Context: an optimization exercise on an open-source flow, tuned for small area, a short achievable clock period and few clock cycles per item. The choices shown serve that exercise and are no tape-out recipe.
At most, simulation tests tie the RTL to the original design; equivalence was not proved.
Not every run is shown, and edits may drop behaviour that the tests do not exercise.
No functional check of the RTL was part of run 4.

==> flow/standard.sh <==
#!/bin/bash
# synth_recipe.tcl (not shown) runs the flow's synth.tcl, then flattens the netlist and writes it again
# the make line also repeats each setting of config.mk as NAME=value (left out here)
make -C /OpenROAD-flow-scripts/flow DESIGN_CONFIG=/design/flow/config.mk WORK_HOME=/design/flow/orfs CLKGATE_MAP_FILE= SYNTH_SCRIPT=/design/flow/synth_recipe.tcl "${@:-finish}"
==> flow/config.mk <==
export PLATFORM = sky130hd
export DESIGN_NAME = Milestone1_convert
export DESIGN_NICKNAME = Milestone1_convert
export VERILOG_FILES = /design/flow/design.v
export SDC_FILE = /design/flow/constraint.sdc
export NUM_CORES = 4
export LEC_CHECK = 0
export CAP_MARGIN = 20
export CORE_MARGIN = 2
export CORE_UTILIZATION = 40
export SLEW_MARGIN = 20
==> flow/flow/run.sh <==
#!/bin/bash
# Standard ORFS layout (standard.sh), with timing repair aimed at a setup
# margin below the design's clock period.  The SDC and clock are unchanged.
set -euo pipefail
bash standard.sh SETUP_SLACK_MARGIN=9.5 finish > orfs_make.log 2>&1
==> flow/constraint.sdc <==
create_clock -name core_clock -period 14.0 [get_ports {Clock}]
set_input_delay 2.8000 -clock core_clock [delete_from_list [all_inputs] [get_ports {Clock}]]
set_output_delay 2.8000 -clock core_clock [all_outputs]
set_load 0.01 [all_outputs]
==> flow/design.v <==
typedef enum logic [3:0] {
	S_TOP_IDLE,
	S_TOP_ENABLE_UART_RX,
	S_TOP_WAIT_UART_RX,
	S_burst_read,
	S_M3_TOP_converting,
	S_M2_TOP_converting,
	S_M1_TOP_converting,
	S_VGA
} TOP_state_type;
typedef enum logic [1:0] {
	S_RXC_IDLE,
	S_RXC_SYNC,
	S_RXC_ASSEMBLE_DATA,
	S_RXC_STOP_BIT
} RX_Controller_state_type;
typedef enum logic [2:0] {
	S_US_IDLE,
	S_US_STRIP_FILE_HEADER_1,
	S_US_STRIP_FILE_HEADER_2,
	S_US_START_FIRST_BYTE_RECEIVE,
	S_US_WRITE_FIRST_BYTE,
	S_US_START_SECOND_BYTE_RECEIVE,
	S_US_WRITE_SECOND_BYTE
} UART_SRAM_state_type;
typedef enum logic [3:0] {
	S_VS_WAIT_NEW_PIXEL_ROW,
	S_VS_NEW_PIXEL_ROW_DELAY_1,
	S_VS_NEW_PIXEL_ROW_DELAY_2,
	S_VS_NEW_PIXEL_ROW_DELAY_3,
	S_VS_NEW_PIXEL_ROW_DELAY_4,
	S_VS_NEW_PIXEL_ROW_DELAY_5,
	S_VS_FETCH_PIXEL_DATA_0,
	S_VS_FETCH_PIXEL_DATA_1,
	S_VS_FETCH_PIXEL_DATA_2,
	S_VS_FETCH_PIXEL_DATA_3
} VGA_SRAM_state_type;
typedef enum logic [5:0] {
	S_M1_convert_IDLE,
	S_M1_convert_Leadin_0,
	S_M1_convert_Leadin_1,
	S_M1_convert_Leadin_2,
	S_M1_convert_Leadin_3,
	S_M1_convert_Leadin_4,
	S_M1_convert_Leadin_5,
	S_M1_convert_Leadin_6,
	S_M1_convert_Leadin_7,
	S_M1_convert_Leadin_8,
	S_M1_convert_Leadin_9,
	S_M1_convert_Leadin_10,
	S_M1_convert_CommonCase_0,
	S_M1_convert_CommonCase_1,
	S_M1_convert_CommonCase_2,
	S_M1_convert_CommonCase_3,
	S_M1_convert_CommonCase_4,
	S_M1_convert_CommonCase_5,
	S_M1_convert_CommonCase_6,
	S_M1_convert_CommonCase_7,
	S_M1_convert_CommonCase_8,
	S_M1_convert_CommonCase_9,
	S_M1_convert_CommonCase_10
} S_M1_convert_state_type;
typedef enum logic [3:0] {
	S_M2_Leadin_CQ,
	S_M2_Leadin_CT,
	S_M2_load_T1,
	S_M2_CommonCase_1,
	S_M2_load_S_prime1,
	S_M2_CommonCase_2,
	S_M2_Leadout_CS,
	S_M2_Leadout_WS,
	S_M2_convert_IDLE
} S_M2_state_type;
typedef enum logic [3:0] {
	S_M3_Leadin,
	S_M3_read_2_leadin,
	S_M3_00_R3W1,
	S_M3_00_R3W1_delay,
	S_M3_10_10_ZeroRun,
	S_M3_wait_Qb_update,
	S_M3_11_fillZero,
	S_M3_wait,
	S_M3_read,
	S_M3_convert_IDLE
} S_M3_state_type;
`timescale 1ns/100ps
`default_nettype none
module Milestone1_convert (
	input  logic          Clock,
	input  logic          Resetn,
	input  logic          Enable,
	input  logic   [15:0] SRAM_read_data,
	input  logic          redo,
	output logic          SRAM_we_n,
	output logic   [17:0] SRAM_address,
	output logic   [15:0] SRAM_write_data,
	output logic          Finish
);
localparam logic [1:0] T_NONE = 2'd0, T_Y = 2'd1, T_U = 2'd2, T_V = 2'd3;
localparam logic [1:0] K_NONE = 2'd0, K_EVEN = 2'd1, K_ODD = 2'd2, K_HOLD = 2'd3;
localparam logic [2:0] I_NONE = 3'd0, I_HI = 3'd1, I_LO = 3'd2, I_REP = 3'd3, I_PORT = 3'd4;
logic        run;           
logic [3:0]  nph;           
logic [7:0]  nk;            
logic        nlead;         
logic [15:0] y_addr;        
logic [17:0] u_addr;        
logic [17:0] rgb_addr;      
logic [1:0]  tag_a, tag_b, tag_c;    
logic [1:0]  kind_a, kind_b;         
logic        c_even, c_odd, c_hold, c_firv, c_ldv, c_ldu, c_ph2;
logic [2:0]  c_ins_u, c_ins_v;
logic [7:0]  y_lo;                  
logic [7:0]  y_sel;                 
logic [15:0] hu, hv;
logic [7:0]  su [0:5];
logic [7:0]  sv [0:5];
logic [8:0]  up_reg, vp_reg;        
logic [7:0]  b0_save;
function automatic logic [11:0] succ(input logic [3:0] p, input logic [7:0] kk);
	logic [3:0] p2;
	logic [7:0] k2;
	p2 = p + 4'd1;
	k2 = kk;
	if (p == 4'd4) begin
		if (kk == 8'd159) p2 = 4'd5;
		else begin p2 = 4'd0; k2 = kk + 8'd1; end
	end else if (p == 4'd9) begin
		p2 = 4'd0; k2 = 8'd0;
	end
	succ = {p2, k2};
endfunction
function automatic logic [5:0] ins_of(input logic [3:0] p, input logic [7:0] kk);
	logic [2:0] iu, iv;
	iu = I_NONE;
	iv = I_NONE;
	case (p)
	4'd0: begin
		if (kk == 8'd0)        iv = I_PORT;
		else if (kk <= 8'd155) iv = kk[0] ? I_LO : I_HI;
		else if (kk == 8'd159) iv = I_HI;
		else                   iv = I_REP;
	end
	4'd2: begin
		if (kk == 8'd0)        iu = I_PORT;
		else if (kk <= 8'd155) iu = kk[0] ? I_LO : I_HI;
		else if (kk == 8'd159) iu = I_HI;
		else                   iu = I_REP;
		if (kk == 8'd159)      iv = I_REP;
	end
	4'd3: if (kk == 8'd159) begin iu = I_REP; iv = I_REP; end
	4'd4: if (kk == 8'd159) begin iu = I_REP; iv = I_LO; end
	4'd5: iu = I_LO;
	4'd6: iv = I_HI;
	4'd7: begin iu = I_HI; iv = I_LO; end
	4'd8: iu = I_LO;
	default: ;
	endcase
	ins_of = {iu, iv};
endfunction
logic [3:0] nph2;
logic [7:0] nk2;
assign {nph2, nk2} = succ(nph, nk);
logic nlead2;
assign nlead2 = nlead & ~(nph == 4'd9);
logic rd_y, rd_u, rd_v;
always_comb begin
	rd_y = 1'b0; rd_u = 1'b0; rd_v = 1'b0;
	case (nph)
	4'd3: begin
		if (nk <= 8'd153) begin
			if (nk[0]) rd_u = 1'b1;
			else       rd_v = (nk <= 8'd152);
		end else if (nk == 8'd155 || nk == 8'd159) rd_v = 1'b1;
		else if (nk == 8'd156) rd_u = 1'b1;
	end
	4'd4: begin
		if (nk == 8'd159) rd_u = 1'b1;
		else              rd_y = ~nlead;
	end
	4'd8: rd_v = 1'b1;
	4'd9: rd_y = 1'b1;
	4'd0: rd_u = (nk == 8'd0);
	default: ;
	endcase
end
logic wr;    
assign wr = (kind_b != K_NONE);
always_ff @(posedge Clock or negedge Resetn) begin
	if (!Resetn) begin
		run       <= 1'b0;
		Finish    <= 1'b0;
		SRAM_we_n <= 1'b1;
	end else begin
		SRAM_we_n <= 1'b1;
		if (run) begin
			SRAM_we_n <= ~wr;
			if (nph == 4'd7 && y_addr == 16'd38400) begin
				run    <= 1'b0;
				Finish <= 1'b1;
			end
		end else if (Finish) begin
			if (redo) Finish <= 1'b0;
		end else if (Enable) begin
			run <= 1'b1;
		end
	end
end
logic [17:0] v_addr;
assign v_addr = {u_addr[17:8] + 10'd75, u_addr[7:0]};    
always_ff @(posedge Clock) begin
	tag_b  <= tag_a;
	tag_c  <= tag_b;
	kind_b <= kind_a;
	if (!run) begin
		nph      <= 4'd4;
		nk       <= 8'd155;
		nlead    <= 1'b1;
		y_addr   <= 16'd0;
		u_addr   <= 18'd38400;
		rgb_addr <= 18'd146944;
		SRAM_address <= 18'd57600;
		tag_a    <= (Enable && !Finish) ? T_V : T_NONE;
		kind_a   <= K_NONE;
		kind_b   <= K_NONE;
		c_even <= 1'b0; c_odd <= 1'b0; c_hold <= 1'b0; c_firv <= 1'b0;
		c_ldv  <= 1'b0; c_ldu <= 1'b0; c_ph2  <= 1'b0;
		c_ins_u <= I_NONE; c_ins_v <= I_NONE;
	end else begin
		nph   <= nph2;
		nk    <= nk2;
		nlead <= nlead2;
		c_even <= (nph == 4'd2);
		c_odd  <= (nph == 4'd3);
		c_hold <= (nph == 4'd4);
		c_firv <= (nph == 4'd4) || (nph == 4'd9);
		c_ldv  <= (nph == 4'd1);
		c_ldu  <= (nph == 4'd2);
		c_ph2  <= (nph == 4'd2);
		{c_ins_u, c_ins_v} <= ins_of(nph, nk);
		kind_a <= K_NONE;
		if (!nlead) begin
			if (c_even)      kind_a <= K_EVEN;
			else if (c_odd)  kind_a <= K_ODD;
			else if (c_hold) kind_a <= K_HOLD;
		end
		tag_a <= T_NONE;
		if (rd_y) begin
			SRAM_address <= {2'd0, y_addr};
			y_addr <= y_addr + 16'd1;
			tag_a  <= T_Y;
		end
		if (rd_u) begin
			SRAM_address <= u_addr;
			u_addr <= u_addr + 18'd1;
			tag_a  <= T_U;
		end
		if (rd_v) begin
			SRAM_address <= v_addr;
			tag_a  <= T_V;
		end
		if (wr) begin
			SRAM_address <= rgb_addr;
			rgb_addr <= rgb_addr + 18'd1;
		end
	end
end
always_ff @(posedge Clock) begin
	if (tag_c == T_Y) y_lo <= SRAM_read_data[7:0];
	if (tag_c == T_U) hu   <= SRAM_read_data;
	if (tag_c == T_V) hv   <= SRAM_read_data;
	if (tag_c == T_Y)  y_sel <= SRAM_read_data[15:8];
	else if (c_ph2)    y_sel <= y_lo;
end
function automatic logic [7:0] ins_val(input logic [2:0] sel, input logic [15:0] h,
                                       input logic [7:0] last, input logic [7:0] port);
	case (sel)
	I_HI:    ins_val = h[15:8];
	I_LO:    ins_val = h[7:0];
	I_PORT:  ins_val = port;
	default: ins_val = last;
	endcase
endfunction
always_ff @(posedge Clock) begin
	if (c_ins_u != I_NONE) begin
		su[0] <= su[1]; su[1] <= su[2]; su[2] <= su[3];
		su[3] <= su[4]; su[4] <= su[5];
		su[5] <= ins_val(c_ins_u, hu, su[5], SRAM_read_data[15:8]);
	end
	if (c_ins_v != I_NONE) begin
		sv[0] <= sv[1]; sv[1] <= sv[2]; sv[2] <= sv[3];
		sv[3] <= sv[4]; sv[4] <= sv[5];
		sv[5] <= ins_val(c_ins_v, hv, sv[5], SRAM_read_data[15:8]);
	end
end
logic [7:0]  ta, tb, tc, td, te, tf;
assign ta = c_firv ? sv[0] : su[0];
assign tb = c_firv ? sv[1] : su[1];
assign tc = c_firv ? sv[2] : su[2];
assign td = c_firv ? sv[3] : su[3];
assign te = c_firv ? sv[4] : su[4];
assign tf = c_firv ? sv[5] : su[5];
logic [8:0]  t_af, t_be, t_cd;
assign t_af = {1'b0, ta} + {1'b0, tf};
assign t_be = {1'b0, tb} + {1'b0, te};
assign t_cd = {1'b0, tc} + {1'b0, td};
logic [8:0]  f_p1, f_np2, f_p3, f_np3;
always_ff @(posedge Clock) begin
	f_p1  <= t_af;
	f_np2 <= ~t_be;
	f_p3  <= t_cd;
	f_np3 <= ~t_cd;
end
logic [8:0] fm_a, fm_b, g_a, g_b;
logic       fm_c, g_c;
fir_sum u_fir (.p1(f_p1), .np2(f_np2), .p3(f_p3), .np3(f_np3), .ha(fm_a), .hb(fm_b), .c(fm_c));
always_ff @(posedge Clock) begin
	g_a <= fm_a;
	g_b <= fm_b;
	g_c <= fm_c;
end
logic [8:0] fw;
assign fw = g_a + g_b + {8'd0, g_c};
always_ff @(posedge Clock) begin
	if (c_ldv) vp_reg <= fw;
	if (c_ldu) up_reg <= fw;
end
logic [8:0]  su9, sv9;
assign su9 = c_even ? {su[2][7], ~su[2][7], su[2][6:0]} : up_reg;
assign sv9 = c_even ? {sv[1][7], ~sv[1][7], sv[1][6:0]} : vp_reg;
logic [13:0] yl_m;
logic        yc_m;
logic [10:0] ya_m, yb_m;
yt_part u_yt (.y(y_sel), .lo(yl_m), .c(yc_m), .ha(ya_m), .hb(yb_m));
logic [13:0] p_ytl;
logic        p_ytc;
logic [10:0] p_yta, p_ytb;
logic [8:0]  p_u, p_nu, p_v, p_nv;
always_ff @(posedge Clock) begin
	p_ytl <= yl_m;
	p_ytc <= yc_m;
	p_yta <= ya_m;
	p_ytb <= yb_m;
	p_u   <= su9;
	p_nu  <= ~su9;
	p_v   <= sv9;
	p_nv  <= ~sv9;
end
logic [10:0] q_ra, q_rb, q_ga, q_gb, q_ba, q_bb;
logic        q_rc, q_gc, q_bc;
logic [10:0] m_ra, m_rb, m_ga, m_gb, m_ba, m_bb;
logic        m_rc, m_gc, m_bc;
pix_sum u_pix (.ytl(p_ytl), .ytc(p_ytc), .yta(p_yta), .ytb(p_ytb),
	.pu(p_u), .npu(p_nu), .pv(p_v), .npv(p_nv),
	.ra(m_ra), .rb(m_rb), .rc(m_rc), .ga(m_ga), .gb(m_gb), .gc(m_gc),
	.ba(m_ba), .bb(m_bb), .bc(m_bc));
always_ff @(posedge Clock) begin
	q_ra <= m_ra; q_rb <= m_rb; q_rc <= m_rc;
	q_ga <= m_ga; q_gb <= m_gb; q_gc <= m_gc;
	q_ba <= m_ba; q_bb <= m_bb; q_bc <= m_bc;
end
function automatic logic [7:0] clip(input logic [10:0] s);
	clip = s[10] ? 8'd0 : (|s[9:8]) ? 8'd255 : s[7:0];
endfunction
logic [10:0] s_r, s_g, s_b;
assign s_r = q_ra + q_rb + {10'd0, q_rc} + 11'd1024;
assign s_g = q_ga + q_gb + {10'd0, q_gc} + 11'd1024;
assign s_b = q_ba + q_bb + {10'd0, q_bc} + 11'd1024;
logic [7:0] r8, g8, b8;
assign r8 = clip(s_r);
assign g8 = clip(s_g);
assign b8 = clip(s_b);
always_ff @(posedge Clock) begin
	case (kind_b)
	K_EVEN:  SRAM_write_data <= {r8, g8};
	K_ODD:   SRAM_write_data <= {b0_save, r8};
	default: SRAM_write_data <= {g8, b8};
	endcase
	if (kind_b == K_EVEN) b0_save <= b8;
end
endmodule
module yt_part(input wire [7:0] y, output wire [13:0] lo, output wire c, output wire [10:0] ha, output wire [10:0] hb);
wire [7:0] ny = ~y;
wire yp_1 = ny[0] ^ y[3];
wire yp_2 = ny[0] & y[3];
wire yp_3 = ny[1] ^ y[4];
wire yp_4 = ny[1] & y[4];
wire yp_5 = ny[2] ^ y[5];
wire yp_6 = ny[2] & y[5];
wire yp_7 = ny[0] ^ y[2];
wire yp_8 = ny[0] & y[2];
wire yp_9 = ny[1] ^ y[3] ^ y[5];
wire yp_10 = (ny[1] & y[3]) | (ny[1] & y[5]) | (y[3] & y[5]);
wire yp_11 = ny[2] ^ y[4] ^ y[6];
wire yp_12 = (ny[2] & y[4]) | (ny[2] & y[6]) | (y[4] & y[6]);
wire yp_13 = y[5] ^ y[7] ^ y[2];
wire yp_14 = (y[5] & y[7]) | (y[5] & y[2]) | (y[7] & y[2]);
wire yp_15 = y[6] ^ y[0] ^ yp_3;
wire yp_16 = (y[6] & y[0]) | (y[6] & yp_3) | (y[0] & yp_3);
wire yp_17 = y[7] ^ y[1] ^ yp_5;
wire yp_18 = (y[7] & y[1]) | (y[7] & yp_5) | (y[1] & yp_5);
wire yp_19 = ny[3] ^ y[6] ^ y[2];
wire yp_20 = (ny[3] & y[6]) | (ny[3] & y[2]) | (y[6] & y[2]);
wire yp_21 = ny[4] ^ y[7];
wire yp_22 = ny[4] & y[7];
wire yp_23 = ny[0] ^ y[2];
wire yp_24 = ny[0] & y[2];
wire yp_25 = ny[1] ^ y[3] ^ y[0];
wire yp_26 = (ny[1] & y[3]) | (ny[1] & y[0]) | (y[3] & y[0]);
wire yp_27 = y[4] ^ y[1] ^ yp_7;
wire yp_28 = (y[4] & y[1]) | (y[4] & yp_7) | (y[1] & yp_7);
wire yp_29 = y[0] ^ yp_9 ^ yp_8;
wire yp_30 = (y[0] & yp_9) | (y[0] & yp_8) | (yp_9 & yp_8);
wire yp_31 = y[1] ^ yp_11 ^ yp_10;
wire yp_32 = (y[1] & yp_11) | (y[1] & yp_10) | (yp_11 & yp_10);
wire yp_33 = yp_1 ^ yp_13 ^ yp_12;
wire yp_34 = (yp_1 & yp_13) | (yp_1 & yp_12) | (yp_13 & yp_12);
wire yp_35 = yp_2 ^ yp_15 ^ yp_14;
wire yp_36 = (yp_2 & yp_15) | (yp_2 & yp_14) | (yp_15 & yp_14);
wire yp_37 = yp_4 ^ yp_17 ^ yp_16;
wire yp_38 = (yp_4 & yp_17) | (yp_4 & yp_16) | (yp_17 & yp_16);
wire yp_39 = yp_6 ^ yp_19 ^ yp_18;
wire yp_40 = (yp_6 & yp_19) | (yp_6 & yp_18) | (yp_19 & yp_18);
wire yp_41 = y[3] ^ yp_21 ^ yp_20;
wire yp_42 = (y[3] & yp_21) | (y[3] & yp_20) | (yp_21 & yp_20);
wire yp_43 = ny[5] ^ y[4] ^ yp_22;
wire yp_44 = (ny[5] & y[4]) | (ny[5] & yp_22) | (y[4] & yp_22);
wire yp_45 = ny[6] ^ y[5];
wire yp_46 = ny[6] & y[5];
wire yp_47 = ny[7] ^ y[6];
wire yp_48 = ny[7] & y[6];
wire [14:0] yp_lo = {1'b0, {yp_31, yp_29, yp_27, yp_25, y[1], ny[1], y[0], ny[6], ny[5], ny[4], ny[3], ny[2], ny[1], y[0]}} + {1'b0, {yp_30, yp_28, yp_26, yp_24, yp_23, 1'b0, ny[7], 1'b0, 1'b0, 1'b0, 1'b0, 1'b0, ny[0], 1'b0}};
assign lo = yp_lo[13:0];
assign c = yp_lo[14];
assign ha = {ny[7], ny[7], ny[7], yp_47, yp_45, yp_43, yp_41, yp_39, yp_37, yp_35, yp_33};
assign hb = {1'b0, 1'b0, yp_48, yp_46, yp_44, yp_42, yp_40, yp_38, yp_36, yp_34, yp_32};
endmodule
module pix_sum(input wire [13:0] ytl, input wire ytc, input wire [10:0] yta, input wire [10:0] ytb,
  input wire [8:0] pu, input wire [8:0] npu, input wire [8:0] pv, input wire [8:0] npv,
  output wire [10:0] ra, output wire [10:0] rb, output wire rc,
  output wire [10:0] ga, output wire [10:0] gb, output wire gc,
  output wire [10:0] ba, output wire [10:0] bb, output wire bc);
wire [0:0] ytc_v = ytc;
wire sr_1 = yta[1] ^ ytb[1];
wire sr_2 = yta[1] & ytb[1];
wire sr_3 = yta[2] ^ ytb[2];
wire sr_4 = yta[2] & ytb[2];
wire sr_5 = yta[3] ^ ytb[3] ^ npv[8];
wire sr_6 = (yta[3] & ytb[3]) | (yta[3] & npv[8]) | (ytb[3] & npv[8]);
wire sr_7 = ytl[5] ^ npv[7] ^ pv[5];
wire sr_8 = (ytl[5] & npv[7]) | (ytl[5] & pv[5]) | (npv[7] & pv[5]);
wire sr_9 = ytl[6] ^ pv[8] ^ pv[6];
wire sr_10 = (ytl[6] & pv[8]) | (ytl[6] & pv[6]) | (pv[8] & pv[6]);
wire sr_11 = ytl[7] ^ npv[7] ^ pv[5];
wire sr_12 = (ytl[7] & npv[7]) | (ytl[7] & pv[5]) | (npv[7] & pv[5]);
wire sr_13 = ytl[8] ^ pv[8] ^ pv[6];
wire sr_14 = (ytl[8] & pv[8]) | (ytl[8] & pv[6]) | (pv[8] & pv[6]);
wire sr_15 = ytl[9] ^ pv[7];
wire sr_16 = ytl[9] & pv[7];
wire sr_17 = ytl[10] ^ npv[8];
wire sr_18 = ytl[10] & npv[8];
wire sr_19 = ytl[11] ^ pv[6] ^ npv[2];
wire sr_20 = (ytl[11] & pv[6]) | (ytl[11] & npv[2]) | (pv[6] & npv[2]);
wire sr_21 = ytl[12] ^ npv[7];
wire sr_22 = ytl[12] & npv[7];
wire sr_23 = ytl[13] ^ pv[8] ^ npv[4];
wire sr_24 = (ytl[13] & pv[8]) | (ytl[13] & npv[4]) | (pv[8] & npv[4]);
wire sr_25 = pv[2] ^ npv[0];
wire sr_26 = pv[2] & npv[0];
wire sr_27 = yta[0] ^ ytb[0] ^ ytc_v[0];
wire sr_28 = (yta[0] & ytb[0]) | (yta[0] & ytc_v[0]) | (ytb[0] & ytc_v[0]);
wire sr_29 = pv[5] ^ pv[3] ^ npv[1];
wire sr_30 = (pv[5] & pv[3]) | (pv[5] & npv[1]) | (pv[3] & npv[1]);
wire sr_31 = npv[6] ^ pv[4] ^ npv[2];
wire sr_32 = (npv[6] & pv[4]) | (npv[6] & npv[2]) | (pv[4] & npv[2]);
wire sr_33 = pv[0] ^ npv[5] ^ sr_1;
wire sr_34 = (pv[0] & npv[5]) | (pv[0] & sr_1) | (npv[5] & sr_1);
wire sr_35 = pv[7] ^ pv[5] ^ npv[3];
wire sr_36 = (pv[7] & pv[5]) | (pv[7] & npv[3]) | (pv[5] & npv[3]);
wire sr_37 = pv[1] ^ sr_3 ^ sr_2;
wire sr_38 = (pv[1] & sr_3) | (pv[1] & sr_2) | (sr_3 & sr_2);
wire sr_39 = pv[6] ^ npv[4] ^ pv[2];
wire sr_40 = (pv[6] & npv[4]) | (pv[6] & pv[2]) | (npv[4] & pv[2]);
wire sr_41 = npv[7] ^ sr_5 ^ sr_4;
wire sr_42 = (npv[7] & sr_5) | (npv[7] & sr_4) | (sr_5 & sr_4);
wire sr_43 = yta[4] ^ ytb[4] ^ pv[7];
wire sr_44 = (yta[4] & ytb[4]) | (yta[4] & pv[7]) | (ytb[4] & pv[7]);
wire sr_45 = npv[5] ^ pv[3] ^ sr_6;
wire sr_46 = (npv[5] & pv[3]) | (npv[5] & sr_6) | (pv[3] & sr_6);
wire sr_47 = yta[5] ^ ytb[5] ^ pv[8];
wire sr_48 = (yta[5] & ytb[5]) | (yta[5] & pv[8]) | (ytb[5] & pv[8]);
wire sr_49 = npv[6] ^ pv[4];
wire sr_50 = npv[6] & pv[4];
wire sr_51 = yta[6] ^ ytb[6] ^ pv[7];
wire sr_52 = (yta[6] & ytb[6]) | (yta[6] & pv[7]) | (ytb[6] & pv[7]);
wire sr_53 = yta[7] ^ ytb[7] ^ npv[8];
wire sr_54 = (yta[7] & ytb[7]) | (yta[7] & npv[8]) | (ytb[7] & npv[8]);
wire sr_55 = ytl[2] ^ npv[4];
wire sr_56 = ytl[2] & npv[4];
wire sr_57 = ytl[3] ^ npv[5] ^ pv[3];
wire sr_58 = (ytl[3] & npv[5]) | (ytl[3] & pv[3]) | (npv[5] & pv[3]);
wire sr_59 = ytl[4] ^ pv[6] ^ pv[4];
wire sr_60 = (ytl[4] & pv[6]) | (ytl[4] & pv[4]) | (pv[6] & pv[4]);
wire sr_61 = pv[3] ^ pv[0] ^ npv[6];
wire sr_62 = (pv[3] & pv[0]) | (pv[3] & npv[6]) | (pv[0] & npv[6]);
wire sr_63 = pv[4] ^ pv[1] ^ sr_9;
wire sr_64 = (pv[4] & pv[1]) | (pv[4] & sr_9) | (pv[1] & sr_9);
wire sr_65 = pv[2] ^ npv[8] ^ sr_11;
wire sr_66 = (pv[2] & npv[8]) | (pv[2] & sr_11) | (npv[8] & sr_11);
wire sr_67 = pv[3] ^ pv[7] ^ sr_13;
wire sr_68 = (pv[3] & pv[7]) | (pv[3] & sr_13) | (pv[7] & sr_13);
wire sr_69 = pv[4] ^ npv[0] ^ sr_15;
wire sr_70 = (pv[4] & npv[0]) | (pv[4] & sr_15) | (npv[0] & sr_15);
wire sr_71 = pv[5] ^ npv[1] ^ sr_17;
wire sr_72 = (pv[5] & npv[1]) | (pv[5] & sr_17) | (npv[1] & sr_17);
wire sr_73 = pv[0] ^ pv[8] ^ sr_19;
wire sr_74 = (pv[0] & pv[8]) | (pv[0] & sr_19) | (pv[8] & sr_19);
wire sr_75 = npv[3] ^ pv[1] ^ sr_21;
wire sr_76 = (npv[3] & pv[1]) | (npv[3] & sr_21) | (pv[1] & sr_21);
wire sr_77 = pv[7] ^ sr_23 ^ sr_25;
wire sr_78 = (pv[7] & sr_23) | (pv[7] & sr_25) | (sr_23 & sr_25);
wire sr_79 = sr_27 ^ sr_29 ^ sr_24;
wire sr_80 = (sr_27 & sr_29) | (sr_27 & sr_24) | (sr_29 & sr_24);
wire sr_81 = sr_31 ^ sr_33 ^ sr_28;
wire sr_82 = (sr_31 & sr_33) | (sr_31 & sr_28) | (sr_33 & sr_28);
wire sr_83 = sr_35 ^ sr_37 ^ sr_32;
wire sr_84 = (sr_35 & sr_37) | (sr_35 & sr_32) | (sr_37 & sr_32);
wire sr_85 = sr_39 ^ sr_41 ^ sr_36;
wire sr_86 = (sr_39 & sr_41) | (sr_39 & sr_36) | (sr_41 & sr_36);
wire sr_87 = sr_43 ^ sr_45 ^ sr_40;
wire sr_88 = (sr_43 & sr_45) | (sr_43 & sr_40) | (sr_45 & sr_40);
wire sr_89 = sr_47 ^ sr_49 ^ sr_44;
wire sr_90 = (sr_47 & sr_49) | (sr_47 & sr_44) | (sr_49 & sr_44);
wire sr_91 = pv[5] ^ sr_51 ^ sr_48;
wire sr_92 = (pv[5] & sr_51) | (pv[5] & sr_48) | (sr_51 & sr_48);
wire sr_93 = pv[6] ^ npv[7] ^ sr_53;
wire sr_94 = (pv[6] & npv[7]) | (pv[6] & sr_53) | (npv[7] & sr_53);
wire sr_95 = yta[8] ^ ytb[8] ^ npv[7];
wire sr_96 = (yta[8] & ytb[8]) | (yta[8] & npv[7]) | (ytb[8] & npv[7]);
wire sr_97 = yta[9] ^ ytb[9] ^ pv[8];
wire sr_98 = (yta[9] & ytb[9]) | (yta[9] & pv[8]) | (ytb[9] & pv[8]);
wire sr_99 = ytl[0] ^ npv[2];
wire sr_100 = ytl[0] & npv[2];
wire sr_101 = ytl[1] ^ npv[3] ^ pv[1];
wire sr_102 = (ytl[1] & npv[3]) | (ytl[1] & pv[1]) | (npv[3] & pv[1]);
wire sr_103 = pv[2] ^ pv[0] ^ sr_55;
wire sr_104 = (pv[2] & pv[0]) | (pv[2] & sr_55) | (pv[0] & sr_55);
wire sr_105 = pv[1] ^ sr_57 ^ sr_56;
wire sr_106 = (pv[1] & sr_57) | (pv[1] & sr_56) | (sr_57 & sr_56);
wire sr_107 = pv[2] ^ sr_59 ^ sr_58;
wire sr_108 = (pv[2] & sr_59) | (pv[2] & sr_58) | (sr_59 & sr_58);
wire sr_109 = sr_7 ^ sr_61 ^ sr_60;
wire sr_110 = (sr_7 & sr_61) | (sr_7 & sr_60) | (sr_61 & sr_60);
wire sr_111 = sr_8 ^ sr_63 ^ sr_62;
wire sr_112 = (sr_8 & sr_63) | (sr_8 & sr_62) | (sr_63 & sr_62);
wire sr_113 = sr_10 ^ sr_65 ^ sr_64;
wire sr_114 = (sr_10 & sr_65) | (sr_10 & sr_64) | (sr_65 & sr_64);
wire sr_115 = sr_12 ^ sr_67 ^ sr_66;
wire sr_116 = (sr_12 & sr_67) | (sr_12 & sr_66) | (sr_67 & sr_66);
wire sr_117 = sr_14 ^ sr_69 ^ sr_68;
wire sr_118 = (sr_14 & sr_69) | (sr_14 & sr_68) | (sr_69 & sr_68);
wire sr_119 = sr_16 ^ sr_71 ^ sr_70;
wire sr_120 = (sr_16 & sr_71) | (sr_16 & sr_70) | (sr_71 & sr_70);
wire sr_121 = sr_18 ^ sr_73 ^ sr_72;
wire sr_122 = (sr_18 & sr_73) | (sr_18 & sr_72) | (sr_73 & sr_72);
wire sr_123 = sr_20 ^ sr_75 ^ sr_74;
wire sr_124 = (sr_20 & sr_75) | (sr_20 & sr_74) | (sr_75 & sr_74);
wire sr_125 = sr_22 ^ sr_77 ^ sr_76;
wire sr_126 = (sr_22 & sr_77) | (sr_22 & sr_76) | (sr_77 & sr_76);
wire sr_127 = sr_26 ^ sr_79 ^ sr_78;
wire sr_128 = (sr_26 & sr_79) | (sr_26 & sr_78) | (sr_79 & sr_78);
wire sr_129 = sr_30 ^ sr_81 ^ sr_80;
wire sr_130 = (sr_30 & sr_81) | (sr_30 & sr_80) | (sr_81 & sr_80);
wire sr_131 = sr_34 ^ sr_83 ^ sr_82;
wire sr_132 = (sr_34 & sr_83) | (sr_34 & sr_82) | (sr_83 & sr_82);
wire sr_133 = sr_38 ^ sr_85 ^ sr_84;
wire sr_134 = (sr_38 & sr_85) | (sr_38 & sr_84) | (sr_85 & sr_84);
wire sr_135 = sr_42 ^ sr_87 ^ sr_86;
wire sr_136 = (sr_42 & sr_87) | (sr_42 & sr_86) | (sr_87 & sr_86);
wire sr_137 = sr_46 ^ sr_89 ^ sr_88;
wire sr_138 = (sr_46 & sr_89) | (sr_46 & sr_88) | (sr_89 & sr_88);
wire sr_139 = sr_50 ^ sr_91 ^ sr_90;
wire sr_140 = (sr_50 & sr_91) | (sr_50 & sr_90) | (sr_91 & sr_90);
wire sr_141 = sr_52 ^ sr_93 ^ sr_92;
wire sr_142 = (sr_52 & sr_93) | (sr_52 & sr_92) | (sr_93 & sr_92);
wire sr_143 = sr_54 ^ sr_95 ^ sr_94;
wire sr_144 = (sr_54 & sr_95) | (sr_54 & sr_94) | (sr_95 & sr_94);
wire sr_145 = pv[7] ^ sr_97 ^ sr_96;
wire sr_146 = (pv[7] & sr_97) | (pv[7] & sr_96) | (sr_97 & sr_96);
wire sr_147 = yta[10] ^ ytb[10] ^ sr_98;
wire sr_148 = (yta[10] & ytb[10]) | (yta[10] & sr_98) | (ytb[10] & sr_98);
wire [16:0] r_lo = {1'b0, {sr_125, sr_123, sr_121, sr_119, sr_117, sr_115, sr_113, sr_111, sr_109, sr_107, sr_105, sr_103, sr_101, pv[0], npv[1], pv[0]}} + {1'b0, {sr_124, sr_122, sr_120, sr_118, sr_116, sr_114, sr_112, sr_110, sr_108, sr_106, sr_104, sr_102, sr_100, sr_99, npv[0], 1'b0}};
assign ra = {sr_147, sr_145, sr_143, sr_141, sr_139, sr_137, sr_135, sr_133, sr_131, sr_129, sr_127};
assign rb = {sr_146, sr_144, sr_142, sr_140, sr_138, sr_136, sr_134, sr_132, sr_130, sr_128, sr_126};
assign rc = r_lo[16];
wire sg_1 = yta[0] ^ ytb[0];
wire sg_2 = yta[0] & ytb[0];
wire sg_3 = ytc_v[0] ^ npu[6] ^ pu[3];
wire sg_4 = (ytc_v[0] & npu[6]) | (ytc_v[0] & pu[3]) | (npu[6] & pu[3]);
wire sg_5 = npu[1] ^ npv[4];
wire sg_6 = npu[1] & npv[4];
wire sg_7 = yta[1] ^ ytb[1] ^ pu[7];
wire sg_8 = (yta[1] & ytb[1]) | (yta[1] & pu[7]) | (ytb[1] & pu[7]);
wire sg_9 = pu[4] ^ npu[2] ^ npv[5];
wire sg_10 = (pu[4] & npu[2]) | (pu[4] & npv[5]) | (npu[2] & npv[5]);
wire sg_11 = pv[3] ^ npv[1];
wire sg_12 = pv[3] & npv[1];
wire sg_13 = yta[2] ^ ytb[2] ^ npu[8];
wire sg_14 = (yta[2] & ytb[2]) | (yta[2] & npu[8]) | (ytb[2] & npu[8]);
wire sg_15 = pu[5] ^ npu[3] ^ npv[6];
wire sg_16 = (pu[5] & npu[3]) | (pu[5] & npv[6]) | (npu[3] & npv[6]);
wire sg_17 = pv[4] ^ npv[2] ^ npu[7];
wire sg_18 = (pv[4] & npv[2]) | (pv[4] & npu[7]) | (npv[2] & npu[7]);
wire sg_19 = yta[3] ^ ytb[3] ^ npu[6];
wire sg_20 = (yta[3] & ytb[3]) | (yta[3] & npu[6]) | (ytb[3] & npu[6]);
wire sg_21 = npu[4] ^ npv[7] ^ pv[5];
wire sg_22 = (npu[4] & npv[7]) | (npu[4] & pv[5]) | (npv[7] & pv[5]);
wire sg_23 = yta[4] ^ ytb[4] ^ npu[7];
wire sg_24 = (yta[4] & ytb[4]) | (yta[4] & npu[7]) | (ytb[4] & npu[7]);
wire sg_25 = npu[5] ^ npv[8] ^ pv[6];
wire sg_26 = (npu[5] & npv[8]) | (npu[5] & pv[6]) | (npv[8] & pv[6]);
wire sg_27 = yta[5] ^ ytb[5] ^ npu[8];
wire sg_28 = (yta[5] & ytb[5]) | (yta[5] & npu[8]) | (ytb[5] & npu[8]);
wire sg_29 = npu[6] ^ pv[7];
wire sg_30 = npu[6] & pv[7];
wire sg_31 = yta[6] ^ ytb[6] ^ pu[7];
wire sg_32 = (yta[6] & ytb[6]) | (yta[6] & pu[7]) | (ytb[6] & pu[7]);
wire sg_33 = ytl[3] ^ pu[2];
wire sg_34 = ytl[3] & pu[2];
wire sg_35 = ytl[4] ^ pu[3] ^ npu[1];
wire sg_36 = (ytl[4] & pu[3]) | (ytl[4] & npu[1]) | (pu[3] & npu[1]);
wire sg_37 = ytl[5] ^ npu[4] ^ npu[2];
wire sg_38 = (ytl[5] & npu[4]) | (ytl[5] & npu[2]) | (npu[4] & npu[2]);
wire sg_39 = ytl[6] ^ npu[5] ^ npu[3];
wire sg_40 = (ytl[6] & npu[5]) | (ytl[6] & npu[3]) | (npu[5] & npu[3]);
wire sg_41 = npv[8] ^ npv[3];
wire sg_42 = npv[8] & npv[3];
wire sg_43 = ytl[7] ^ npu[6] ^ npu[4];
wire sg_44 = (ytl[7] & npu[6]) | (ytl[7] & npu[4]) | (npu[6] & npu[4]);
wire sg_45 = npv[4] ^ pu[5];
wire sg_46 = npv[4] & pu[5];
wire sg_47 = ytl[8] ^ pu[7] ^ npu[5];
wire sg_48 = (ytl[8] & pu[7]) | (ytl[8] & npu[5]) | (pu[7] & npu[5]);
wire sg_49 = npu[0] ^ npv[5] ^ pu[6];
wire sg_50 = (npu[0] & npv[5]) | (npu[0] & pu[6]) | (npv[5] & pu[6]);
wire sg_51 = ytl[9] ^ npu[8] ^ npu[6];
wire sg_52 = (ytl[9] & npu[8]) | (ytl[9] & npu[6]) | (npu[8] & npu[6]);
wire sg_53 = npu[1] ^ npv[6];
wire sg_54 = npu[1] & npv[6];
wire sg_55 = ytl[10] ^ npu[7] ^ npu[2];
wire sg_56 = (ytl[10] & npu[7]) | (ytl[10] & npu[2]) | (npu[7] & npu[2]);
wire sg_57 = npv[7] ^ npv[0] ^ pu[8];
wire sg_58 = (npv[7] & npv[0]) | (npv[7] & pu[8]) | (npv[0] & pu[8]);
wire sg_59 = ytl[11] ^ pu[8] ^ npu[3];
wire sg_60 = (ytl[11] & pu[8]) | (ytl[11] & npu[3]) | (pu[8] & npu[3]);
wire sg_61 = pu[0] ^ npv[8] ^ npv[1];
wire sg_62 = (pu[0] & npv[8]) | (pu[0] & npv[1]) | (npv[8] & npv[1]);
wire sg_63 = ytl[12] ^ npu[4] ^ pu[1];
wire sg_64 = (ytl[12] & npu[4]) | (ytl[12] & pu[1]) | (npu[4] & pu[1]);
wire sg_65 = npv[2] ^ pv[0] ^ npu[8];
wire sg_66 = (npv[2] & pv[0]) | (npv[2] & npu[8]) | (pv[0] & npu[8]);
wire sg_67 = ytl[13] ^ pu[5] ^ pu[2];
wire sg_68 = (ytl[13] & pu[5]) | (ytl[13] & pu[2]) | (pu[5] & pu[2]);
wire sg_69 = npu[0] ^ npv[3] ^ pv[1];
wire sg_70 = (npu[0] & npv[3]) | (npu[0] & pv[1]) | (npv[3] & pv[1]);
wire sg_71 = pv[2] ^ npv[0] ^ npu[5];
wire sg_72 = (pv[2] & npv[0]) | (pv[2] & npu[5]) | (npv[0] & npu[5]);
wire sg_73 = sg_1 ^ sg_3 ^ sg_5;
wire sg_74 = (sg_1 & sg_3) | (sg_1 & sg_5) | (sg_3 & sg_5);
wire sg_75 = sg_2 ^ sg_7 ^ sg_9;
wire sg_76 = (sg_2 & sg_7) | (sg_2 & sg_9) | (sg_7 & sg_9);
wire sg_77 = sg_11 ^ sg_4 ^ sg_6;
wire sg_78 = (sg_11 & sg_4) | (sg_11 & sg_6) | (sg_4 & sg_6);
wire sg_79 = sg_13 ^ sg_15 ^ sg_17;
wire sg_80 = (sg_13 & sg_15) | (sg_13 & sg_17) | (sg_15 & sg_17);
wire sg_81 = sg_8 ^ sg_10 ^ sg_12;
wire sg_82 = (sg_8 & sg_10) | (sg_8 & sg_12) | (sg_10 & sg_12);
wire sg_83 = npv[3] ^ sg_19 ^ sg_21;
wire sg_84 = (npv[3] & sg_19) | (npv[3] & sg_21) | (sg_19 & sg_21);
wire sg_85 = sg_14 ^ sg_16 ^ sg_18;
wire sg_86 = (sg_14 & sg_16) | (sg_14 & sg_18) | (sg_16 & sg_18);
wire sg_87 = npv[4] ^ pu[6] ^ sg_23;
wire sg_88 = (npv[4] & pu[6]) | (npv[4] & sg_23) | (pu[6] & sg_23);
wire sg_89 = sg_25 ^ sg_20 ^ sg_22;
wire sg_90 = (sg_25 & sg_20) | (sg_25 & sg_22) | (sg_20 & sg_22);
wire sg_91 = npv[5] ^ pu[7] ^ sg_27;
wire sg_92 = (npv[5] & pu[7]) | (npv[5] & sg_27) | (pu[7] & sg_27);
wire sg_93 = sg_29 ^ sg_24 ^ sg_26;
wire sg_94 = (sg_29 & sg_24) | (sg_29 & sg_26) | (sg_24 & sg_26);
wire sg_95 = pv[8] ^ npv[6] ^ pu[8];
wire sg_96 = (pv[8] & npv[6]) | (pv[8] & pu[8]) | (npv[6] & pu[8]);
wire sg_97 = sg_31 ^ sg_28 ^ sg_30;
wire sg_98 = (sg_31 & sg_28) | (sg_31 & sg_30) | (sg_28 & sg_30);
wire sg_99 = yta[7] ^ ytb[7] ^ pu[8];
wire sg_100 = (yta[7] & ytb[7]) | (yta[7] & pu[8]) | (ytb[7] & pu[8]);
wire sg_101 = npv[7] ^ npu[7] ^ sg_32;
wire sg_102 = (npv[7] & npu[7]) | (npv[7] & sg_32) | (npu[7] & sg_32);
wire sg_103 = yta[8] ^ ytb[8] ^ pv[8];
wire sg_104 = (yta[8] & ytb[8]) | (yta[8] & pv[8]) | (ytb[8] & pv[8]);
wire sg_105 = npu[0] ^ npv[5];
wire sg_106 = npu[0] & npv[5];
wire sg_107 = npv[6] ^ npv[1] ^ sg_35;
wire sg_108 = (npv[6] & npv[1]) | (npv[6] & sg_35) | (npv[1] & sg_35);
wire sg_109 = npv[7] ^ npv[2] ^ sg_37;
wire sg_110 = (npv[7] & npv[2]) | (npv[7] & sg_37) | (npv[2] & sg_37);
wire sg_111 = pu[4] ^ sg_39 ^ sg_41;
wire sg_112 = (pu[4] & sg_39) | (pu[4] & sg_41) | (sg_39 & sg_41);
wire sg_113 = sg_43 ^ sg_45 ^ sg_40;
wire sg_114 = (sg_43 & sg_45) | (sg_43 & sg_40) | (sg_45 & sg_40);
wire sg_115 = sg_47 ^ sg_49 ^ sg_44;
wire sg_116 = (sg_47 & sg_49) | (sg_47 & sg_44) | (sg_49 & sg_44);
wire sg_117 = sg_51 ^ sg_53 ^ sg_48;
wire sg_118 = (sg_51 & sg_53) | (sg_51 & sg_48) | (sg_53 & sg_48);
wire sg_119 = sg_55 ^ sg_57 ^ sg_52;
wire sg_120 = (sg_55 & sg_57) | (sg_55 & sg_52) | (sg_57 & sg_52);
wire sg_121 = sg_59 ^ sg_61 ^ sg_56;
wire sg_122 = (sg_59 & sg_61) | (sg_59 & sg_56) | (sg_61 & sg_56);
wire sg_123 = sg_63 ^ sg_65 ^ sg_60;
wire sg_124 = (sg_63 & sg_65) | (sg_63 & sg_60) | (sg_65 & sg_60);
wire sg_125 = sg_67 ^ sg_69 ^ sg_64;
wire sg_126 = (sg_67 & sg_69) | (sg_67 & sg_64) | (sg_69 & sg_64);
wire sg_127 = sg_71 ^ sg_73 ^ sg_68;
wire sg_128 = (sg_71 & sg_73) | (sg_71 & sg_68) | (sg_73 & sg_68);
wire sg_129 = sg_75 ^ sg_77 ^ sg_72;
wire sg_130 = (sg_75 & sg_77) | (sg_75 & sg_72) | (sg_77 & sg_72);
wire sg_131 = sg_79 ^ sg_81 ^ sg_76;
wire sg_132 = (sg_79 & sg_81) | (sg_79 & sg_76) | (sg_81 & sg_76);
wire sg_133 = sg_83 ^ sg_85 ^ sg_80;
wire sg_134 = (sg_83 & sg_85) | (sg_83 & sg_80) | (sg_85 & sg_80);
wire sg_135 = sg_87 ^ sg_89 ^ sg_84;
wire sg_136 = (sg_87 & sg_89) | (sg_87 & sg_84) | (sg_89 & sg_84);
wire sg_137 = sg_91 ^ sg_93 ^ sg_88;
wire sg_138 = (sg_91 & sg_93) | (sg_91 & sg_88) | (sg_93 & sg_88);
wire sg_139 = sg_95 ^ sg_97 ^ sg_92;
wire sg_140 = (sg_95 & sg_97) | (sg_95 & sg_92) | (sg_97 & sg_92);
wire sg_141 = sg_99 ^ sg_101 ^ sg_96;
wire sg_142 = (sg_99 & sg_101) | (sg_99 & sg_96) | (sg_101 & sg_96);
wire sg_143 = npu[8] ^ sg_103 ^ sg_100;
wire sg_144 = (npu[8] & sg_103) | (npu[8] & sg_100) | (sg_103 & sg_100);
wire sg_145 = yta[9] ^ ytb[9] ^ npv[8];
wire sg_146 = (yta[9] & ytb[9]) | (yta[9] & npv[8]) | (ytb[9] & npv[8]);
wire sg_147 = ytl[1] ^ pu[0];
wire sg_148 = ytl[1] & pu[0];
wire sg_149 = ytl[2] ^ pu[1] ^ npv[4];
wire sg_150 = (ytl[2] & pu[1]) | (ytl[2] & npv[4]) | (pu[1] & npv[4]);
wire sg_151 = npv[0] ^ sg_33 ^ sg_105;
wire sg_152 = (npv[0] & sg_33) | (npv[0] & sg_105) | (sg_33 & sg_105);
wire sg_153 = sg_34 ^ sg_107 ^ sg_106;
wire sg_154 = (sg_34 & sg_107) | (sg_34 & sg_106) | (sg_107 & sg_106);
wire sg_155 = sg_36 ^ sg_109 ^ sg_108;
wire sg_156 = (sg_36 & sg_109) | (sg_36 & sg_108) | (sg_109 & sg_108);
wire sg_157 = sg_38 ^ sg_111 ^ sg_110;
wire sg_158 = (sg_38 & sg_111) | (sg_38 & sg_110) | (sg_111 & sg_110);
wire sg_159 = sg_42 ^ sg_113 ^ sg_112;
wire sg_160 = (sg_42 & sg_113) | (sg_42 & sg_112) | (sg_113 & sg_112);
wire sg_161 = sg_46 ^ sg_115 ^ sg_114;
wire sg_162 = (sg_46 & sg_115) | (sg_46 & sg_114) | (sg_115 & sg_114);
wire sg_163 = sg_50 ^ sg_117 ^ sg_116;
wire sg_164 = (sg_50 & sg_117) | (sg_50 & sg_116) | (sg_117 & sg_116);
wire sg_165 = sg_54 ^ sg_119 ^ sg_118;
wire sg_166 = (sg_54 & sg_119) | (sg_54 & sg_118) | (sg_119 & sg_118);
wire sg_167 = sg_58 ^ sg_121 ^ sg_120;
wire sg_168 = (sg_58 & sg_121) | (sg_58 & sg_120) | (sg_121 & sg_120);
wire sg_169 = sg_62 ^ sg_123 ^ sg_122;
wire sg_170 = (sg_62 & sg_123) | (sg_62 & sg_122) | (sg_123 & sg_122);
wire sg_171 = sg_66 ^ sg_125 ^ sg_124;
wire sg_172 = (sg_66 & sg_125) | (sg_66 & sg_124) | (sg_125 & sg_124);
wire sg_173 = sg_70 ^ sg_127 ^ sg_126;
wire sg_174 = (sg_70 & sg_127) | (sg_70 & sg_126) | (sg_127 & sg_126);
wire sg_175 = sg_74 ^ sg_129 ^ sg_128;
wire sg_176 = (sg_74 & sg_129) | (sg_74 & sg_128) | (sg_129 & sg_128);
wire sg_177 = sg_78 ^ sg_131 ^ sg_130;
wire sg_178 = (sg_78 & sg_131) | (sg_78 & sg_130) | (sg_131 & sg_130);
wire sg_179 = sg_82 ^ sg_133 ^ sg_132;
wire sg_180 = (sg_82 & sg_133) | (sg_82 & sg_132) | (sg_133 & sg_132);
wire sg_181 = sg_86 ^ sg_135 ^ sg_134;
wire sg_182 = (sg_86 & sg_135) | (sg_86 & sg_134) | (sg_135 & sg_134);
wire sg_183 = sg_90 ^ sg_137 ^ sg_136;
wire sg_184 = (sg_90 & sg_137) | (sg_90 & sg_136) | (sg_137 & sg_136);
wire sg_185 = sg_94 ^ sg_139 ^ sg_138;
wire sg_186 = (sg_94 & sg_139) | (sg_94 & sg_138) | (sg_139 & sg_138);
wire sg_187 = sg_98 ^ sg_141 ^ sg_140;
wire sg_188 = (sg_98 & sg_141) | (sg_98 & sg_140) | (sg_141 & sg_140);
wire sg_189 = sg_102 ^ sg_143 ^ sg_142;
wire sg_190 = (sg_102 & sg_143) | (sg_102 & sg_142) | (sg_143 & sg_142);
wire sg_191 = sg_104 ^ sg_145 ^ sg_144;
wire sg_192 = (sg_104 & sg_145) | (sg_104 & sg_144) | (sg_145 & sg_144);
wire sg_193 = yta[10] ^ ytb[10] ^ sg_146;
wire sg_194 = (yta[10] & ytb[10]) | (yta[10] & sg_146) | (ytb[10] & sg_146);
wire [16:0] g_lo = {1'b0, {sg_171, sg_169, sg_167, sg_165, sg_163, sg_161, sg_159, sg_157, sg_155, sg_153, sg_151, sg_149, npv[3], ytl[0], npv[1], pv[0]}} + {1'b0, {sg_170, sg_168, sg_166, sg_164, sg_162, sg_160, sg_158, sg_156, sg_154, sg_152, sg_150, sg_148, sg_147, npv[2], npv[0], 1'b0}};
assign ga = {sg_193, sg_191, sg_189, sg_187, sg_185, sg_183, sg_181, sg_179, sg_177, sg_175, sg_173};
assign gb = {sg_192, sg_190, sg_188, sg_186, sg_184, sg_182, sg_180, sg_178, sg_176, sg_174, sg_172};
assign gc = g_lo[16];
wire sb_1 = ytl[5] ^ npu[7] ^ npu[5];
wire sb_2 = (ytl[5] & npu[7]) | (ytl[5] & npu[5]) | (npu[7] & npu[5]);
wire sb_3 = ytl[6] ^ pu[8] ^ npu[6];
wire sb_4 = (ytl[6] & pu[8]) | (ytl[6] & npu[6]) | (pu[8] & npu[6]);
wire sb_5 = ytl[7] ^ pu[7] ^ pu[4];
wire sb_6 = (ytl[7] & pu[7]) | (ytl[7] & pu[4]) | (pu[7] & pu[4]);
wire sb_7 = ytl[8] ^ npu[8] ^ pu[5];
wire sb_8 = (ytl[8] & npu[8]) | (ytl[8] & pu[5]) | (npu[8] & pu[5]);
wire sb_9 = pu[3] ^ pu[0];
wire sb_10 = pu[3] & pu[0];
wire sb_11 = ytl[9] ^ npu[6] ^ pu[4];
wire sb_12 = (ytl[9] & npu[6]) | (ytl[9] & pu[4]) | (npu[6] & pu[4]);
wire sb_13 = ytl[10] ^ npu[7] ^ pu[5];
wire sb_14 = (ytl[10] & npu[7]) | (ytl[10] & pu[5]) | (npu[7] & pu[5]);
wire sb_15 = ytl[11] ^ npu[8] ^ pu[6];
wire sb_16 = (ytl[11] & npu[8]) | (ytl[11] & pu[6]) | (npu[8] & pu[6]);
wire sb_17 = ytl[12] ^ pu[7];
wire sb_18 = ytl[12] & pu[7];
wire sb_19 = yta[0] ^ ytb[0];
wire sb_20 = yta[0] & ytb[0];
wire sb_21 = yta[1] ^ ytb[1];
wire sb_22 = yta[1] & ytb[1];
wire sb_23 = yta[2] ^ ytb[2];
wire sb_24 = yta[2] & ytb[2];
wire sb_25 = ytl[1] ^ npu[3];
wire sb_26 = ytl[1] & npu[3];
wire sb_27 = ytl[2] ^ npu[4];
wire sb_28 = ytl[2] & npu[4];
wire sb_29 = ytl[3] ^ npu[5] ^ npu[3];
wire sb_30 = (ytl[3] & npu[5]) | (ytl[3] & npu[3]) | (npu[5] & npu[3]);
wire sb_31 = ytl[4] ^ pu[6] ^ npu[4];
wire sb_32 = (ytl[4] & pu[6]) | (ytl[4] & npu[4]) | (pu[6] & npu[4]);
wire sb_33 = pu[2] ^ pu[0] ^ npu[6];
wire sb_34 = (pu[2] & pu[0]) | (pu[2] & npu[6]) | (pu[0] & npu[6]);
wire sb_35 = pu[3] ^ pu[1] ^ sb_3;
wire sb_36 = (pu[3] & pu[1]) | (pu[3] & sb_3) | (pu[1] & sb_3);
wire sb_37 = pu[2] ^ npu[8] ^ sb_5;
wire sb_38 = (pu[2] & npu[8]) | (pu[2] & sb_5) | (npu[8] & sb_5);
wire sb_39 = npu[7] ^ sb_7 ^ sb_9;
wire sb_40 = (npu[7] & sb_7) | (npu[7] & sb_9) | (sb_7 & sb_9);
wire sb_41 = pu[1] ^ sb_11 ^ sb_8;
wire sb_42 = (pu[1] & sb_11) | (pu[1] & sb_8) | (sb_11 & sb_8);
wire sb_43 = pu[2] ^ pu[6] ^ sb_13;
wire sb_44 = (pu[2] & pu[6]) | (pu[2] & sb_13) | (pu[6] & sb_13);
wire sb_45 = pu[3] ^ pu[7] ^ sb_15;
wire sb_46 = (pu[3] & pu[7]) | (pu[3] & sb_15) | (pu[7] & sb_15);
wire sb_47 = pu[4] ^ pu[8] ^ sb_17;
wire sb_48 = (pu[4] & pu[8]) | (pu[4] & sb_17) | (pu[8] & sb_17);
wire sb_49 = ytl[13] ^ npu[8] ^ pu[5];
wire sb_50 = (ytl[13] & npu[8]) | (ytl[13] & pu[5]) | (npu[8] & pu[5]);
wire sb_51 = ytc_v[0] ^ pu[6] ^ pu[8];
wire sb_52 = (ytc_v[0] & pu[6]) | (ytc_v[0] & pu[8]) | (pu[6] & pu[8]);
wire sb_53 = pu[7] ^ pu[0] ^ sb_21;
wire sb_54 = (pu[7] & pu[0]) | (pu[7] & sb_21) | (pu[0] & sb_21);
wire sb_55 = pu[8] ^ pu[1] ^ sb_23;
wire sb_56 = (pu[8] & pu[1]) | (pu[8] & sb_23) | (pu[1] & sb_23);
wire sb_57 = yta[3] ^ ytb[3] ^ npu[2];
wire sb_58 = (yta[3] & ytb[3]) | (yta[3] & npu[2]) | (ytb[3] & npu[2]);
wire sb_59 = yta[4] ^ ytb[4] ^ pu[3];
wire sb_60 = (yta[4] & ytb[4]) | (yta[4] & pu[3]) | (ytb[4] & pu[3]);
wire sb_61 = yta[5] ^ ytb[5];
wire sb_62 = yta[5] & ytb[5];
wire sb_63 = yta[6] ^ ytb[6] ^ npu[5];
wire sb_64 = (yta[6] & ytb[6]) | (yta[6] & npu[5]) | (ytb[6] & npu[5]);
wire sb_65 = yta[7] ^ ytb[7] ^ npu[6];
wire sb_66 = (yta[7] & ytb[7]) | (yta[7] & npu[6]) | (ytb[7] & npu[6]);
wire sb_67 = yta[8] ^ ytb[8] ^ npu[7];
wire sb_68 = (yta[8] & ytb[8]) | (yta[8] & npu[7]) | (ytb[8] & npu[7]);
wire sb_69 = yta[9] ^ ytb[9] ^ pu[8];
wire sb_70 = (yta[9] & ytb[9]) | (yta[9] & pu[8]) | (ytb[9] & pu[8]);
wire sb_71 = ytl[0] ^ pu[2];
wire sb_72 = ytl[0] & pu[2];
wire sb_73 = npu[1] ^ npu[2] ^ sb_25;
wire sb_74 = (npu[1] & npu[2]) | (npu[1] & sb_25) | (npu[2] & sb_25);
wire sb_75 = npu[2] ^ sb_27 ^ sb_26;
wire sb_76 = (npu[2] & sb_27) | (npu[2] & sb_26) | (sb_27 & sb_26);
wire sb_77 = pu[0] ^ sb_29 ^ sb_28;
wire sb_78 = (pu[0] & sb_29) | (pu[0] & sb_28) | (sb_29 & sb_28);
wire sb_79 = pu[1] ^ sb_31 ^ sb_30;
wire sb_80 = (pu[1] & sb_31) | (pu[1] & sb_30) | (sb_31 & sb_30);
wire sb_81 = sb_1 ^ sb_33 ^ sb_32;
wire sb_82 = (sb_1 & sb_33) | (sb_1 & sb_32) | (sb_33 & sb_32);
wire sb_83 = sb_2 ^ sb_35 ^ sb_34;
wire sb_84 = (sb_2 & sb_35) | (sb_2 & sb_34) | (sb_35 & sb_34);
wire sb_85 = sb_4 ^ sb_37 ^ sb_36;
wire sb_86 = (sb_4 & sb_37) | (sb_4 & sb_36) | (sb_37 & sb_36);
wire sb_87 = sb_6 ^ sb_39 ^ sb_38;
wire sb_88 = (sb_6 & sb_39) | (sb_6 & sb_38) | (sb_39 & sb_38);
wire sb_89 = sb_10 ^ sb_41 ^ sb_40;
wire sb_90 = (sb_10 & sb_41) | (sb_10 & sb_40) | (sb_41 & sb_40);
wire sb_91 = sb_12 ^ sb_43 ^ sb_42;
wire sb_92 = (sb_12 & sb_43) | (sb_12 & sb_42) | (sb_43 & sb_42);
wire sb_93 = sb_14 ^ sb_45 ^ sb_44;
wire sb_94 = (sb_14 & sb_45) | (sb_14 & sb_44) | (sb_45 & sb_44);
wire sb_95 = sb_16 ^ sb_47 ^ sb_46;
wire sb_96 = (sb_16 & sb_47) | (sb_16 & sb_46) | (sb_47 & sb_46);
wire sb_97 = sb_18 ^ sb_49 ^ sb_48;
wire sb_98 = (sb_18 & sb_49) | (sb_18 & sb_48) | (sb_49 & sb_48);
wire sb_99 = sb_19 ^ sb_51 ^ sb_50;
wire sb_100 = (sb_19 & sb_51) | (sb_19 & sb_50) | (sb_51 & sb_50);
wire sb_101 = sb_20 ^ sb_53 ^ sb_52;
wire sb_102 = (sb_20 & sb_53) | (sb_20 & sb_52) | (sb_53 & sb_52);
wire sb_103 = sb_22 ^ sb_55 ^ sb_54;
wire sb_104 = (sb_22 & sb_55) | (sb_22 & sb_54) | (sb_55 & sb_54);
wire sb_105 = sb_24 ^ sb_57 ^ sb_56;
wire sb_106 = (sb_24 & sb_57) | (sb_24 & sb_56) | (sb_57 & sb_56);
wire sb_107 = pu[2] ^ sb_59 ^ sb_58;
wire sb_108 = (pu[2] & sb_59) | (pu[2] & sb_58) | (sb_59 & sb_58);
wire sb_109 = npu[4] ^ sb_61 ^ sb_60;
wire sb_110 = (npu[4] & sb_61) | (npu[4] & sb_60) | (sb_61 & sb_60);
wire sb_111 = pu[4] ^ sb_63 ^ sb_62;
wire sb_112 = (pu[4] & sb_63) | (pu[4] & sb_62) | (sb_63 & sb_62);
wire sb_113 = pu[5] ^ sb_65 ^ sb_64;
wire sb_114 = (pu[5] & sb_65) | (pu[5] & sb_64) | (sb_65 & sb_64);
wire sb_115 = pu[6] ^ sb_67 ^ sb_66;
wire sb_116 = (pu[6] & sb_67) | (pu[6] & sb_66) | (sb_67 & sb_66);
wire sb_117 = pu[7] ^ sb_69 ^ sb_68;
wire sb_118 = (pu[7] & sb_69) | (pu[7] & sb_68) | (sb_69 & sb_68);
wire sb_119 = yta[10] ^ ytb[10] ^ sb_70;
wire sb_120 = (yta[10] & ytb[10]) | (yta[10] & sb_70) | (ytb[10] & sb_70);
wire [16:0] b_lo = {1'b0, {sb_97, sb_95, sb_93, sb_91, sb_89, sb_87, sb_85, sb_83, sb_81, sb_79, sb_77, sb_75, sb_73, npu[0], npu[1], pu[0]}} + {1'b0, {sb_96, sb_94, sb_92, sb_90, sb_88, sb_86, sb_84, sb_82, sb_80, sb_78, sb_76, sb_74, sb_72, sb_71, npu[0], 1'b0}};
assign ba = {sb_119, sb_117, sb_115, sb_113, sb_111, sb_109, sb_107, sb_105, sb_103, sb_101, sb_99};
assign bb = {sb_118, sb_116, sb_114, sb_112, sb_110, sb_108, sb_106, sb_104, sb_102, sb_100, sb_98};
assign bc = b_lo[16];
endmodule
module fir_sum(input wire [8:0] p1, input wire [8:0] np2, input wire [8:0] p3, input wire [8:0] np3,
  output wire [8:0] ha, output wire [8:0] hb, output wire c);
wire fi_1 = p1[8] ^ p1[6];
wire fi_2 = p1[8] & p1[6];
wire fi_3 = p1[5] ^ p1[3] ^ p1[1];
wire fi_4 = (p1[5] & p1[3]) | (p1[5] & p1[1]) | (p1[3] & p1[1]);
wire fi_5 = np2[3] ^ np2[1];
wire fi_6 = np2[3] & np2[1];
wire fi_7 = p1[6] ^ p1[4] ^ p1[2];
wire fi_8 = (p1[6] & p1[4]) | (p1[6] & p1[2]) | (p1[4] & p1[2]);
wire fi_9 = np2[4] ^ np2[2] ^ np2[1];
wire fi_10 = (np2[4] & np2[2]) | (np2[4] & np2[1]) | (np2[2] & np2[1]);
wire fi_11 = p3[1] ^ np3[6];
wire fi_12 = p3[1] & np3[6];
wire fi_13 = p1[7] ^ p1[5] ^ p1[3];
wire fi_14 = (p1[7] & p1[5]) | (p1[7] & p1[3]) | (p1[5] & p1[3]);
wire fi_15 = np2[5] ^ np2[3] ^ np2[2];
wire fi_16 = (np2[5] & np2[3]) | (np2[5] & np2[2]) | (np2[3] & np2[2]);
wire fi_17 = np3[0] ^ p3[2] ^ np3[7];
wire fi_18 = (np3[0] & p3[2]) | (np3[0] & np3[7]) | (p3[2] & np3[7]);
wire fi_19 = p1[4] ^ np2[6] ^ np2[4];
wire fi_20 = (p1[4] & np2[6]) | (p1[4] & np2[4]) | (np2[6] & np2[4]);
wire fi_21 = np2[3] ^ p3[1] ^ p3[3];
wire fi_22 = (np2[3] & p3[1]) | (np2[3] & p3[3]) | (p3[1] & p3[3]);
wire fi_23 = np3[8] ^ p3[0] ^ fi_1;
wire fi_24 = (np3[8] & p3[0]) | (np3[8] & fi_1) | (p3[0] & fi_1);
wire fi_25 = p1[7] ^ p1[5] ^ np2[7];
wire fi_26 = (p1[7] & p1[5]) | (p1[7] & np2[7]) | (p1[5] & np2[7]);
wire fi_27 = np2[5] ^ np2[4] ^ np3[2];
wire fi_28 = (np2[5] & np2[4]) | (np2[5] & np3[2]) | (np2[4] & np3[2]);
wire fi_29 = p3[4] ^ fi_2;
wire fi_30 = p3[4] & fi_2;
wire fi_31 = p1[8] ^ p1[6] ^ np2[8];
wire fi_32 = (p1[8] & p1[6]) | (p1[8] & np2[8]) | (p1[6] & np2[8]);
wire fi_33 = np2[6] ^ np2[5] ^ np3[3];
wire fi_34 = (np2[6] & np2[5]) | (np2[6] & np3[3]) | (np2[5] & np3[3]);
wire fi_35 = p3[5] ^ p3[2];
wire fi_36 = p3[5] & p3[2];
wire fi_37 = p1[7] ^ np2[7] ^ np2[6];
wire fi_38 = (p1[7] & np2[7]) | (p1[7] & np2[6]) | (np2[7] & np2[6]);
wire fi_39 = p3[4] ^ p3[6];
wire fi_40 = p3[4] & p3[6];
wire fi_41 = p1[8] ^ np2[8];
wire fi_42 = p1[8] & np2[8];
wire fi_43 = p1[3] ^ p1[1];
wire fi_44 = p1[3] & p1[1];
wire fi_45 = p1[4] ^ p1[2] ^ p1[0];
wire fi_46 = (p1[4] & p1[2]) | (p1[4] & p1[0]) | (p1[2] & p1[0]);
wire fi_47 = np2[2] ^ np2[0];
wire fi_48 = np2[2] & np2[0];
wire fi_49 = np2[0] ^ np3[0] ^ np3[5];
wire fi_50 = (np2[0] & np3[0]) | (np2[0] & np3[5]) | (np3[0] & np3[5]);
wire fi_51 = np3[4] ^ fi_3 ^ fi_5;
wire fi_52 = (np3[4] & fi_3) | (np3[4] & fi_5) | (fi_3 & fi_5);
wire fi_53 = p3[0] ^ fi_7 ^ fi_9;
wire fi_54 = (p3[0] & fi_7) | (p3[0] & fi_9) | (fi_7 & fi_9);
wire fi_55 = fi_11 ^ fi_4 ^ fi_6;
wire fi_56 = (fi_11 & fi_4) | (fi_11 & fi_6) | (fi_4 & fi_6);
wire fi_57 = fi_13 ^ fi_15 ^ fi_17;
wire fi_58 = (fi_13 & fi_15) | (fi_13 & fi_17) | (fi_15 & fi_17);
wire fi_59 = fi_8 ^ fi_10 ^ fi_12;
wire fi_60 = (fi_8 & fi_10) | (fi_8 & fi_12) | (fi_10 & fi_12);
wire fi_61 = fi_19 ^ fi_21 ^ fi_23;
wire fi_62 = (fi_19 & fi_21) | (fi_19 & fi_23) | (fi_21 & fi_23);
wire fi_63 = fi_14 ^ fi_16 ^ fi_18;
wire fi_64 = (fi_14 & fi_16) | (fi_14 & fi_18) | (fi_16 & fi_18);
wire fi_65 = fi_25 ^ fi_27 ^ fi_29;
wire fi_66 = (fi_25 & fi_27) | (fi_25 & fi_29) | (fi_27 & fi_29);
wire fi_67 = fi_20 ^ fi_22 ^ fi_24;
wire fi_68 = (fi_20 & fi_22) | (fi_20 & fi_24) | (fi_22 & fi_24);
wire fi_69 = fi_31 ^ fi_33 ^ fi_35;
wire fi_70 = (fi_31 & fi_33) | (fi_31 & fi_35) | (fi_33 & fi_35);
wire fi_71 = fi_26 ^ fi_28 ^ fi_30;
wire fi_72 = (fi_26 & fi_28) | (fi_26 & fi_30) | (fi_28 & fi_30);
wire fi_73 = p3[3] ^ fi_37 ^ fi_39;
wire fi_74 = (p3[3] & fi_37) | (p3[3] & fi_39) | (fi_37 & fi_39);
wire fi_75 = fi_32 ^ fi_34 ^ fi_36;
wire fi_76 = (fi_32 & fi_34) | (fi_32 & fi_36) | (fi_34 & fi_36);
wire fi_77 = np2[7] ^ np3[5] ^ p3[7];
wire fi_78 = (np2[7] & np3[5]) | (np2[7] & p3[7]) | (np3[5] & p3[7]);
wire fi_79 = fi_41 ^ fi_38 ^ fi_40;
wire fi_80 = (fi_41 & fi_38) | (fi_41 & fi_40) | (fi_38 & fi_40);
wire fi_81 = np2[8] ^ p3[6] ^ p3[8];
wire fi_82 = (np2[8] & p3[6]) | (np2[8] & p3[8]) | (p3[6] & p3[8]);
wire fi_83 = p3[5] ^ fi_42;
wire fi_84 = p3[5] & fi_42;
wire fi_85 = p1[2] ^ p1[0];
wire fi_86 = p1[2] & p1[0];
wire fi_87 = np2[1] ^ np3[3] ^ np3[2];
wire fi_88 = (np2[1] & np3[3]) | (np2[1] & np3[2]) | (np3[3] & np3[2]);
wire fi_89 = p3[4] ^ fi_45 ^ fi_47;
wire fi_90 = (p3[4] & fi_45) | (p3[4] & fi_47) | (fi_45 & fi_47);
wire fi_91 = fi_49 ^ fi_51 ^ fi_46;
wire fi_92 = (fi_49 & fi_51) | (fi_49 & fi_46) | (fi_51 & fi_46);
wire fi_93 = fi_53 ^ fi_55 ^ fi_50;
wire fi_94 = (fi_53 & fi_55) | (fi_53 & fi_50) | (fi_55 & fi_50);
wire fi_95 = fi_57 ^ fi_59 ^ fi_54;
wire fi_96 = (fi_57 & fi_59) | (fi_57 & fi_54) | (fi_59 & fi_54);
wire fi_97 = fi_61 ^ fi_63 ^ fi_58;
wire fi_98 = (fi_61 & fi_63) | (fi_61 & fi_58) | (fi_63 & fi_58);
wire fi_99 = fi_65 ^ fi_67 ^ fi_62;
wire fi_100 = (fi_65 & fi_67) | (fi_65 & fi_62) | (fi_67 & fi_62);
wire fi_101 = fi_69 ^ fi_71 ^ fi_66;
wire fi_102 = (fi_69 & fi_71) | (fi_69 & fi_66) | (fi_71 & fi_66);
wire fi_103 = fi_73 ^ fi_75 ^ fi_70;
wire fi_104 = (fi_73 & fi_75) | (fi_73 & fi_70) | (fi_75 & fi_70);
wire fi_105 = fi_77 ^ fi_79 ^ fi_74;
wire fi_106 = (fi_77 & fi_79) | (fi_77 & fi_74) | (fi_79 & fi_74);
wire fi_107 = fi_81 ^ fi_83 ^ fi_78;
wire fi_108 = (fi_81 & fi_83) | (fi_81 & fi_78) | (fi_83 & fi_78);
wire fi_109 = p3[7] ^ fi_82;
wire fi_110 = p3[7] & fi_82;
wire fi_111 = p1[1] ^ np3[1];
wire fi_112 = p1[1] & np3[1];
wire fi_113 = np2[0] ^ p3[2] ^ fi_85;
wire fi_114 = (np2[0] & p3[2]) | (np2[0] & fi_85) | (p3[2] & fi_85);
wire fi_115 = fi_43 ^ fi_87 ^ fi_86;
wire fi_116 = (fi_43 & fi_87) | (fi_43 & fi_86) | (fi_87 & fi_86);
wire fi_117 = fi_44 ^ fi_89 ^ fi_88;
wire fi_118 = (fi_44 & fi_89) | (fi_44 & fi_88) | (fi_89 & fi_88);
wire fi_119 = fi_48 ^ fi_91 ^ fi_90;
wire fi_120 = (fi_48 & fi_91) | (fi_48 & fi_90) | (fi_91 & fi_90);
wire fi_121 = fi_52 ^ fi_93 ^ fi_92;
wire fi_122 = (fi_52 & fi_93) | (fi_52 & fi_92) | (fi_93 & fi_92);
wire fi_123 = fi_56 ^ fi_95 ^ fi_94;
wire fi_124 = (fi_56 & fi_95) | (fi_56 & fi_94) | (fi_95 & fi_94);
wire fi_125 = fi_60 ^ fi_97 ^ fi_96;
wire fi_126 = (fi_60 & fi_97) | (fi_60 & fi_96) | (fi_97 & fi_96);
wire fi_127 = fi_64 ^ fi_99 ^ fi_98;
wire fi_128 = (fi_64 & fi_99) | (fi_64 & fi_98) | (fi_99 & fi_98);
wire fi_129 = fi_68 ^ fi_101 ^ fi_100;
wire fi_130 = (fi_68 & fi_101) | (fi_68 & fi_100) | (fi_101 & fi_100);
wire fi_131 = fi_72 ^ fi_103 ^ fi_102;
wire fi_132 = (fi_72 & fi_103) | (fi_72 & fi_102) | (fi_103 & fi_102);
wire fi_133 = fi_76 ^ fi_105 ^ fi_104;
wire fi_134 = (fi_76 & fi_105) | (fi_76 & fi_104) | (fi_105 & fi_104);
wire fi_135 = fi_80 ^ fi_107 ^ fi_106;
wire fi_136 = (fi_80 & fi_107) | (fi_80 & fi_106) | (fi_107 & fi_106);
wire fi_137 = fi_84 ^ fi_109 ^ fi_108;
wire fi_138 = (fi_84 & fi_109) | (fi_84 & fi_108) | (fi_109 & fi_108);
wire fi_139 = p3[8] ^ fi_110;
wire fi_140 = p3[8] & fi_110;
wire [8:0] fi_lo = {1'b0, {fi_123, fi_121, fi_119, fi_117, fi_115, fi_113, np3[0], p1[0]}} + {1'b0, {fi_122, fi_120, fi_118, fi_116, fi_114, fi_112, fi_111, p3[0]}};
assign ha = {fi_140, fi_139, fi_137, fi_135, fi_133, fi_131, fi_129, fi_127, fi_125};
assign hb = {1'b0, fi_138, fi_136, fi_134, fi_132, fi_130, fi_128, fi_126, fi_124};
assign c = fi_lo[8];
endmodule
### Power grid, run 1

(2 px per um) Pins as bars on the die edge. Tap cells in gray.
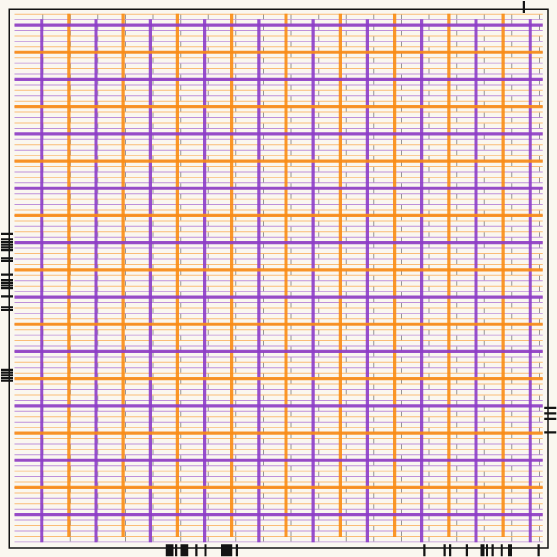
color	net
purple	VSS
orange	VDD
met4 straps	19
rows	97
met5 straps	19
core area: 69700 sq um
Die Y-Extent: 269 um

### Cells colored by class, run 1

(3 px per um) Fill, decap, tap and diode cells in gray.
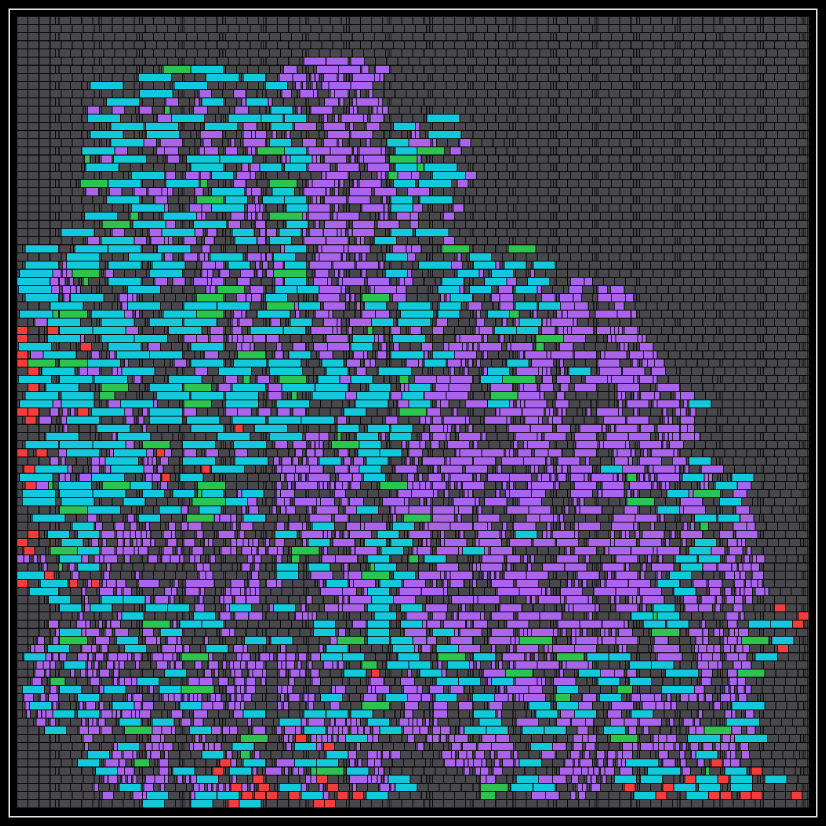
color	class	cells
purple	all other logic	1912
red	other buffers and delay cells	62
green	clock drivers and dummy loads	97
cyan	flip-flops	485

### Clock distribution, run 1

(2 px per um)
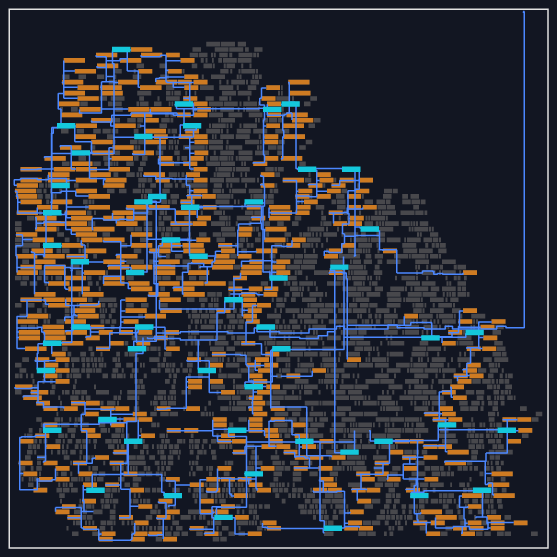
[orange] flip-flops | count: 485
[cyan] cells driving clock nets | count: 52
[blue] clock wires | length: 6310 um
routed clock nets	53
clock skew: 0.0609 ns
Skew-Pair Late Insertion Delay: 0.64 ns

==> results.yml, run 1 <==
status:
  status: "no timing/DRC/antenna violations"
yosys:
  synth_xor_area_share_pct: 3.35
  ys_ff_latch: 485
  synth-edff-count: 170
  syn_inst: 2448
  ys_types: 84
  async_flop_share_pct: 0.619
  synth_area_per_cell_sq_um: 11.4
  synth-main-ff-cell: "dfxtp_1"
  synth_top_area_cell: "dfxtp_1"
  synth_most_common_cell: "inv_1"
  synth_mux_area_share_pct: 3.59
  yosysSeqAreaShare_pct: 40.8
  ys_top_cells_by_area: "dfxtp_1 22%, fa_1 20%, edfxtp_1 18%"
  synth_compound_area_share_pct: 8.86
  synthesis.nets: 2958
  synth-simple-area-share_pct: 6.97
  synth_top_family_by_area: "adder cells"
  synth_fa_ha_area_share_pct: 29.4
  synth_common_cells: "464 x inv_1, 312 x dfxtp_1, 280 x fa_1"
  synth.top_cell.area_share_pct: 22.3
  synthesis.area_sq_um: 28000
  yosys_warnings: 3
worst_setup_path:
  crit_cells: 1
  slowest_stage: "clkdlybuf4s50_1"
  crit_chain: "clkdlybuf4s50_1"
  worstSetupEndpointType: "primary output"
  crit_required_ns: 11.20
  cp_top_family: "buffers and inverters"
  path_class: "reg -> out"
  critPathMaxStageDelay_ns: 0.56
  arrival_ns: 1.53
  worst-path-buf-inv: 1
  crit_path_max_fanout: 2
  r2r_cells: 10
  crit_path_start_kind: "register"
placement:
  gp_congestion: 0.911
  portBuffers: 55
  dp_hpwl_mm: 49.9
  preCtsSetupSlack_ns: 10.12
clocking:
  cts.clk_slew.worst_paths_ns: 0.06
  cts.sinks: 485
  cts_buffers: 52
  h-tree-depth: 2
  root_buffer: "clkbuf_16"
  cts_buffer_depth: 3
  post_cts_buffers: 0
  cts_tree: "yes"
layout:
  nets: 3023
  insertedDiodeCount: 0
  area_delta_synth_final_pct: 12.2
  drive_above_1_share_pct: 7.32
  reg_top3: "su x48, sv x48"
sta:
  slew_violations: 0
  final.setup.worst_slack_ns: 9.67
  rsz0062_at_grt: "false"
  finalHoldViolCount: 0
  setup_tns_ns: 0
  min_period_ns: 4.33
  worstMarginPinSlew_ns: 1.10
  finalSetupViolations: 0
  finalCritPeriodShare_pct: 30.9
  max-slew-margin-rel_pct: 25.9
  fmax_ghz: 0.231
detailed_routing:
  num_vias: 17364
  vias_per_cell: 4.97
  antenna_left: 0
  drcViolationCount: 0
  firstDrtPassIters: 5
  wire_per_inst_um: 18.2
  drt_iter0_markers: 1056
  drt_wl_total_mm: 63.8
floorplanning:
  ioPinCount: 56
  initial_core_util_pct: 40.2
  die_x_um: 269
  die_area_sq_um: 72200
  row_count: 97
worst_hold_path:
  min_path_type: "reg -> reg"
  whs_path_depth: 0
global_routing:
  grt.overflow.total: 0
  antenna_found_initial: 0
  grt_first_pass_wirelength_mm: 101
  grtUsageTotal_pct: 18.1
  grt_start_max_net_pins: 60
  grt_pass1_vias: 18066
flow_run:
  cap_viol_max_count: 0
Testbench counts for the RTL of run 1, summed over its fixed seeds: cycles 1,545,808, frames 8.
run 1: worst reg2reg max path, delay by kind of cell (launching register included):
kind                       cells  cell delay [ns]
AOI/OAI and AO/OA              4             0.81
DFF                            1             0.69
buffers and inverters          2             0.24
adders and majority gates      4             1.83
run 1: path summary, 6_finish.rpt:
path                                                from                  end  slack (ns)
min reg2reg                             tag_a[0]$_DFF_P_     tag_b[0]$_DFF_P_        0.33
min                                     tag_a[0]$_DFF_P_     tag_b[0]$_DFF_P_        0.33
min in group asynchronous                         Resetn   Finish$_DFFE_PN0P_        2.35
max reg2reg                              p_nu[4]$_DFF_P_         q_gc$_DFF_P_       10.26
max in group asynchronous                         Resetn  SRAM_we_n$_DFF_PN1_       11.43
max                        SRAM_address[17]$_SDFFE_PN0P_     SRAM_address[17]        9.67
run 1: layout make-up:
type | instances | area, sq um
Tap cell | 940 | 1180
Timing Repair Buffer | 62 | 602
Multi-Input combinational cell | 1446 | 14600
Sequential cell | 485 | 11400
Clock inverter | 25 | 309
Clock buffer | 72 | 1560
Fill cell | 6464 | 38200
Inverter | 466 | 1750
run 1: layer usage:
metal | GRT usage (%) | routed length, um | part of all wire (%) | vias up
li1 | - | - | - | 8263
met1 | 24.7 | 29200 | 46 | 8634
met2 | 29.8 | 30000 | 47 | 367
met3 | 2.62 | 2880 | 4.5 | 100
met4 | 5.93 | 1760 | 2.8 | 0
met5 | 0 | 0 | 0 | -
run 1: kinds of logic (layout without fill, tap and decap cells):
group                      Yosys count  count (layout)
adders and majority gates          490             490
DFF                                485             485
muxes                               93              93
AOI/OAI and AO/OA                  367             367
xor gates and xnor gates           104             104
buffers and inverters              517             625
and+or+nand+nor                    392             392
run 1: repair_timing:
| item | 4_1_cts | 5_1_grt |
|---|---|---|
| setup endpoints to repair | 1 | 0 |
| hold buffers | 0 | 0 |
| resized for setup | 1 | 0 |
run 1: stage by stage:
step | instance area (sq um) | util (%) | hold WS [ns] | cells
floorplan | 28000 | - | 0.310 | 2448
global placement | 29600 | 42.5 | 0.315 | 3399
detailed placement | 29600 | 42.5 | 0.321 | 3399
CTS | 31400 | 45.1 | 0.330 | 3496
global route | 31400 | 45.1 | 0.336 | 3496
finish | 31400 | 45.1 | 0.328 | 3496
run 1: cell usage in the layout, fill, tap and decap left out, drive strengths merged, types with 16 or more instances in the layout:
master | netlist | final
inv | 464 | 469
dfxtp | 312 | 312
fa | 280 | 280
ha | 210 | 210
edfxtp | 170 | 170
nor2 | 116 | 116
nand2 | 96 | 96
o21ai | 89 | 89
a21oi | 83 | 83
clkbuf | 40 | 72
mux2 | 59 | 59
xnor2 | 58 | 58
clkdlybuf4s50 | 0 | 54
xor2 | 44 | 44
mux2i | 34 | 34
a21o | 27 | 27
nand3 | 27 | 27
nor3 | 27 | 27
a22oi | 24 | 24
and3 | 20 | 20
o21bai | 18 | 18
nor2b | 17 | 17
clkinv | 2 | 16
### Congestion heat map, run 1

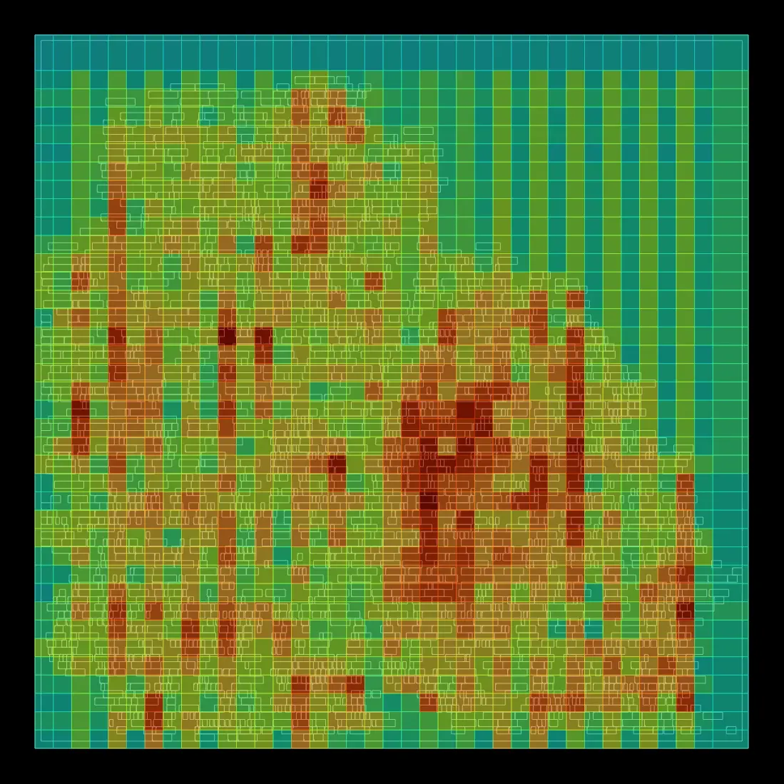

--- run 2 (diff from run 1) ---
==> flow/run.sh (new file) <==
#!/bin/bash
# synth_recipe.tcl (not shown) runs the flow's synth.tcl, then flattens the netlist and writes it again
# the make line also repeats each setting of config.mk as NAME=value (left out here)
make -C /OpenROAD-flow-scripts/flow DESIGN_CONFIG=/design/flow/config.mk WORK_HOME=/design/flow/orfs CLKGATE_MAP_FILE= SYNTH_SCRIPT=/design/flow/synth_recipe.tcl finish
removed: flow/flow/run.sh
removed: flow/standard.sh
### Congestion heat map, run 2

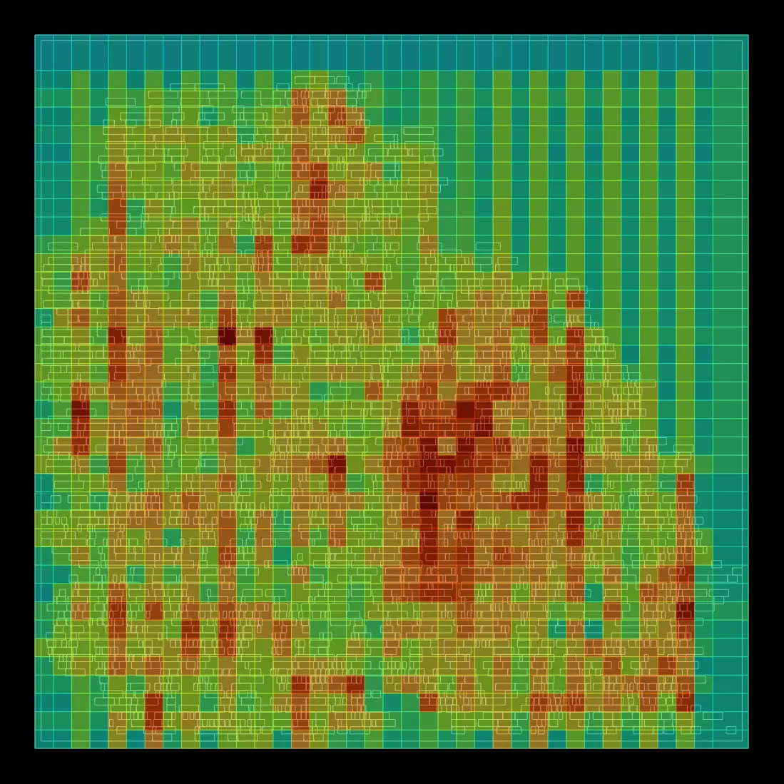
gr usage total: 18.1%
met1 usage: 24.7%
met3 GRT Util: 2.62%
routed length per instance: 18.2 um
met2 Use GR: 29.8%

### Metal layers overlaid, run 2

(2 px per um)
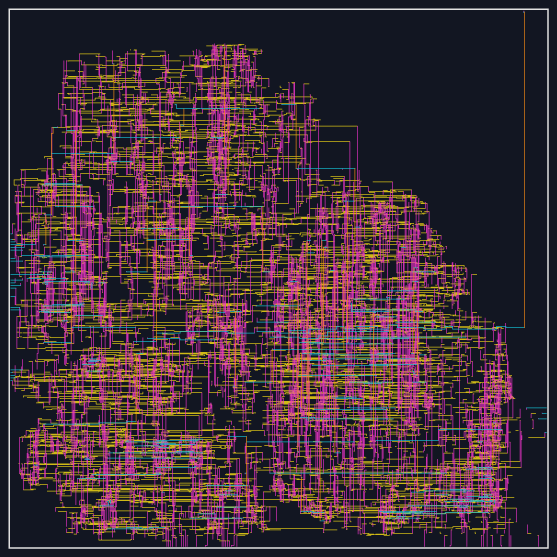
color	layer	wire length
yellow	met1	29.2 mm
orange	met4	1760 um
magenta	met2	30.0 mm
cyan	met3	2890 um
Post-Route WL: 63.8 mm
vias: 17364

### Cells colored by class, run 2

(3 px per um) Fill, decap, tap and diode cells in gray.
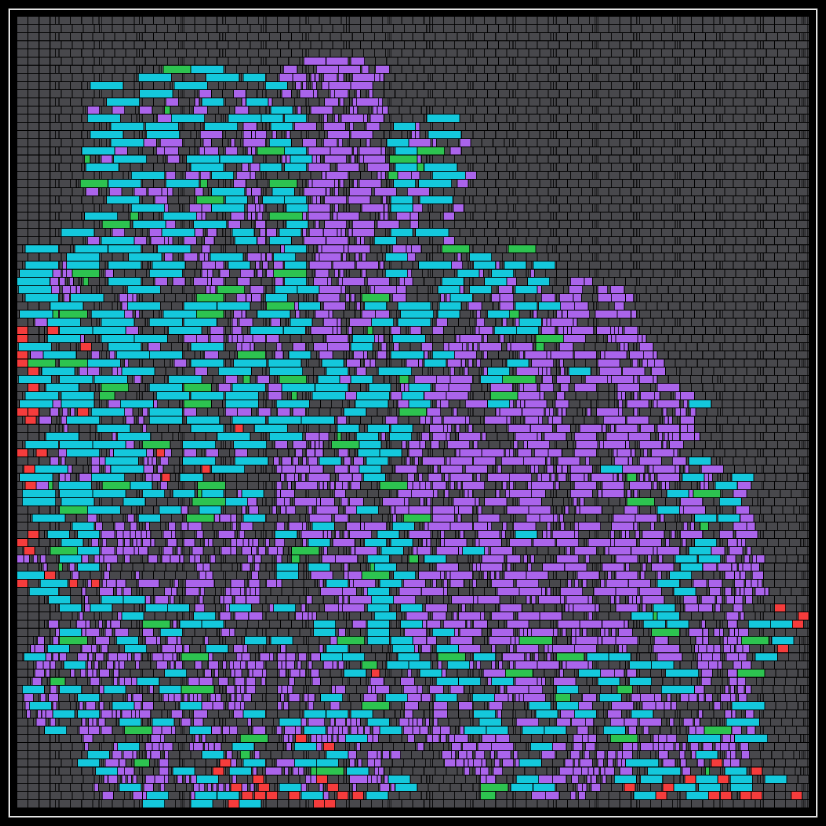
color	class	cells
green	clock drivers and dummy loads	97
cyan	flip-flops	485
purple	all other logic	1912
red	other buffers and delay cells	62

==> run 2 against run 1 <==
  * Still clean on timing, DRC and antenna
  * Setup slack got worse by 0.15 ns
  * Register-to-register slack is essentially flat
  * Non-clock buffer count stayed put
  * Sequential share of layout area hardly changed
  * Maximum frequency down 3.3%
  * Area after synthesis did not move
  * Wire length about the same
  * Clock skew is essentially flat
==> results.yml, run 2 <==
yosys:
  yosysSeqAreaShare_pct: 40.8
  synth_top_area_cell: "dfxtp_1"
  ys_top_cells_by_area: "dfxtp_1 22%, fa_1 20%, edfxtp_1 18%"
  yosys_warnings: 3
  synthesis.nets: 2958
  synth_most_common_cell: "inv_1"
  synth_area_per_cell_sq_um: 11.4
  async_flop_share_pct: 0.619
  ys_ff_latch: 485
  syn_inst: 2448
  synth.top_cell.area_share_pct: 22.3
sta:
  min_period_ns: 4.48
  fmax_ghz: 0.223
  slew_violations: 0
  clock-skew-final_ns: 0.0608
  finalSetupViolations: 0
  finalHoldViolCount: 0
  worstMarginPinSlew_ns: 1.10
  setup_tns_ns: 0
  rsz0062_at_grt: "false"
layout:
  design_area_sq_um: 31400
  final_common_cell: "inv_1"
  area_delta_synth_final_pct: 12.2
  reg_top3: "su x48, sv x48"
  final_cell_mix: "464 x inv_1, 311 x dfxtp_1, 280 x fa_1, 210 x ha_1, 170 x edfxtp_1"
  insertedDiodeCount: 0
worst_setup_path:
  slowest_stage: "clkdlybuf4s50_1"
  cp_top_family: "buffers and inverters"
  worstSetupEndpointType: "primary output"
  crit_chain: "clkdlybuf4s50_1"
  arrival_ns: 1.68
  crit_path_start_kind: "register"
detailed_routing:
  firstDrtPassIters: 5
  antenna_left: 0
  drt_iter0_markers: 1056
  vias_per_cell: 4.97
  drcViolationCount: 0
floorplanning:
  die_x_um: 269
  die_area_sq_um: 72200
  row_count: 97
  ioPinCount: 56
  dieHeight_um: 269
  coreArea_sq_um: 69700
placement:
  portBuffers: 55
  place_area_sq_um: 29600
clocking:
  cts_hold_buffers: 0
  insertion_delay_ns: 0.64
  cts_buffer_depth: 3
  root_buffer: "clkbuf_16"
  post_cts_buffers: 0
  cts.sinks: 485
  cts_tree: "yes"
  cts_buffers: 52
global_routing:
  grt.overflow.total: 0
  grt_first_pass_wirelength_mm: 101
  grt_start_max_net_pins: 60
  grt_pass1_vias: 18066
worst_hold_path:
  min_path_type: "reg -> reg"
status:
  status: "no timing/DRC/antenna violations"
flow_run:
  cap_viol_max_count: 0
[run 2: cell type report]
type / instances / area, sq um
Fill cell: 6463 / 38200
Multi-Input combinational cell: 1446 / 14600
Sequential cell: 485 / 11400
Inverter: 466 / 1750
Clock buffer: 72 / 1560
Tap cell: 940 / 1180
Timing Repair Buffer: 62 / 603
Clock inverter: 25 / 309
[run 2: worst paths after layout]
check | from | to | slack (ns) | depth (start not counted)
min in group asynchronous | Resetn | Finish$_DFFE_PN0P_ | 2.35 | 1
min | tag_a[0]$_DFF_P_ | tag_b[0]$_DFF_P_ | 0.33 | 0
max reg2reg | p_nu[4]$_DFF_P_ | q_gc$_DFF_P_ | 10.26 | 10
max in group asynchronous | Resetn | SRAM_we_n$_DFF_PN1_ | 11.43 | 1
min reg2reg | tag_a[0]$_DFF_P_ | tag_b[0]$_DFF_P_ | 0.33 | 0
max | SRAM_we_n$_DFF_PN1_ | SRAM_we_n | 9.52 | 1
[run 2: kinds of logic (layout without fill, tap and decap cells)]
group           Yosys count  after routing  share of synthesized area (%)
fa+ha+maj               490            490                           29.4
flops                   485            485                           40.8
buf+inv                 517            625                           7.05
xor+xnor                104            104                           3.35
mux                      93             93                           3.59
compound gates          367            367                           8.86
simple gates            392            392                           6.97
[run 2: stage by stage]
| stage | setup WS (ns) | instances | utilization, % |
|---|---|---|---|
| finish | 9.52 | 3496 | 45.1 |
| detailed placement | 10.12 | 3399 | 42.5 |
| global route | 9.46 | 3496 | 45.1 |
| CTS | 9.49 | 3496 | 45.1 |
| floorplan | 10.63 | 2448 | - |
| global placement | 10.16 | 3399 | 42.5 |
[run 2: layer usage]
metal	routed length, um	GRT usage, %	share of wire (%)	up-vias
li1	-	-	-	8263
met1	29200	24.7	46	8632
met2	30000	29.8	47	369
met3	2890	2.62	4.5	100
met4	1760	5.93	2.8	0
met5	0	0	0	-
### Clock distribution, run 2

(2 px per um)
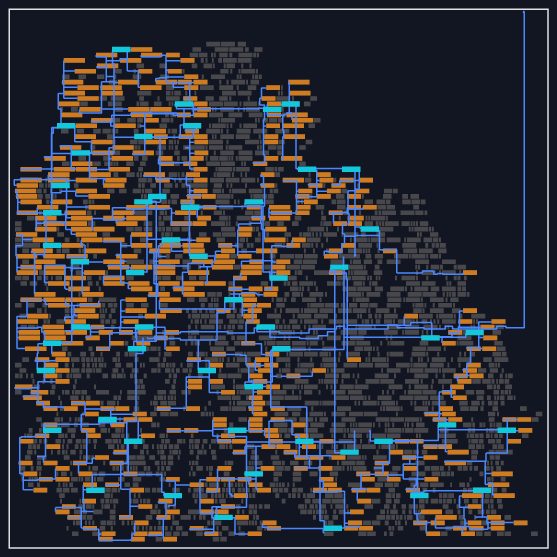

--- run 3 (changed files replaced; the others as in run 2) ---
removed: flow/run.sh
==> flow/design.v <==
typedef enum logic [3:0] {
	S_TOP_IDLE,
	S_TOP_ENABLE_UART_RX,
	S_TOP_WAIT_UART_RX,
	S_burst_read,
	S_M3_TOP_converting,
	S_M2_TOP_converting,
	S_M1_TOP_converting,
	S_VGA
} TOP_state_type;
typedef enum logic [1:0] {
	S_RXC_IDLE,
	S_RXC_SYNC,
	S_RXC_ASSEMBLE_DATA,
	S_RXC_STOP_BIT
} RX_Controller_state_type;
typedef enum logic [2:0] {
	S_US_IDLE,
	S_US_STRIP_FILE_HEADER_1,
	S_US_STRIP_FILE_HEADER_2,
	S_US_START_FIRST_BYTE_RECEIVE,
	S_US_WRITE_FIRST_BYTE,
	S_US_START_SECOND_BYTE_RECEIVE,
	S_US_WRITE_SECOND_BYTE
} UART_SRAM_state_type;
typedef enum logic [3:0] {
	S_VS_WAIT_NEW_PIXEL_ROW,
	S_VS_NEW_PIXEL_ROW_DELAY_1,
	S_VS_NEW_PIXEL_ROW_DELAY_2,
	S_VS_NEW_PIXEL_ROW_DELAY_3,
	S_VS_NEW_PIXEL_ROW_DELAY_4,
	S_VS_NEW_PIXEL_ROW_DELAY_5,
	S_VS_FETCH_PIXEL_DATA_0,
	S_VS_FETCH_PIXEL_DATA_1,
	S_VS_FETCH_PIXEL_DATA_2,
	S_VS_FETCH_PIXEL_DATA_3
} VGA_SRAM_state_type;
typedef enum logic [5:0] {
	S_M1_convert_IDLE,
	S_M1_convert_Leadin_0,
	S_M1_convert_Leadin_1,
	S_M1_convert_Leadin_2,
	S_M1_convert_Leadin_3,
	S_M1_convert_Leadin_4,
	S_M1_convert_Leadin_5,
	S_M1_convert_Leadin_6,
	S_M1_convert_Leadin_7,
	S_M1_convert_Leadin_8,
	S_M1_convert_Leadin_9,
	S_M1_convert_Leadin_10,
	S_M1_convert_CommonCase_0,
	S_M1_convert_CommonCase_1,
	S_M1_convert_CommonCase_2,
	S_M1_convert_CommonCase_3,
	S_M1_convert_CommonCase_4,
	S_M1_convert_CommonCase_5,
	S_M1_convert_CommonCase_6,
	S_M1_convert_CommonCase_7,
	S_M1_convert_CommonCase_8,
	S_M1_convert_CommonCase_9,
	S_M1_convert_CommonCase_10
} S_M1_convert_state_type;
typedef enum logic [3:0] {
	S_M2_Leadin_CQ,
	S_M2_Leadin_CT,
	S_M2_load_T1,
	S_M2_CommonCase_1,
	S_M2_load_S_prime1,
	S_M2_CommonCase_2,
	S_M2_Leadout_CS,
	S_M2_Leadout_WS,
	S_M2_convert_IDLE
} S_M2_state_type;
typedef enum logic [3:0] {
	S_M3_Leadin,
	S_M3_read_2_leadin,
	S_M3_00_R3W1,
	S_M3_00_R3W1_delay,
	S_M3_10_10_ZeroRun,
	S_M3_wait_Qb_update,
	S_M3_11_fillZero,
	S_M3_wait,
	S_M3_read,
	S_M3_convert_IDLE
} S_M3_state_type;
`timescale 1ns/100ps
`default_nettype none
module Milestone1_convert (
	input  logic          Clock,
	input  logic          Resetn,
	input  logic          Enable,
	input  logic   [15:0] SRAM_read_data,
	input  logic          redo,
	output logic          SRAM_we_n,
	output logic   [17:0] SRAM_address,
	output logic   [15:0] SRAM_write_data,
	output logic          Finish
);
localparam logic [1:0] T_NONE = 2'd0, T_Y = 2'd1, T_U = 2'd2, T_V = 2'd3;
localparam logic [1:0] K_NONE = 2'd0, K_EVEN = 2'd1, K_ODD = 2'd2, K_HOLD = 2'd3;
localparam logic [2:0] I_NONE = 3'd0, I_HI = 3'd1, I_LO = 3'd2, I_REP = 3'd3, I_PORT = 3'd4;
logic        run;           
logic [3:0]  nph;           
logic [7:0]  nk;            
logic        nlead;         
logic [15:0] y_addr;        
logic [17:0] u_addr;        
logic [17:0] rgb_addr;      
logic [1:0]  tag_a, tag_b, tag_c;    
logic [1:0]  kind_a, kind_b;         
logic        c_even, c_odd, c_hold, c_firv, c_ldv, c_ldu, c_ph2;
logic [2:0]  c_ins_u, c_ins_v;
logic [7:0]  y_lo;                  
logic [7:0]  y_sel;                 
logic [15:0] hu, hv;
logic [7:0]  su [0:5];
logic [7:0]  sv [0:5];
logic [8:0]  up_reg, vp_reg;        
logic [7:0]  b0_save;
function automatic logic [11:0] succ(input logic [3:0] p, input logic [7:0] kk);
	logic [3:0] p2;
	logic [7:0] k2;
	p2 = p + 4'd1;
	k2 = kk;
	if (p == 4'd4) begin
		if (kk == 8'd159) p2 = 4'd5;
		else begin p2 = 4'd0; k2 = kk + 8'd1; end
	end else if (p == 4'd9) begin
		p2 = 4'd0; k2 = 8'd0;
	end
	succ = {p2, k2};
endfunction
function automatic logic [5:0] ins_of(input logic [3:0] p, input logic [7:0] kk);
	logic [2:0] iu, iv;
	iu = I_NONE;
	iv = I_NONE;
	case (p)
	4'd0: begin
		if (kk == 8'd0)        iv = I_PORT;
		else if (kk <= 8'd155) iv = kk[0] ? I_LO : I_HI;
		else if (kk == 8'd159) iv = I_HI;
		else                   iv = I_REP;
	end
	4'd2: begin
		if (kk == 8'd0)        iu = I_PORT;
		else if (kk <= 8'd155) iu = kk[0] ? I_LO : I_HI;
		else if (kk == 8'd159) iu = I_HI;
		else                   iu = I_REP;
		if (kk == 8'd159)      iv = I_REP;
	end
	4'd3: if (kk == 8'd159) begin iu = I_REP; iv = I_REP; end
	4'd4: if (kk == 8'd159) begin iu = I_REP; iv = I_LO; end
	4'd5: iu = I_LO;
	4'd6: iv = I_HI;
	4'd7: begin iu = I_HI; iv = I_LO; end
	4'd8: iu = I_LO;
	default: ;
	endcase
	ins_of = {iu, iv};
endfunction
logic [3:0] nph2;
logic [7:0] nk2;
assign {nph2, nk2} = succ(nph, nk);
logic nlead2;
assign nlead2 = nlead & ~(nph == 4'd9);
logic rd_y, rd_u, rd_v;
always_comb begin
	rd_y = 1'b0; rd_u = 1'b0; rd_v = 1'b0;
	case (nph)
	4'd3: begin
		if (nk <= 8'd153) begin
			if (nk[0]) rd_u = 1'b1;
			else       rd_v = (nk <= 8'd152);
		end else if (nk == 8'd155 || nk == 8'd159) rd_v = 1'b1;
		else if (nk == 8'd156) rd_u = 1'b1;
	end
	4'd4: begin
		if (nk == 8'd159) rd_u = 1'b1;
		else              rd_y = ~nlead;
	end
	4'd8: rd_v = 1'b1;
	4'd9: rd_y = 1'b1;
	4'd0: rd_u = (nk == 8'd0);
	default: ;
	endcase
end
logic wr;    
assign wr = (kind_b != K_NONE);
always_ff @(posedge Clock or negedge Resetn) begin
	if (!Resetn) begin
		run       <= 1'b0;
		Finish    <= 1'b0;
		SRAM_we_n <= 1'b1;
	end else begin
		SRAM_we_n <= 1'b1;
		if (run) begin
			SRAM_we_n <= ~wr;
			if (nph == 4'd7 && y_addr == 16'd38400) begin
				run    <= 1'b0;
				Finish <= 1'b1;
			end
		end else if (Finish) begin
			if (redo) Finish <= 1'b0;
		end else if (Enable) begin
			run <= 1'b1;
		end
	end
end
logic [17:0] v_addr;
assign v_addr = {u_addr[17:8] + 10'd75, u_addr[7:0]};    
always_ff @(posedge Clock) begin
	tag_b  <= tag_a;
	tag_c  <= tag_b;
	kind_b <= kind_a;
	if (!run) begin
		nph      <= 4'd4;
		nk       <= 8'd155;
		nlead    <= 1'b1;
		y_addr   <= 16'd0;
		u_addr   <= 18'd38400;
		rgb_addr <= 18'd146944;
		SRAM_address <= 18'd57600;
		tag_a    <= (Enable && !Finish) ? T_V : T_NONE;
		kind_a   <= K_NONE;
		kind_b   <= K_NONE;
		c_even <= 1'b0; c_odd <= 1'b0; c_hold <= 1'b0; c_firv <= 1'b0;
		c_ldv  <= 1'b0; c_ldu <= 1'b0; c_ph2  <= 1'b0;
		c_ins_u <= I_NONE; c_ins_v <= I_NONE;
	end else begin
		nph   <= nph2;
		nk    <= nk2;
		nlead <= nlead2;
		c_even <= (nph == 4'd2);
		c_odd  <= (nph == 4'd3);
		c_hold <= (nph == 4'd4);
		c_firv <= (nph == 4'd4) || (nph == 4'd9);
		c_ldv  <= (nph == 4'd1);
		c_ldu  <= (nph == 4'd2);
		c_ph2  <= (nph == 4'd2);
		{c_ins_u, c_ins_v} <= ins_of(nph, nk);
		kind_a <= K_NONE;
		if (!nlead) begin
			if (c_even)      kind_a <= K_EVEN;
			else if (c_odd)  kind_a <= K_ODD;
			else if (c_hold) kind_a <= K_HOLD;
		end
		tag_a <= T_NONE;
		if (rd_y) begin
			SRAM_address <= {2'd0, y_addr};
			y_addr <= y_addr + 16'd1;
			tag_a  <= T_Y;
		end
		if (rd_u) begin
			SRAM_address <= u_addr;
			u_addr <= u_addr + 18'd1;
			tag_a  <= T_U;
		end
		if (rd_v) begin
			SRAM_address <= v_addr;
			tag_a  <= T_V;
		end
		if (wr) begin
			SRAM_address <= rgb_addr;
			rgb_addr <= rgb_addr + 18'd1;
		end
	end
end
always_ff @(posedge Clock) begin
	if (tag_c == T_Y) y_lo <= SRAM_read_data[7:0];
	if (tag_c == T_U) hu   <= SRAM_read_data;
	if (tag_c == T_V) hv   <= SRAM_read_data;
	if (tag_c == T_Y)  y_sel <= SRAM_read_data[15:8];
	else if (c_ph2)    y_sel <= y_lo;
end
function automatic logic [7:0] ins_val(input logic [2:0] sel, input logic [15:0] h,
                                       input logic [7:0] last, input logic [7:0] port);
	case (sel)
	I_HI:    ins_val = h[15:8];
	I_LO:    ins_val = h[7:0];
	I_PORT:  ins_val = port;
	default: ins_val = last;
	endcase
endfunction
always_ff @(posedge Clock) begin
	if (c_ins_u != I_NONE) begin
		su[0] <= su[1]; su[1] <= su[2]; su[2] <= su[3];
		su[3] <= su[4]; su[4] <= su[5];
		su[5] <= ins_val(c_ins_u, hu, su[5], SRAM_read_data[15:8]);
	end
	if (c_ins_v != I_NONE) begin
		sv[0] <= sv[1]; sv[1] <= sv[2]; sv[2] <= sv[3];
		sv[3] <= sv[4]; sv[4] <= sv[5];
		sv[5] <= ins_val(c_ins_v, hv, sv[5], SRAM_read_data[15:8]);
	end
end
logic [7:0]  ta, tb, tc, td, te, tf;
assign ta = c_firv ? sv[0] : su[0];
assign tb = c_firv ? sv[1] : su[1];
assign tc = c_firv ? sv[2] : su[2];
assign td = c_firv ? sv[3] : su[3];
assign te = c_firv ? sv[4] : su[4];
assign tf = c_firv ? sv[5] : su[5];
logic [8:0]  t_af, t_be, t_cd;
assign t_af = {1'b0, ta} + {1'b0, tf};
assign t_be = {1'b0, tb} + {1'b0, te};
assign t_cd = {1'b0, tc} + {1'b0, td};
logic [8:0]  f_p1, f_np2, f_p3;
always_ff @(posedge Clock) begin
	f_p1  <= t_af;
	f_np2 <= ~t_be;
	f_p3  <= t_cd;
end
logic [8:0] fm_h, g_h;
logic       fm_c, g_c;
fir_sum u_fir (.p1(f_p1), .np2(f_np2), .p3(f_p3), .np3(~f_p3), .hi(fm_h), .c(fm_c));
always_ff @(posedge Clock) begin
	g_h <= fm_h;
	g_c <= fm_c;
end
logic [8:0] fw;
assign fw = g_h + {8'd0, g_c};
always_ff @(posedge Clock) begin
	if (c_ldv) vp_reg <= fw;
	if (c_ldu) up_reg <= fw;
end
logic [8:0]  su9, sv9;
assign su9 = c_even ? {su[2][7], ~su[2][7], su[2][6:0]} : up_reg;
assign sv9 = c_even ? {sv[1][7], ~sv[1][7], sv[1][6:0]} : vp_reg;
logic [13:0] yl_m;
logic        yc_m;
logic [10:0] yh_m;
yt_part u_yt (.y(y_sel), .lo(yl_m), .c(yc_m), .hi(yh_m));
logic [13:0] p_ytl;
logic        p_ytc;
logic [10:0] p_yth;
logic [8:0]  p_u, p_nu, p_v, p_nv;
always_ff @(posedge Clock) begin
	p_ytl <= yl_m;
	p_ytc <= yc_m;
	p_yth <= yh_m;
	p_u   <= su9;
	p_nu  <= ~su9;
	p_v   <= sv9;
	p_nv  <= ~sv9;
end
logic [10:0] q_ra, q_rb, q_ga, q_gb, q_ba, q_bb;
logic        q_rc, q_gc, q_bc;
logic [10:0] m_ra, m_rb, m_ga, m_gb, m_ba, m_bb;
logic        m_rc, m_gc, m_bc;
pix_sum u_pix (.ytl(p_ytl), .ytc(p_ytc), .yth(p_yth),
	.pu(p_u), .npu(p_nu), .pv(p_v), .npv(p_nv),
	.ra(m_ra), .rb(m_rb), .rc(m_rc), .ga(m_ga), .gb(m_gb), .gc(m_gc),
	.ba(m_ba), .bb(m_bb), .bc(m_bc));
always_ff @(posedge Clock) begin
	q_ra <= m_ra; q_rb <= m_rb; q_rc <= m_rc;
	q_ga <= m_ga; q_gb <= m_gb; q_gc <= m_gc;
	q_ba <= m_ba; q_bb <= m_bb; q_bc <= m_bc;
end
function automatic logic [7:0] clip(input logic [10:0] s);
	clip = s[10] ? 8'd0 : (|s[9:8]) ? 8'd255 : s[7:0];
endfunction
logic [10:0] s_r, s_g, s_b;
assign s_r = q_ra + q_rb + {10'd0, q_rc} + 11'd1024;
assign s_g = q_ga + q_gb + {10'd0, q_gc} + 11'd1024;
assign s_b = q_ba + q_bb + {10'd0, q_bc} + 11'd1024;
logic [7:0] r8, g8, b8;
assign r8 = clip(s_r);
assign g8 = clip(s_g);
assign b8 = clip(s_b);
always_ff @(posedge Clock) begin
	case (kind_b)
	K_EVEN:  SRAM_write_data <= {r8, g8};
	K_ODD:   SRAM_write_data <= {b0_save, r8};
	default: SRAM_write_data <= {g8, b8};
	endcase
	if (kind_b == K_EVEN) b0_save <= b8;
end
endmodule
module yt_part(input wire [7:0] y, output wire [13:0] lo, output wire c, output wire [10:0] hi);
wire [7:0] ny = ~y;
wire yp_1, yp_2;
csa_ha yp_1_h (.a(ny[0]), .b(y[3]), .s(yp_1), .co(yp_2));
wire yp_3, yp_4;
csa_ha yp_3_h (.a(ny[1]), .b(y[4]), .s(yp_3), .co(yp_4));
wire yp_5, yp_6;
csa_ha yp_5_h (.a(ny[2]), .b(y[5]), .s(yp_5), .co(yp_6));
wire yp_7, yp_8;
csa_ha yp_7_h (.a(ny[0]), .b(y[2]), .s(yp_7), .co(yp_8));
wire yp_9, yp_10;
csa_fa yp_9_f (.a(ny[1]), .b(y[3]), .c(y[5]), .s(yp_9), .co(yp_10));
wire yp_11, yp_12;
csa_fa yp_11_f (.a(ny[2]), .b(y[4]), .c(y[6]), .s(yp_11), .co(yp_12));
wire yp_13, yp_14;
csa_fa yp_13_f (.a(y[5]), .b(y[7]), .c(y[2]), .s(yp_13), .co(yp_14));
wire yp_15, yp_16;
csa_fa yp_15_f (.a(y[6]), .b(y[0]), .c(yp_3), .s(yp_15), .co(yp_16));
wire yp_17, yp_18;
csa_fa yp_17_f (.a(y[7]), .b(y[1]), .c(yp_5), .s(yp_17), .co(yp_18));
wire yp_19, yp_20;
csa_fa yp_19_f (.a(ny[3]), .b(y[6]), .c(y[2]), .s(yp_19), .co(yp_20));
wire yp_21, yp_22;
csa_ha yp_21_h (.a(ny[4]), .b(y[7]), .s(yp_21), .co(yp_22));
wire yp_23, yp_24;
csa_ha yp_23_h (.a(ny[0]), .b(y[2]), .s(yp_23), .co(yp_24));
wire yp_25, yp_26;
csa_fa yp_25_f (.a(ny[1]), .b(y[3]), .c(y[0]), .s(yp_25), .co(yp_26));
wire yp_27, yp_28;
csa_fa yp_27_f (.a(y[4]), .b(y[1]), .c(yp_7), .s(yp_27), .co(yp_28));
wire yp_29, yp_30;
csa_fa yp_29_f (.a(y[0]), .b(yp_9), .c(yp_8), .s(yp_29), .co(yp_30));
wire yp_31, yp_32;
csa_fa yp_31_f (.a(y[1]), .b(yp_11), .c(yp_10), .s(yp_31), .co(yp_32));
wire yp_33, yp_34;
csa_fa yp_33_f (.a(yp_1), .b(yp_13), .c(yp_12), .s(yp_33), .co(yp_34));
wire yp_35, yp_36;
csa_fa yp_35_f (.a(yp_2), .b(yp_15), .c(yp_14), .s(yp_35), .co(yp_36));
wire yp_37, yp_38;
csa_fa yp_37_f (.a(yp_4), .b(yp_17), .c(yp_16), .s(yp_37), .co(yp_38));
wire yp_39, yp_40;
csa_fa yp_39_f (.a(yp_6), .b(yp_19), .c(yp_18), .s(yp_39), .co(yp_40));
wire yp_41, yp_42;
csa_fa yp_41_f (.a(y[3]), .b(yp_21), .c(yp_20), .s(yp_41), .co(yp_42));
wire yp_43, yp_44;
csa_fa yp_43_f (.a(ny[5]), .b(y[4]), .c(yp_22), .s(yp_43), .co(yp_44));
wire yp_45, yp_46;
csa_ha yp_45_h (.a(ny[6]), .b(y[5]), .s(yp_45), .co(yp_46));
wire yp_47, yp_48;
csa_ha yp_47_h (.a(ny[7]), .b(y[6]), .s(yp_47), .co(yp_48));
wire [14:0] yp_lo = {1'b0, {yp_31, yp_29, yp_27, yp_25, y[1], ny[1], y[0], ny[6], ny[5], ny[4], ny[3], ny[2], ny[1], y[0]}} + {1'b0, {yp_30, yp_28, yp_26, yp_24, yp_23, 1'b0, ny[7], 1'b0, 1'b0, 1'b0, 1'b0, 1'b0, ny[0], 1'b0}};
assign lo = yp_lo[13:0];
assign c = yp_lo[14];
assign hi = {ny[7], ny[7], ny[7], yp_47, yp_45, yp_43, yp_41, yp_39, yp_37, yp_35, yp_33} + {1'b0, 1'b0, yp_48, yp_46, yp_44, yp_42, yp_40, yp_38, yp_36, yp_34, yp_32};
endmodule
module pix_sum(input wire [13:0] ytl, input wire ytc, input wire [10:0] yth,
  input wire [8:0] pu, input wire [8:0] npu, input wire [8:0] pv, input wire [8:0] npv,
  output wire [10:0] ra, output wire [10:0] rb, output wire rc,
  output wire [10:0] ga, output wire [10:0] gb, output wire gc,
  output wire [10:0] ba, output wire [10:0] bb, output wire bc);
wire [0:0] ytc_v = ytc;
wire sr_1, sr_2;
csa_fa sr_1_f (.a(ytl[5]), .b(npv[7]), .c(pv[5]), .s(sr_1), .co(sr_2));
wire sr_3, sr_4;
csa_fa sr_3_f (.a(ytl[6]), .b(pv[8]), .c(pv[6]), .s(sr_3), .co(sr_4));
wire sr_5, sr_6;
csa_fa sr_5_f (.a(ytl[7]), .b(npv[7]), .c(pv[5]), .s(sr_5), .co(sr_6));
wire sr_7, sr_8;
csa_fa sr_7_f (.a(ytl[8]), .b(pv[8]), .c(pv[6]), .s(sr_7), .co(sr_8));
wire sr_9, sr_10;
csa_ha sr_9_h (.a(ytl[9]), .b(pv[7]), .s(sr_9), .co(sr_10));
wire sr_11, sr_12;
csa_ha sr_11_h (.a(ytl[10]), .b(npv[8]), .s(sr_11), .co(sr_12));
wire sr_13, sr_14;
csa_fa sr_13_f (.a(ytl[11]), .b(pv[6]), .c(npv[2]), .s(sr_13), .co(sr_14));
wire sr_15, sr_16;
csa_ha sr_15_h (.a(ytl[12]), .b(npv[7]), .s(sr_15), .co(sr_16));
wire sr_17, sr_18;
csa_fa sr_17_f (.a(ytl[13]), .b(pv[8]), .c(npv[4]), .s(sr_17), .co(sr_18));
wire sr_19, sr_20;
csa_ha sr_19_h (.a(pv[2]), .b(npv[0]), .s(sr_19), .co(sr_20));
wire sr_21, sr_22;
csa_fa sr_21_f (.a(yth[0]), .b(ytc_v[0]), .c(pv[5]), .s(sr_21), .co(sr_22));
wire sr_23, sr_24;
csa_ha sr_23_h (.a(pv[3]), .b(npv[1]), .s(sr_23), .co(sr_24));
wire sr_25, sr_26;
csa_fa sr_25_f (.a(yth[1]), .b(npv[6]), .c(pv[4]), .s(sr_25), .co(sr_26));
wire sr_27, sr_28;
csa_fa sr_27_f (.a(npv[2]), .b(pv[0]), .c(npv[5]), .s(sr_27), .co(sr_28));
wire sr_29, sr_30;
csa_fa sr_29_f (.a(yth[2]), .b(pv[7]), .c(pv[5]), .s(sr_29), .co(sr_30));
wire sr_31, sr_32;
csa_ha sr_31_h (.a(npv[3]), .b(pv[1]), .s(sr_31), .co(sr_32));
wire sr_33, sr_34;
csa_fa sr_33_f (.a(yth[3]), .b(npv[8]), .c(pv[6]), .s(sr_33), .co(sr_34));
wire sr_35, sr_36;
csa_fa sr_35_f (.a(npv[4]), .b(pv[2]), .c(npv[7]), .s(sr_35), .co(sr_36));
wire sr_37, sr_38;
csa_fa sr_37_f (.a(yth[4]), .b(pv[7]), .c(npv[5]), .s(sr_37), .co(sr_38));
wire sr_39, sr_40;
csa_ha sr_39_h (.a(yth[5]), .b(pv[8]), .s(sr_39), .co(sr_40));
wire sr_41, sr_42;
csa_ha sr_41_h (.a(ytl[2]), .b(npv[4]), .s(sr_41), .co(sr_42));
wire sr_43, sr_44;
csa_fa sr_43_f (.a(ytl[3]), .b(npv[5]), .c(pv[3]), .s(sr_43), .co(sr_44));
wire sr_45, sr_46;
csa_fa sr_45_f (.a(ytl[4]), .b(pv[6]), .c(pv[4]), .s(sr_45), .co(sr_46));
wire sr_47, sr_48;
csa_fa sr_47_f (.a(pv[3]), .b(pv[0]), .c(npv[6]), .s(sr_47), .co(sr_48));
wire sr_49, sr_50;
csa_fa sr_49_f (.a(pv[4]), .b(pv[1]), .c(sr_3), .s(sr_49), .co(sr_50));
wire sr_51, sr_52;
csa_fa sr_51_f (.a(pv[2]), .b(npv[8]), .c(sr_5), .s(sr_51), .co(sr_52));
wire sr_53, sr_54;
csa_fa sr_53_f (.a(pv[3]), .b(pv[7]), .c(sr_7), .s(sr_53), .co(sr_54));
wire sr_55, sr_56;
csa_fa sr_55_f (.a(pv[4]), .b(npv[0]), .c(sr_9), .s(sr_55), .co(sr_56));
wire sr_57, sr_58;
csa_fa sr_57_f (.a(pv[5]), .b(npv[1]), .c(sr_11), .s(sr_57), .co(sr_58));
wire sr_59, sr_60;
csa_fa sr_59_f (.a(pv[0]), .b(pv[8]), .c(sr_13), .s(sr_59), .co(sr_60));
wire sr_61, sr_62;
csa_fa sr_61_f (.a(npv[3]), .b(pv[1]), .c(sr_15), .s(sr_61), .co(sr_62));
wire sr_63, sr_64;
csa_fa sr_63_f (.a(pv[7]), .b(sr_17), .c(sr_19), .s(sr_63), .co(sr_64));
wire sr_65, sr_66;
csa_fa sr_65_f (.a(sr_21), .b(sr_23), .c(sr_18), .s(sr_65), .co(sr_66));
wire sr_67, sr_68;
csa_fa sr_67_f (.a(sr_25), .b(sr_27), .c(sr_22), .s(sr_67), .co(sr_68));
wire sr_69, sr_70;
csa_fa sr_69_f (.a(sr_29), .b(sr_31), .c(sr_26), .s(sr_69), .co(sr_70));
wire sr_71, sr_72;
csa_fa sr_71_f (.a(sr_33), .b(sr_35), .c(sr_30), .s(sr_71), .co(sr_72));
wire sr_73, sr_74;
csa_fa sr_73_f (.a(pv[3]), .b(sr_37), .c(sr_34), .s(sr_73), .co(sr_74));
wire sr_75, sr_76;
csa_fa sr_75_f (.a(npv[6]), .b(pv[4]), .c(sr_39), .s(sr_75), .co(sr_76));
wire sr_77, sr_78;
csa_fa sr_77_f (.a(yth[6]), .b(pv[7]), .c(pv[5]), .s(sr_77), .co(sr_78));
wire sr_79, sr_80;
csa_fa sr_79_f (.a(yth[7]), .b(npv[8]), .c(pv[6]), .s(sr_79), .co(sr_80));
wire sr_81, sr_82;
csa_ha sr_81_h (.a(ytl[0]), .b(npv[2]), .s(sr_81), .co(sr_82));
wire sr_83, sr_84;
csa_fa sr_83_f (.a(ytl[1]), .b(npv[3]), .c(pv[1]), .s(sr_83), .co(sr_84));
wire sr_85, sr_86;
csa_fa sr_85_f (.a(pv[2]), .b(pv[0]), .c(sr_41), .s(sr_85), .co(sr_86));
wire sr_87, sr_88;
csa_fa sr_87_f (.a(pv[1]), .b(sr_43), .c(sr_42), .s(sr_87), .co(sr_88));
wire sr_89, sr_90;
csa_fa sr_89_f (.a(pv[2]), .b(sr_45), .c(sr_44), .s(sr_89), .co(sr_90));
wire sr_91, sr_92;
csa_fa sr_91_f (.a(sr_1), .b(sr_47), .c(sr_46), .s(sr_91), .co(sr_92));
wire sr_93, sr_94;
csa_fa sr_93_f (.a(sr_2), .b(sr_49), .c(sr_48), .s(sr_93), .co(sr_94));
wire sr_95, sr_96;
csa_fa sr_95_f (.a(sr_4), .b(sr_51), .c(sr_50), .s(sr_95), .co(sr_96));
wire sr_97, sr_98;
csa_fa sr_97_f (.a(sr_6), .b(sr_53), .c(sr_52), .s(sr_97), .co(sr_98));
wire sr_99, sr_100;
csa_fa sr_99_f (.a(sr_8), .b(sr_55), .c(sr_54), .s(sr_99), .co(sr_100));
wire sr_101, sr_102;
csa_fa sr_101_f (.a(sr_10), .b(sr_57), .c(sr_56), .s(sr_101), .co(sr_102));
wire sr_103, sr_104;
csa_fa sr_103_f (.a(sr_12), .b(sr_59), .c(sr_58), .s(sr_103), .co(sr_104));
wire sr_105, sr_106;
csa_fa sr_105_f (.a(sr_14), .b(sr_61), .c(sr_60), .s(sr_105), .co(sr_106));
wire sr_107, sr_108;
csa_fa sr_107_f (.a(sr_16), .b(sr_63), .c(sr_62), .s(sr_107), .co(sr_108));
wire sr_109, sr_110;
csa_fa sr_109_f (.a(sr_20), .b(sr_65), .c(sr_64), .s(sr_109), .co(sr_110));
wire sr_111, sr_112;
csa_fa sr_111_f (.a(sr_24), .b(sr_67), .c(sr_66), .s(sr_111), .co(sr_112));
wire sr_113, sr_114;
csa_fa sr_113_f (.a(sr_28), .b(sr_69), .c(sr_68), .s(sr_113), .co(sr_114));
wire sr_115, sr_116;
csa_fa sr_115_f (.a(sr_32), .b(sr_71), .c(sr_70), .s(sr_115), .co(sr_116));
wire sr_117, sr_118;
csa_fa sr_117_f (.a(sr_36), .b(sr_73), .c(sr_72), .s(sr_117), .co(sr_118));
wire sr_119, sr_120;
csa_fa sr_119_f (.a(sr_38), .b(sr_75), .c(sr_74), .s(sr_119), .co(sr_120));
wire sr_121, sr_122;
csa_fa sr_121_f (.a(sr_40), .b(sr_77), .c(sr_76), .s(sr_121), .co(sr_122));
wire sr_123, sr_124;
csa_fa sr_123_f (.a(npv[7]), .b(sr_79), .c(sr_78), .s(sr_123), .co(sr_124));
wire sr_125, sr_126;
csa_fa sr_125_f (.a(yth[8]), .b(npv[7]), .c(sr_80), .s(sr_125), .co(sr_126));
wire sr_127, sr_128;
csa_fa sr_127_f (.a(yth[9]), .b(pv[8]), .c(pv[7]), .s(sr_127), .co(sr_128));
wire [16:0] r_lo = {1'b0, {sr_107, sr_105, sr_103, sr_101, sr_99, sr_97, sr_95, sr_93, sr_91, sr_89, sr_87, sr_85, sr_83, pv[0], npv[1], pv[0]}} + {1'b0, {sr_106, sr_104, sr_102, sr_100, sr_98, sr_96, sr_94, sr_92, sr_90, sr_88, sr_86, sr_84, sr_82, sr_81, npv[0], 1'b0}};
assign ra = {yth[10], sr_127, sr_125, sr_123, sr_121, sr_119, sr_117, sr_115, sr_113, sr_111, sr_109};
assign rb = {sr_128, sr_126, sr_124, sr_122, sr_120, sr_118, sr_116, sr_114, sr_112, sr_110, sr_108};
assign rc = r_lo[16];
wire sg_1, sg_2;
csa_fa sg_1_f (.a(yth[0]), .b(ytc_v[0]), .c(npu[6]), .s(sg_1), .co(sg_2));
wire sg_3, sg_4;
csa_ha sg_3_h (.a(pu[3]), .b(npu[1]), .s(sg_3), .co(sg_4));
wire sg_5, sg_6;
csa_fa sg_5_f (.a(yth[1]), .b(pu[7]), .c(pu[4]), .s(sg_5), .co(sg_6));
wire sg_7, sg_8;
csa_ha sg_7_h (.a(npu[2]), .b(npv[5]), .s(sg_7), .co(sg_8));
wire sg_9, sg_10;
csa_fa sg_9_f (.a(yth[2]), .b(npu[8]), .c(pu[5]), .s(sg_9), .co(sg_10));
wire sg_11, sg_12;
csa_fa sg_11_f (.a(npu[3]), .b(npv[6]), .c(pv[4]), .s(sg_11), .co(sg_12));
wire sg_13, sg_14;
csa_fa sg_13_f (.a(yth[3]), .b(npu[6]), .c(npu[4]), .s(sg_13), .co(sg_14));
wire sg_15, sg_16;
csa_fa sg_15_f (.a(yth[4]), .b(npu[7]), .c(npu[5]), .s(sg_15), .co(sg_16));
wire sg_17, sg_18;
csa_ha sg_17_h (.a(yth[5]), .b(npu[8]), .s(sg_17), .co(sg_18));
wire sg_19, sg_20;
csa_ha sg_19_h (.a(ytl[3]), .b(pu[2]), .s(sg_19), .co(sg_20));
wire sg_21, sg_22;
csa_fa sg_21_f (.a(ytl[4]), .b(pu[3]), .c(npu[1]), .s(sg_21), .co(sg_22));
wire sg_23, sg_24;
csa_fa sg_23_f (.a(ytl[5]), .b(npu[4]), .c(npu[2]), .s(sg_23), .co(sg_24));
wire sg_25, sg_26;
csa_fa sg_25_f (.a(ytl[6]), .b(npu[5]), .c(npu[3]), .s(sg_25), .co(sg_26));
wire sg_27, sg_28;
csa_ha sg_27_h (.a(npv[8]), .b(npv[3]), .s(sg_27), .co(sg_28));
wire sg_29, sg_30;
csa_fa sg_29_f (.a(ytl[7]), .b(npu[6]), .c(npu[4]), .s(sg_29), .co(sg_30));
wire sg_31, sg_32;
csa_ha sg_31_h (.a(npv[4]), .b(pu[5]), .s(sg_31), .co(sg_32));
wire sg_33, sg_34;
csa_fa sg_33_f (.a(ytl[8]), .b(pu[7]), .c(npu[5]), .s(sg_33), .co(sg_34));
wire sg_35, sg_36;
csa_fa sg_35_f (.a(npu[0]), .b(npv[5]), .c(pu[6]), .s(sg_35), .co(sg_36));
wire sg_37, sg_38;
csa_fa sg_37_f (.a(ytl[9]), .b(npu[8]), .c(npu[6]), .s(sg_37), .co(sg_38));
wire sg_39, sg_40;
csa_ha sg_39_h (.a(npu[1]), .b(npv[6]), .s(sg_39), .co(sg_40));
wire sg_41, sg_42;
csa_fa sg_41_f (.a(ytl[10]), .b(npu[7]), .c(npu[2]), .s(sg_41), .co(sg_42));
wire sg_43, sg_44;
csa_fa sg_43_f (.a(npv[7]), .b(npv[0]), .c(pu[8]), .s(sg_43), .co(sg_44));
wire sg_45, sg_46;
csa_fa sg_45_f (.a(ytl[11]), .b(pu[8]), .c(npu[3]), .s(sg_45), .co(sg_46));
wire sg_47, sg_48;
csa_fa sg_47_f (.a(pu[0]), .b(npv[8]), .c(npv[1]), .s(sg_47), .co(sg_48));
wire sg_49, sg_50;
csa_fa sg_49_f (.a(ytl[12]), .b(npu[4]), .c(pu[1]), .s(sg_49), .co(sg_50));
wire sg_51, sg_52;
csa_fa sg_51_f (.a(npv[2]), .b(pv[0]), .c(npu[8]), .s(sg_51), .co(sg_52));
wire sg_53, sg_54;
csa_fa sg_53_f (.a(ytl[13]), .b(pu[5]), .c(pu[2]), .s(sg_53), .co(sg_54));
wire sg_55, sg_56;
csa_fa sg_55_f (.a(npu[0]), .b(npv[3]), .c(pv[1]), .s(sg_55), .co(sg_56));
wire sg_57, sg_58;
csa_fa sg_57_f (.a(npv[4]), .b(pv[2]), .c(npv[0]), .s(sg_57), .co(sg_58));
wire sg_59, sg_60;
csa_fa sg_59_f (.a(npu[5]), .b(sg_1), .c(sg_3), .s(sg_59), .co(sg_60));
wire sg_61, sg_62;
csa_fa sg_61_f (.a(pv[3]), .b(npv[1]), .c(sg_5), .s(sg_61), .co(sg_62));
wire sg_63, sg_64;
csa_fa sg_63_f (.a(sg_7), .b(sg_2), .c(sg_4), .s(sg_63), .co(sg_64));
wire sg_65, sg_66;
csa_fa sg_65_f (.a(npv[2]), .b(npu[7]), .c(sg_9), .s(sg_65), .co(sg_66));
wire sg_67, sg_68;
csa_fa sg_67_f (.a(sg_11), .b(sg_6), .c(sg_8), .s(sg_67), .co(sg_68));
wire sg_69, sg_70;
csa_fa sg_69_f (.a(npv[7]), .b(pv[5]), .c(npv[3]), .s(sg_69), .co(sg_70));
wire sg_71, sg_72;
csa_fa sg_71_f (.a(sg_13), .b(sg_10), .c(sg_12), .s(sg_71), .co(sg_72));
wire sg_73, sg_74;
csa_fa sg_73_f (.a(npv[8]), .b(pv[6]), .c(npv[4]), .s(sg_73), .co(sg_74));
wire sg_75, sg_76;
csa_fa sg_75_f (.a(pu[6]), .b(sg_15), .c(sg_14), .s(sg_75), .co(sg_76));
wire sg_77, sg_78;
csa_fa sg_77_f (.a(npu[6]), .b(pv[7]), .c(npv[5]), .s(sg_77), .co(sg_78));
wire sg_79, sg_80;
csa_fa sg_79_f (.a(pu[7]), .b(sg_17), .c(sg_16), .s(sg_79), .co(sg_80));
wire sg_81, sg_82;
csa_fa sg_81_f (.a(yth[6]), .b(pu[7]), .c(pv[8]), .s(sg_81), .co(sg_82));
wire sg_83, sg_84;
csa_fa sg_83_f (.a(npv[6]), .b(pu[8]), .c(sg_18), .s(sg_83), .co(sg_84));
wire sg_85, sg_86;
csa_fa sg_85_f (.a(yth[7]), .b(pu[8]), .c(npv[7]), .s(sg_85), .co(sg_86));
wire sg_87, sg_88;
csa_ha sg_87_h (.a(npu[0]), .b(npv[5]), .s(sg_87), .co(sg_88));
wire sg_89, sg_90;
csa_fa sg_89_f (.a(npv[6]), .b(npv[1]), .c(sg_21), .s(sg_89), .co(sg_90));
wire sg_91, sg_92;
csa_fa sg_91_f (.a(npv[7]), .b(npv[2]), .c(sg_23), .s(sg_91), .co(sg_92));
wire sg_93, sg_94;
csa_fa sg_93_f (.a(pu[4]), .b(sg_25), .c(sg_27), .s(sg_93), .co(sg_94));
wire sg_95, sg_96;
csa_fa sg_95_f (.a(sg_29), .b(sg_31), .c(sg_26), .s(sg_95), .co(sg_96));
wire sg_97, sg_98;
csa_fa sg_97_f (.a(sg_33), .b(sg_35), .c(sg_30), .s(sg_97), .co(sg_98));
wire sg_99, sg_100;
csa_fa sg_99_f (.a(sg_37), .b(sg_39), .c(sg_34), .s(sg_99), .co(sg_100));
wire sg_101, sg_102;
csa_fa sg_101_f (.a(sg_41), .b(sg_43), .c(sg_38), .s(sg_101), .co(sg_102));
wire sg_103, sg_104;
csa_fa sg_103_f (.a(sg_45), .b(sg_47), .c(sg_42), .s(sg_103), .co(sg_104));
wire sg_105, sg_106;
csa_fa sg_105_f (.a(sg_49), .b(sg_51), .c(sg_46), .s(sg_105), .co(sg_106));
wire sg_107, sg_108;
csa_fa sg_107_f (.a(sg_53), .b(sg_55), .c(sg_50), .s(sg_107), .co(sg_108));
wire sg_109, sg_110;
csa_fa sg_109_f (.a(sg_57), .b(sg_59), .c(sg_54), .s(sg_109), .co(sg_110));
wire sg_111, sg_112;
csa_fa sg_111_f (.a(sg_61), .b(sg_63), .c(sg_58), .s(sg_111), .co(sg_112));
wire sg_113, sg_114;
csa_fa sg_113_f (.a(sg_65), .b(sg_67), .c(sg_62), .s(sg_113), .co(sg_114));
wire sg_115, sg_116;
csa_fa sg_115_f (.a(sg_69), .b(sg_71), .c(sg_66), .s(sg_115), .co(sg_116));
wire sg_117, sg_118;
csa_fa sg_117_f (.a(sg_73), .b(sg_75), .c(sg_70), .s(sg_117), .co(sg_118));
wire sg_119, sg_120;
csa_fa sg_119_f (.a(sg_77), .b(sg_79), .c(sg_74), .s(sg_119), .co(sg_120));
wire sg_121, sg_122;
csa_fa sg_121_f (.a(sg_81), .b(sg_83), .c(sg_78), .s(sg_121), .co(sg_122));
wire sg_123, sg_124;
csa_fa sg_123_f (.a(npu[7]), .b(sg_85), .c(sg_82), .s(sg_123), .co(sg_124));
wire sg_125, sg_126;
csa_fa sg_125_f (.a(yth[8]), .b(pv[8]), .c(npu[8]), .s(sg_125), .co(sg_126));
wire sg_127, sg_128;
csa_ha sg_127_h (.a(ytl[1]), .b(pu[0]), .s(sg_127), .co(sg_128));
wire sg_129, sg_130;
csa_fa sg_129_f (.a(ytl[2]), .b(pu[1]), .c(npv[4]), .s(sg_129), .co(sg_130));
wire sg_131, sg_132;
csa_fa sg_131_f (.a(npv[0]), .b(sg_19), .c(sg_87), .s(sg_131), .co(sg_132));
wire sg_133, sg_134;
csa_fa sg_133_f (.a(sg_20), .b(sg_89), .c(sg_88), .s(sg_133), .co(sg_134));
wire sg_135, sg_136;
csa_fa sg_135_f (.a(sg_22), .b(sg_91), .c(sg_90), .s(sg_135), .co(sg_136));
wire sg_137, sg_138;
csa_fa sg_137_f (.a(sg_24), .b(sg_93), .c(sg_92), .s(sg_137), .co(sg_138));
wire sg_139, sg_140;
csa_fa sg_139_f (.a(sg_28), .b(sg_95), .c(sg_94), .s(sg_139), .co(sg_140));
wire sg_141, sg_142;
csa_fa sg_141_f (.a(sg_32), .b(sg_97), .c(sg_96), .s(sg_141), .co(sg_142));
wire sg_143, sg_144;
csa_fa sg_143_f (.a(sg_36), .b(sg_99), .c(sg_98), .s(sg_143), .co(sg_144));
wire sg_145, sg_146;
csa_fa sg_145_f (.a(sg_40), .b(sg_101), .c(sg_100), .s(sg_145), .co(sg_146));
wire sg_147, sg_148;
csa_fa sg_147_f (.a(sg_44), .b(sg_103), .c(sg_102), .s(sg_147), .co(sg_148));
wire sg_149, sg_150;
csa_fa sg_149_f (.a(sg_48), .b(sg_105), .c(sg_104), .s(sg_149), .co(sg_150));
wire sg_151, sg_152;
csa_fa sg_151_f (.a(sg_52), .b(sg_107), .c(sg_106), .s(sg_151), .co(sg_152));
wire sg_153, sg_154;
csa_fa sg_153_f (.a(sg_56), .b(sg_109), .c(sg_108), .s(sg_153), .co(sg_154));
wire sg_155, sg_156;
csa_fa sg_155_f (.a(sg_60), .b(sg_111), .c(sg_110), .s(sg_155), .co(sg_156));
wire sg_157, sg_158;
csa_fa sg_157_f (.a(sg_64), .b(sg_113), .c(sg_112), .s(sg_157), .co(sg_158));
wire sg_159, sg_160;
csa_fa sg_159_f (.a(sg_68), .b(sg_115), .c(sg_114), .s(sg_159), .co(sg_160));
wire sg_161, sg_162;
csa_fa sg_161_f (.a(sg_72), .b(sg_117), .c(sg_116), .s(sg_161), .co(sg_162));
wire sg_163, sg_164;
csa_fa sg_163_f (.a(sg_76), .b(sg_119), .c(sg_118), .s(sg_163), .co(sg_164));
wire sg_165, sg_166;
csa_fa sg_165_f (.a(sg_80), .b(sg_121), .c(sg_120), .s(sg_165), .co(sg_166));
wire sg_167, sg_168;
csa_fa sg_167_f (.a(sg_84), .b(sg_123), .c(sg_122), .s(sg_167), .co(sg_168));
wire sg_169, sg_170;
csa_fa sg_169_f (.a(sg_86), .b(sg_125), .c(sg_124), .s(sg_169), .co(sg_170));
wire sg_171, sg_172;
csa_fa sg_171_f (.a(yth[9]), .b(npv[8]), .c(sg_126), .s(sg_171), .co(sg_172));
wire [16:0] g_lo = {1'b0, {sg_151, sg_149, sg_147, sg_145, sg_143, sg_141, sg_139, sg_137, sg_135, sg_133, sg_131, sg_129, npv[3], ytl[0], npv[1], pv[0]}} + {1'b0, {sg_150, sg_148, sg_146, sg_144, sg_142, sg_140, sg_138, sg_136, sg_134, sg_132, sg_130, sg_128, sg_127, npv[2], npv[0], 1'b0}};
assign ga = {yth[10], sg_171, sg_169, sg_167, sg_165, sg_163, sg_161, sg_159, sg_157, sg_155, sg_153};
assign gb = {sg_172, sg_170, sg_168, sg_166, sg_164, sg_162, sg_160, sg_158, sg_156, sg_154, sg_152};
assign gc = g_lo[16];
wire sb_1, sb_2;
csa_fa sb_1_f (.a(ytl[5]), .b(npu[7]), .c(npu[5]), .s(sb_1), .co(sb_2));
wire sb_3, sb_4;
csa_fa sb_3_f (.a(ytl[6]), .b(pu[8]), .c(npu[6]), .s(sb_3), .co(sb_4));
wire sb_5, sb_6;
csa_fa sb_5_f (.a(ytl[7]), .b(pu[7]), .c(pu[4]), .s(sb_5), .co(sb_6));
wire sb_7, sb_8;
csa_fa sb_7_f (.a(ytl[8]), .b(npu[8]), .c(pu[5]), .s(sb_7), .co(sb_8));
wire sb_9, sb_10;
csa_ha sb_9_h (.a(pu[3]), .b(pu[0]), .s(sb_9), .co(sb_10));
wire sb_11, sb_12;
csa_fa sb_11_f (.a(ytl[9]), .b(npu[6]), .c(pu[4]), .s(sb_11), .co(sb_12));
wire sb_13, sb_14;
csa_fa sb_13_f (.a(ytl[10]), .b(npu[7]), .c(pu[5]), .s(sb_13), .co(sb_14));
wire sb_15, sb_16;
csa_fa sb_15_f (.a(ytl[11]), .b(npu[8]), .c(pu[6]), .s(sb_15), .co(sb_16));
wire sb_17, sb_18;
csa_ha sb_17_h (.a(ytl[12]), .b(pu[7]), .s(sb_17), .co(sb_18));
wire sb_19, sb_20;
csa_ha sb_19_h (.a(ytl[1]), .b(npu[3]), .s(sb_19), .co(sb_20));
wire sb_21, sb_22;
csa_ha sb_21_h (.a(ytl[2]), .b(npu[4]), .s(sb_21), .co(sb_22));
wire sb_23, sb_24;
csa_fa sb_23_f (.a(ytl[3]), .b(npu[5]), .c(npu[3]), .s(sb_23), .co(sb_24));
wire sb_25, sb_26;
csa_fa sb_25_f (.a(ytl[4]), .b(pu[6]), .c(npu[4]), .s(sb_25), .co(sb_26));
wire sb_27, sb_28;
csa_fa sb_27_f (.a(pu[2]), .b(pu[0]), .c(npu[6]), .s(sb_27), .co(sb_28));
wire sb_29, sb_30;
csa_fa sb_29_f (.a(pu[3]), .b(pu[1]), .c(sb_3), .s(sb_29), .co(sb_30));
wire sb_31, sb_32;
csa_fa sb_31_f (.a(pu[2]), .b(npu[8]), .c(sb_5), .s(sb_31), .co(sb_32));
wire sb_33, sb_34;
csa_fa sb_33_f (.a(npu[7]), .b(sb_7), .c(sb_9), .s(sb_33), .co(sb_34));
wire sb_35, sb_36;
csa_fa sb_35_f (.a(pu[1]), .b(sb_11), .c(sb_8), .s(sb_35), .co(sb_36));
wire sb_37, sb_38;
csa_fa sb_37_f (.a(pu[2]), .b(pu[6]), .c(sb_13), .s(sb_37), .co(sb_38));
wire sb_39, sb_40;
csa_fa sb_39_f (.a(pu[3]), .b(pu[7]), .c(sb_15), .s(sb_39), .co(sb_40));
wire sb_41, sb_42;
csa_fa sb_41_f (.a(pu[4]), .b(pu[8]), .c(sb_17), .s(sb_41), .co(sb_42));
wire sb_43, sb_44;
csa_fa sb_43_f (.a(ytl[13]), .b(npu[8]), .c(pu[5]), .s(sb_43), .co(sb_44));
wire sb_45, sb_46;
csa_fa sb_45_f (.a(yth[0]), .b(ytc_v[0]), .c(pu[6]), .s(sb_45), .co(sb_46));
wire sb_47, sb_48;
csa_ha sb_47_h (.a(yth[1]), .b(pu[7]), .s(sb_47), .co(sb_48));
wire sb_49, sb_50;
csa_ha sb_49_h (.a(yth[2]), .b(pu[8]), .s(sb_49), .co(sb_50));
wire sb_51, sb_52;
csa_ha sb_51_h (.a(ytl[0]), .b(pu[2]), .s(sb_51), .co(sb_52));
wire sb_53, sb_54;
csa_fa sb_53_f (.a(npu[1]), .b(npu[2]), .c(sb_19), .s(sb_53), .co(sb_54));
wire sb_55, sb_56;
csa_fa sb_55_f (.a(npu[2]), .b(sb_21), .c(sb_20), .s(sb_55), .co(sb_56));
wire sb_57, sb_58;
csa_fa sb_57_f (.a(pu[0]), .b(sb_23), .c(sb_22), .s(sb_57), .co(sb_58));
wire sb_59, sb_60;
csa_fa sb_59_f (.a(pu[1]), .b(sb_25), .c(sb_24), .s(sb_59), .co(sb_60));
wire sb_61, sb_62;
csa_fa sb_61_f (.a(sb_1), .b(sb_27), .c(sb_26), .s(sb_61), .co(sb_62));
wire sb_63, sb_64;
csa_fa sb_63_f (.a(sb_2), .b(sb_29), .c(sb_28), .s(sb_63), .co(sb_64));
wire sb_65, sb_66;
csa_fa sb_65_f (.a(sb_4), .b(sb_31), .c(sb_30), .s(sb_65), .co(sb_66));
wire sb_67, sb_68;
csa_fa sb_67_f (.a(sb_6), .b(sb_33), .c(sb_32), .s(sb_67), .co(sb_68));
wire sb_69, sb_70;
csa_fa sb_69_f (.a(sb_10), .b(sb_35), .c(sb_34), .s(sb_69), .co(sb_70));
wire sb_71, sb_72;
csa_fa sb_71_f (.a(sb_12), .b(sb_37), .c(sb_36), .s(sb_71), .co(sb_72));
wire sb_73, sb_74;
csa_fa sb_73_f (.a(sb_14), .b(sb_39), .c(sb_38), .s(sb_73), .co(sb_74));
wire sb_75, sb_76;
csa_fa sb_75_f (.a(sb_16), .b(sb_41), .c(sb_40), .s(sb_75), .co(sb_76));
wire sb_77, sb_78;
csa_fa sb_77_f (.a(sb_18), .b(sb_43), .c(sb_42), .s(sb_77), .co(sb_78));
wire sb_79, sb_80;
csa_fa sb_79_f (.a(pu[8]), .b(sb_45), .c(sb_44), .s(sb_79), .co(sb_80));
wire sb_81, sb_82;
csa_fa sb_81_f (.a(pu[0]), .b(sb_47), .c(sb_46), .s(sb_81), .co(sb_82));
wire sb_83, sb_84;
csa_fa sb_83_f (.a(pu[1]), .b(sb_49), .c(sb_48), .s(sb_83), .co(sb_84));
wire sb_85, sb_86;
csa_fa sb_85_f (.a(yth[3]), .b(npu[2]), .c(sb_50), .s(sb_85), .co(sb_86));
wire sb_87, sb_88;
csa_fa sb_87_f (.a(yth[4]), .b(pu[3]), .c(pu[2]), .s(sb_87), .co(sb_88));
wire sb_89, sb_90;
csa_ha sb_89_h (.a(yth[5]), .b(npu[4]), .s(sb_89), .co(sb_90));
wire sb_91, sb_92;
csa_fa sb_91_f (.a(yth[6]), .b(npu[5]), .c(pu[4]), .s(sb_91), .co(sb_92));
wire sb_93, sb_94;
csa_fa sb_93_f (.a(yth[7]), .b(npu[6]), .c(pu[5]), .s(sb_93), .co(sb_94));
wire sb_95, sb_96;
csa_fa sb_95_f (.a(yth[8]), .b(npu[7]), .c(pu[6]), .s(sb_95), .co(sb_96));
wire sb_97, sb_98;
csa_fa sb_97_f (.a(yth[9]), .b(pu[8]), .c(pu[7]), .s(sb_97), .co(sb_98));
wire [16:0] b_lo = {1'b0, {sb_77, sb_75, sb_73, sb_71, sb_69, sb_67, sb_65, sb_63, sb_61, sb_59, sb_57, sb_55, sb_53, npu[0], npu[1], pu[0]}} + {1'b0, {sb_76, sb_74, sb_72, sb_70, sb_68, sb_66, sb_64, sb_62, sb_60, sb_58, sb_56, sb_54, sb_52, sb_51, npu[0], 1'b0}};
assign ba = {yth[10], sb_97, sb_95, sb_93, sb_91, sb_89, sb_87, sb_85, sb_83, sb_81, sb_79};
assign bb = {sb_98, sb_96, sb_94, sb_92, sb_90, sb_88, sb_86, sb_84, sb_82, sb_80, sb_78};
assign bc = b_lo[16];
endmodule
module fir_sum(input wire [8:0] p1, input wire [8:0] np2, input wire [8:0] p3, input wire [8:0] np3,
  output wire [8:0] hi, output wire c);
wire fi_1, fi_2;
csa_ha fi_1_h (.a(p1[8]), .b(p1[6]), .s(fi_1), .co(fi_2));
wire fi_3, fi_4;
csa_fa fi_3_f (.a(p1[5]), .b(p1[3]), .c(p1[1]), .s(fi_3), .co(fi_4));
wire fi_5, fi_6;
csa_ha fi_5_h (.a(np2[3]), .b(np2[1]), .s(fi_5), .co(fi_6));
wire fi_7, fi_8;
csa_fa fi_7_f (.a(p1[6]), .b(p1[4]), .c(p1[2]), .s(fi_7), .co(fi_8));
wire fi_9, fi_10;
csa_fa fi_9_f (.a(np2[4]), .b(np2[2]), .c(np2[1]), .s(fi_9), .co(fi_10));
wire fi_11, fi_12;
csa_ha fi_11_h (.a(p3[1]), .b(np3[6]), .s(fi_11), .co(fi_12));
wire fi_13, fi_14;
csa_fa fi_13_f (.a(p1[7]), .b(p1[5]), .c(p1[3]), .s(fi_13), .co(fi_14));
wire fi_15, fi_16;
csa_fa fi_15_f (.a(np2[5]), .b(np2[3]), .c(np2[2]), .s(fi_15), .co(fi_16));
wire fi_17, fi_18;
csa_fa fi_17_f (.a(np3[0]), .b(p3[2]), .c(np3[7]), .s(fi_17), .co(fi_18));
wire fi_19, fi_20;
csa_fa fi_19_f (.a(p1[4]), .b(np2[6]), .c(np2[4]), .s(fi_19), .co(fi_20));
wire fi_21, fi_22;
csa_fa fi_21_f (.a(np2[3]), .b(p3[1]), .c(p3[3]), .s(fi_21), .co(fi_22));
wire fi_23, fi_24;
csa_fa fi_23_f (.a(np3[8]), .b(p3[0]), .c(fi_1), .s(fi_23), .co(fi_24));
wire fi_25, fi_26;
csa_fa fi_25_f (.a(p1[7]), .b(p1[5]), .c(np2[7]), .s(fi_25), .co(fi_26));
wire fi_27, fi_28;
csa_fa fi_27_f (.a(np2[5]), .b(np2[4]), .c(np3[2]), .s(fi_27), .co(fi_28));
wire fi_29, fi_30;
csa_ha fi_29_h (.a(p3[4]), .b(fi_2), .s(fi_29), .co(fi_30));
wire fi_31, fi_32;
csa_fa fi_31_f (.a(p1[8]), .b(p1[6]), .c(np2[8]), .s(fi_31), .co(fi_32));
wire fi_33, fi_34;
csa_fa fi_33_f (.a(np2[6]), .b(np2[5]), .c(np3[3]), .s(fi_33), .co(fi_34));
wire fi_35, fi_36;
csa_ha fi_35_h (.a(p3[5]), .b(p3[2]), .s(fi_35), .co(fi_36));
wire fi_37, fi_38;
csa_fa fi_37_f (.a(p1[7]), .b(np2[7]), .c(np2[6]), .s(fi_37), .co(fi_38));
wire fi_39, fi_40;
csa_ha fi_39_h (.a(p3[4]), .b(p3[6]), .s(fi_39), .co(fi_40));
wire fi_41, fi_42;
csa_ha fi_41_h (.a(p1[8]), .b(np2[8]), .s(fi_41), .co(fi_42));
wire fi_43, fi_44;
csa_ha fi_43_h (.a(p1[3]), .b(p1[1]), .s(fi_43), .co(fi_44));
wire fi_45, fi_46;
csa_fa fi_45_f (.a(p1[4]), .b(p1[2]), .c(p1[0]), .s(fi_45), .co(fi_46));
wire fi_47, fi_48;
csa_ha fi_47_h (.a(np2[2]), .b(np2[0]), .s(fi_47), .co(fi_48));
wire fi_49, fi_50;
csa_fa fi_49_f (.a(np2[0]), .b(np3[0]), .c(np3[5]), .s(fi_49), .co(fi_50));
wire fi_51, fi_52;
csa_fa fi_51_f (.a(np3[4]), .b(fi_3), .c(fi_5), .s(fi_51), .co(fi_52));
wire fi_53, fi_54;
csa_fa fi_53_f (.a(p3[0]), .b(fi_7), .c(fi_9), .s(fi_53), .co(fi_54));
wire fi_55, fi_56;
csa_fa fi_55_f (.a(fi_11), .b(fi_4), .c(fi_6), .s(fi_55), .co(fi_56));
wire fi_57, fi_58;
csa_fa fi_57_f (.a(fi_13), .b(fi_15), .c(fi_17), .s(fi_57), .co(fi_58));
wire fi_59, fi_60;
csa_fa fi_59_f (.a(fi_8), .b(fi_10), .c(fi_12), .s(fi_59), .co(fi_60));
wire fi_61, fi_62;
csa_fa fi_61_f (.a(fi_19), .b(fi_21), .c(fi_23), .s(fi_61), .co(fi_62));
wire fi_63, fi_64;
csa_fa fi_63_f (.a(fi_14), .b(fi_16), .c(fi_18), .s(fi_63), .co(fi_64));
wire fi_65, fi_66;
csa_fa fi_65_f (.a(fi_25), .b(fi_27), .c(fi_29), .s(fi_65), .co(fi_66));
wire fi_67, fi_68;
csa_fa fi_67_f (.a(fi_20), .b(fi_22), .c(fi_24), .s(fi_67), .co(fi_68));
wire fi_69, fi_70;
csa_fa fi_69_f (.a(fi_31), .b(fi_33), .c(fi_35), .s(fi_69), .co(fi_70));
wire fi_71, fi_72;
csa_fa fi_71_f (.a(fi_26), .b(fi_28), .c(fi_30), .s(fi_71), .co(fi_72));
wire fi_73, fi_74;
csa_fa fi_73_f (.a(p3[3]), .b(fi_37), .c(fi_39), .s(fi_73), .co(fi_74));
wire fi_75, fi_76;
csa_fa fi_75_f (.a(fi_32), .b(fi_34), .c(fi_36), .s(fi_75), .co(fi_76));
wire fi_77, fi_78;
csa_fa fi_77_f (.a(np2[7]), .b(np3[5]), .c(p3[7]), .s(fi_77), .co(fi_78));
wire fi_79, fi_80;
csa_fa fi_79_f (.a(fi_41), .b(fi_38), .c(fi_40), .s(fi_79), .co(fi_80));
wire fi_81, fi_82;
csa_fa fi_81_f (.a(np2[8]), .b(p3[6]), .c(p3[8]), .s(fi_81), .co(fi_82));
wire fi_83, fi_84;
csa_ha fi_83_h (.a(p3[5]), .b(fi_42), .s(fi_83), .co(fi_84));
wire fi_85, fi_86;
csa_ha fi_85_h (.a(p1[2]), .b(p1[0]), .s(fi_85), .co(fi_86));
wire fi_87, fi_88;
csa_fa fi_87_f (.a(np2[1]), .b(np3[3]), .c(np3[2]), .s(fi_87), .co(fi_88));
wire fi_89, fi_90;
csa_fa fi_89_f (.a(p3[4]), .b(fi_45), .c(fi_47), .s(fi_89), .co(fi_90));
wire fi_91, fi_92;
csa_fa fi_91_f (.a(fi_49), .b(fi_51), .c(fi_46), .s(fi_91), .co(fi_92));
wire fi_93, fi_94;
csa_fa fi_93_f (.a(fi_53), .b(fi_55), .c(fi_50), .s(fi_93), .co(fi_94));
wire fi_95, fi_96;
csa_fa fi_95_f (.a(fi_57), .b(fi_59), .c(fi_54), .s(fi_95), .co(fi_96));
wire fi_97, fi_98;
csa_fa fi_97_f (.a(fi_61), .b(fi_63), .c(fi_58), .s(fi_97), .co(fi_98));
wire fi_99, fi_100;
csa_fa fi_99_f (.a(fi_65), .b(fi_67), .c(fi_62), .s(fi_99), .co(fi_100));
wire fi_101, fi_102;
csa_fa fi_101_f (.a(fi_69), .b(fi_71), .c(fi_66), .s(fi_101), .co(fi_102));
wire fi_103, fi_104;
csa_fa fi_103_f (.a(fi_73), .b(fi_75), .c(fi_70), .s(fi_103), .co(fi_104));
wire fi_105, fi_106;
csa_fa fi_105_f (.a(fi_77), .b(fi_79), .c(fi_74), .s(fi_105), .co(fi_106));
wire fi_107, fi_108;
csa_fa fi_107_f (.a(fi_81), .b(fi_83), .c(fi_78), .s(fi_107), .co(fi_108));
wire fi_109, fi_110;
csa_ha fi_109_h (.a(p3[7]), .b(fi_82), .s(fi_109), .co(fi_110));
wire fi_111, fi_112;
csa_ha fi_111_h (.a(p1[1]), .b(np3[1]), .s(fi_111), .co(fi_112));
wire fi_113, fi_114;
csa_fa fi_113_f (.a(np2[0]), .b(p3[2]), .c(fi_85), .s(fi_113), .co(fi_114));
wire fi_115, fi_116;
csa_fa fi_115_f (.a(fi_43), .b(fi_87), .c(fi_86), .s(fi_115), .co(fi_116));
wire fi_117, fi_118;
csa_fa fi_117_f (.a(fi_44), .b(fi_89), .c(fi_88), .s(fi_117), .co(fi_118));
wire fi_119, fi_120;
csa_fa fi_119_f (.a(fi_48), .b(fi_91), .c(fi_90), .s(fi_119), .co(fi_120));
wire fi_121, fi_122;
csa_fa fi_121_f (.a(fi_52), .b(fi_93), .c(fi_92), .s(fi_121), .co(fi_122));
wire fi_123, fi_124;
csa_fa fi_123_f (.a(fi_56), .b(fi_95), .c(fi_94), .s(fi_123), .co(fi_124));
wire fi_125, fi_126;
csa_fa fi_125_f (.a(fi_60), .b(fi_97), .c(fi_96), .s(fi_125), .co(fi_126));
wire fi_127, fi_128;
csa_fa fi_127_f (.a(fi_64), .b(fi_99), .c(fi_98), .s(fi_127), .co(fi_128));
wire fi_129, fi_130;
csa_fa fi_129_f (.a(fi_68), .b(fi_101), .c(fi_100), .s(fi_129), .co(fi_130));
wire fi_131, fi_132;
csa_fa fi_131_f (.a(fi_72), .b(fi_103), .c(fi_102), .s(fi_131), .co(fi_132));
wire fi_133, fi_134;
csa_fa fi_133_f (.a(fi_76), .b(fi_105), .c(fi_104), .s(fi_133), .co(fi_134));
wire fi_135, fi_136;
csa_fa fi_135_f (.a(fi_80), .b(fi_107), .c(fi_106), .s(fi_135), .co(fi_136));
wire fi_137, fi_138;
csa_fa fi_137_f (.a(fi_84), .b(fi_109), .c(fi_108), .s(fi_137), .co(fi_138));
wire fi_139, fi_140;
csa_ha fi_139_h (.a(p3[8]), .b(fi_110), .s(fi_139), .co(fi_140));
wire [8:0] fi_lo = {1'b0, {fi_123, fi_121, fi_119, fi_117, fi_115, fi_113, np3[0], p1[0]}} + {1'b0, {fi_122, fi_120, fi_118, fi_116, fi_114, fi_112, fi_111, p3[0]}};
assign hi = {fi_140, fi_139, fi_137, fi_135, fi_133, fi_131, fi_129, fi_127, fi_125} + {1'b0, fi_138, fi_136, fi_134, fi_132, fi_130, fi_128, fi_126, fi_124};
assign c = fi_lo[8];
endmodule
module csa_fa(input wire a, input wire b, input wire c, output wire s, output wire co);
assign s = a ^ b ^ c;
assign co = (a & b) | (a & c) | (b & c);
endmodule
module csa_ha(input wire a, input wire b, output wire s, output wire co);
assign s = a ^ b;
assign co = a & b;
endmodule
==> flow/flow/run.sh <==
#!/bin/bash
# Standard ORFS layout (standard.sh) with two changes in how it is made:
#  - the port buffers are buf_4 cells instead of the buffer ORFS picks
#  - timing repair aims at a setup margin below the design's clock period
# The SDC, clock period and I/O constraints are the standard flow's, unchanged.
set -euo pipefail
bash standard.sh SETUP_SLACK_MARGIN=10.0 "BUFFER_PORTS_ARGS=-buffer_cell sky130_fd_sc_hd__buf_4" finish > orfs_make.log 2>&1
==> flow/standard.sh <==
#!/bin/bash
# synth_recipe.tcl (not shown) runs the flow's synth.tcl, then flattens the netlist and writes it again
# the make line also repeats each setting of config.mk as NAME=value (left out here)
make -C /OpenROAD-flow-scripts/flow DESIGN_CONFIG=/design/flow/config.mk WORK_HOME=/design/flow/orfs CLKGATE_MAP_FILE= SYNTH_SCRIPT=/design/flow/synth_recipe.tcl "${@:-finish}"
==> flow/config.mk <==
export PLATFORM = sky130hd
export DESIGN_NAME = Milestone1_convert
export DESIGN_NICKNAME = Milestone1_convert
export VERILOG_FILES = /design/flow/design.v
export SDC_FILE = /design/flow/constraint.sdc
export NUM_CORES = 4
export LEC_CHECK = 0
export CAP_MARGIN = 20
export CORE_MARGIN = 2
export CORE_UTILIZATION = 40
export SLEW_MARGIN = 20
export SYNTH_HIERARCHICAL = 1
### Clock distribution, run 3

(2 px per um)
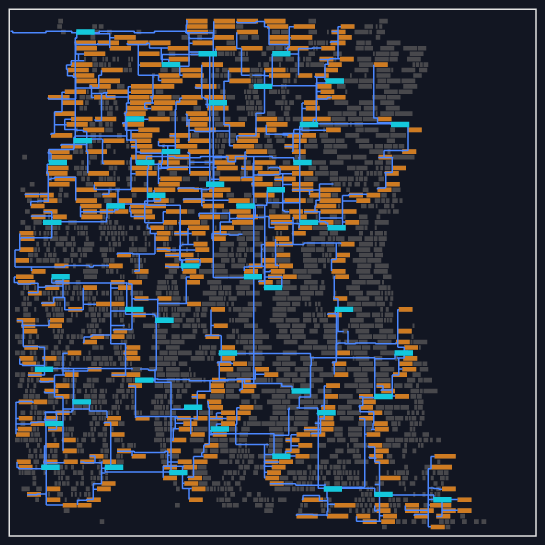
[orange] flip-flops | count: 461
[blue] clock wires | length: 5870 um
[cyan] cells driving clock nets | count: 48
routed clock nets	49
clock skew: 0.0289 ns
Skew-Pair Late Insertion Delay: 0.59 ns

### Metal layers overlaid, run 3

(2 px per um)
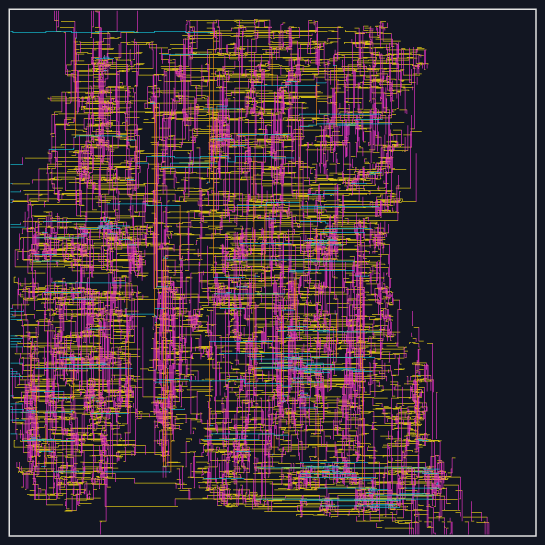
color	layer	wire length
orange	met4	1650 um
cyan	met3	2830 um
yellow	met1	26.3 mm
magenta	met2	28.1 mm

==> run 3 against run 2 <==
  * Still clean on timing, DRC and antenna
  * Die area down 4.5%
  * Cell count fell by 11%
  * Non-clock buffer count stayed put
  * Setup slack improved by 0.49 ns
  * Via count decreased by 5.7%
  * Maximum frequency rose by 12%
  * First-iteration DRC count is 7.6% lower
  * Area after synthesis fell by 4.5%
  * Critical endpoint unchanged
==> results.yml, run 3 <==
layout:
  area_delta_synth_final_pct: 9.10
  final_common_cell: "dfxtp_1"
  multiInputGateArea_sq_um: 14600
  insertedDiodeCount: 0
  final_cell_mix: "284 x dfxtp_1, 255 x fa_1, 220 x ha_1, 170 x edfxtp_1, 110 x inv_1"
  drive_above_1_share_pct: 10.5
  reg_top3: "su x48, sv x48"
  fill_cells: 5972
  seqCellArea_sq_um: 11000
  nets: 2701
worst_setup_path:
  crit_path_max_fanout: 1
  slowest_stage: "dfstp_2"
  arrival_ns: 1.19
  cp_top_family: "flip-flops"
  worst-path-buf-inv: 1
  worstSetupEndpointType: "primary output"
  critPathMaxStageDelay_ns: 0.52
  crit_chain: "buf_6"
  crit_path_start_kind: "register"
  path_class: "reg -> out"
  crit_required_ns: 11.20
detailed_routing:
  drcViolationCount: 0
  drt_wl_total_mm: 58.9
  num_vias: 16373
  wire_per_inst_um: 19.0
  firstDrtPassIters: 7
  antenna_left: 0
  drt_iter0_markers: 976
  vias_per_cell: 5.27
sta:
  setup_tns_ns: 0
  finalSetupViolations: 0
  fmax_ghz: 0.250
  worstMarginPinSlew_ns: 1.02
  finalCritPeriodShare_pct: 28.5
  finalHoldViolCount: 0
  max-slew-margin-rel_pct: 31.8
  rsz0062_at_grt: "true"
  min_period_ns: 3.99
  slew_violations: 0
yosys:
  synth_common_cells: "288 x dfxtp_1, 256 x fa_1, 221 x ha_1"
  synthesis.nets: 2711
  synth_top_area_cell: "dfxtp_1"
  synth.top_cell.area_share_pct: 21.6
  ys_top_cells_by_area: "dfxtp_1 22%, fa_1 19%, edfxtp_1 19%"
  yosys_warnings: 9
  ys_ff_latch: 461
  yosysSeqAreaShare_pct: 40.9
  synth-edff-count: 170
  async_flop_share_pct: 0.651
  synth_area_per_cell_sq_um: 12.1
  synth_most_common_cell: "dfxtp_1"
  syn_inst: 2214
  ys_types: 88
  synth-main-ff-cell: "dfxtp_1"
  synthesis.area_sq_um: 26700
placement:
  gp_congestion: 0.843
  portBuffers: 55
  dp_hpwl_mm: 45.3
global_routing:
  grt_first_pass_wirelength_mm: 93.0
  antenna_found_initial: 1
  grt_start_max_net_pins: 49
  grt.overflow.total: 0
  grt_pass1_vias: 16871
clocking:
  cts_buffer_depth: 3
  h-tree-depth: 2
  cts_tree: "yes"
  cts_hold_buffers: 0
  root_buffer: "clkbuf_16"
  cts.sinks: 461
  cts.clk_slew.worst_paths_ns: 0.06
  cts_buffers: 48
status:
  status: "no timing/DRC/antenna violations"
floorplanning:
  ioPinCount: 56
  initial_core_util_pct: 40.5
  row_count: 94
  die_x_um: 263
  coreArea_sq_um: 66000
  dieHeight_um: 263
  die_area_sq_um: 68900
flow_run:
  cap_viol_max_count: 0
worst_hold_path:
  min_path_type: "reg -> reg"
Testbench counts for the RTL of run 3, summed over its fixed seeds: cycles 1,545,808, frames 8.
### Congestion heat map, run 3

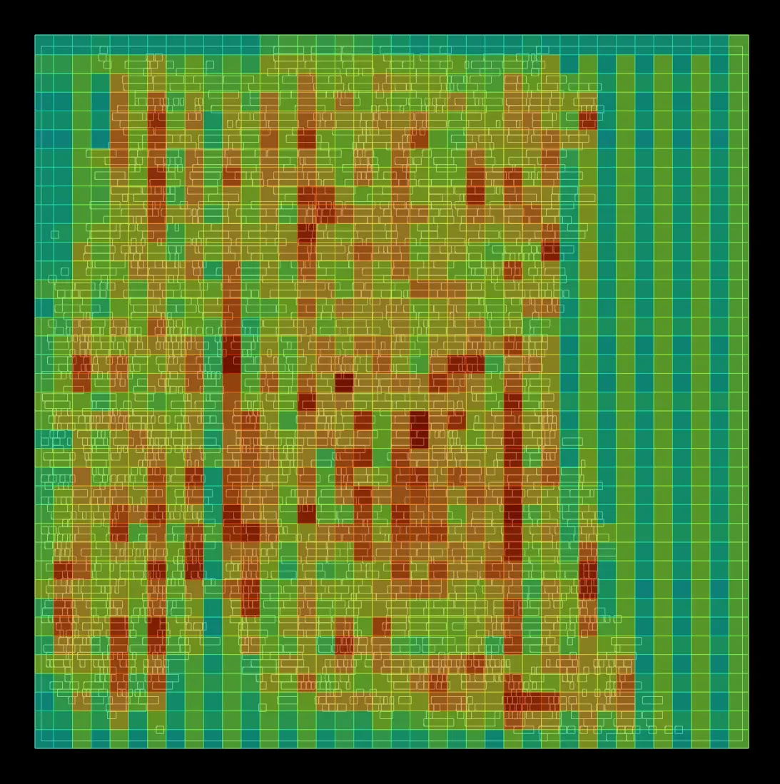
met3 GRT Util: 2.84%
busiest grt layer: met2
gr usage total: 17.1%
met1 usage: 22.8%
post-layout util: 44.2%

==> run 3: cells by family (layout without fill, tap and decap cells) <==
family | after synthesis | after routing | synth area share [%]
simple gates | 445 | 445 | 8.38
fa+ha+maj | 477 | 477 | 29.5
xor+xnor | 119 | 119 | 4.00
flops | 461 | 461 | 40.9
buf+inv | 237 | 267 | 4.37
mux | 82 | 82 | 3.32
compound gates | 393 | 393 | 9.49
==> run 3: area by class of cell <==
class | instances | share of cell area [%]
clock buffers | 61 | 4.56
clock inverters | 29 | 0.922
inverters | 115 | 1.48
multi-input cells | 1516 | 50.2
flip-flops and latches | 461 | 37.5
well taps | 864 | 3.70
repair buffers | 62 | 1.61
==> run 3: final timing paths <==
| kind | slack [ns] | startpoint | end | cells past startpoint |
|---|---|---|---|---|
| min in group asynchronous | 2.00 | Resetn | Finish$_DFFE_PN0P_ | 1 |
| setup / recovery | 10.01 | SRAM_we_n$_DFF_PN1_ | SRAM_we_n | 1 |
| max in group asynchronous | 11.82 | Resetn | SRAM_we_n$_DFF_PN1_ | 1 |
| hold / removal | 0.33 | tag_b[1]$_DFF_P_ | tag_c[1]$_DFF_P_ | 0 |
| setup reg to reg | 10.09 | f_p1[8]$_DFF_P_ | g_h[8]$_DFF_P_ | 11 |
| hold reg to reg | 0.33 | tag_b[1]$_DFF_P_ | tag_c[1]$_DFF_P_ | 0 |
==> run 3: stage by stage <==
step           area [sq um]  std cells  worst slack [ns]  hold slack, ns
2_1_floorplan         26700       2214             10.08           0.310
3_3_place_gp          27600       3017              9.85           0.314
3_5_place_dp          27600       3017              9.84           0.312
4_1_cts               29200       3107              9.97           0.327
5_1_grt               29200       3108              9.96           0.333
6_report              29200       3108             10.01           0.327
==> run 3: per-module statistics from Yosys, one instance, submodules excluded <==
module | cell area (sq um) | cells | flops+latches
Milestone1_convert | 18600 | 1591 | 461
yt_part | 811 | 103 | 0
fir_sum | 469 | 53 | 0
csa_ha | 12.5 | 1 | 0
csa_fa | 20.0 | 1 | 0
pix_sum | 1360 | 174 | 0
==> run 3: repair_timing <==
action / CTS / global route
pin swaps: 0 / 5
setup endpoints to repair: 3 / 3
setup buffers: 0 / 1
resized for setup: 5 / 2
==> run 3: layer usage <==
metal / vias up / GRT usage, % / routed length [um]
li1: 7740 / - / -
met1: 8168 / 22.8 / 26300
met2: 376 / 28.3 / 28100
met3: 89 / 2.84 / 2830
met4: 0 / 5.56 / 1650
met5: - / 0 / 0
### Power grid, run 3

(2 px per um) Pins as bars on the die edge. Tap cells in gray.
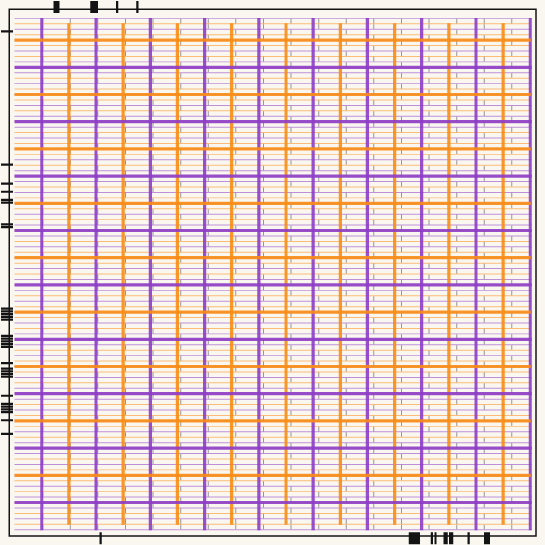

--- run 4 (diff from run 3) ---
--- a/flow/design.v
+++ b/flow/design.v
@@ -186,15 +186,15 @@
 end
 logic wr;    
 assign wr = (kind_b != K_NONE);
+always_ff @(posedge Clock) begin
+	SRAM_we_n <= ~(run && wr);
+end
 always_ff @(posedge Clock or negedge Resetn) begin
 	if (!Resetn) begin
 		run       <= 1'b0;
 		Finish    <= 1'b0;
-		SRAM_we_n <= 1'b1;
 	end else begin
-		SRAM_we_n <= 1'b1;
 		if (run) begin
-			SRAM_we_n <= ~wr;
 			if (nph == 4'd7 && y_addr == 16'd38400) begin
 				run    <= 1'b0;
 				Finish <= 1'b1;
@@ -304,15 +304,16 @@
 assign t_af = {1'b0, ta} + {1'b0, tf};
 assign t_be = {1'b0, tb} + {1'b0, te};
 assign t_cd = {1'b0, tc} + {1'b0, td};
-logic [8:0]  f_p1, f_np2, f_p3;
+logic [8:0]  f_p1, f_np2, f_p3, f_np3;
 always_ff @(posedge Clock) begin
 	f_p1  <= t_af;
 	f_np2 <= ~t_be;
 	f_p3  <= t_cd;
+	f_np3 <= ~t_cd;
 end
 logic [8:0] fm_h, g_h;
 logic       fm_c, g_c;
-fir_sum u_fir (.p1(f_p1), .np2(f_np2), .p3(f_p3), .np3(~f_p3), .hi(fm_h), .c(fm_c));
+fir_sum u_fir (.p1(f_p1), .np2(f_np2), .p3(f_p3), .np3(f_np3), .hi(fm_h), .c(fm_c));
 always_ff @(posedge Clock) begin
 	g_h <= fm_h;
 	g_c <= fm_c;
### Power grid, run 4

(2 px per um) Pins as bars on the die edge. Tap cells in gray.
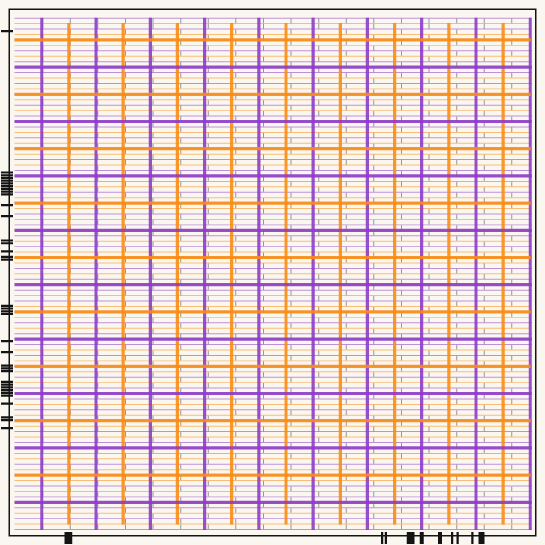
color	net
orange	VDD
purple	VSS
met4 straps	19
signal pins	56
met1 rails	95
met5 straps	18

### Metal layers overlaid, run 4

(2 px per um)
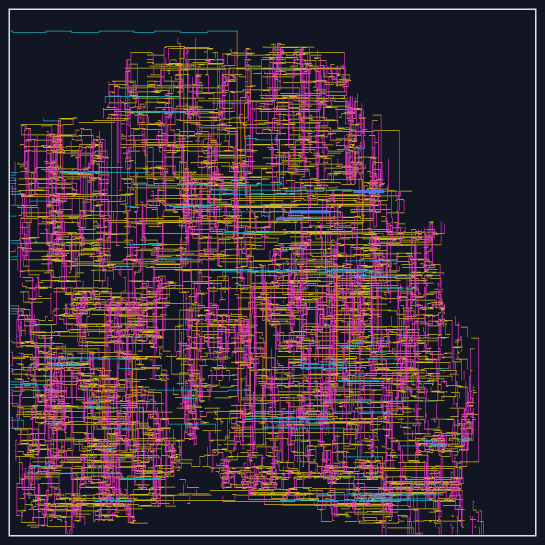
color	layer	wire length
magenta	met2	27.0 mm
blue	met5	43.2 um
orange	met4	1480 um
cyan	met3	2750 um
yellow	met1	26.6 mm
routed length per instance: 18.8 um
vias: 16125

### Congestion heat map, run 4

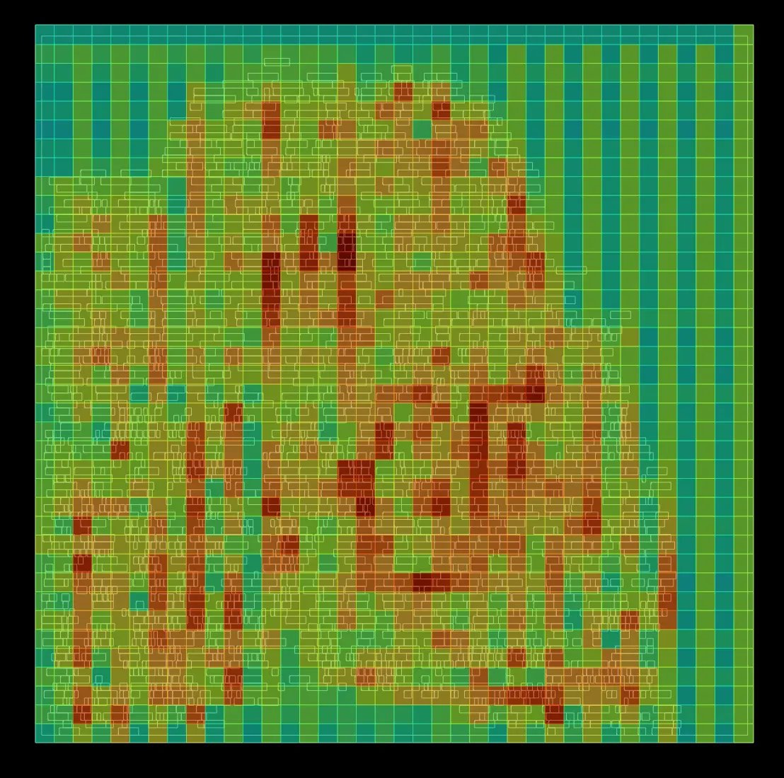
post-layout util: 44.3%
met3 GRT Util: 3.18%

==> run 4 against run 3 <==
  * Wire length decreased by 1.7%
  * Register-to-register slack better by 0.02 ns
  * Non-clock buffer count increased by 1
  * Synthesized cell count decreased by 1.2%
  * Cell count down 0.64%
  * First-iteration DRC count down 7.8%
  * Area after synthesis about the same
  * Maximum frequency grew 2.2%
==> results.yml, run 4 <==
status:
  status: "no timing/DRC/antenna violations"
worst_setup_path:
  critPathMaxStageDelay_ns: 0.38
  cp_top_family: "flip-flops"
  crit_required_ns: 11.20
  arrival_ns: 1.11
  slowest_stage: "dfrtp_1"
  r2r_slack_ns: 10.11
  crit_path_max_fanout: 2
  crit_chain: "buf_4"
  worst-path-buf-inv: 1
  path_class: "reg -> out"
  crit_path_start_kind: "register"
  startpoint: "Finish$_DFFE_PN0P_"
clocking:
  insertion_delay_ns: 0.59
  cts.sinks: 470
  cts_buffer_depth: 3
  cts_buffers: 50
  h-tree-depth: 2
yosys:
  ys_top_cells_by_area: "dfxtp_1 22%, fa_1 19%, edfxtp_1 19%"
  synth_mux_area_share_pct: 3.52
  synth_top_family_by_area: "adder cells"
  yosysSeqAreaShare_pct: 41.6
  synth_most_common_cell: "dfxtp_1"
  ys_ff_latch: 470
  synth_compound_area_share_pct: 9.16
  async_flop_share_pct: 0.426
  ys_types: 90
  synth_xor_area_share_pct: 4.10
  yosys_warnings: 9
  synth-simple-area-share_pct: 7.92
  synthesis.nets: 2685
  synth-edff-count: 170
  syn_inst: 2188
  synth_top_area_cell: "dfxtp_1"
  synth-main-ff-cell: "dfxtp_1"
  synth.top_cell.area_share_pct: 22.3
  synth_fa_ha_area_share_pct: 29.5
detailed_routing:
  met3_length_mm: 2.75
  maxUsedRoutingLayer: "met5"
  met2WireLength_mm: 27.0
  firstDrtPassIters: 5
  wl_met1_mm: 26.6
  vias_per_cell: 5.22
  drt_iter0_markers: 900
  drt_wl_total_mm: 57.9
  drcViolationCount: 0
  antenna_left: 0
floorplanning:
  die_x_um: 262
  die_area_sq_um: 68900
  coreArea_sq_um: 66000
  row_count: 94
  dieHeight_um: 262
sta:
  finalSetupViolations: 0
  slew_violations: 0
  finalHoldViolCount: 0
  rsz0062_at_grt: "false"
  setup_tns_ns: 0
  max-slew-margin-rel_pct: 30.4
  min_period_ns: 3.91
  clock-skew-final_ns: 0.0227
  fmax_ghz: 0.256
  worstMarginPinSlew_ns: 1.04
  finalCritPeriodShare_pct: 27.9
layout:
  nets: 2683
  final_common_cell: "dfxtp_1"
  reg_top3: "su x48, sv x48"
  final_cell_mix: "295 x dfxtp_1, 255 x fa_1, 219 x ha_1, 170 x edfxtp_1, 120 x nor2_1"
  area_delta_synth_final_pct: 9.49
  insertedDiodeCount: 0
  drive_above_1_share_pct: 10.9
global_routing:
  grtUsageTotal_pct: 17.0
  grt_start_max_net_pins: 55
  grt_pass1_vias: 16791
  grt.overflow.total: 0
  grt_first_pass_wirelength_mm: 92.7
  antenna_found_initial: 3
placement:
  dp_hpwl_mm: 44.1
  portBuffers: 55
worst_hold_path:
  min_from: "tag_b[1]$_DFF_P_"
flow_run:
  cap_viol_max_count: 0
==> run 4: cell types whose count changed after synthesis, sizes merged, moves of 10 or more <==
cell	delta
o21ai	-21
nor2	+16
nor3	-14
dfxtp	+10
==> run 4: stage by stage <==
stage	util [%]	hold slack, ns	area, sq um	instances	setup slack, ns
finish	44.3	0.319	29300	3088	10.09
global route	44.3	0.315	29300	3088	10.01
CTS	44.3	0.322	29200	3088	10.04
detailed placement	41.8	0.313	27600	2997	9.75
global placement	41.8	0.318	27600	2997	9.85
floorplan	-	0.310	26700	2188	10.08
==> run 4: layout make-up <==
class | count | area (sq um)
clock buffer | 69 | 1410
clock inverter | 21 | 238
fill | 5978 | 36700
inverter | 106 | 398
multi-input combinational | 1495 | 14500
sequential | 470 | 11100
tap | 864 | 1080
timing repair buffer | 63 | 473
==> run 4: metal layers <==
metal / GRT usage (%) / up-vias
li1: - / 7610
met1: 23.3 / 8088
met2: 27.6 / 320
met3: 3.18 / 101
met4: 4.88 / 6
met5: 0 / -
==> run 4: worst register-to-register path, cell delays in order (launching register included) <==
cell and delay, ns:
dfxtp_4 0.37, ha_4 0.27, fa_1 0.42, fa_1 0.52, fa_1 0.44, fa_1 0.53, ha_4 0.20, fa_2 0.37
a211oi_2 0.28, o21bai_1 0.12, a21oi_2 0.15, xnor2_1 0.13
==> run 4: cell families after synthesis <==
logic type                 after synthesis
adders and majority gates              477
DFF                                    470
and+or+nand+nor                        424
AOI/OAI and AO/OA                      383
buffers and inverters                  223
xor gates and xnor gates               125
muxes                                   86
==> run 4: Yosys stat by module, one instance, submodules excluded <==
module,copies in the design,flops+latches,cells
yt_part,1,0,103
fir_sum,1,0,53
Milestone1_convert,1,470,1565
csa_fa,245,0,1
csa_ha,48,0,1
pix_sum,1,0,174
==> run 4: what timing repair did <==
| action | 4_1_cts | 5_1_grt |
|---|---|---|
| buffers inserted | 1 | 0 |
| endpoints found under the hold margin | 0 | 0 |
| setup endpoints to repair | 3 | 3 |
| cloned | 0 | 0 |
| pin swaps | 4 | 5 |
| resized for setup | 3 | 6 |
| hold buffers | 0 | 0 |
==> run 4: final timing paths <==
path | endpoint | cells past startpoint
worst min-delay path | tag_c[1]$_DFF_P_ | 0
min in group asynchronous | Finish$_DFFE_PN0P_ | 1
worst max-delay path | Finish | 1
worst max register to register | g_h[6]$_DFF_P_ | 11
worst min register to register | tag_c[1]$_DFF_P_ | 0
max in group asynchronous | run$_DFF_PN0_ | 1
### Cells colored by class, run 4

(3 px per um) Fill, decap, tap and diode cells in gray.
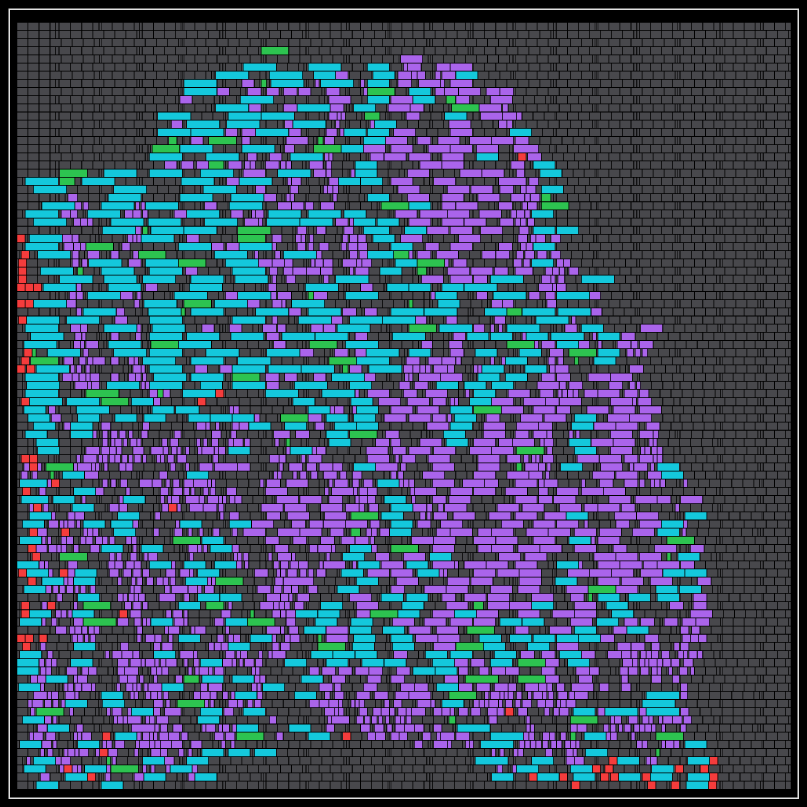

--- run 5 (diff from run 4) ---
--- a/flow/design.v
+++ b/flow/design.v
@@ -186,15 +186,15 @@
 end
 logic wr;    
 assign wr = (kind_b != K_NONE);
-always_ff @(posedge Clock) begin
-	SRAM_we_n <= ~(run && wr);
-end
 always_ff @(posedge Clock or negedge Resetn) begin
 	if (!Resetn) begin
 		run       <= 1'b0;
 		Finish    <= 1'b0;
+		SRAM_we_n <= 1'b1;
 	end else begin
+		SRAM_we_n <= 1'b1;
 		if (run) begin
+			SRAM_we_n <= ~wr;
 			if (nph == 4'd7 && y_addr == 16'd38400) begin
 				run    <= 1'b0;
 				Finish <= 1'b1;
@@ -304,16 +304,15 @@
 assign t_af = {1'b0, ta} + {1'b0, tf};
 assign t_be = {1'b0, tb} + {1'b0, te};
 assign t_cd = {1'b0, tc} + {1'b0, td};
-logic [8:0]  f_p1, f_np2, f_p3, f_np3;
+logic [8:0]  f_p1, f_np2, f_p3;
 always_ff @(posedge Clock) begin
 	f_p1  <= t_af;
 	f_np2 <= ~t_be;
 	f_p3  <= t_cd;
-	f_np3 <= ~t_cd;
 end
 logic [8:0] fm_h, g_h;
 logic       fm_c, g_c;
-fir_sum u_fir (.p1(f_p1), .np2(f_np2), .p3(f_p3), .np3(f_np3), .hi(fm_h), .c(fm_c));
+fir_sum u_fir (.p1(f_p1), .np2(f_np2), .p3(f_p3), .np3(~f_p3), .hi(fm_h), .c(fm_c));
 always_ff @(posedge Clock) begin
 	g_h <= fm_h;
 	g_c <= fm_c;
==> flow/run.sh (new file) <==
#!/bin/bash
# synth_recipe.tcl (not shown) runs the flow's synth.tcl, then flattens the netlist and writes it again
# the make line also repeats each setting of config.mk as NAME=value (left out here)
make -C /OpenROAD-flow-scripts/flow DESIGN_CONFIG=/design/flow/config.mk WORK_HOME=/design/flow/orfs CLKGATE_MAP_FILE= SYNTH_SCRIPT=/design/flow/synth_recipe.tcl finish
removed: flow/flow/run.sh
removed: flow/standard.sh
### Cells colored by class, run 5

(3 px per um) Fill, decap, tap and diode cells in gray.
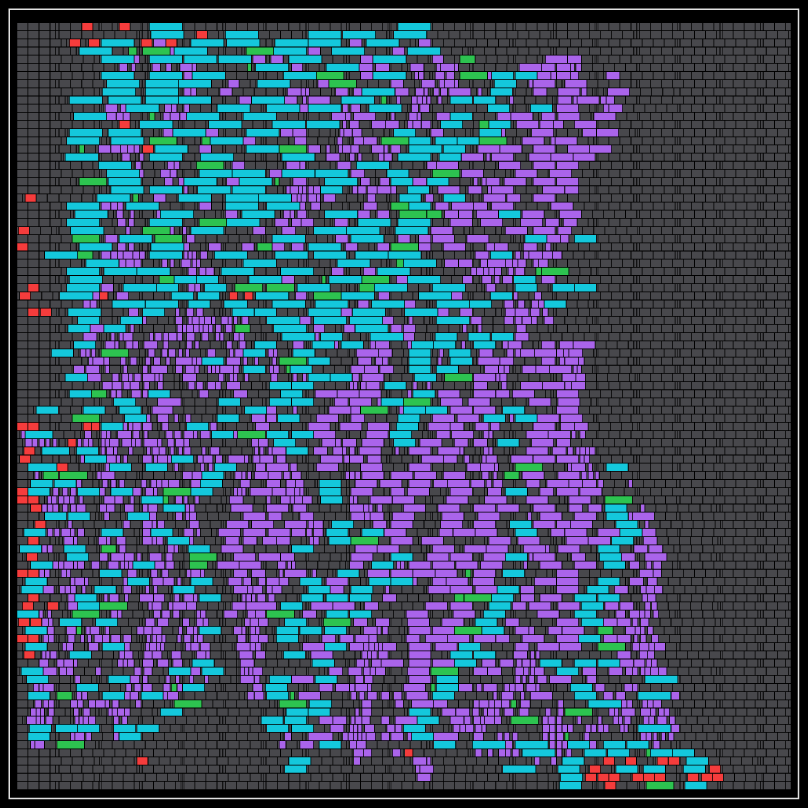
color	class	cells
red	other buffers and delay cells	62
purple	all other logic	1631
cyan	flip-flops	461
green	clock drivers and dummy loads	88

### Congestion heat map, run 5

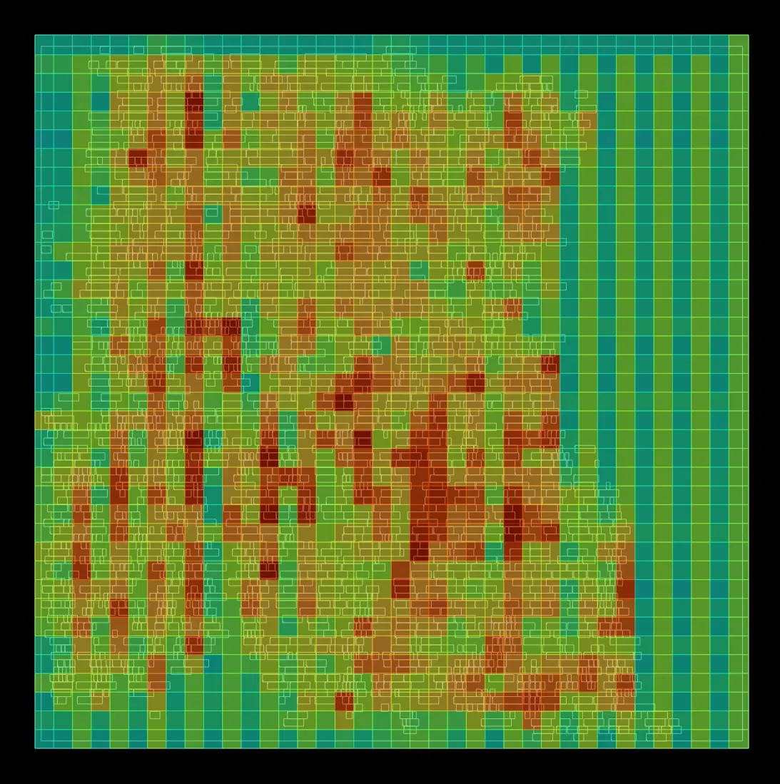
met3 GRT Util: 2.78%
met2 Use GR: 28.0%
gr usage total: 17.3%
routed length per instance: 19.1 um

==> run 5 against run 4 <==
  * Core utilization about the same
  * Register-to-register slack worse by 0.29 ns
  * Die area about the same
  * Critical path type unchanged
  * First-iteration DRC count up 15%
==> results.yml, run 5 <==
layout:
  design_area_sq_um: 29300
  nets: 2702
  insertedDiodeCount: 0
  final_cell_mix: "287 x dfxtp_1, 256 x fa_1, 221 x ha_1, 170 x edfxtp_1, 111 x inv_1"
  seqCellArea_sq_um: 10900
  final_common_cell: "dfxtp_1"
  reg_top3: "su x48, sv x48"
  drive_above_1_share_pct: 7.81
  stdcell_count: 3106
  area_delta_synth_final_pct: 9.46
yosys:
  synth-edff-count: 170
  async_flop_share_pct: 0.651
  synth_most_common_cell: "dfxtp_1"
  syn_inst: 2214
  synth-main-ff-cell: "dfxtp_1"
  synth_top_area_cell: "dfxtp_1"
  ys_ff_latch: 461
  ys_top_cells_by_area: "dfxtp_1 22%, fa_1 19%, edfxtp_1 19%"
  yosys_warnings: 9
  synthesis.nets: 2711
  yosysSeqAreaShare_pct: 40.9
  ys_types: 88
placement:
  dp_cells: 3018
  preCtsSetupSlack_ns: 9.83
  portBuffers: 55
  dp_hpwl_mm: 45.3
worst_setup_path:
  slowest_stage: "clkdlybuf4s50_1"
  path_class: "reg -> out"
  worst-path-buf-inv: 1
  crit_chain: "clkdlybuf4s50_1"
  crit_cells: 1
  crit_required_ns: 11.20
  r2r_cells: 11
  crit_path_max_fanout: 1
  r2r_slack_ns: 9.82
  crit_path_start_kind: "register"
  startpoint: "SRAM_we_n$_DFF_PN1_"
  regToRegEndpoint: "g_h[8]$_DFF_P_"
  cp_top_family: "buffers and inverters"
  critPathMaxStageDelay_ns: 0.53
sta:
  max-slew-margin-rel_pct: 29.0
  setup_tns_ns: 0
  final.setup.worst_slack_ns: 9.58
  clock-skew-final_ns: 0.0229
  finalSetupViolations: 0
  rsz0062_at_grt: "false"
  finalHoldViolCount: 0
  whs_ns: 0.330
  finalCritPeriodShare_pct: 31.6
  worstMarginPinSlew_ns: 1.06
detailed_routing:
  maxUsedRoutingLayer: "met4"
  wl_met1_mm: 26.3
  drt_iter0_markers: 1034
  firstDrtPassIters: 5
  antenna_left: 0
  drcViolationCount: 0
  vias_per_cell: 5.29
  met3_length_mm: 2.80
status:
  status: "no timing/DRC/antenna violations"
clocking:
  cts_tree: "yes"
  h-tree-depth: 2
  post_cts_buffers: 0
  cts.sinks: 461
  insertion_delay_ns: 0.59
  cts_hold_buffers: 0
  ctsResizeCount: 0
  cts_buffer_depth: 3
  cts_buffers: 49
global_routing:
  grt_start_max_net_pins: 49
  antenna_found_initial: 0
  grt_first_pass_wirelength_mm: 94.2
  grt.overflow.total: 0
floorplanning:
  die_x_um: 263
  row_count: 94
  dieHeight_um: 263
  coreArea_sq_um: 66000
flow_run:
  cap_viol_max_count: 0
Testbench counts for the RTL of run 5, summed over its fixed seeds: cycles 1,545,808, frames 8.
### Metal layers overlaid, run 5

(2 px per um)
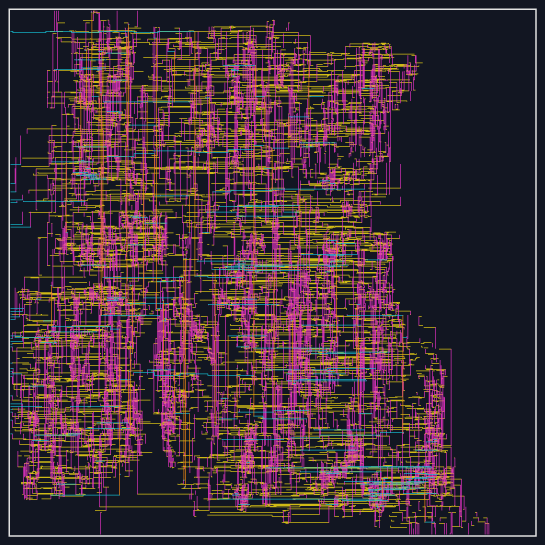
color	layer	wire length
orange	met4	2310 um
cyan	met3	2800 um
yellow	met1	26.3 mm
magenta	met2	27.8 mm
Post-Route WL: 59.3 mm
vias: 16445

## run 5: changes by cell type in the layout (fill, tap and decap cells not counted), moves of 9 or more
cell | before | now
xor2_1 | 47 | 38
clkdlybuf4s50_1 | 0 | 55
o21ai_1 | 20 | 36
nor2_1 | 120 | 106
nor3_1 | 15 | 30
buf_4 | 63 | 7
## run 5: final cells by class
| type | count | share of cell area, % |
|---|---|---|
| multi-input cells | 1516 | 50.0 |
| flip-flops and latches | 461 | 37.4 |
| clock buffers | 73 | 5.04 |
| well taps | 864 | 3.69 |
| repair buffers | 62 | 2.06 |
| inverters | 115 | 1.47 |
| clock inverters | 15 | 0.363 |
## run 5: worst min-delay path by stage
| stage | slack, ns | cells after the start | endpoint | start |
|---|---|---|---|---|
| after floorplan | 0.31 | 0 | tag_b[0]$_DFF_P_ | tag_a[0]$_DFF_P_ |
| after global placement | 0.32 | 0 | tag_b[0]$_DFF_P_ | tag_a[0]$_DFF_P_ |
| after detailed placement | 0.32 | 0 | tag_b[0]$_DFF_P_ | tag_a[0]$_DFF_P_ |
| after CTS | 0.34 | 0 | tag_c[1]$_DFF_P_ | tag_b[1]$_DFF_P_ |
| after global routing | 0.34 | 0 | tag_c[1]$_DFF_P_ | tag_b[1]$_DFF_P_ |
| final | 0.33 | 0 | tag_c[1]$_DFF_P_ | tag_b[1]$_DFF_P_ |
## run 5: metal layers
layer | track usage, % | vias to the layer above
li1 | - | 7741
met1 | 23.2 | 8202
met2 | 28.0 | 393
met3 | 2.78 | 109
met4 | 7.25 | 0
met5 | 0 | -
## run 5: kinds of logic (layout without fill, tap and decap cells)
kind of cell	count (synthesis)	count (layout)	share of synthesized area, %
adders and majority gates	477	477	29.5
DFF	461	461	40.9
and+or+nand+nor	445	445	8.38
AOI/OAI and AO/OA	393	393	9.49
buffers and inverters	237	265	4.37
xor gates and xnor gates	119	119	4.00
muxes	82	82	3.32
## run 5: Yosys stat by module (local to each module, per instance)
module,cells,copies in the design,area [sq um],flip-flops and latches
csa_fa,1,245,20.0,0
csa_ha,1,48,12.5,0
fir_sum,53,1,469,0
Milestone1_convert,1591,1,18600,461
pix_sum,174,1,1360,0
yt_part,103,1,811,0
### Clock distribution, run 5

(2 px per um)
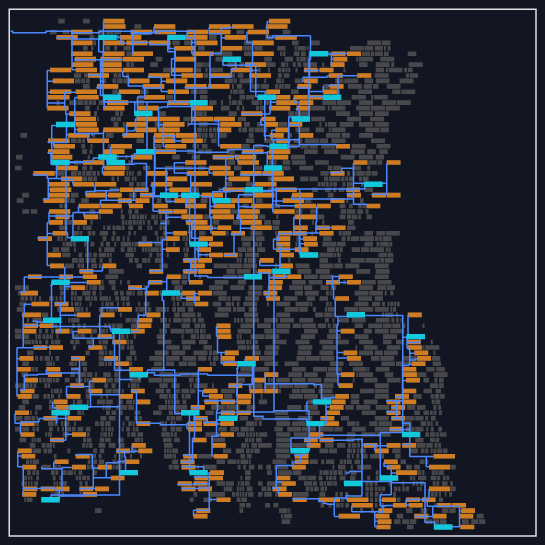

--- run 6: outline of the changes from run 5 ---
flow/design.v: 1004 -> 930 lines; modules unchanged: 4
  Milestone1_convert: edited, 291 -> 293 lines
  pix_sum: edited, 417 -> 341 lines
==> module Milestone1_convert as of run 6 <==
module Milestone1_convert (
	input  logic          Clock,
	input  logic          Resetn,
	input  logic          Enable,
	input  logic   [15:0] SRAM_read_data,
	input  logic          redo,
	output logic          SRAM_we_n,
	output logic   [17:0] SRAM_address,
	output logic   [15:0] SRAM_write_data,
	output logic          Finish
);
localparam logic [1:0] T_NONE = 2'd0, T_Y = 2'd1, T_U = 2'd2, T_V = 2'd3;
localparam logic [1:0] K_NONE = 2'd0, K_EVEN = 2'd1, K_ODD = 2'd2, K_HOLD = 2'd3;
localparam logic [2:0] I_NONE = 3'd0, I_HI = 3'd1, I_LO = 3'd2, I_REP = 3'd3, I_PORT = 3'd4;
logic        run;           
logic [3:0]  nph;           
logic [7:0]  nk;            
logic        nlead;         
logic [15:0] y_addr;        
logic [17:0] u_addr;        
logic [17:0] rgb_addr;      
logic [1:0]  tag_a, tag_b, tag_c;    
logic [1:0]  kind_a, kind_b;         
logic        c_even, c_odd, c_hold, c_firv, c_ldv, c_ldu, c_ph2;
logic [2:0]  c_ins_u, c_ins_v;
logic [7:0]  y_lo;                  
logic [7:0]  y_sel;                 
logic [15:0] hu, hv;
logic [7:0]  su [0:5];
logic [7:0]  sv [0:5];
logic [8:0]  up_reg, vp_reg;        
logic [7:0]  b0_save;
function automatic logic [11:0] succ(input logic [3:0] p, input logic [7:0] kk);
	logic [3:0] p2;
	logic [7:0] k2;
	p2 = p + 4'd1;
	k2 = kk;
	if (p == 4'd4) begin
		if (kk == 8'd159) p2 = 4'd5;
		else begin p2 = 4'd0; k2 = kk + 8'd1; end
	end else if (p == 4'd9) begin
		p2 = 4'd0; k2 = 8'd0;
	end
	succ = {p2, k2};
endfunction
function automatic logic [5:0] ins_of(input logic [3:0] p, input logic [7:0] kk);
	logic [2:0] iu, iv;
	iu = I_NONE;
	iv = I_NONE;
	case (p)
	4'd0: begin
		if (kk == 8'd0)        iv = I_PORT;
		else if (kk <= 8'd155) iv = kk[0] ? I_LO : I_HI;
		else if (kk == 8'd159) iv = I_HI;
		else                   iv = I_REP;
	end
	4'd2: begin
		if (kk == 8'd0)        iu = I_PORT;
		else if (kk <= 8'd155) iu = kk[0] ? I_LO : I_HI;
		else if (kk == 8'd159) iu = I_HI;
		else                   iu = I_REP;
		if (kk == 8'd159)      iv = I_REP;
	end
	4'd3: if (kk == 8'd159) begin iu = I_REP; iv = I_REP; end
	4'd4: if (kk == 8'd159) begin iu = I_REP; iv = I_LO; end
	4'd5: iu = I_LO;
	4'd6: iv = I_HI;
	4'd7: begin iu = I_HI; iv = I_LO; end
	4'd8: iu = I_LO;
	default: ;
	endcase
	ins_of = {iu, iv};
endfunction
logic [3:0] nph2;
logic [7:0] nk2;
assign {nph2, nk2} = succ(nph, nk);
logic nlead2;
assign nlead2 = nlead & ~(nph == 4'd9);
logic rd_y, rd_u, rd_v;
always_comb begin
	rd_y = 1'b0; rd_u = 1'b0; rd_v = 1'b0;
	case (nph)
	4'd3: begin
		if (nk <= 8'd153) begin
			if (nk[0]) rd_u = 1'b1;
			else       rd_v = (nk <= 8'd152);
		end else if (nk == 8'd155 || nk == 8'd159) rd_v = 1'b1;
		else if (nk == 8'd156) rd_u = 1'b1;
	end
	4'd4: begin
		if (nk == 8'd159) rd_u = 1'b1;
		else              rd_y = ~nlead;
	end
	4'd8: rd_v = 1'b1;
	4'd9: rd_y = 1'b1;
	4'd0: rd_u = (nk == 8'd0);
	default: ;
	endcase
end
logic wr;    
assign wr = (kind_b != K_NONE);
always_ff @(posedge Clock) begin
	SRAM_we_n <= ~(run && wr);
end
always_ff @(posedge Clock or negedge Resetn) begin
	if (!Resetn) begin
		run       <= 1'b0;
		Finish    <= 1'b0;
	end else begin
		if (run) begin
			if (nph == 4'd7 && y_addr == 16'd38400) begin
				run    <= 1'b0;
				Finish <= 1'b1;
			end
		end else if (Finish) begin
			if (redo) Finish <= 1'b0;
		end else if (Enable) begin
			run <= 1'b1;
		end
	end
end
logic [17:0] v_addr;
assign v_addr = {u_addr[17:8] + 10'd75, u_addr[7:0]};    
always_ff @(posedge Clock) begin
	tag_b  <= tag_a;
	tag_c  <= tag_b;
	kind_b <= kind_a;
	if (!run) begin
		nph      <= 4'd4;
		nk       <= 8'd155;
		nlead    <= 1'b1;
		y_addr   <= 16'd0;
		u_addr   <= 18'd38400;
		rgb_addr <= 18'd146944;
		SRAM_address <= 18'd57600;
		tag_a    <= (Enable && !Finish) ? T_V : T_NONE;
		kind_a   <= K_NONE;
		kind_b   <= K_NONE;
		c_even <= 1'b0; c_odd <= 1'b0; c_hold <= 1'b0; c_firv <= 1'b0;
		c_ldv  <= 1'b0; c_ldu <= 1'b0; c_ph2  <= 1'b0;
		c_ins_u <= I_NONE; c_ins_v <= I_NONE;
	end else begin
		nph   <= nph2;
		nk    <= nk2;
		nlead <= nlead2;
		c_even <= (nph == 4'd2);
		c_odd  <= (nph == 4'd3);
		c_hold <= (nph == 4'd4);
		c_firv <= (nph == 4'd4) || (nph == 4'd9);
		c_ldv  <= (nph == 4'd1);
		c_ldu  <= (nph == 4'd2);
		c_ph2  <= (nph == 4'd2);
		{c_ins_u, c_ins_v} <= ins_of(nph, nk);
		kind_a <= K_NONE;
		if (!nlead) begin
			if (c_even)      kind_a <= K_EVEN;
			else if (c_odd)  kind_a <= K_ODD;
			else if (c_hold) kind_a <= K_HOLD;
		end
		tag_a <= T_NONE;
		if (rd_y) begin
			SRAM_address <= {2'd0, y_addr};
			y_addr <= y_addr + 16'd1;
			tag_a  <= T_Y;
		end
		if (rd_u) begin
			SRAM_address <= u_addr;
			u_addr <= u_addr + 18'd1;
			tag_a  <= T_U;
		end
		if (rd_v) begin
			SRAM_address <= v_addr;
			tag_a  <= T_V;
		end
		if (wr) begin
			SRAM_address <= rgb_addr;
			rgb_addr <= rgb_addr + 18'd1;
		end
	end
end
always_ff @(posedge Clock) begin
	if (tag_c == T_Y) y_lo <= SRAM_read_data[7:0];
	if (tag_c == T_U) hu   <= SRAM_read_data;
	if (tag_c == T_V) hv   <= SRAM_read_data;
	if (tag_c == T_Y)  y_sel <= SRAM_read_data[15:8];
	else if (c_ph2)    y_sel <= y_lo;
end
function automatic logic [7:0] ins_val(input logic [2:0] sel, input logic [15:0] h,
                                       input logic [7:0] last, input logic [7:0] port);
	case (sel)
	I_HI:    ins_val = h[15:8];
	I_LO:    ins_val = h[7:0];
	I_PORT:  ins_val = port;
	default: ins_val = last;
	endcase
endfunction
always_ff @(posedge Clock) begin
	if (c_ins_u != I_NONE) begin
		su[0] <= su[1]; su[1] <= su[2]; su[2] <= su[3];
		su[3] <= su[4]; su[4] <= su[5];
		su[5] <= ins_val(c_ins_u, hu, su[5], SRAM_read_data[15:8]);
	end
	if (c_ins_v != I_NONE) begin
		sv[0] <= sv[1]; sv[1] <= sv[2]; sv[2] <= sv[3];
		sv[3] <= sv[4]; sv[4] <= sv[5];
		sv[5] <= ins_val(c_ins_v, hv, sv[5], SRAM_read_data[15:8]);
	end
end
logic [7:0]  ta, tb, tc, td, te, tf;
assign ta = c_firv ? sv[0] : su[0];
assign tb = c_firv ? sv[1] : su[1];
assign tc = c_firv ? sv[2] : su[2];
assign td = c_firv ? sv[3] : su[3];
assign te = c_firv ? sv[4] : su[4];
assign tf = c_firv ? sv[5] : su[5];
logic [8:0]  t_af, t_be, t_cd;
assign t_af = {1'b0, ta} + {1'b0, tf};
assign t_be = {1'b0, tb} + {1'b0, te};
assign t_cd = {1'b0, tc} + {1'b0, td};
logic [8:0]  f_p1, f_np2, f_p3, f_np3;
always_ff @(posedge Clock) begin
	f_p1  <= t_af;
	f_np2 <= ~t_be;
	f_p3  <= t_cd;
	f_np3 <= ~t_cd;
end
logic [8:0] fm_h, g_h;
logic       fm_c, g_c;
fir_sum u_fir (.p1(f_p1), .np2(f_np2), .p3(f_p3), .np3(f_np3), .hi(fm_h), .c(fm_c));
always_ff @(posedge Clock) begin
	g_h <= fm_h;
	g_c <= fm_c;
end
logic [8:0] fw;
assign fw = g_h + {8'd0, g_c};
always_ff @(posedge Clock) begin
	if (c_ldv) vp_reg <= fw;
	if (c_ldu) up_reg <= fw;
end
logic [8:0]  su9, sv9;
assign su9 = c_even ? {su[2][7], ~su[2][7], su[2][6:0]} : up_reg;
assign sv9 = c_even ? {sv[1][7], ~sv[1][7], sv[1][6:0]} : vp_reg;
logic [13:0] yl_m;
logic        yc_m;
logic [10:0] yh_m;
yt_part u_yt (.y(y_sel), .lo(yl_m), .c(yc_m), .hi(yh_m));
logic [13:0] p_ytl;
logic        p_ytc;
logic [10:0] p_yth;
logic [8:0]  p_u, p_v;
logic [10:0] p_u3, p_v3;
always_ff @(posedge Clock) begin
	p_ytl <= yl_m;
	p_ytc <= yc_m;
	p_yth <= yh_m;
	p_u   <= su9;
	p_u3  <= {2'd0, su9} + {1'b0, su9, 1'b0};
	p_v   <= sv9;
	p_v3  <= {2'd0, sv9} + {1'b0, sv9, 1'b0};
end
logic [10:0] q_ra, q_rb, q_ga, q_gb, q_ba, q_bb;
logic        q_rc, q_gc, q_bc;
logic [10:0] m_ra, m_rb, m_ga, m_gb, m_ba, m_bb;
logic        m_rc, m_gc, m_bc;
pix_sum u_pix (.ytl(p_ytl), .ytc(p_ytc), .yth(p_yth),
	.pu(p_u), .pu3(p_u3), .pv(p_v), .pv3(p_v3),
	.ra(m_ra), .rb(m_rb), .rc(m_rc), .ga(m_ga), .gb(m_gb), .gc(m_gc),
	.ba(m_ba), .bb(m_bb), .bc(m_bc));
always_ff @(posedge Clock) begin
	q_ra <= m_ra; q_rb <= m_rb; q_rc <= m_rc;
	q_ga <= m_ga; q_gb <= m_gb; q_gc <= m_gc;
	q_ba <= m_ba; q_bb <= m_bb; q_bc <= m_bc;
end
function automatic logic [7:0] clip(input logic [10:0] s);
	clip = s[10] ? 8'd0 : (|s[9:8]) ? 8'd255 : s[7:0];
endfunction
logic [10:0] s_r, s_g, s_b;
assign s_r = q_ra + q_rb + {10'd0, q_rc};
assign s_g = q_ga + q_gb + {10'd0, q_gc};
assign s_b = q_ba + q_bb + {10'd0, q_bc};
logic [7:0] r8, g8, b8;
assign r8 = clip(s_r);
assign g8 = clip(s_g);
assign b8 = clip(s_b);
always_ff @(posedge Clock) begin
	case (kind_b)
	K_EVEN:  SRAM_write_data <= {r8, g8};
	K_ODD:   SRAM_write_data <= {b0_save, r8};
	default: SRAM_write_data <= {g8, b8};
	endcase
	if (kind_b == K_EVEN) b0_save <= b8;
end
endmodule
==> flow/flow/run.sh (new file) <==
#!/bin/bash
# Standard ORFS layout (standard.sh) with two changes in how it is made:
#  - the port buffers are buf_4 cells instead of the buffer ORFS picks
#  - timing repair aims at a setup margin below the design's clock period
# The SDC, clock period and I/O constraints are the standard flow's, unchanged.
set -euo pipefail
bash standard.sh SETUP_SLACK_MARGIN=10.0 "BUFFER_PORTS_ARGS=-buffer_cell sky130_fd_sc_hd__buf_4" finish > orfs_make.log 2>&1
==> flow/standard.sh (new file) <==
#!/bin/bash
# synth_recipe.tcl (not shown) runs the flow's synth.tcl, then flattens the netlist and writes it again
# the make line also repeats each setting of config.mk as NAME=value (left out here)
make -C /OpenROAD-flow-scripts/flow DESIGN_CONFIG=/design/flow/config.mk WORK_HOME=/design/flow/orfs CLKGATE_MAP_FILE= SYNTH_SCRIPT=/design/flow/synth_recipe.tcl "${@:-finish}"
removed: flow/run.sh
### Clock distribution, run 6

(2 px per um)
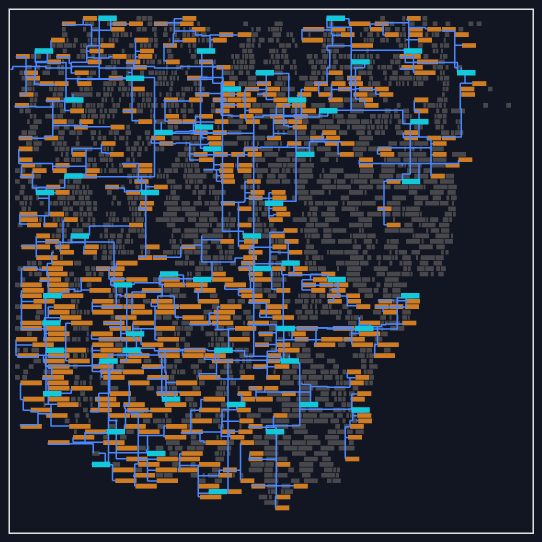
[blue] clock wires | length: 6100 um
[orange] flip-flops | count: 472
[cyan] cells driving clock nets | count: 52
routed clock nets	53

### Metal layers overlaid, run 6

(2 px per um)
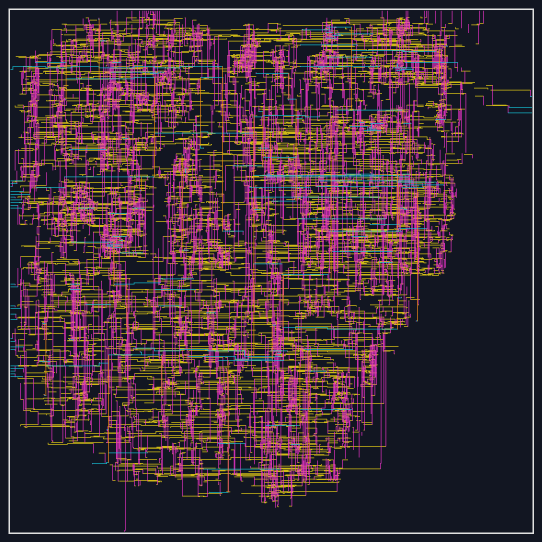
color	layer	wire length
magenta	met2	27.3 mm
cyan	met3	2150 um
yellow	met1	27.7 mm
orange	met4	1170 um
routed length per instance: 18.6 um
Post-Route WL: 58.3 mm
gr usage total: 17.4%

==> run 6 against run 5 <==
  * Die area decreased by 1.0%
  * Register-to-register slack improved by 0.35 ns
  * Critical endpoint is now Finish
  * Worst hold slack got worse by 0.0031 ns
  * Still clean on timing, DRC and antenna
  * Global-route usage about the same
==> results.yml, run 6 <==
status:
  status: "no timing/DRC/antenna violations"
floorplanning:
  dieHeight_um: 261
  row_count: 94
  coreArea_sq_um: 65600
  die_area_sq_um: 68200
  die_x_um: 261
sta:
  setup_tns_ns: 0
  slew_violations: 0
  worstMarginPinSlew_ns: 1.01
  final.setup.worst_slack_ns: 10.07
  rsz0062_at_grt: "false"
  min_period_ns: 3.93
  fmax_ghz: 0.254
  finalHoldViolCount: 0
  finalSetupViolations: 0
  whs_ns: 0.327
  finalCritPeriodShare_pct: 28.1
  max-slew-margin-rel_pct: 32.8
  clock-skew-final_ns: 0.0174
detailed_routing:
  drt_iter0_markers: 932
  num_vias: 16156
  drcViolationCount: 0
  firstDrtPassIters: 5
  antenna_left: 0
  vias_per_cell: 5.16
yosys:
  synthesis.nets: 2668
  synth-main-ff-cell: "dfxtp_1"
  syn_inst: 2218
  synth_top_area_cell: "dfxtp_1"
  async_flop_share_pct: 0.424
  ys_ff_latch: 472
  synth-edff-count: 170
  synth_most_common_cell: "dfxtp_1"
  synth_area_per_cell_sq_um: 11.9
  yosysSeqAreaShare_pct: 42.2
  ys_top_cells_by_area: "dfxtp_1 23%, edfxtp_1 19%, fa_1 16%"
  ys_types: 86
  synth.top_cell.area_share_pct: 22.7
  yosys_warnings: 9
  synthesis.area_sq_um: 26500
worst_hold_path:
  min_path_type: "reg -> reg"
worst_setup_path:
  arrival_ns: 1.13
  worstSetupEndpointType: "primary output"
  crit_required_ns: 11.20
  critPathMaxStageDelay_ns: 0.39
  crit_chain: "buf_4"
  crit_path_start_kind: "register"
  cp_top_family: "flip-flops"
  path_class: "reg -> out"
  slowest_stage: "dfrtp_1"
  worst-path-buf-inv: 1
  crit_path_max_fanout: 3
layout:
  final_cell_mix: "297 x dfxtp_1, 219 x ha_1, 208 x fa_1, 170 x edfxtp_1, 145 x inv_1"
  final_util_pct: 44.4
  nets: 2670
  final_common_cell: "dfxtp_1"
  area_delta_synth_final_pct: 10.0
  reg_top3: "su x48, sv x48"
  drive_above_1_share_pct: 11.7
  insertedDiodeCount: 0
flow_run:
  cap_viol_max_count: 0
placement:
  gp_congestion: 0.871
  dp_hpwl_mm: 45.0
  preCtsSetupSlack_ns: 9.84
  portBuffers: 55
global_routing:
  antenna_found_initial: 1
  grt_first_pass_wirelength_mm: 92.8
  grt_start_max_net_pins: 107
  grt.overflow.total: 0
  grt_pass1_vias: 16887
clocking:
  cts.sinks: 472
  cts_buffer_depth: 3
  insertion_delay_ns: 0.60
  cts_buffers: 52
  root_buffer: "clkbuf_16"
  cts_tree: "yes"
  h-tree-depth: 2
Testbench counts for the RTL of run 6, summed over its fixed seeds: cycles 1,545,808, frames 8.
### Power grid, run 6

(2 px per um) Pins as bars on the die edge. Tap cells in gray.
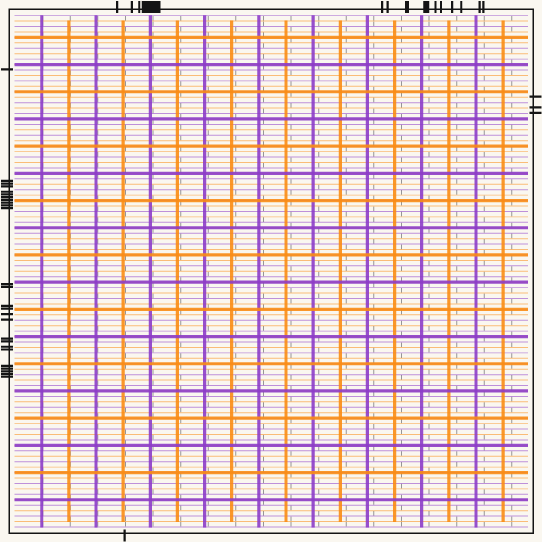
color	net
purple	VSS
orange	VDD
signal pins	56
tap cells	864

-- run 6: cell count changes after synthesis, moves of 10 or more --
cell / previous run / this run
a21o_1: 18 / 34
and2_1: 22 / 53
dfxtp_1: 288 / 300
fa_1: 256 / 209
inv_1: 111 / 145
mux2_2: 54 / 66
mux2i_1: 28 / 17
nor2_1: 106 / 55
o21ai_0: 74 / 89
o21ai_1: 36 / 11
o22ai_1: 17 / 7
xnor2_1: 79 / 96
-- run 6: timing repair --
item                                    4_1_cts  5_1_grt
buffers inserted                              0        2
endpoints found under the setup margin        2        2
pin swaps                                     1        7
endpoints found under the hold margin         0        0
gates resized for setup                       4        3
hold buffers                                  0        0
-- run 6: per-layer routing --
metal,share of wire (%),global-route usage (%),routed length (um)
met5,0,0,0
met4,2.0,4.17,1170
met3,3.7,2.66,2150
met2,47,28.6,27300
met1,47,24.1,27700
-- run 6: Yosys stat by module (local to each module, per instance) --
module	times used	area (sq um)	cells
csa_ha	57	12.5	1
pix_sum	1	1500	202
csa_fa	196	20.0	1
fir_sum	1	469	53
Milestone1_convert	1	19000	1607
yt_part	1	811	103
-- run 6: metrics by stage --
step                      instances  cell area (sq um)
after CTS                      3126              29100
after detailed placement       3028              27300
after global routing           3128              29100
after global placement         3028              27300
after floorplan                2218              26500
final                          3128              29100
-- run 6: kinds of logic after synthesis --
group,share of synthesized area (%)
mux,3.45
flops,42.2
compound gates,10.1
buf+inv,4.89
fa+ha+maj,26.3
simple gates,8.47
xor+xnor,4.63
-- run 6: layout make-up --
cell class | count | area [sq um]
clock buffer | 74 | 1500
timing repair buffer | 68 | 510
clock inverter | 24 | 278
sequential | 472 | 11200
fill | 6124 | 36500
multi-input combinational | 1481 | 14000
inverter | 145 | 544
tap | 864 | 1080
-- run 6: final timing paths --
path	start	end	cells past startpoint	slack (ns)
worst max-delay path	Finish$_DFFE_PN0P_	Finish	1	10.07
worst min-delay path	tag_a[1]$_DFF_P_	tag_b[1]$_DFF_P_	0	0.33
worst max register to register	f_p1[8]$_DFF_P_	g_h[8]$_DFF_P_	11	10.17
worst min register to register	tag_a[1]$_DFF_P_	tag_b[1]$_DFF_P_	0	0.33
max in group asynchronous	Resetn	run$_DFF_PN0_	1	11.93
min in group asynchronous	Resetn	run$_DFF_PN0_	1	1.98
### Cells colored by class, run 6

(3 px per um) Fill, decap, tap and diode cells in gray.
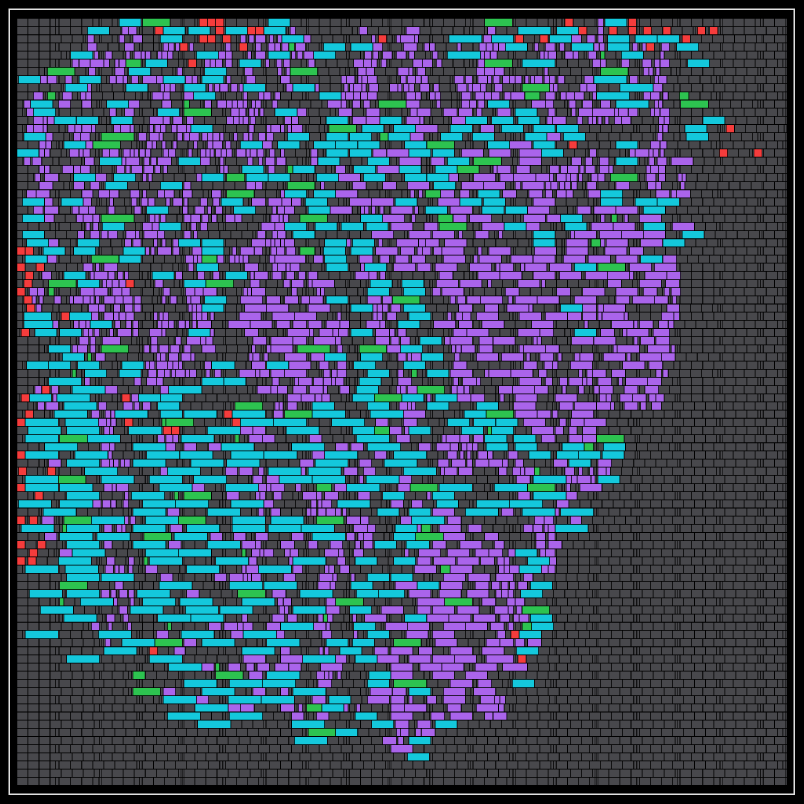

--- run 7 (diff from run 6) ---
--- a/flow/config.mk
+++ b/flow/config.mk
@@ -8,5 +8,6 @@
 export CAP_MARGIN = 20
 export CORE_MARGIN = 2
 export CORE_UTILIZATION = 40
+export CTS_BUF_LIST = sky130_fd_sc_hd__clkbuf_8
 export SLEW_MARGIN = 20
 export SYNTH_HIERARCHICAL = 1
### Cells colored by class, run 7

(3 px per um) Fill, decap, tap and diode cells in gray.
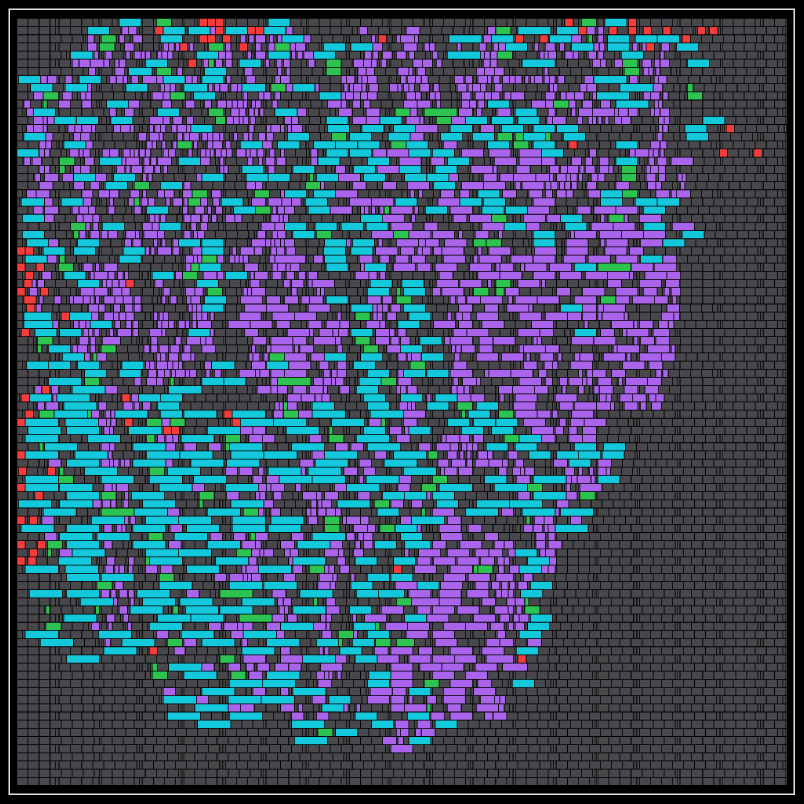
color	class	cells
red	other buffers and delay cells	69
green	clock drivers and dummy loads	152
cyan	flip-flops	472
purple	all other logic	1626

### Metal layers overlaid, run 7

(2 px per um)
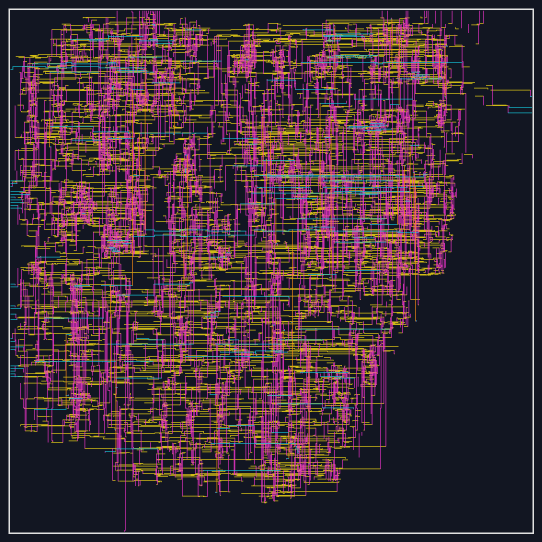
color	layer	wire length
magenta	met2	27.6 mm
yellow	met1	27.4 mm
orange	met4	1240 um
cyan	met3	2530 um

### Congestion heat map, run 7

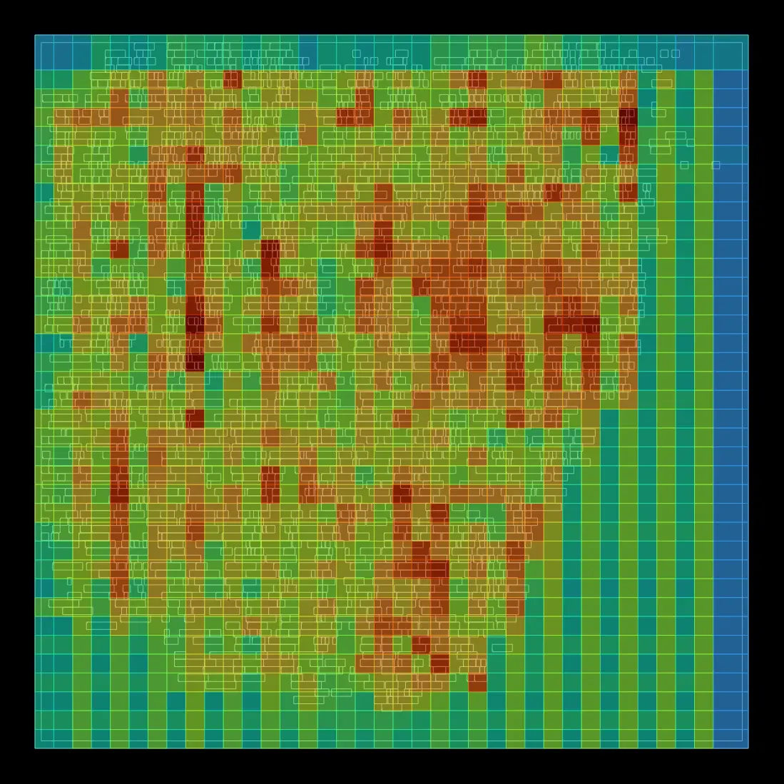
routed length per instance: 18.4 um
met1 usage: 24.1%
gr usage total: 17.6%
met2 Use GR: 28.5%
met3 GRT Util: 3.01%

==> run 7 against run 6 <==
  * Setup slack worse by 0.040 ns
  * Worst hold slack worse by 0.0037 ns
  * Sequential share of layout area hardly changed
  * Design area hardly changed
  * Via count is 0.76% higher
  * Sequential cell count stayed put
  * First-iteration DRC count is 14% lower
  * Non-clock buffer count is 1 higher
  * Critical path type unchanged
  * Critical endpoint unchanged
==> results.yml, run 7 <==
floorplanning:
  die_x_um: 261
  dieHeight_um: 261
  die_area_sq_um: 68200
  row_count: 94
  coreArea_sq_um: 65600
worst_setup_path:
  arrival_ns: 1.17
  worstSetupEndpointType: "primary output"
  path_class: "reg -> out"
  crit_path_start_kind: "register"
  critPathMaxStageDelay_ns: 0.39
  cp_top_family: "flip-flops"
  crit_required_ns: 11.20
  crit_cells: 1
  worst-path-buf-inv: 1
  rr_startpoint: "f_p1[6]$_DFF_P_"
  crit_end: "Finish"
  startpoint: "Finish$_DFFE_PN0P_"
  crit_chain: "buf_6"
  r2r_slack_ns: 10.10
yosys:
  synthesis.area_sq_um: 26500
  synth_compound_area_share_pct: 10.1
  ys_top_cells_by_area: "dfxtp_1 23%, edfxtp_1 19%, fa_1 16%"
  ys_types: 86
  synth-main-ff-cell: "dfxtp_1"
  async_flop_share_pct: 0.424
  synth-edff-count: 170
  yosys_warnings: 9
  synth.top_cell.area_share_pct: 22.7
  synth_xor_area_share_pct: 4.63
  synth_top_area_cell: "dfxtp_1"
  synthesis.nets: 2668
  synth-simple-area-share_pct: 8.47
  ys_ff_latch: 472
  syn_inst: 2218
  synth_mux_area_share_pct: 3.45
  synth_most_common_cell: "dfxtp_1"
  synth_area_per_cell_sq_um: 11.9
sta:
  setup_tns_ns: 0
  min_period_ns: 3.97
  finalHoldViolCount: 0
  max-slew-margin-rel_pct: 32.6
  worstMarginPinSlew_ns: 1.01
  whs_ns: 0.323
  finalSetupViolations: 0
  finalCritPeriodShare_pct: 28.4
placement:
  dp_cells: 3028
clocking:
  cts_buffers: 82
  cts_hold_buffers: 0
  cts_tree: "yes"
  cts_buffer_depth: 3
  h-tree-depth: 3
  root_buffer: "clkbuf_8"
  cts.sinks: 472
global_routing:
  antenna_found_initial: 1
  grt.overflow.total: 0
  grt_start_max_net_pins: 107
detailed_routing:
  drt_iter0_markers: 801
  drt_wl_total_mm: 58.7
  vias_per_cell: 5.11
  antenna_left: 0
  num_vias: 16279
  firstDrtPassIters: 5
  drcViolationCount: 0
layout:
  drive_above_1_share_pct: 13.4
  nets: 2701
  final_cell_mix: "293 x dfxtp_1, 219 x ha_1, 208 x fa_1, 170 x edfxtp_1, 162 x inv_1"
status:
  status: "no timing/DRC/antenna violations"
flow_run:
  cap_viol_max_count: 0
## run 7: timing repair
action,CTS,global route
endpoints found under the hold margin,0,0
pin swaps,1,14
setup endpoints to repair,7,3
resized for setup,8,6
setup buffers,1,2
## run 7: worst min path at each step
stage | to | from | depth (start not counted) | slack [ns]
after global routing | tag_c[1]$_DFF_P_ | tag_b[1]$_DFF_P_ | 0 | 0.33
after global placement | tag_c[0]$_DFF_P_ | tag_b[0]$_DFF_P_ | 0 | 0.32
after CTS | tag_c[1]$_DFF_P_ | tag_b[1]$_DFF_P_ | 0 | 0.33
after detailed placement | tag_b[0]$_DFF_P_ | tag_a[0]$_DFF_P_ | 0 | 0.32
final | tag_c[1]$_DFF_P_ | tag_b[1]$_DFF_P_ | 0 | 0.32
after floorplan | tag_b[0]$_DFF_P_ | tag_a[0]$_DFF_P_ | 0 | 0.31
## run 7: final cells by class
cell class,instances,area [sq um]
clock buffer,98,1350
clock inverter,54,427
fill,6148,36500
inverter,145,544
multi-input combinational,1481,14000
sequential,472,11200
tap,864,1080
timing repair buffer,69,522
## run 7: cell families (layout without fill, tap and decap cells)
kind of cell,Yosys count,count (layout)
DFF,472,472
adders and majority gates,430,430
and+or+nand+nor,422,422
buffers and inverters,265,366
xor gates and xnor gates,140,140
muxes,83,83
AOI/OAI and AO/OA,406,406
## run 7: stage by stage
stage	util [%]	worst slack (ns)	area [sq um]
after CTS	44.3	9.96	29100
after floorplan	-	10.08	26500
after detailed placement	41.6	9.84	27300
after global routing	44.4	9.95	29100
after global placement	41.6	9.84	27300
final	44.4	10.03	29100
## run 7: per-module statistics from Yosys, one instance, submodules excluded
module              cell area (sq um)  times used  cells
csa_fa                           20.0         196      1
fir_sum                           469           1     53
Milestone1_convert              19000           1   1607
csa_ha                           12.5          57      1
yt_part                           811           1    103
pix_sum                          1500           1    202
## run 7: routing by layer
| layer | part of all wire (%) | vias up | GRT usage, % |
|---|---|---|---|
| met5 | 0 | - | 0 |
| met4 | 2.1 | 0 | 5.48 |
| met3 | 4.3 | 82 | 3.01 |
| met2 | 47 | 329 | 28.5 |
| met1 | 47 | 8054 | 24.1 |
| li1 | - | 7814 | - |
### Clock distribution, run 7

(2 px per um)
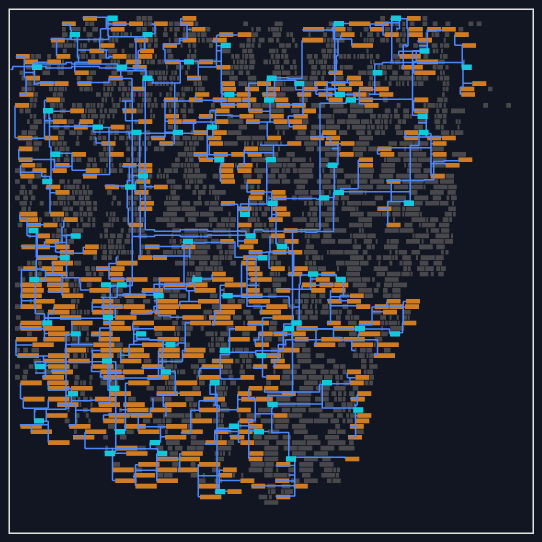

--- run 8 (diff from run 7) ---
--- a/flow/config.mk
+++ b/flow/config.mk
@@ -8,6 +8,6 @@
 export CAP_MARGIN = 20
 export CORE_MARGIN = 2
 export CORE_UTILIZATION = 40
-export CTS_BUF_LIST = sky130_fd_sc_hd__clkbuf_8
+export CTS_BUF_LIST = sky130_fd_sc_hd__clkbuf_4 sky130_fd_sc_hd__clkbuf_8
 export SLEW_MARGIN = 20
 export SYNTH_HIERARCHICAL = 1
### Clock distribution, run 8

(2 px per um)
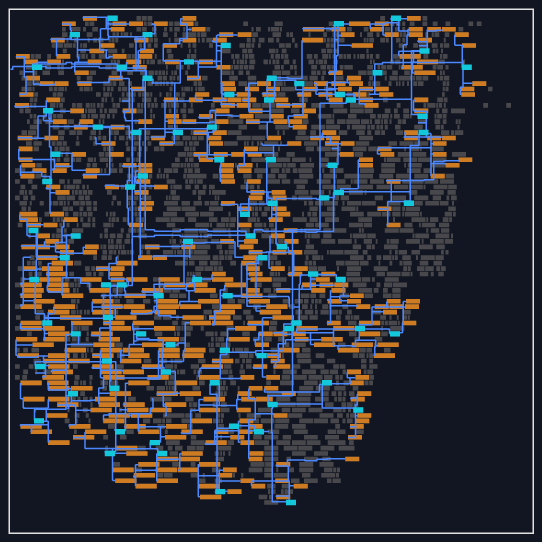
[blue] clock wires | length: 6660 um
[cyan] cells driving clock nets | count: 82
[orange] flip-flops | count: 472
routed clock nets	83

### Cells colored by class, run 8

(3 px per um) Fill, decap, tap and diode cells in gray.
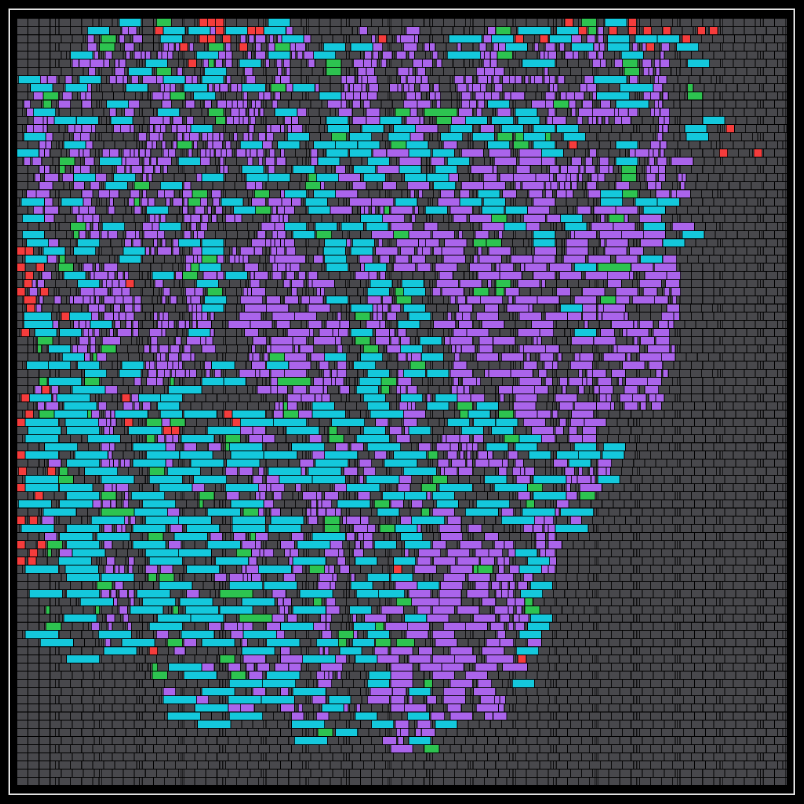
color	class	cells
green	clock drivers and dummy loads	152
purple	all other logic	1626
red	other buffers and delay cells	69
cyan	flip-flops	472

==> run 8 against run 7 <==
  * Register-to-register slack hardly changed
  * Design area is 0.22% higher
  * Sequential share of layout area is 0.084 points lower
  * Clock skew is 0.0025 ns lower
  * Count of clock-buffer cells in the layout is 17 higher
  * Global-route usage hardly changed
  * Wire length hardly changed
  * Worst hold slack hardly changed
  * Non-clock buffer count stayed put
  * Die area stayed put
  * Critical path depth stayed put
  * Largest cell class unchanged
==> results.yml, run 8 <==
clocking:
  cts_buffers: 82
  cts_hold_buffers: 0
  insertion_delay_ns: 0.66
  cts_tree: "yes"
  cts_buffer_depth: 3
  h-tree-depth: 3
  root_buffer: "clkbuf_8"
  cts.clk_slew.worst_paths_ns: 0.06
  cts.sinks: 472
status:
  status: "no timing/DRC/antenna violations"
yosys:
  synthesis.nets: 2668
  synth_common_cells: "300 x dfxtp_1, 221 x ha_1, 209 x fa_1"
  ys_ff_latch: 472
  synth-main-ff-cell: "dfxtp_1"
  synth_area_per_cell_sq_um: 11.9
  synthesis.area_sq_um: 26500
  yosysSeqAreaShare_pct: 42.2
  ys_types: 86
  synth.top_cell.area_share_pct: 22.7
  async_flop_share_pct: 0.424
  synth_top_area_cell: "dfxtp_1"
  yosys_warnings: 9
  ys_top_cells_by_area: "dfxtp_1 23%, edfxtp_1 19%, fa_1 16%"
  synth_most_common_cell: "dfxtp_1"
  syn_inst: 2218
  synth-edff-count: 170
detailed_routing:
  drcViolationCount: 0
  drt_iter0_markers: 801
  num_vias: 16302
  firstDrtPassIters: 5
  drt_wl_total_mm: 58.8
  antenna_left: 0
  vias_per_cell: 5.12
floorplanning:
  ioPinCount: 56
  coreArea_sq_um: 65600
  die_area_sq_um: 68200
  initial_core_util_pct: 40.3
  die_x_um: 261
  dieHeight_um: 261
  row_count: 94
layout:
  insertedDiodeCount: 0
  final_common_cell: "dfxtp_1"
  stdcell_count: 3183
  reg_top3: "su x48, sv x48"
  fill_cells: 6136
  drive_above_1_share_pct: 14.1
  area_delta_synth_final_pct: 10.4
  final_cell_mix: "293 x dfxtp_1, 219 x ha_1, 208 x fa_1, 170 x edfxtp_1, 145 x inv_1"
  nets: 2701
global_routing:
  grt_start_max_net_pins: 107
  antenna_found_initial: 1
  grt_pass1_vias: 17167
  grt_first_pass_wirelength_mm: 93.4
  grt.overflow.total: 0
worst_setup_path:
  worst-path-buf-inv: 1
  path_class: "reg -> out"
  crit_chain: "buf_6"
  slowest_stage: "dfrtp_1"
  cp_top_family: "flip-flops"
  crit_path_start_kind: "register"
  crit_path_max_fanout: 2
  arrival_ns: 1.17
  crit_required_ns: 11.20
  worstSetupEndpointType: "primary output"
  critPathMaxStageDelay_ns: 0.39
sta:
  rsz0062_at_grt: "true"
  setup_tns_ns: 0
  slew_violations: 0
  finalHoldViolCount: 0
  whs_ns: 0.324
  clock-skew-final_ns: 0.0222
  min_period_ns: 3.97
  finalSetupViolations: 0
  max-slew-margin-rel_pct: 32.3
  worstMarginPinSlew_ns: 1.02
  finalCritPeriodShare_pct: 28.4
  fmax_ghz: 0.252
placement:
  portBuffers: 55
  dp_hpwl_mm: 45.0
  gp_congestion: 0.871
  dp_cells: 3028
flow_run:
  cap_viol_max_count: 0
worst_hold_path:
  min_path_type: "reg -> reg"
### Congestion heat map, run 8

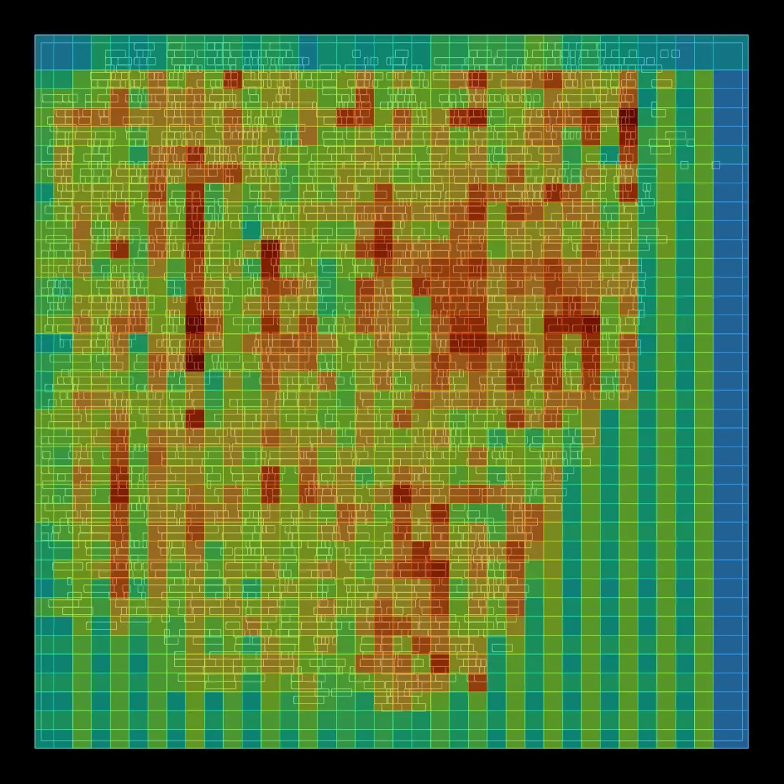
post-layout util: 44.5%
gr usage total: 17.6%
routed length per instance: 18.5 um

run 8: cell count changes in the layout (fill, tap and decap cells not counted), sizes merged:
cell    before  now
inv        166  149
clkbuf      98  115
run 8: final timing paths:
path / from / endpoint / slack [ns] / depth (start not counted)
worst max-delay path: Finish$_DFFE_PN0P_ / Finish / 10.03 / 1
worst min-delay path: tag_b[1]$_DFF_P_ / tag_c[1]$_DFF_P_ / 0.32 / 0
worst max register to register: f_p1[6]$_DFF_P_ / g_h[8]$_DFF_P_ / 10.10 / 11
worst min register to register: tag_b[1]$_DFF_P_ / tag_c[1]$_DFF_P_ / 0.32 / 0
max in group asynchronous: Resetn / run$_DFF_PN0_ / 11.99 / 1
min in group asynchronous: Resetn / run$_DFF_PN0_ / 1.91 / 1
run 8: worst reg2reg max path, stage by stage (launching register included):
cell	delay (ns)
dfxtp_4	0.36
ha_4	0.24
fa_1	0.56
fa_1	0.44
fa_1	0.51
fa_1	0.45
ha_4	0.19
fa_2	0.39
a211oi_2	0.28
o21ai_1	0.09
a31oi_1	0.18
xnor2_1	0.10
run 8: logic make-up (layout without fill, tap and decap cells):
kind of cell	count (synthesis)	in the layout	share of synthesized area [%]
AO/OA/AOI/OAI	406	406	10.1
XOR/XNOR	140	140	4.63
adder cells (fa/ha/maj)	430	430	26.3
buffers and inverters	265	366	4.89
flip-flops	472	472	42.2
multiplexers	83	83	3.45
AND/OR/NAND/NOR	422	422	8.47
run 8: final cells by class:
type | instances | area [sq um] | share of cell area (%)
clock buffers | 115 | 1480 | 5.06
clock inverters | 37 | 363 | 1.24
inverters | 145 | 544 | 1.86
multi-input cells | 1481 | 14000 | 48.1
flip-flops and latches | 472 | 11200 | 38.3
well taps | 864 | 1080 | 3.70
repair buffers | 69 | 522 | 1.79
run 8: Yosys stat by module (local to each module, per instance):
module,copies in the design,area (sq um)
Milestone1_convert,1,19000
csa_fa,196,20.0
csa_ha,57,12.5
fir_sum,1,469
pix_sum,1,1500
yt_part,1,811
run 8: timing repair:
item | 4_1_cts | 5_1_grt
gates resized for setup | 8 | 6
gates cloned | 0 | 0
buffers inserted | 1 | 2
endpoints found under the setup margin | 7 | 3
pin swaps | 1 | 14
run 8: metal layers:
| layer | up-vias | global-route usage [%] | part of all wire, % |
|---|---|---|---|
| met3 | 80 | 3.01 | 4.1 |
| met4 | 0 | 5.52 | 2.1 |
| met2 | 331 | 28.5 | 47 |
| li1 | 7814 | - | - |
| met1 | 8077 | 24.1 | 47 |
| met5 | - | 0 | 0 |
run 8: per-stage QoR:
stage | area (sq um) | worst slack (ns)
2_1_floorplan | 26500 | 10.08
5_1_grt | 29200 | 9.96
6_report | 29200 | 10.03
3_3_place_gp | 27300 | 9.84
3_5_place_dp | 27300 | 9.84
4_1_cts | 29200 | 9.96
### Metal layers overlaid, run 8

(2 px per um)
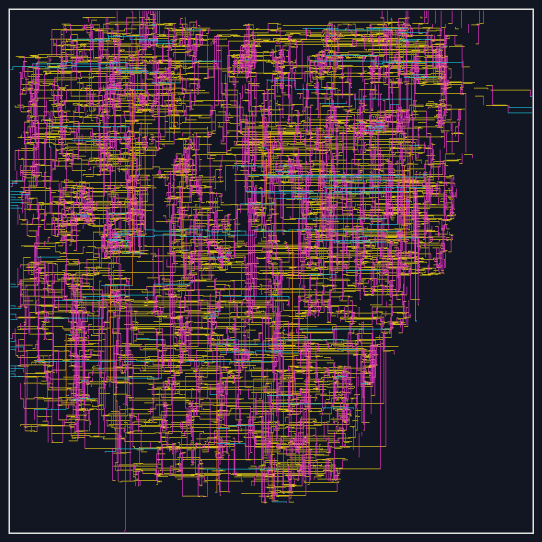

--- run 9 (diff from run 8) ---
--- a/flow/config.mk
+++ b/flow/config.mk
@@ -8,6 +8,7 @@
 export CAP_MARGIN = 20
 export CORE_MARGIN = 2
 export CORE_UTILIZATION = 40
-export CTS_BUF_LIST = sky130_fd_sc_hd__clkbuf_4 sky130_fd_sc_hd__clkbuf_8
+export CTS_CLUSTER_DIAMETER = 60
+export CTS_CLUSTER_SIZE = 24
 export SLEW_MARGIN = 20
 export SYNTH_HIERARCHICAL = 1
### Metal layers overlaid, run 9

(2 px per um)
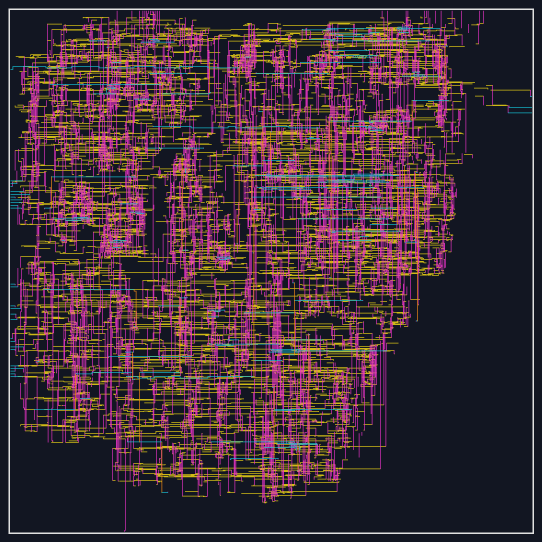
color	layer	wire length
yellow	met1	27.3 mm
magenta	met2	27.4 mm
cyan	met3	2360 um
orange	met4	1040 um

### Clock distribution, run 9

(2 px per um)
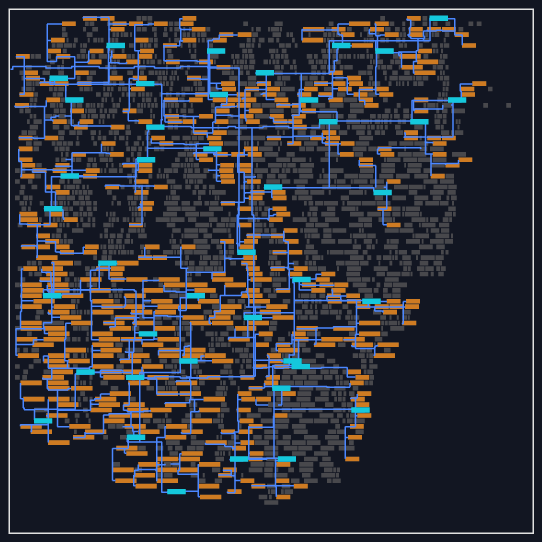
[orange] flip-flops | count: 472
[blue] clock wires | length: 5770 um
[cyan] cells driving clock nets | count: 41
routed clock nets	42

==> run 9 against run 8 <==
  * Largest cell class unchanged
  * Still clean
  * Wire length decreased by 1.2%
  * First-iteration DRC count rose by 9.6%
  * Non-clock buffer count fell by 2
  * Critical path type unchanged
  * Count of clock-buffer cells in the layout decreased by 68
==> results.yml, run 9 <==
floorplanning:
  die_x_um: 261
  die_area_sq_um: 68200
  row_count: 94
  dieHeight_um: 261
  initial_core_util_pct: 40.3
  ioPinCount: 56
  coreArea_sq_um: 65600
sta:
  setup_tns_ns: 0
  whs_ns: 0.321
  finalHoldViolCount: 0
  rsz0062_at_grt: "false"
  fmax_ghz: 0.256
  slew_violations: 0
  worstMarginPinSlew_ns: 1.00
  max-slew-margin-rel_pct: 33.3
  min_period_ns: 3.91
  finalCritPeriodShare_pct: 27.9
  clock-skew-final_ns: 0.0326
  finalSetupViolations: 0
worst_setup_path:
  cp_top_family: "flip-flops"
  arrival_ns: 1.11
  worstSetupEndpointType: "primary output"
  worst-path-buf-inv: 1
  critPathMaxStageDelay_ns: 0.40
  crit_path_start_kind: "register"
  slowest_stage: "dfrtp_1"
  crit_path_max_fanout: 3
  crit_chain: "buf_4"
  path_class: "reg -> out"
  crit_required_ns: 11.20
detailed_routing:
  vias_per_cell: 5.18
  antenna_left: 0
  drcViolationCount: 0
  wire_per_inst_um: 18.7
  drt_iter0_markers: 878
  firstDrtPassIters: 5
  num_vias: 16088
  drt_wl_total_mm: 58.0
layout:
  insertedDiodeCount: 0
  design_area_sq_um: 28800
  stdcell_count: 3105
  final_cell_mix: "297 x dfxtp_1, 219 x ha_1, 208 x fa_1, 170 x edfxtp_1, 145 x inv_1"
  drive_above_1_share_pct: 11.3
  nets: 2658
  reg_top3: "su x48, sv x48"
  final_common_cell: "dfxtp_1"
  fill_cells: 6159
  area_delta_synth_final_pct: 8.81
yosys:
  synth_most_common_cell: "dfxtp_1"
  syn_inst: 2218
  synth_top_area_cell: "dfxtp_1"
  yosys_warnings: 9
  synthesis.area_sq_um: 26500
  synth-main-ff-cell: "dfxtp_1"
  ys_ff_latch: 472
  ys_types: 86
  synth_common_cells: "300 x dfxtp_1, 221 x ha_1, 209 x fa_1"
  async_flop_share_pct: 0.424
  synth_area_per_cell_sq_um: 11.9
  synth.top_cell.area_share_pct: 22.7
  synthesis.nets: 2668
  ys_top_cells_by_area: "dfxtp_1 23%, edfxtp_1 19%, fa_1 16%"
  synth-edff-count: 170
  yosysSeqAreaShare_pct: 42.2
status:
  status: "no timing/DRC/antenna violations"
clocking:
  cts.clk_slew.worst_paths_ns: 0.08
  cts_buffers: 41
  root_buffer: "clkbuf_16"
  cts_hold_buffers: 0
  cts_buffer_depth: 3
  cts.sinks: 472
  cts_tree: "yes"
  h-tree-depth: 2
  insertion_delay_ns: 0.59
global_routing:
  grt_first_pass_wirelength_mm: 92.3
  antenna_found_initial: 1
  grt.overflow.total: 0
  grtUsageTotal_pct: 17.3
  grt_start_max_net_pins: 107
  grt_pass1_vias: 16754
worst_hold_path:
  min_path_type: "reg -> reg"
placement:
  dp_cells: 3028
  gp_congestion: 0.871
  place_area_sq_um: 27300
  portBuffers: 55
  dp_hpwl_mm: 45.0
flow_run:
  cap_viol_max_count: 0
### Cells colored by class, run 9

(3 px per um) Fill, decap, tap and diode cells in gray.
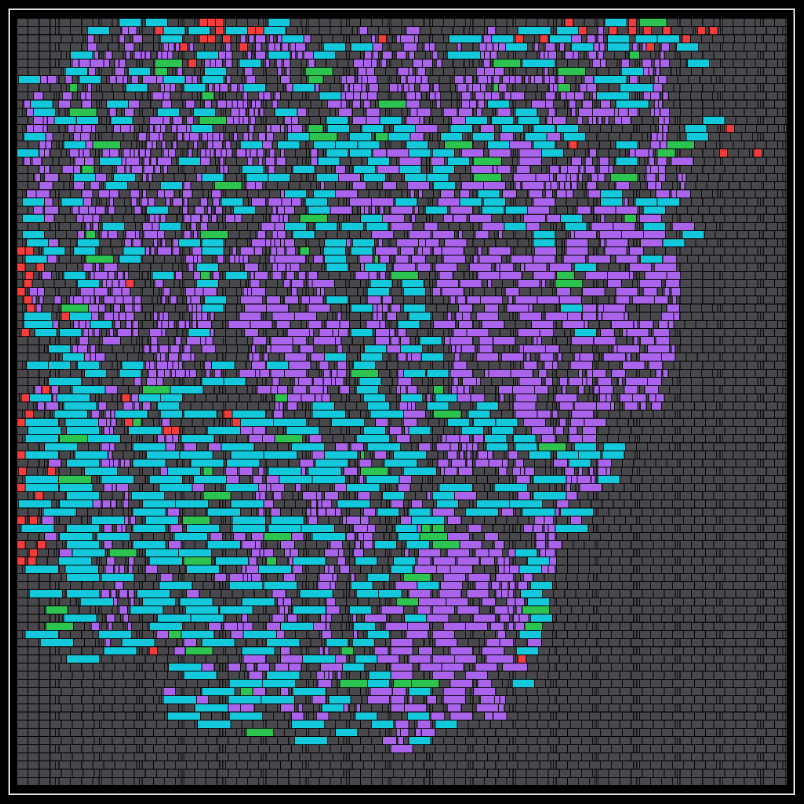
color	class	cells
cyan	flip-flops	472
green	clock drivers and dummy loads	76
purple	all other logic	1626
red	other buffers and delay cells	67

[run 9: cell counts after synthesis]
Identical to the previous run, type by type.
[run 9: worst paths after layout]
path                               startpoint          endpoint  slack (ns)  depth (start not counted)
max                        Finish$_DFFE_PN0P_            Finish       10.09                          1
min                          tag_b[0]$_DFF_P_  tag_c[0]$_DFF_P_        0.32                          0
max reg2reg                   f_p1[6]$_DFF_P_    g_h[8]$_DFF_P_       10.16                         11
min reg2reg                  tag_b[0]$_DFF_P_  tag_c[0]$_DFF_P_        0.32                          0
max in group asynchronous              Resetn     run$_DFF_PN0_       11.90                          1
min in group asynchronous              Resetn     run$_DFF_PN0_        2.00                          1
[run 9: layout make-up]
| type | count | area (sq um) | area share (%) |
|---|---|---|---|
| Sequential cell | 472 | 11200 | 38.8 |
| Inverter | 145 | 544 | 1.89 |
| Clock buffer | 47 | 1110 | 3.86 |
| Timing Repair Buffer | 67 | 503 | 1.75 |
| Multi-Input combinational cell | 1481 | 14000 | 48.8 |
| Tap cell | 864 | 1080 | 3.75 |
| Clock inverter | 29 | 349 | 1.21 |
[run 9: kinds of logic (layout without fill, tap and decap cells)]
logic type	Yosys count	count (layout)	synth area share [%]
mux	83	83	3.45
fa+ha+maj	430	430	26.3
flops	472	472	42.2
simple gates	422	422	8.47
compound gates	406	406	10.1
xor+xnor	140	140	4.63
buf+inv	265	288	4.89
[run 9: what timing repair did]
action / 4_1_cts / 5_1_grt
buffers inserted: 0 / 1
endpoints found under the setup margin: 2 / 2
resized for setup: 4 / 2
pin swaps: 1 / 7
[run 9: per-layer routing]
metal | vias up | share of wire (%) | track usage [%]
met4 | 0 | 1.8 | 3.80
met1 | 8009 | 47 | 24.1
met2 | 296 | 47 | 28.8
li1 | 7711 | - | -
met3 | 72 | 4.1 | 2.54
met5 | - | 0 | 0
[run 9: per-stage QoR]
stage	setup WS [ns]	util [%]
6_report	10.09	43.9
3_5_place_dp	9.84	41.6
4_1_cts	10.04	43.8
2_1_floorplan	10.08	-
3_3_place_gp	9.84	41.6
5_1_grt	10.02	43.9
[run 9: modules after synthesis, one instance, submodules excluded]
module	times used	cells
Milestone1_convert	1	1607
pix_sum	1	202
yt_part	1	103
fir_sum	1	53
csa_fa	196	1
csa_ha	57	1
### Congestion heat map, run 9

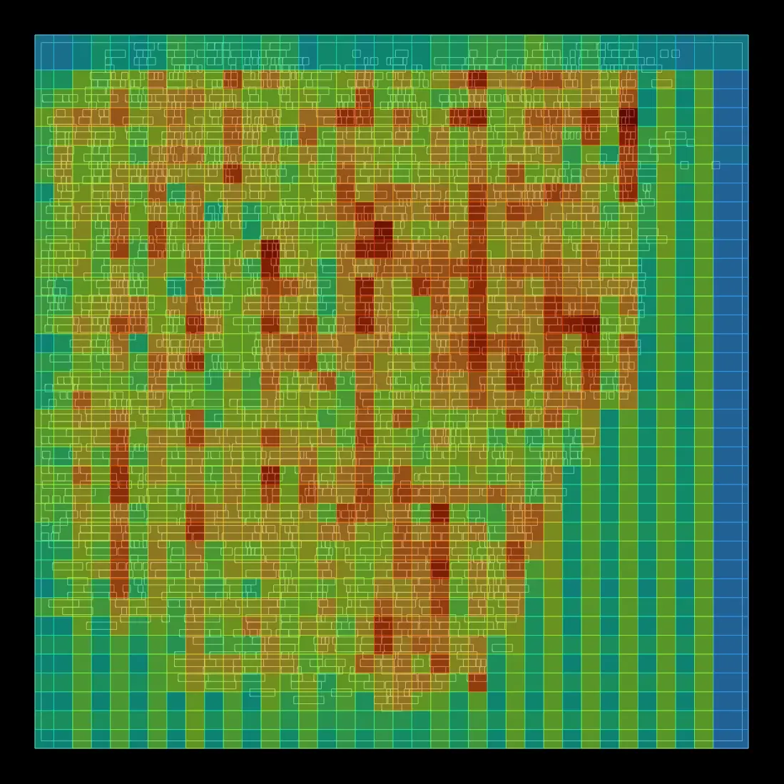

--- run 10 (diff from run 9) ---
--- a/flow/config.mk
+++ b/flow/config.mk
@@ -7,8 +7,6 @@
 export LEC_CHECK = 0
 export CAP_MARGIN = 20
 export CORE_MARGIN = 2
-export CORE_UTILIZATION = 40
-export CTS_CLUSTER_DIAMETER = 60
-export CTS_CLUSTER_SIZE = 24
+export CORE_UTILIZATION = 60
 export SLEW_MARGIN = 20
 export SYNTH_HIERARCHICAL = 1
### Congestion heat map, run 10

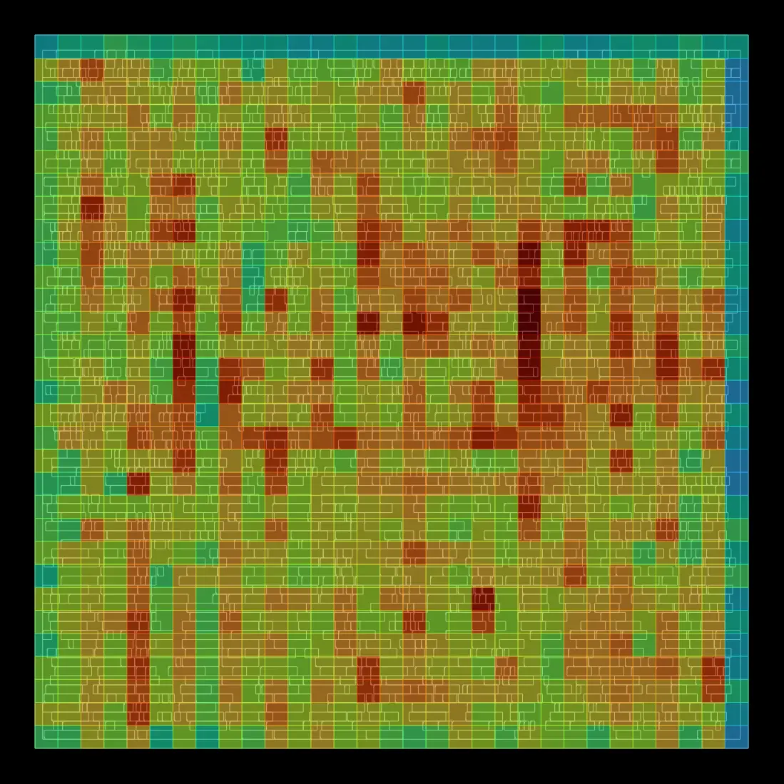
met2 Use GR: 39.9%
met3 GRT Util: 3.69%
met1 usage: 37.0%

### Power grid, run 10

(2 px per um) Pins as bars on the die edge. Tap cells in gray.
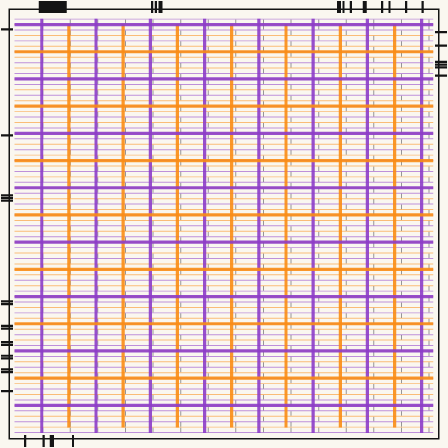
color	net
purple	VSS
orange	VDD
met1 rails	77
rows	76
met4 straps	15
tap cells	585

### Cells colored by class, run 10

(4 px per um) Fill, decap, tap and diode cells in gray.
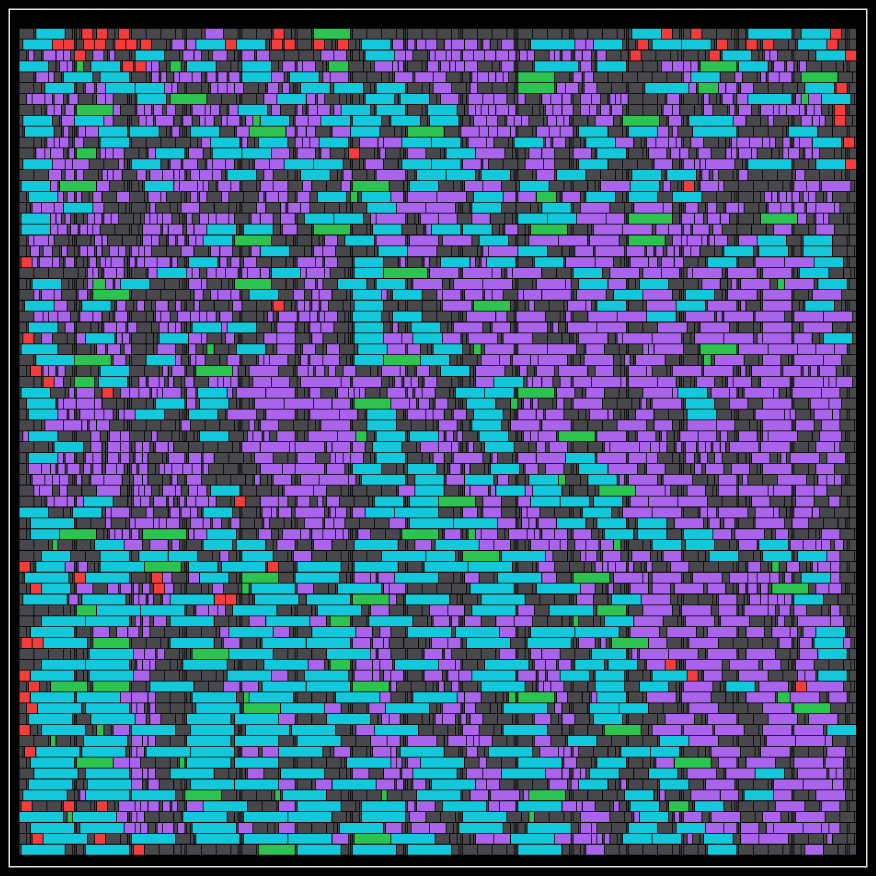
color	class	cells
purple	all other logic	1626
cyan	flip-flops	472
green	clock drivers and dummy loads	95
red	other buffers and delay cells	69
core area: 43300 sq um
sequential cell area share: 38.9%
num rows: 76

==> run 10 against run 9 <==
  * Wire length shrank 1.8%
  * Highest routed layer unchanged
  * Critical path depth did not move
  * Design area down 0.29%
  * Synthesized cell count stayed put
  * Cell count down 8.3%
  * Register-to-register slack worse by 0.03 ns
  * Count of clock-buffer cells in the layout rose by 25
  * Still clean on timing, DRC and antenna
  * Maximum frequency shrank 0.82%
  * Largest cell class unchanged
  * Clock skew fell by 0.016 ns
  * Global-route usage rose by 8.1 points
==> results.yml, run 10 <==
placement:
  dp_hpwl_mm: 43.6
  preCtsSetupSlack_ns: 9.87
  gp_congestion: 0.871
  place_area_sq_um: 26900
  dp_cells: 2749
  portBuffers: 55
detailed_routing:
  maxUsedRoutingLayer: "met4"
  firstDrtPassIters: 5
  wl_met1_mm: 27.2
  wire_per_inst_um: 20.0
  met3_length_mm: 2.68
  vias_per_cell: 5.67
  drcViolationCount: 0
  antenna_left: 0
  drt_iter0_markers: 1127
  drt_wl_total_mm: 57.0
  num_vias: 16145
  met2WireLength_mm: 25.7
yosys:
  synth.top_cell.area_share_pct: 22.7
  synth_xor_area_share_pct: 4.63
  synth-edff-count: 170
  synth-main-ff-cell: "dfxtp_1"
  syn_inst: 2218
  ys_ff_latch: 472
  synth_fa_ha_area_share_pct: 26.3
  async_flop_share_pct: 0.424
  ys_top_cells_by_area: "dfxtp_1 23%, edfxtp_1 19%, fa_1 16%"
  yosysSeqAreaShare_pct: 42.2
  synth_common_cells: "300 x dfxtp_1, 221 x ha_1, 209 x fa_1"
  synth_top_area_cell: "dfxtp_1"
  synth_compound_area_share_pct: 10.1
  synth_most_common_cell: "dfxtp_1"
  synth-simple-area-share_pct: 8.47
  synthesis.area_sq_um: 26500
  synth_area_per_cell_sq_um: 11.9
  ys_types: 86
  synth_top_family_by_area: "adder cells"
  synthesis.nets: 2668
  synth_mux_area_share_pct: 3.45
  yosys_warnings: 9
floorplanning:
  die_x_um: 214
  ioPinCount: 56
  initial_core_util_pct: 61.2
  die_area_sq_um: 45800
  dieHeight_um: 214
sta:
  rsz0062_at_grt: "true"
  worstMarginPinSlew_ns: 0.979
  whs_ns: 0.333
  min_period_ns: 3.94
  slew_violations: 0
  max-slew-margin-rel_pct: 34.7
  clock-skew-final_ns: 0.0170
  finalCritPeriodShare_pct: 28.2
  finalHoldViolCount: 0
  fmax_ghz: 0.254
  final.setup.worst_slack_ns: 10.06
  setup_tns_ns: 0
  finalSetupViolations: 0
layout:
  final_common_cell: "dfxtp_1"
  reg_top3: "su x48, sv x48"
  nets: 2670
  drive_above_1_share_pct: 11.8
  final_util_pct: 66.4
  final_cell_mix: "297 x dfxtp_1, 219 x ha_1, 208 x fa_1, 170 x edfxtp_1, 145 x inv_1"
  design_area_sq_um: 28700
  insertedDiodeCount: 0
  area_delta_synth_final_pct: 8.50
  stdcell_count: 2847
clocking:
  h-tree-depth: 2
  root_buffer: "clkbuf_16"
  cts_buffer_depth: 3
  cts_tree: "yes"
  insertion_delay_ns: 0.60
  cts_hold_buffers: 0
  cts.sinks: 472
  cts_buffers: 51
  cts.clk_slew.worst_paths_ns: 0.06
worst_setup_path:
  cp_top_family: "flip-flops"
  crit_end: "Finish"
  crit_cells: 1
  path_class: "reg -> out"
  rr_startpoint: "f_p1[6]$_DFF_P_"
  crit_required_ns: 11.20
  crit_path_start_kind: "register"
  critPathMaxStageDelay_ns: 0.39
  r2r_slack_ns: 10.13
  crit_path_max_fanout: 3
  worstSetupEndpointType: "primary output"
  slowest_stage: "dfrtp_1"
  regToRegEndpoint: "g_h[6]$_DFF_P_"
  startpoint: "Finish$_DFFE_PN0P_"
  arrival_ns: 1.14
  worst-path-buf-inv: 1
  crit_chain: "buf_4"
  r2r_cells: 11
global_routing:
  grt_first_pass_wirelength_mm: 90.7
  antenna_found_initial: 0
  grtUsageTotal_pct: 25.4
  grt_start_max_net_pins: 64
  grt_pass1_vias: 16543
  grt.overflow.total: 0
status:
  status: "no timing/DRC/antenna violations"
worst_hold_path:
  min_path_type: "reg -> reg"
flow_run:
  cap_viol_max_count: 0
run 10: cell counts after synthesis:
Identical to the previous run, type by type.
run 10: cell families (layout without fill, tap and decap cells):
logic type / after synthesis / in the layout
buffers and inverters: 265 / 309
adder cells (fa/ha/maj): 430 / 430
multiplexers: 83 / 83
flip-flops: 472 / 472
AO/OA/AOI/OAI: 406 / 406
AND/OR/NAND/NOR: 422 / 422
XOR/XNOR: 140 / 140
run 10: metal layers:
metal	vias to the layer above	global-route usage [%]
met2	385	39.9
met1	7942	37.0
met4	0	7.44
li1	7726	-
met3	92	3.69
met5	-	0
run 10: final cells by class:
cell class | count | area (sq um)
Tap cell | 585 | 732
Clock inverter | 23 | 218
Sequential cell | 472 | 11200
Fill cell | 3276 | 14600
Clock buffer | 72 | 1490
Inverter | 145 | 544
Timing Repair Buffer | 69 | 518
Multi-Input combinational cell | 1481 | 14000
run 10: Yosys stat by module, one instance, submodules excluded:
module / copies in the design / flip-flops and latches / cells / area (sq um)
Milestone1_convert: 1 / 472 / 1607 / 19000
pix_sum: 1 / 0 / 202 / 1500
yt_part: 1 / 0 / 103 / 811
fir_sum: 1 / 0 / 53 / 469
csa_ha: 57 / 0 / 1 / 12.5
csa_fa: 196 / 0 / 1 / 20.0
run 10: worst min-delay path by stage:
stage,from,end,slack (ns),cells past startpoint
after floorplan,tag_a[0]$_DFF_P_,tag_b[0]$_DFF_P_,0.31,0
after global placement,tag_b[1]$_DFF_P_,tag_c[1]$_DFF_P_,0.31,0
after detailed placement,tag_b[1]$_DFF_P_,tag_c[1]$_DFF_P_,0.33,0
after CTS,tag_b[1]$_DFF_P_,tag_c[1]$_DFF_P_,0.34,0
after global routing,tag_b[1]$_DFF_P_,tag_c[1]$_DFF_P_,0.35,0
final,tag_b[1]$_DFF_P_,tag_c[1]$_DFF_P_,0.33,0
run 10: what timing repair did:
item,CTS,global route
buffers inserted,0,3
pin swaps,0,11
resized for setup,4,4
endpoints found under the setup margin,2,2
cloned,0,0
### Metal layers overlaid, run 10

(3 px per um)
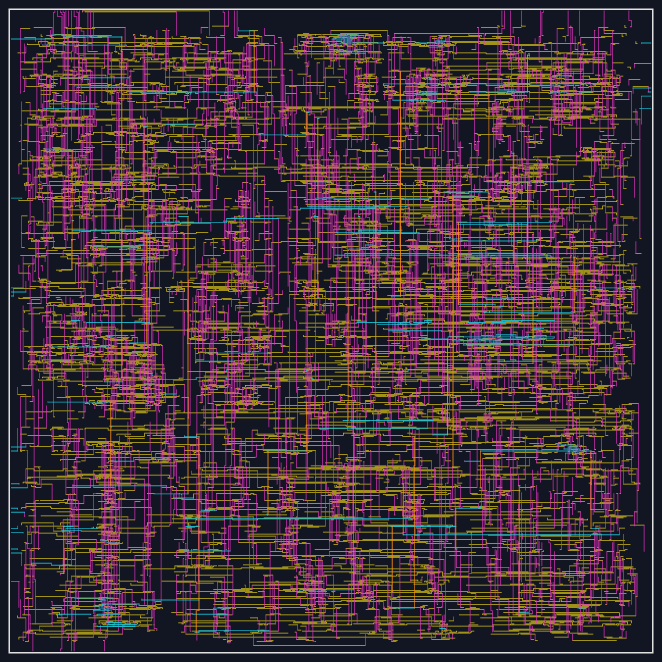

--- run 11 (diff from run 10) ---
--- a/flow/config.mk
+++ b/flow/config.mk
@@ -7,6 +7,8 @@
 export LEC_CHECK = 0
 export CAP_MARGIN = 20
 export CORE_MARGIN = 2
-export CORE_UTILIZATION = 60
+export CORE_UTILIZATION = 40
+export CTS_CLUSTER_DIAMETER = 70
+export CTS_CLUSTER_SIZE = 36
 export SLEW_MARGIN = 20
 export SYNTH_HIERARCHICAL = 1
### Metal layers overlaid, run 11

(2 px per um)
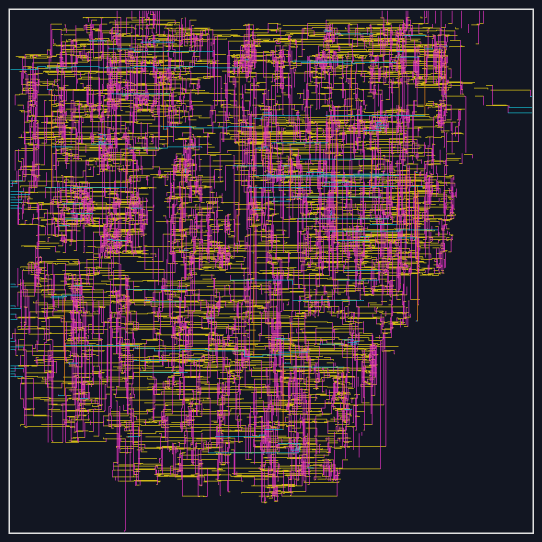
color	layer	wire length
magenta	met2	27.2 mm
orange	met4	1080 um
cyan	met3	1940 um
yellow	met1	27.5 mm

### Clock distribution, run 11

(2 px per um)
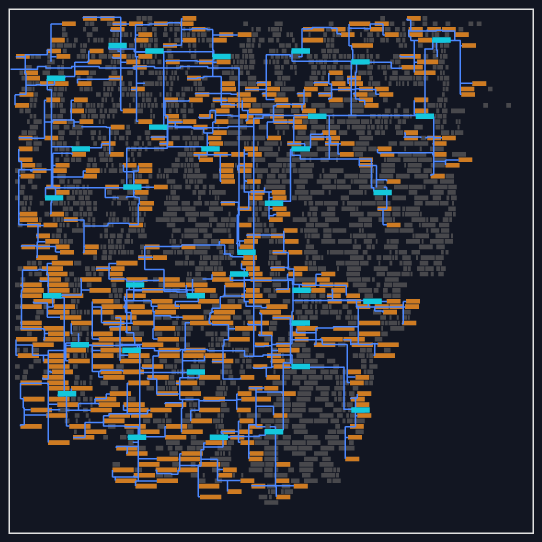
[blue] clock wires | length: 5660 um
[cyan] cells driving clock nets | count: 34
[orange] flip-flops | count: 472
routed clock nets	35
Skew-Pair Late Insertion Delay: 0.57 ns

==> run 11 against run 10 <==
  * Still clean on timing, DRC and antenna
  * Design area is 0.28% lower
  * Core utilization is 23 points lower
  * Synthesized cell count stayed put
  * Sequential cell count stayed put
  * Global-route usage is 8.2 points lower
  * Setup slack better by 0.027 ns
  * Sequential share of layout area is 0.10 points higher
  * Cell count is 8.6% higher
  * Non-clock buffer count is 2 lower
  * Largest cell class unchanged
==> results.yml, run 11 <==
status:
  status: "no timing/DRC/antenna violations"
yosys:
  ys_top_cells_by_area: "dfxtp_1 23%, edfxtp_1 19%, fa_1 16%"
  synth_common_cells: "300 x dfxtp_1, 221 x ha_1, 209 x fa_1"
  synthesis.area_sq_um: 26500
  ys_ff_latch: 472
sta:
  finalHoldViolCount: 0
  min_period_ns: 3.92
  finalCritPeriodShare_pct: 28.0
  setup_tns_ns: 0
floorplanning:
  die_x_um: 261
  dieHeight_um: 261
detailed_routing:
  wire_per_inst_um: 18.7
layout:
  signal_buffer_area_fraction_pct: 1.76
  seqCellArea_sq_um: 11200
  nets: 2651
  stdcell_count: 3091
worst_setup_path:
  rr_startpoint: "f_p1[6]$_DFF_P_"
  slowest_stage: "dfrtp_1"
global_routing:
  grt_start_max_net_pins: 107
  grtUsageTotal_pct: 17.2
  antenna_found_initial: 1
clocking:
  cts.sinks: 472
  h-tree-depth: 2
flow_run:
  cap_viol_max_count: 0
placement:
  preCtsSetupSlack_ns: 9.84
### Congestion heat map, run 11

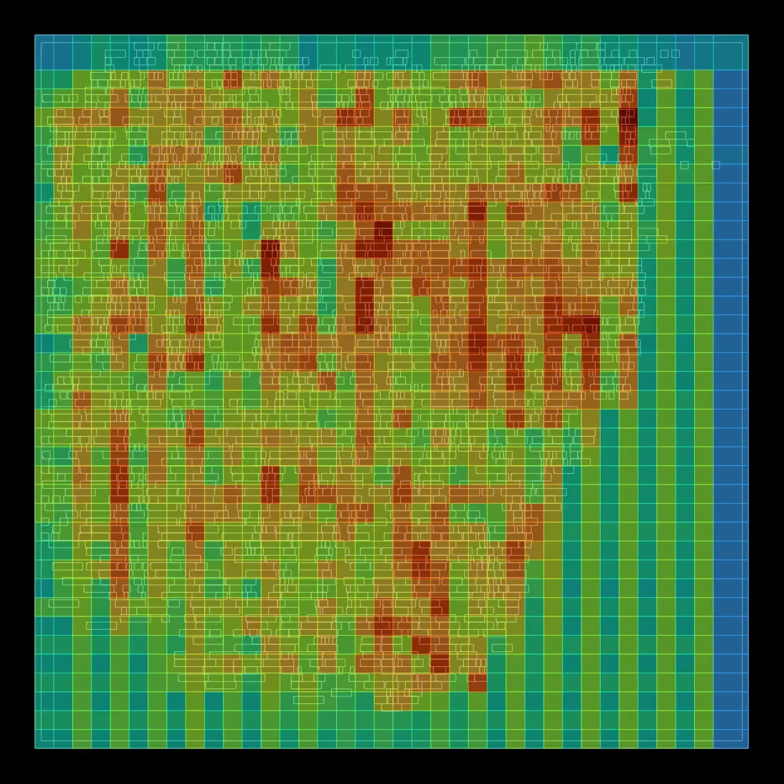
met1 usage: 24.0%
met2 Use GR: 28.6%
met3 GRT Util: 2.47%

run 11: how the worst max path moves through the flow:
| stage | start | end |
|---|---|---|
| after CTS | f_p1[8]$_DFF_P_ | g_h[8]$_DFF_P_ |
| final | Finish$_DFFE_PN0P_ | Finish |
| after global routing | Finish$_DFFE_PN0P_ | Finish |
| after global placement | f_p1[6]$_DFF_P_ | g_h[8]$_DFF_P_ |
| after detailed placement | f_p1[6]$_DFF_P_ | g_h[8]$_DFF_P_ |
| after floorplan | f_p1[6]$_DFF_P_ | g_h[8]$_DFF_P_ |
run 11: cell families (layout without fill, tap and decap cells):
group	count (synthesis)	count (layout)	share of synthesized area, %
AOI/OAI and AO/OA	406	406	10.1
xor gates and xnor gates	140	140	4.63
adders and majority gates	430	430	26.3
buffers and inverters	265	274	4.89
DFF	472	472	42.2
muxes	83	83	3.45
and+or+nand+nor	422	422	8.47
run 11: worst register-to-register path, cell delays in order, from the launching register on:
cell and delay (ns):
dfxtp_2 0.41, ha_4 0.22, fa_1 0.49, fa_1 0.43, fa_1 0.51, fa_1 0.45
ha_4 0.19, fa_2 0.39, a211oi_2 0.27, o21ai_1 0.10, a31oi_1 0.17, xnor2_1 0.14
run 11: per-layer routing:
metal	global-route usage [%]	part of all wire (%)	vias up
met2	28.6	47	260
met4	3.65	1.9	0
met3	2.47	3.4	66
met1	24.0	48	8011
li1	-	-	7682
met5	0	0	-

==> what the ideal ports hide <==
Ports are ideal in the flow. The routed layouts listed here were re-timed in OpenROAD.
Step 1 (the two cells are an assumption about what drives the block):
set clk [get_ports {Clock}]
set_driving_cell -lib_cell sky130_fd_sc_hd__clkbuf_16 $clk
set_driving_cell -lib_cell sky130_fd_sc_hd__buf_2 [delete_from_list [all_inputs] $clk]
Step 2, shift: input delay + t, output delay - t, t = (earliest + latest rising clock arrival at the registers) / 2. This alone moves slack from input paths to output paths.
Slacks: ideal ports / drivers / drivers and shift; pairs: ideal ports / drivers.
run | t, ns | setup slack, ns | hold WS [ns] | latest minus earliest clock arrival (ns) | worst register clock-pin slew, ns
run 1 | 0.677 | 9.668 / 9.599 / 10.123 | 0.328 / 0.328 / 0.328 | 0.063 / 0.063 | 0.07 / 0.07
run 2 | 0.677 | 9.521 / 9.451 / 10.123 | 0.328 / 0.328 / 0.328 | 0.063 / 0.063 | 0.07 / 0.07
run 3 | 0.641 | 10.007 / 9.948 / 10.090 | 0.327 / 0.327 / 0.327 | 0.033 / 0.033 | 0.07 / 0.07
run 4 | 0.643 | 10.091 / 10.032 / 10.113 | 0.319 / 0.319 / 0.319 | 0.023 / 0.023 | 0.07 / 0.07
run 5 | 0.643 | 9.577 / 9.516 / 9.820 | 0.330 / 0.330 / 0.330 | 0.030 / 0.030 | 0.06 / 0.06
run 6 | 0.651 | 10.066 / 10.010 / 10.171 | 0.327 / 0.327 / 0.327 | 0.020 / 0.020 | 0.06 / 0.06
run 7 | 0.707 | 10.027 / 9.974 / 10.103 | 0.323 / 0.323 / 0.323 | 0.034 / 0.034 | 0.07 / 0.07
run 8 | 0.710 | 10.026 / 9.972 / 10.103 | 0.324 / 0.324 / 0.324 | 0.030 / 0.029 | 0.07 / 0.07
run 9 | 0.629 | 10.090 / 10.031 / 10.159 | 0.321 / 0.321 / 0.321 | 0.037 / 0.037 | 0.09 / 0.09
run 10 | 0.655 | 10.057 / 9.995 / 10.132 | 0.333 / 0.333 / 0.333 | 0.022 / 0.021 | 0.06 / 0.06
run 11 | 0.613 | 10.084 / 10.026 / 10.168 | 0.334 / 0.334 / 0.334 | 0.035 / 0.035 | 0.11 / 0.11
After both steps setup and hold are still met in every run listed.
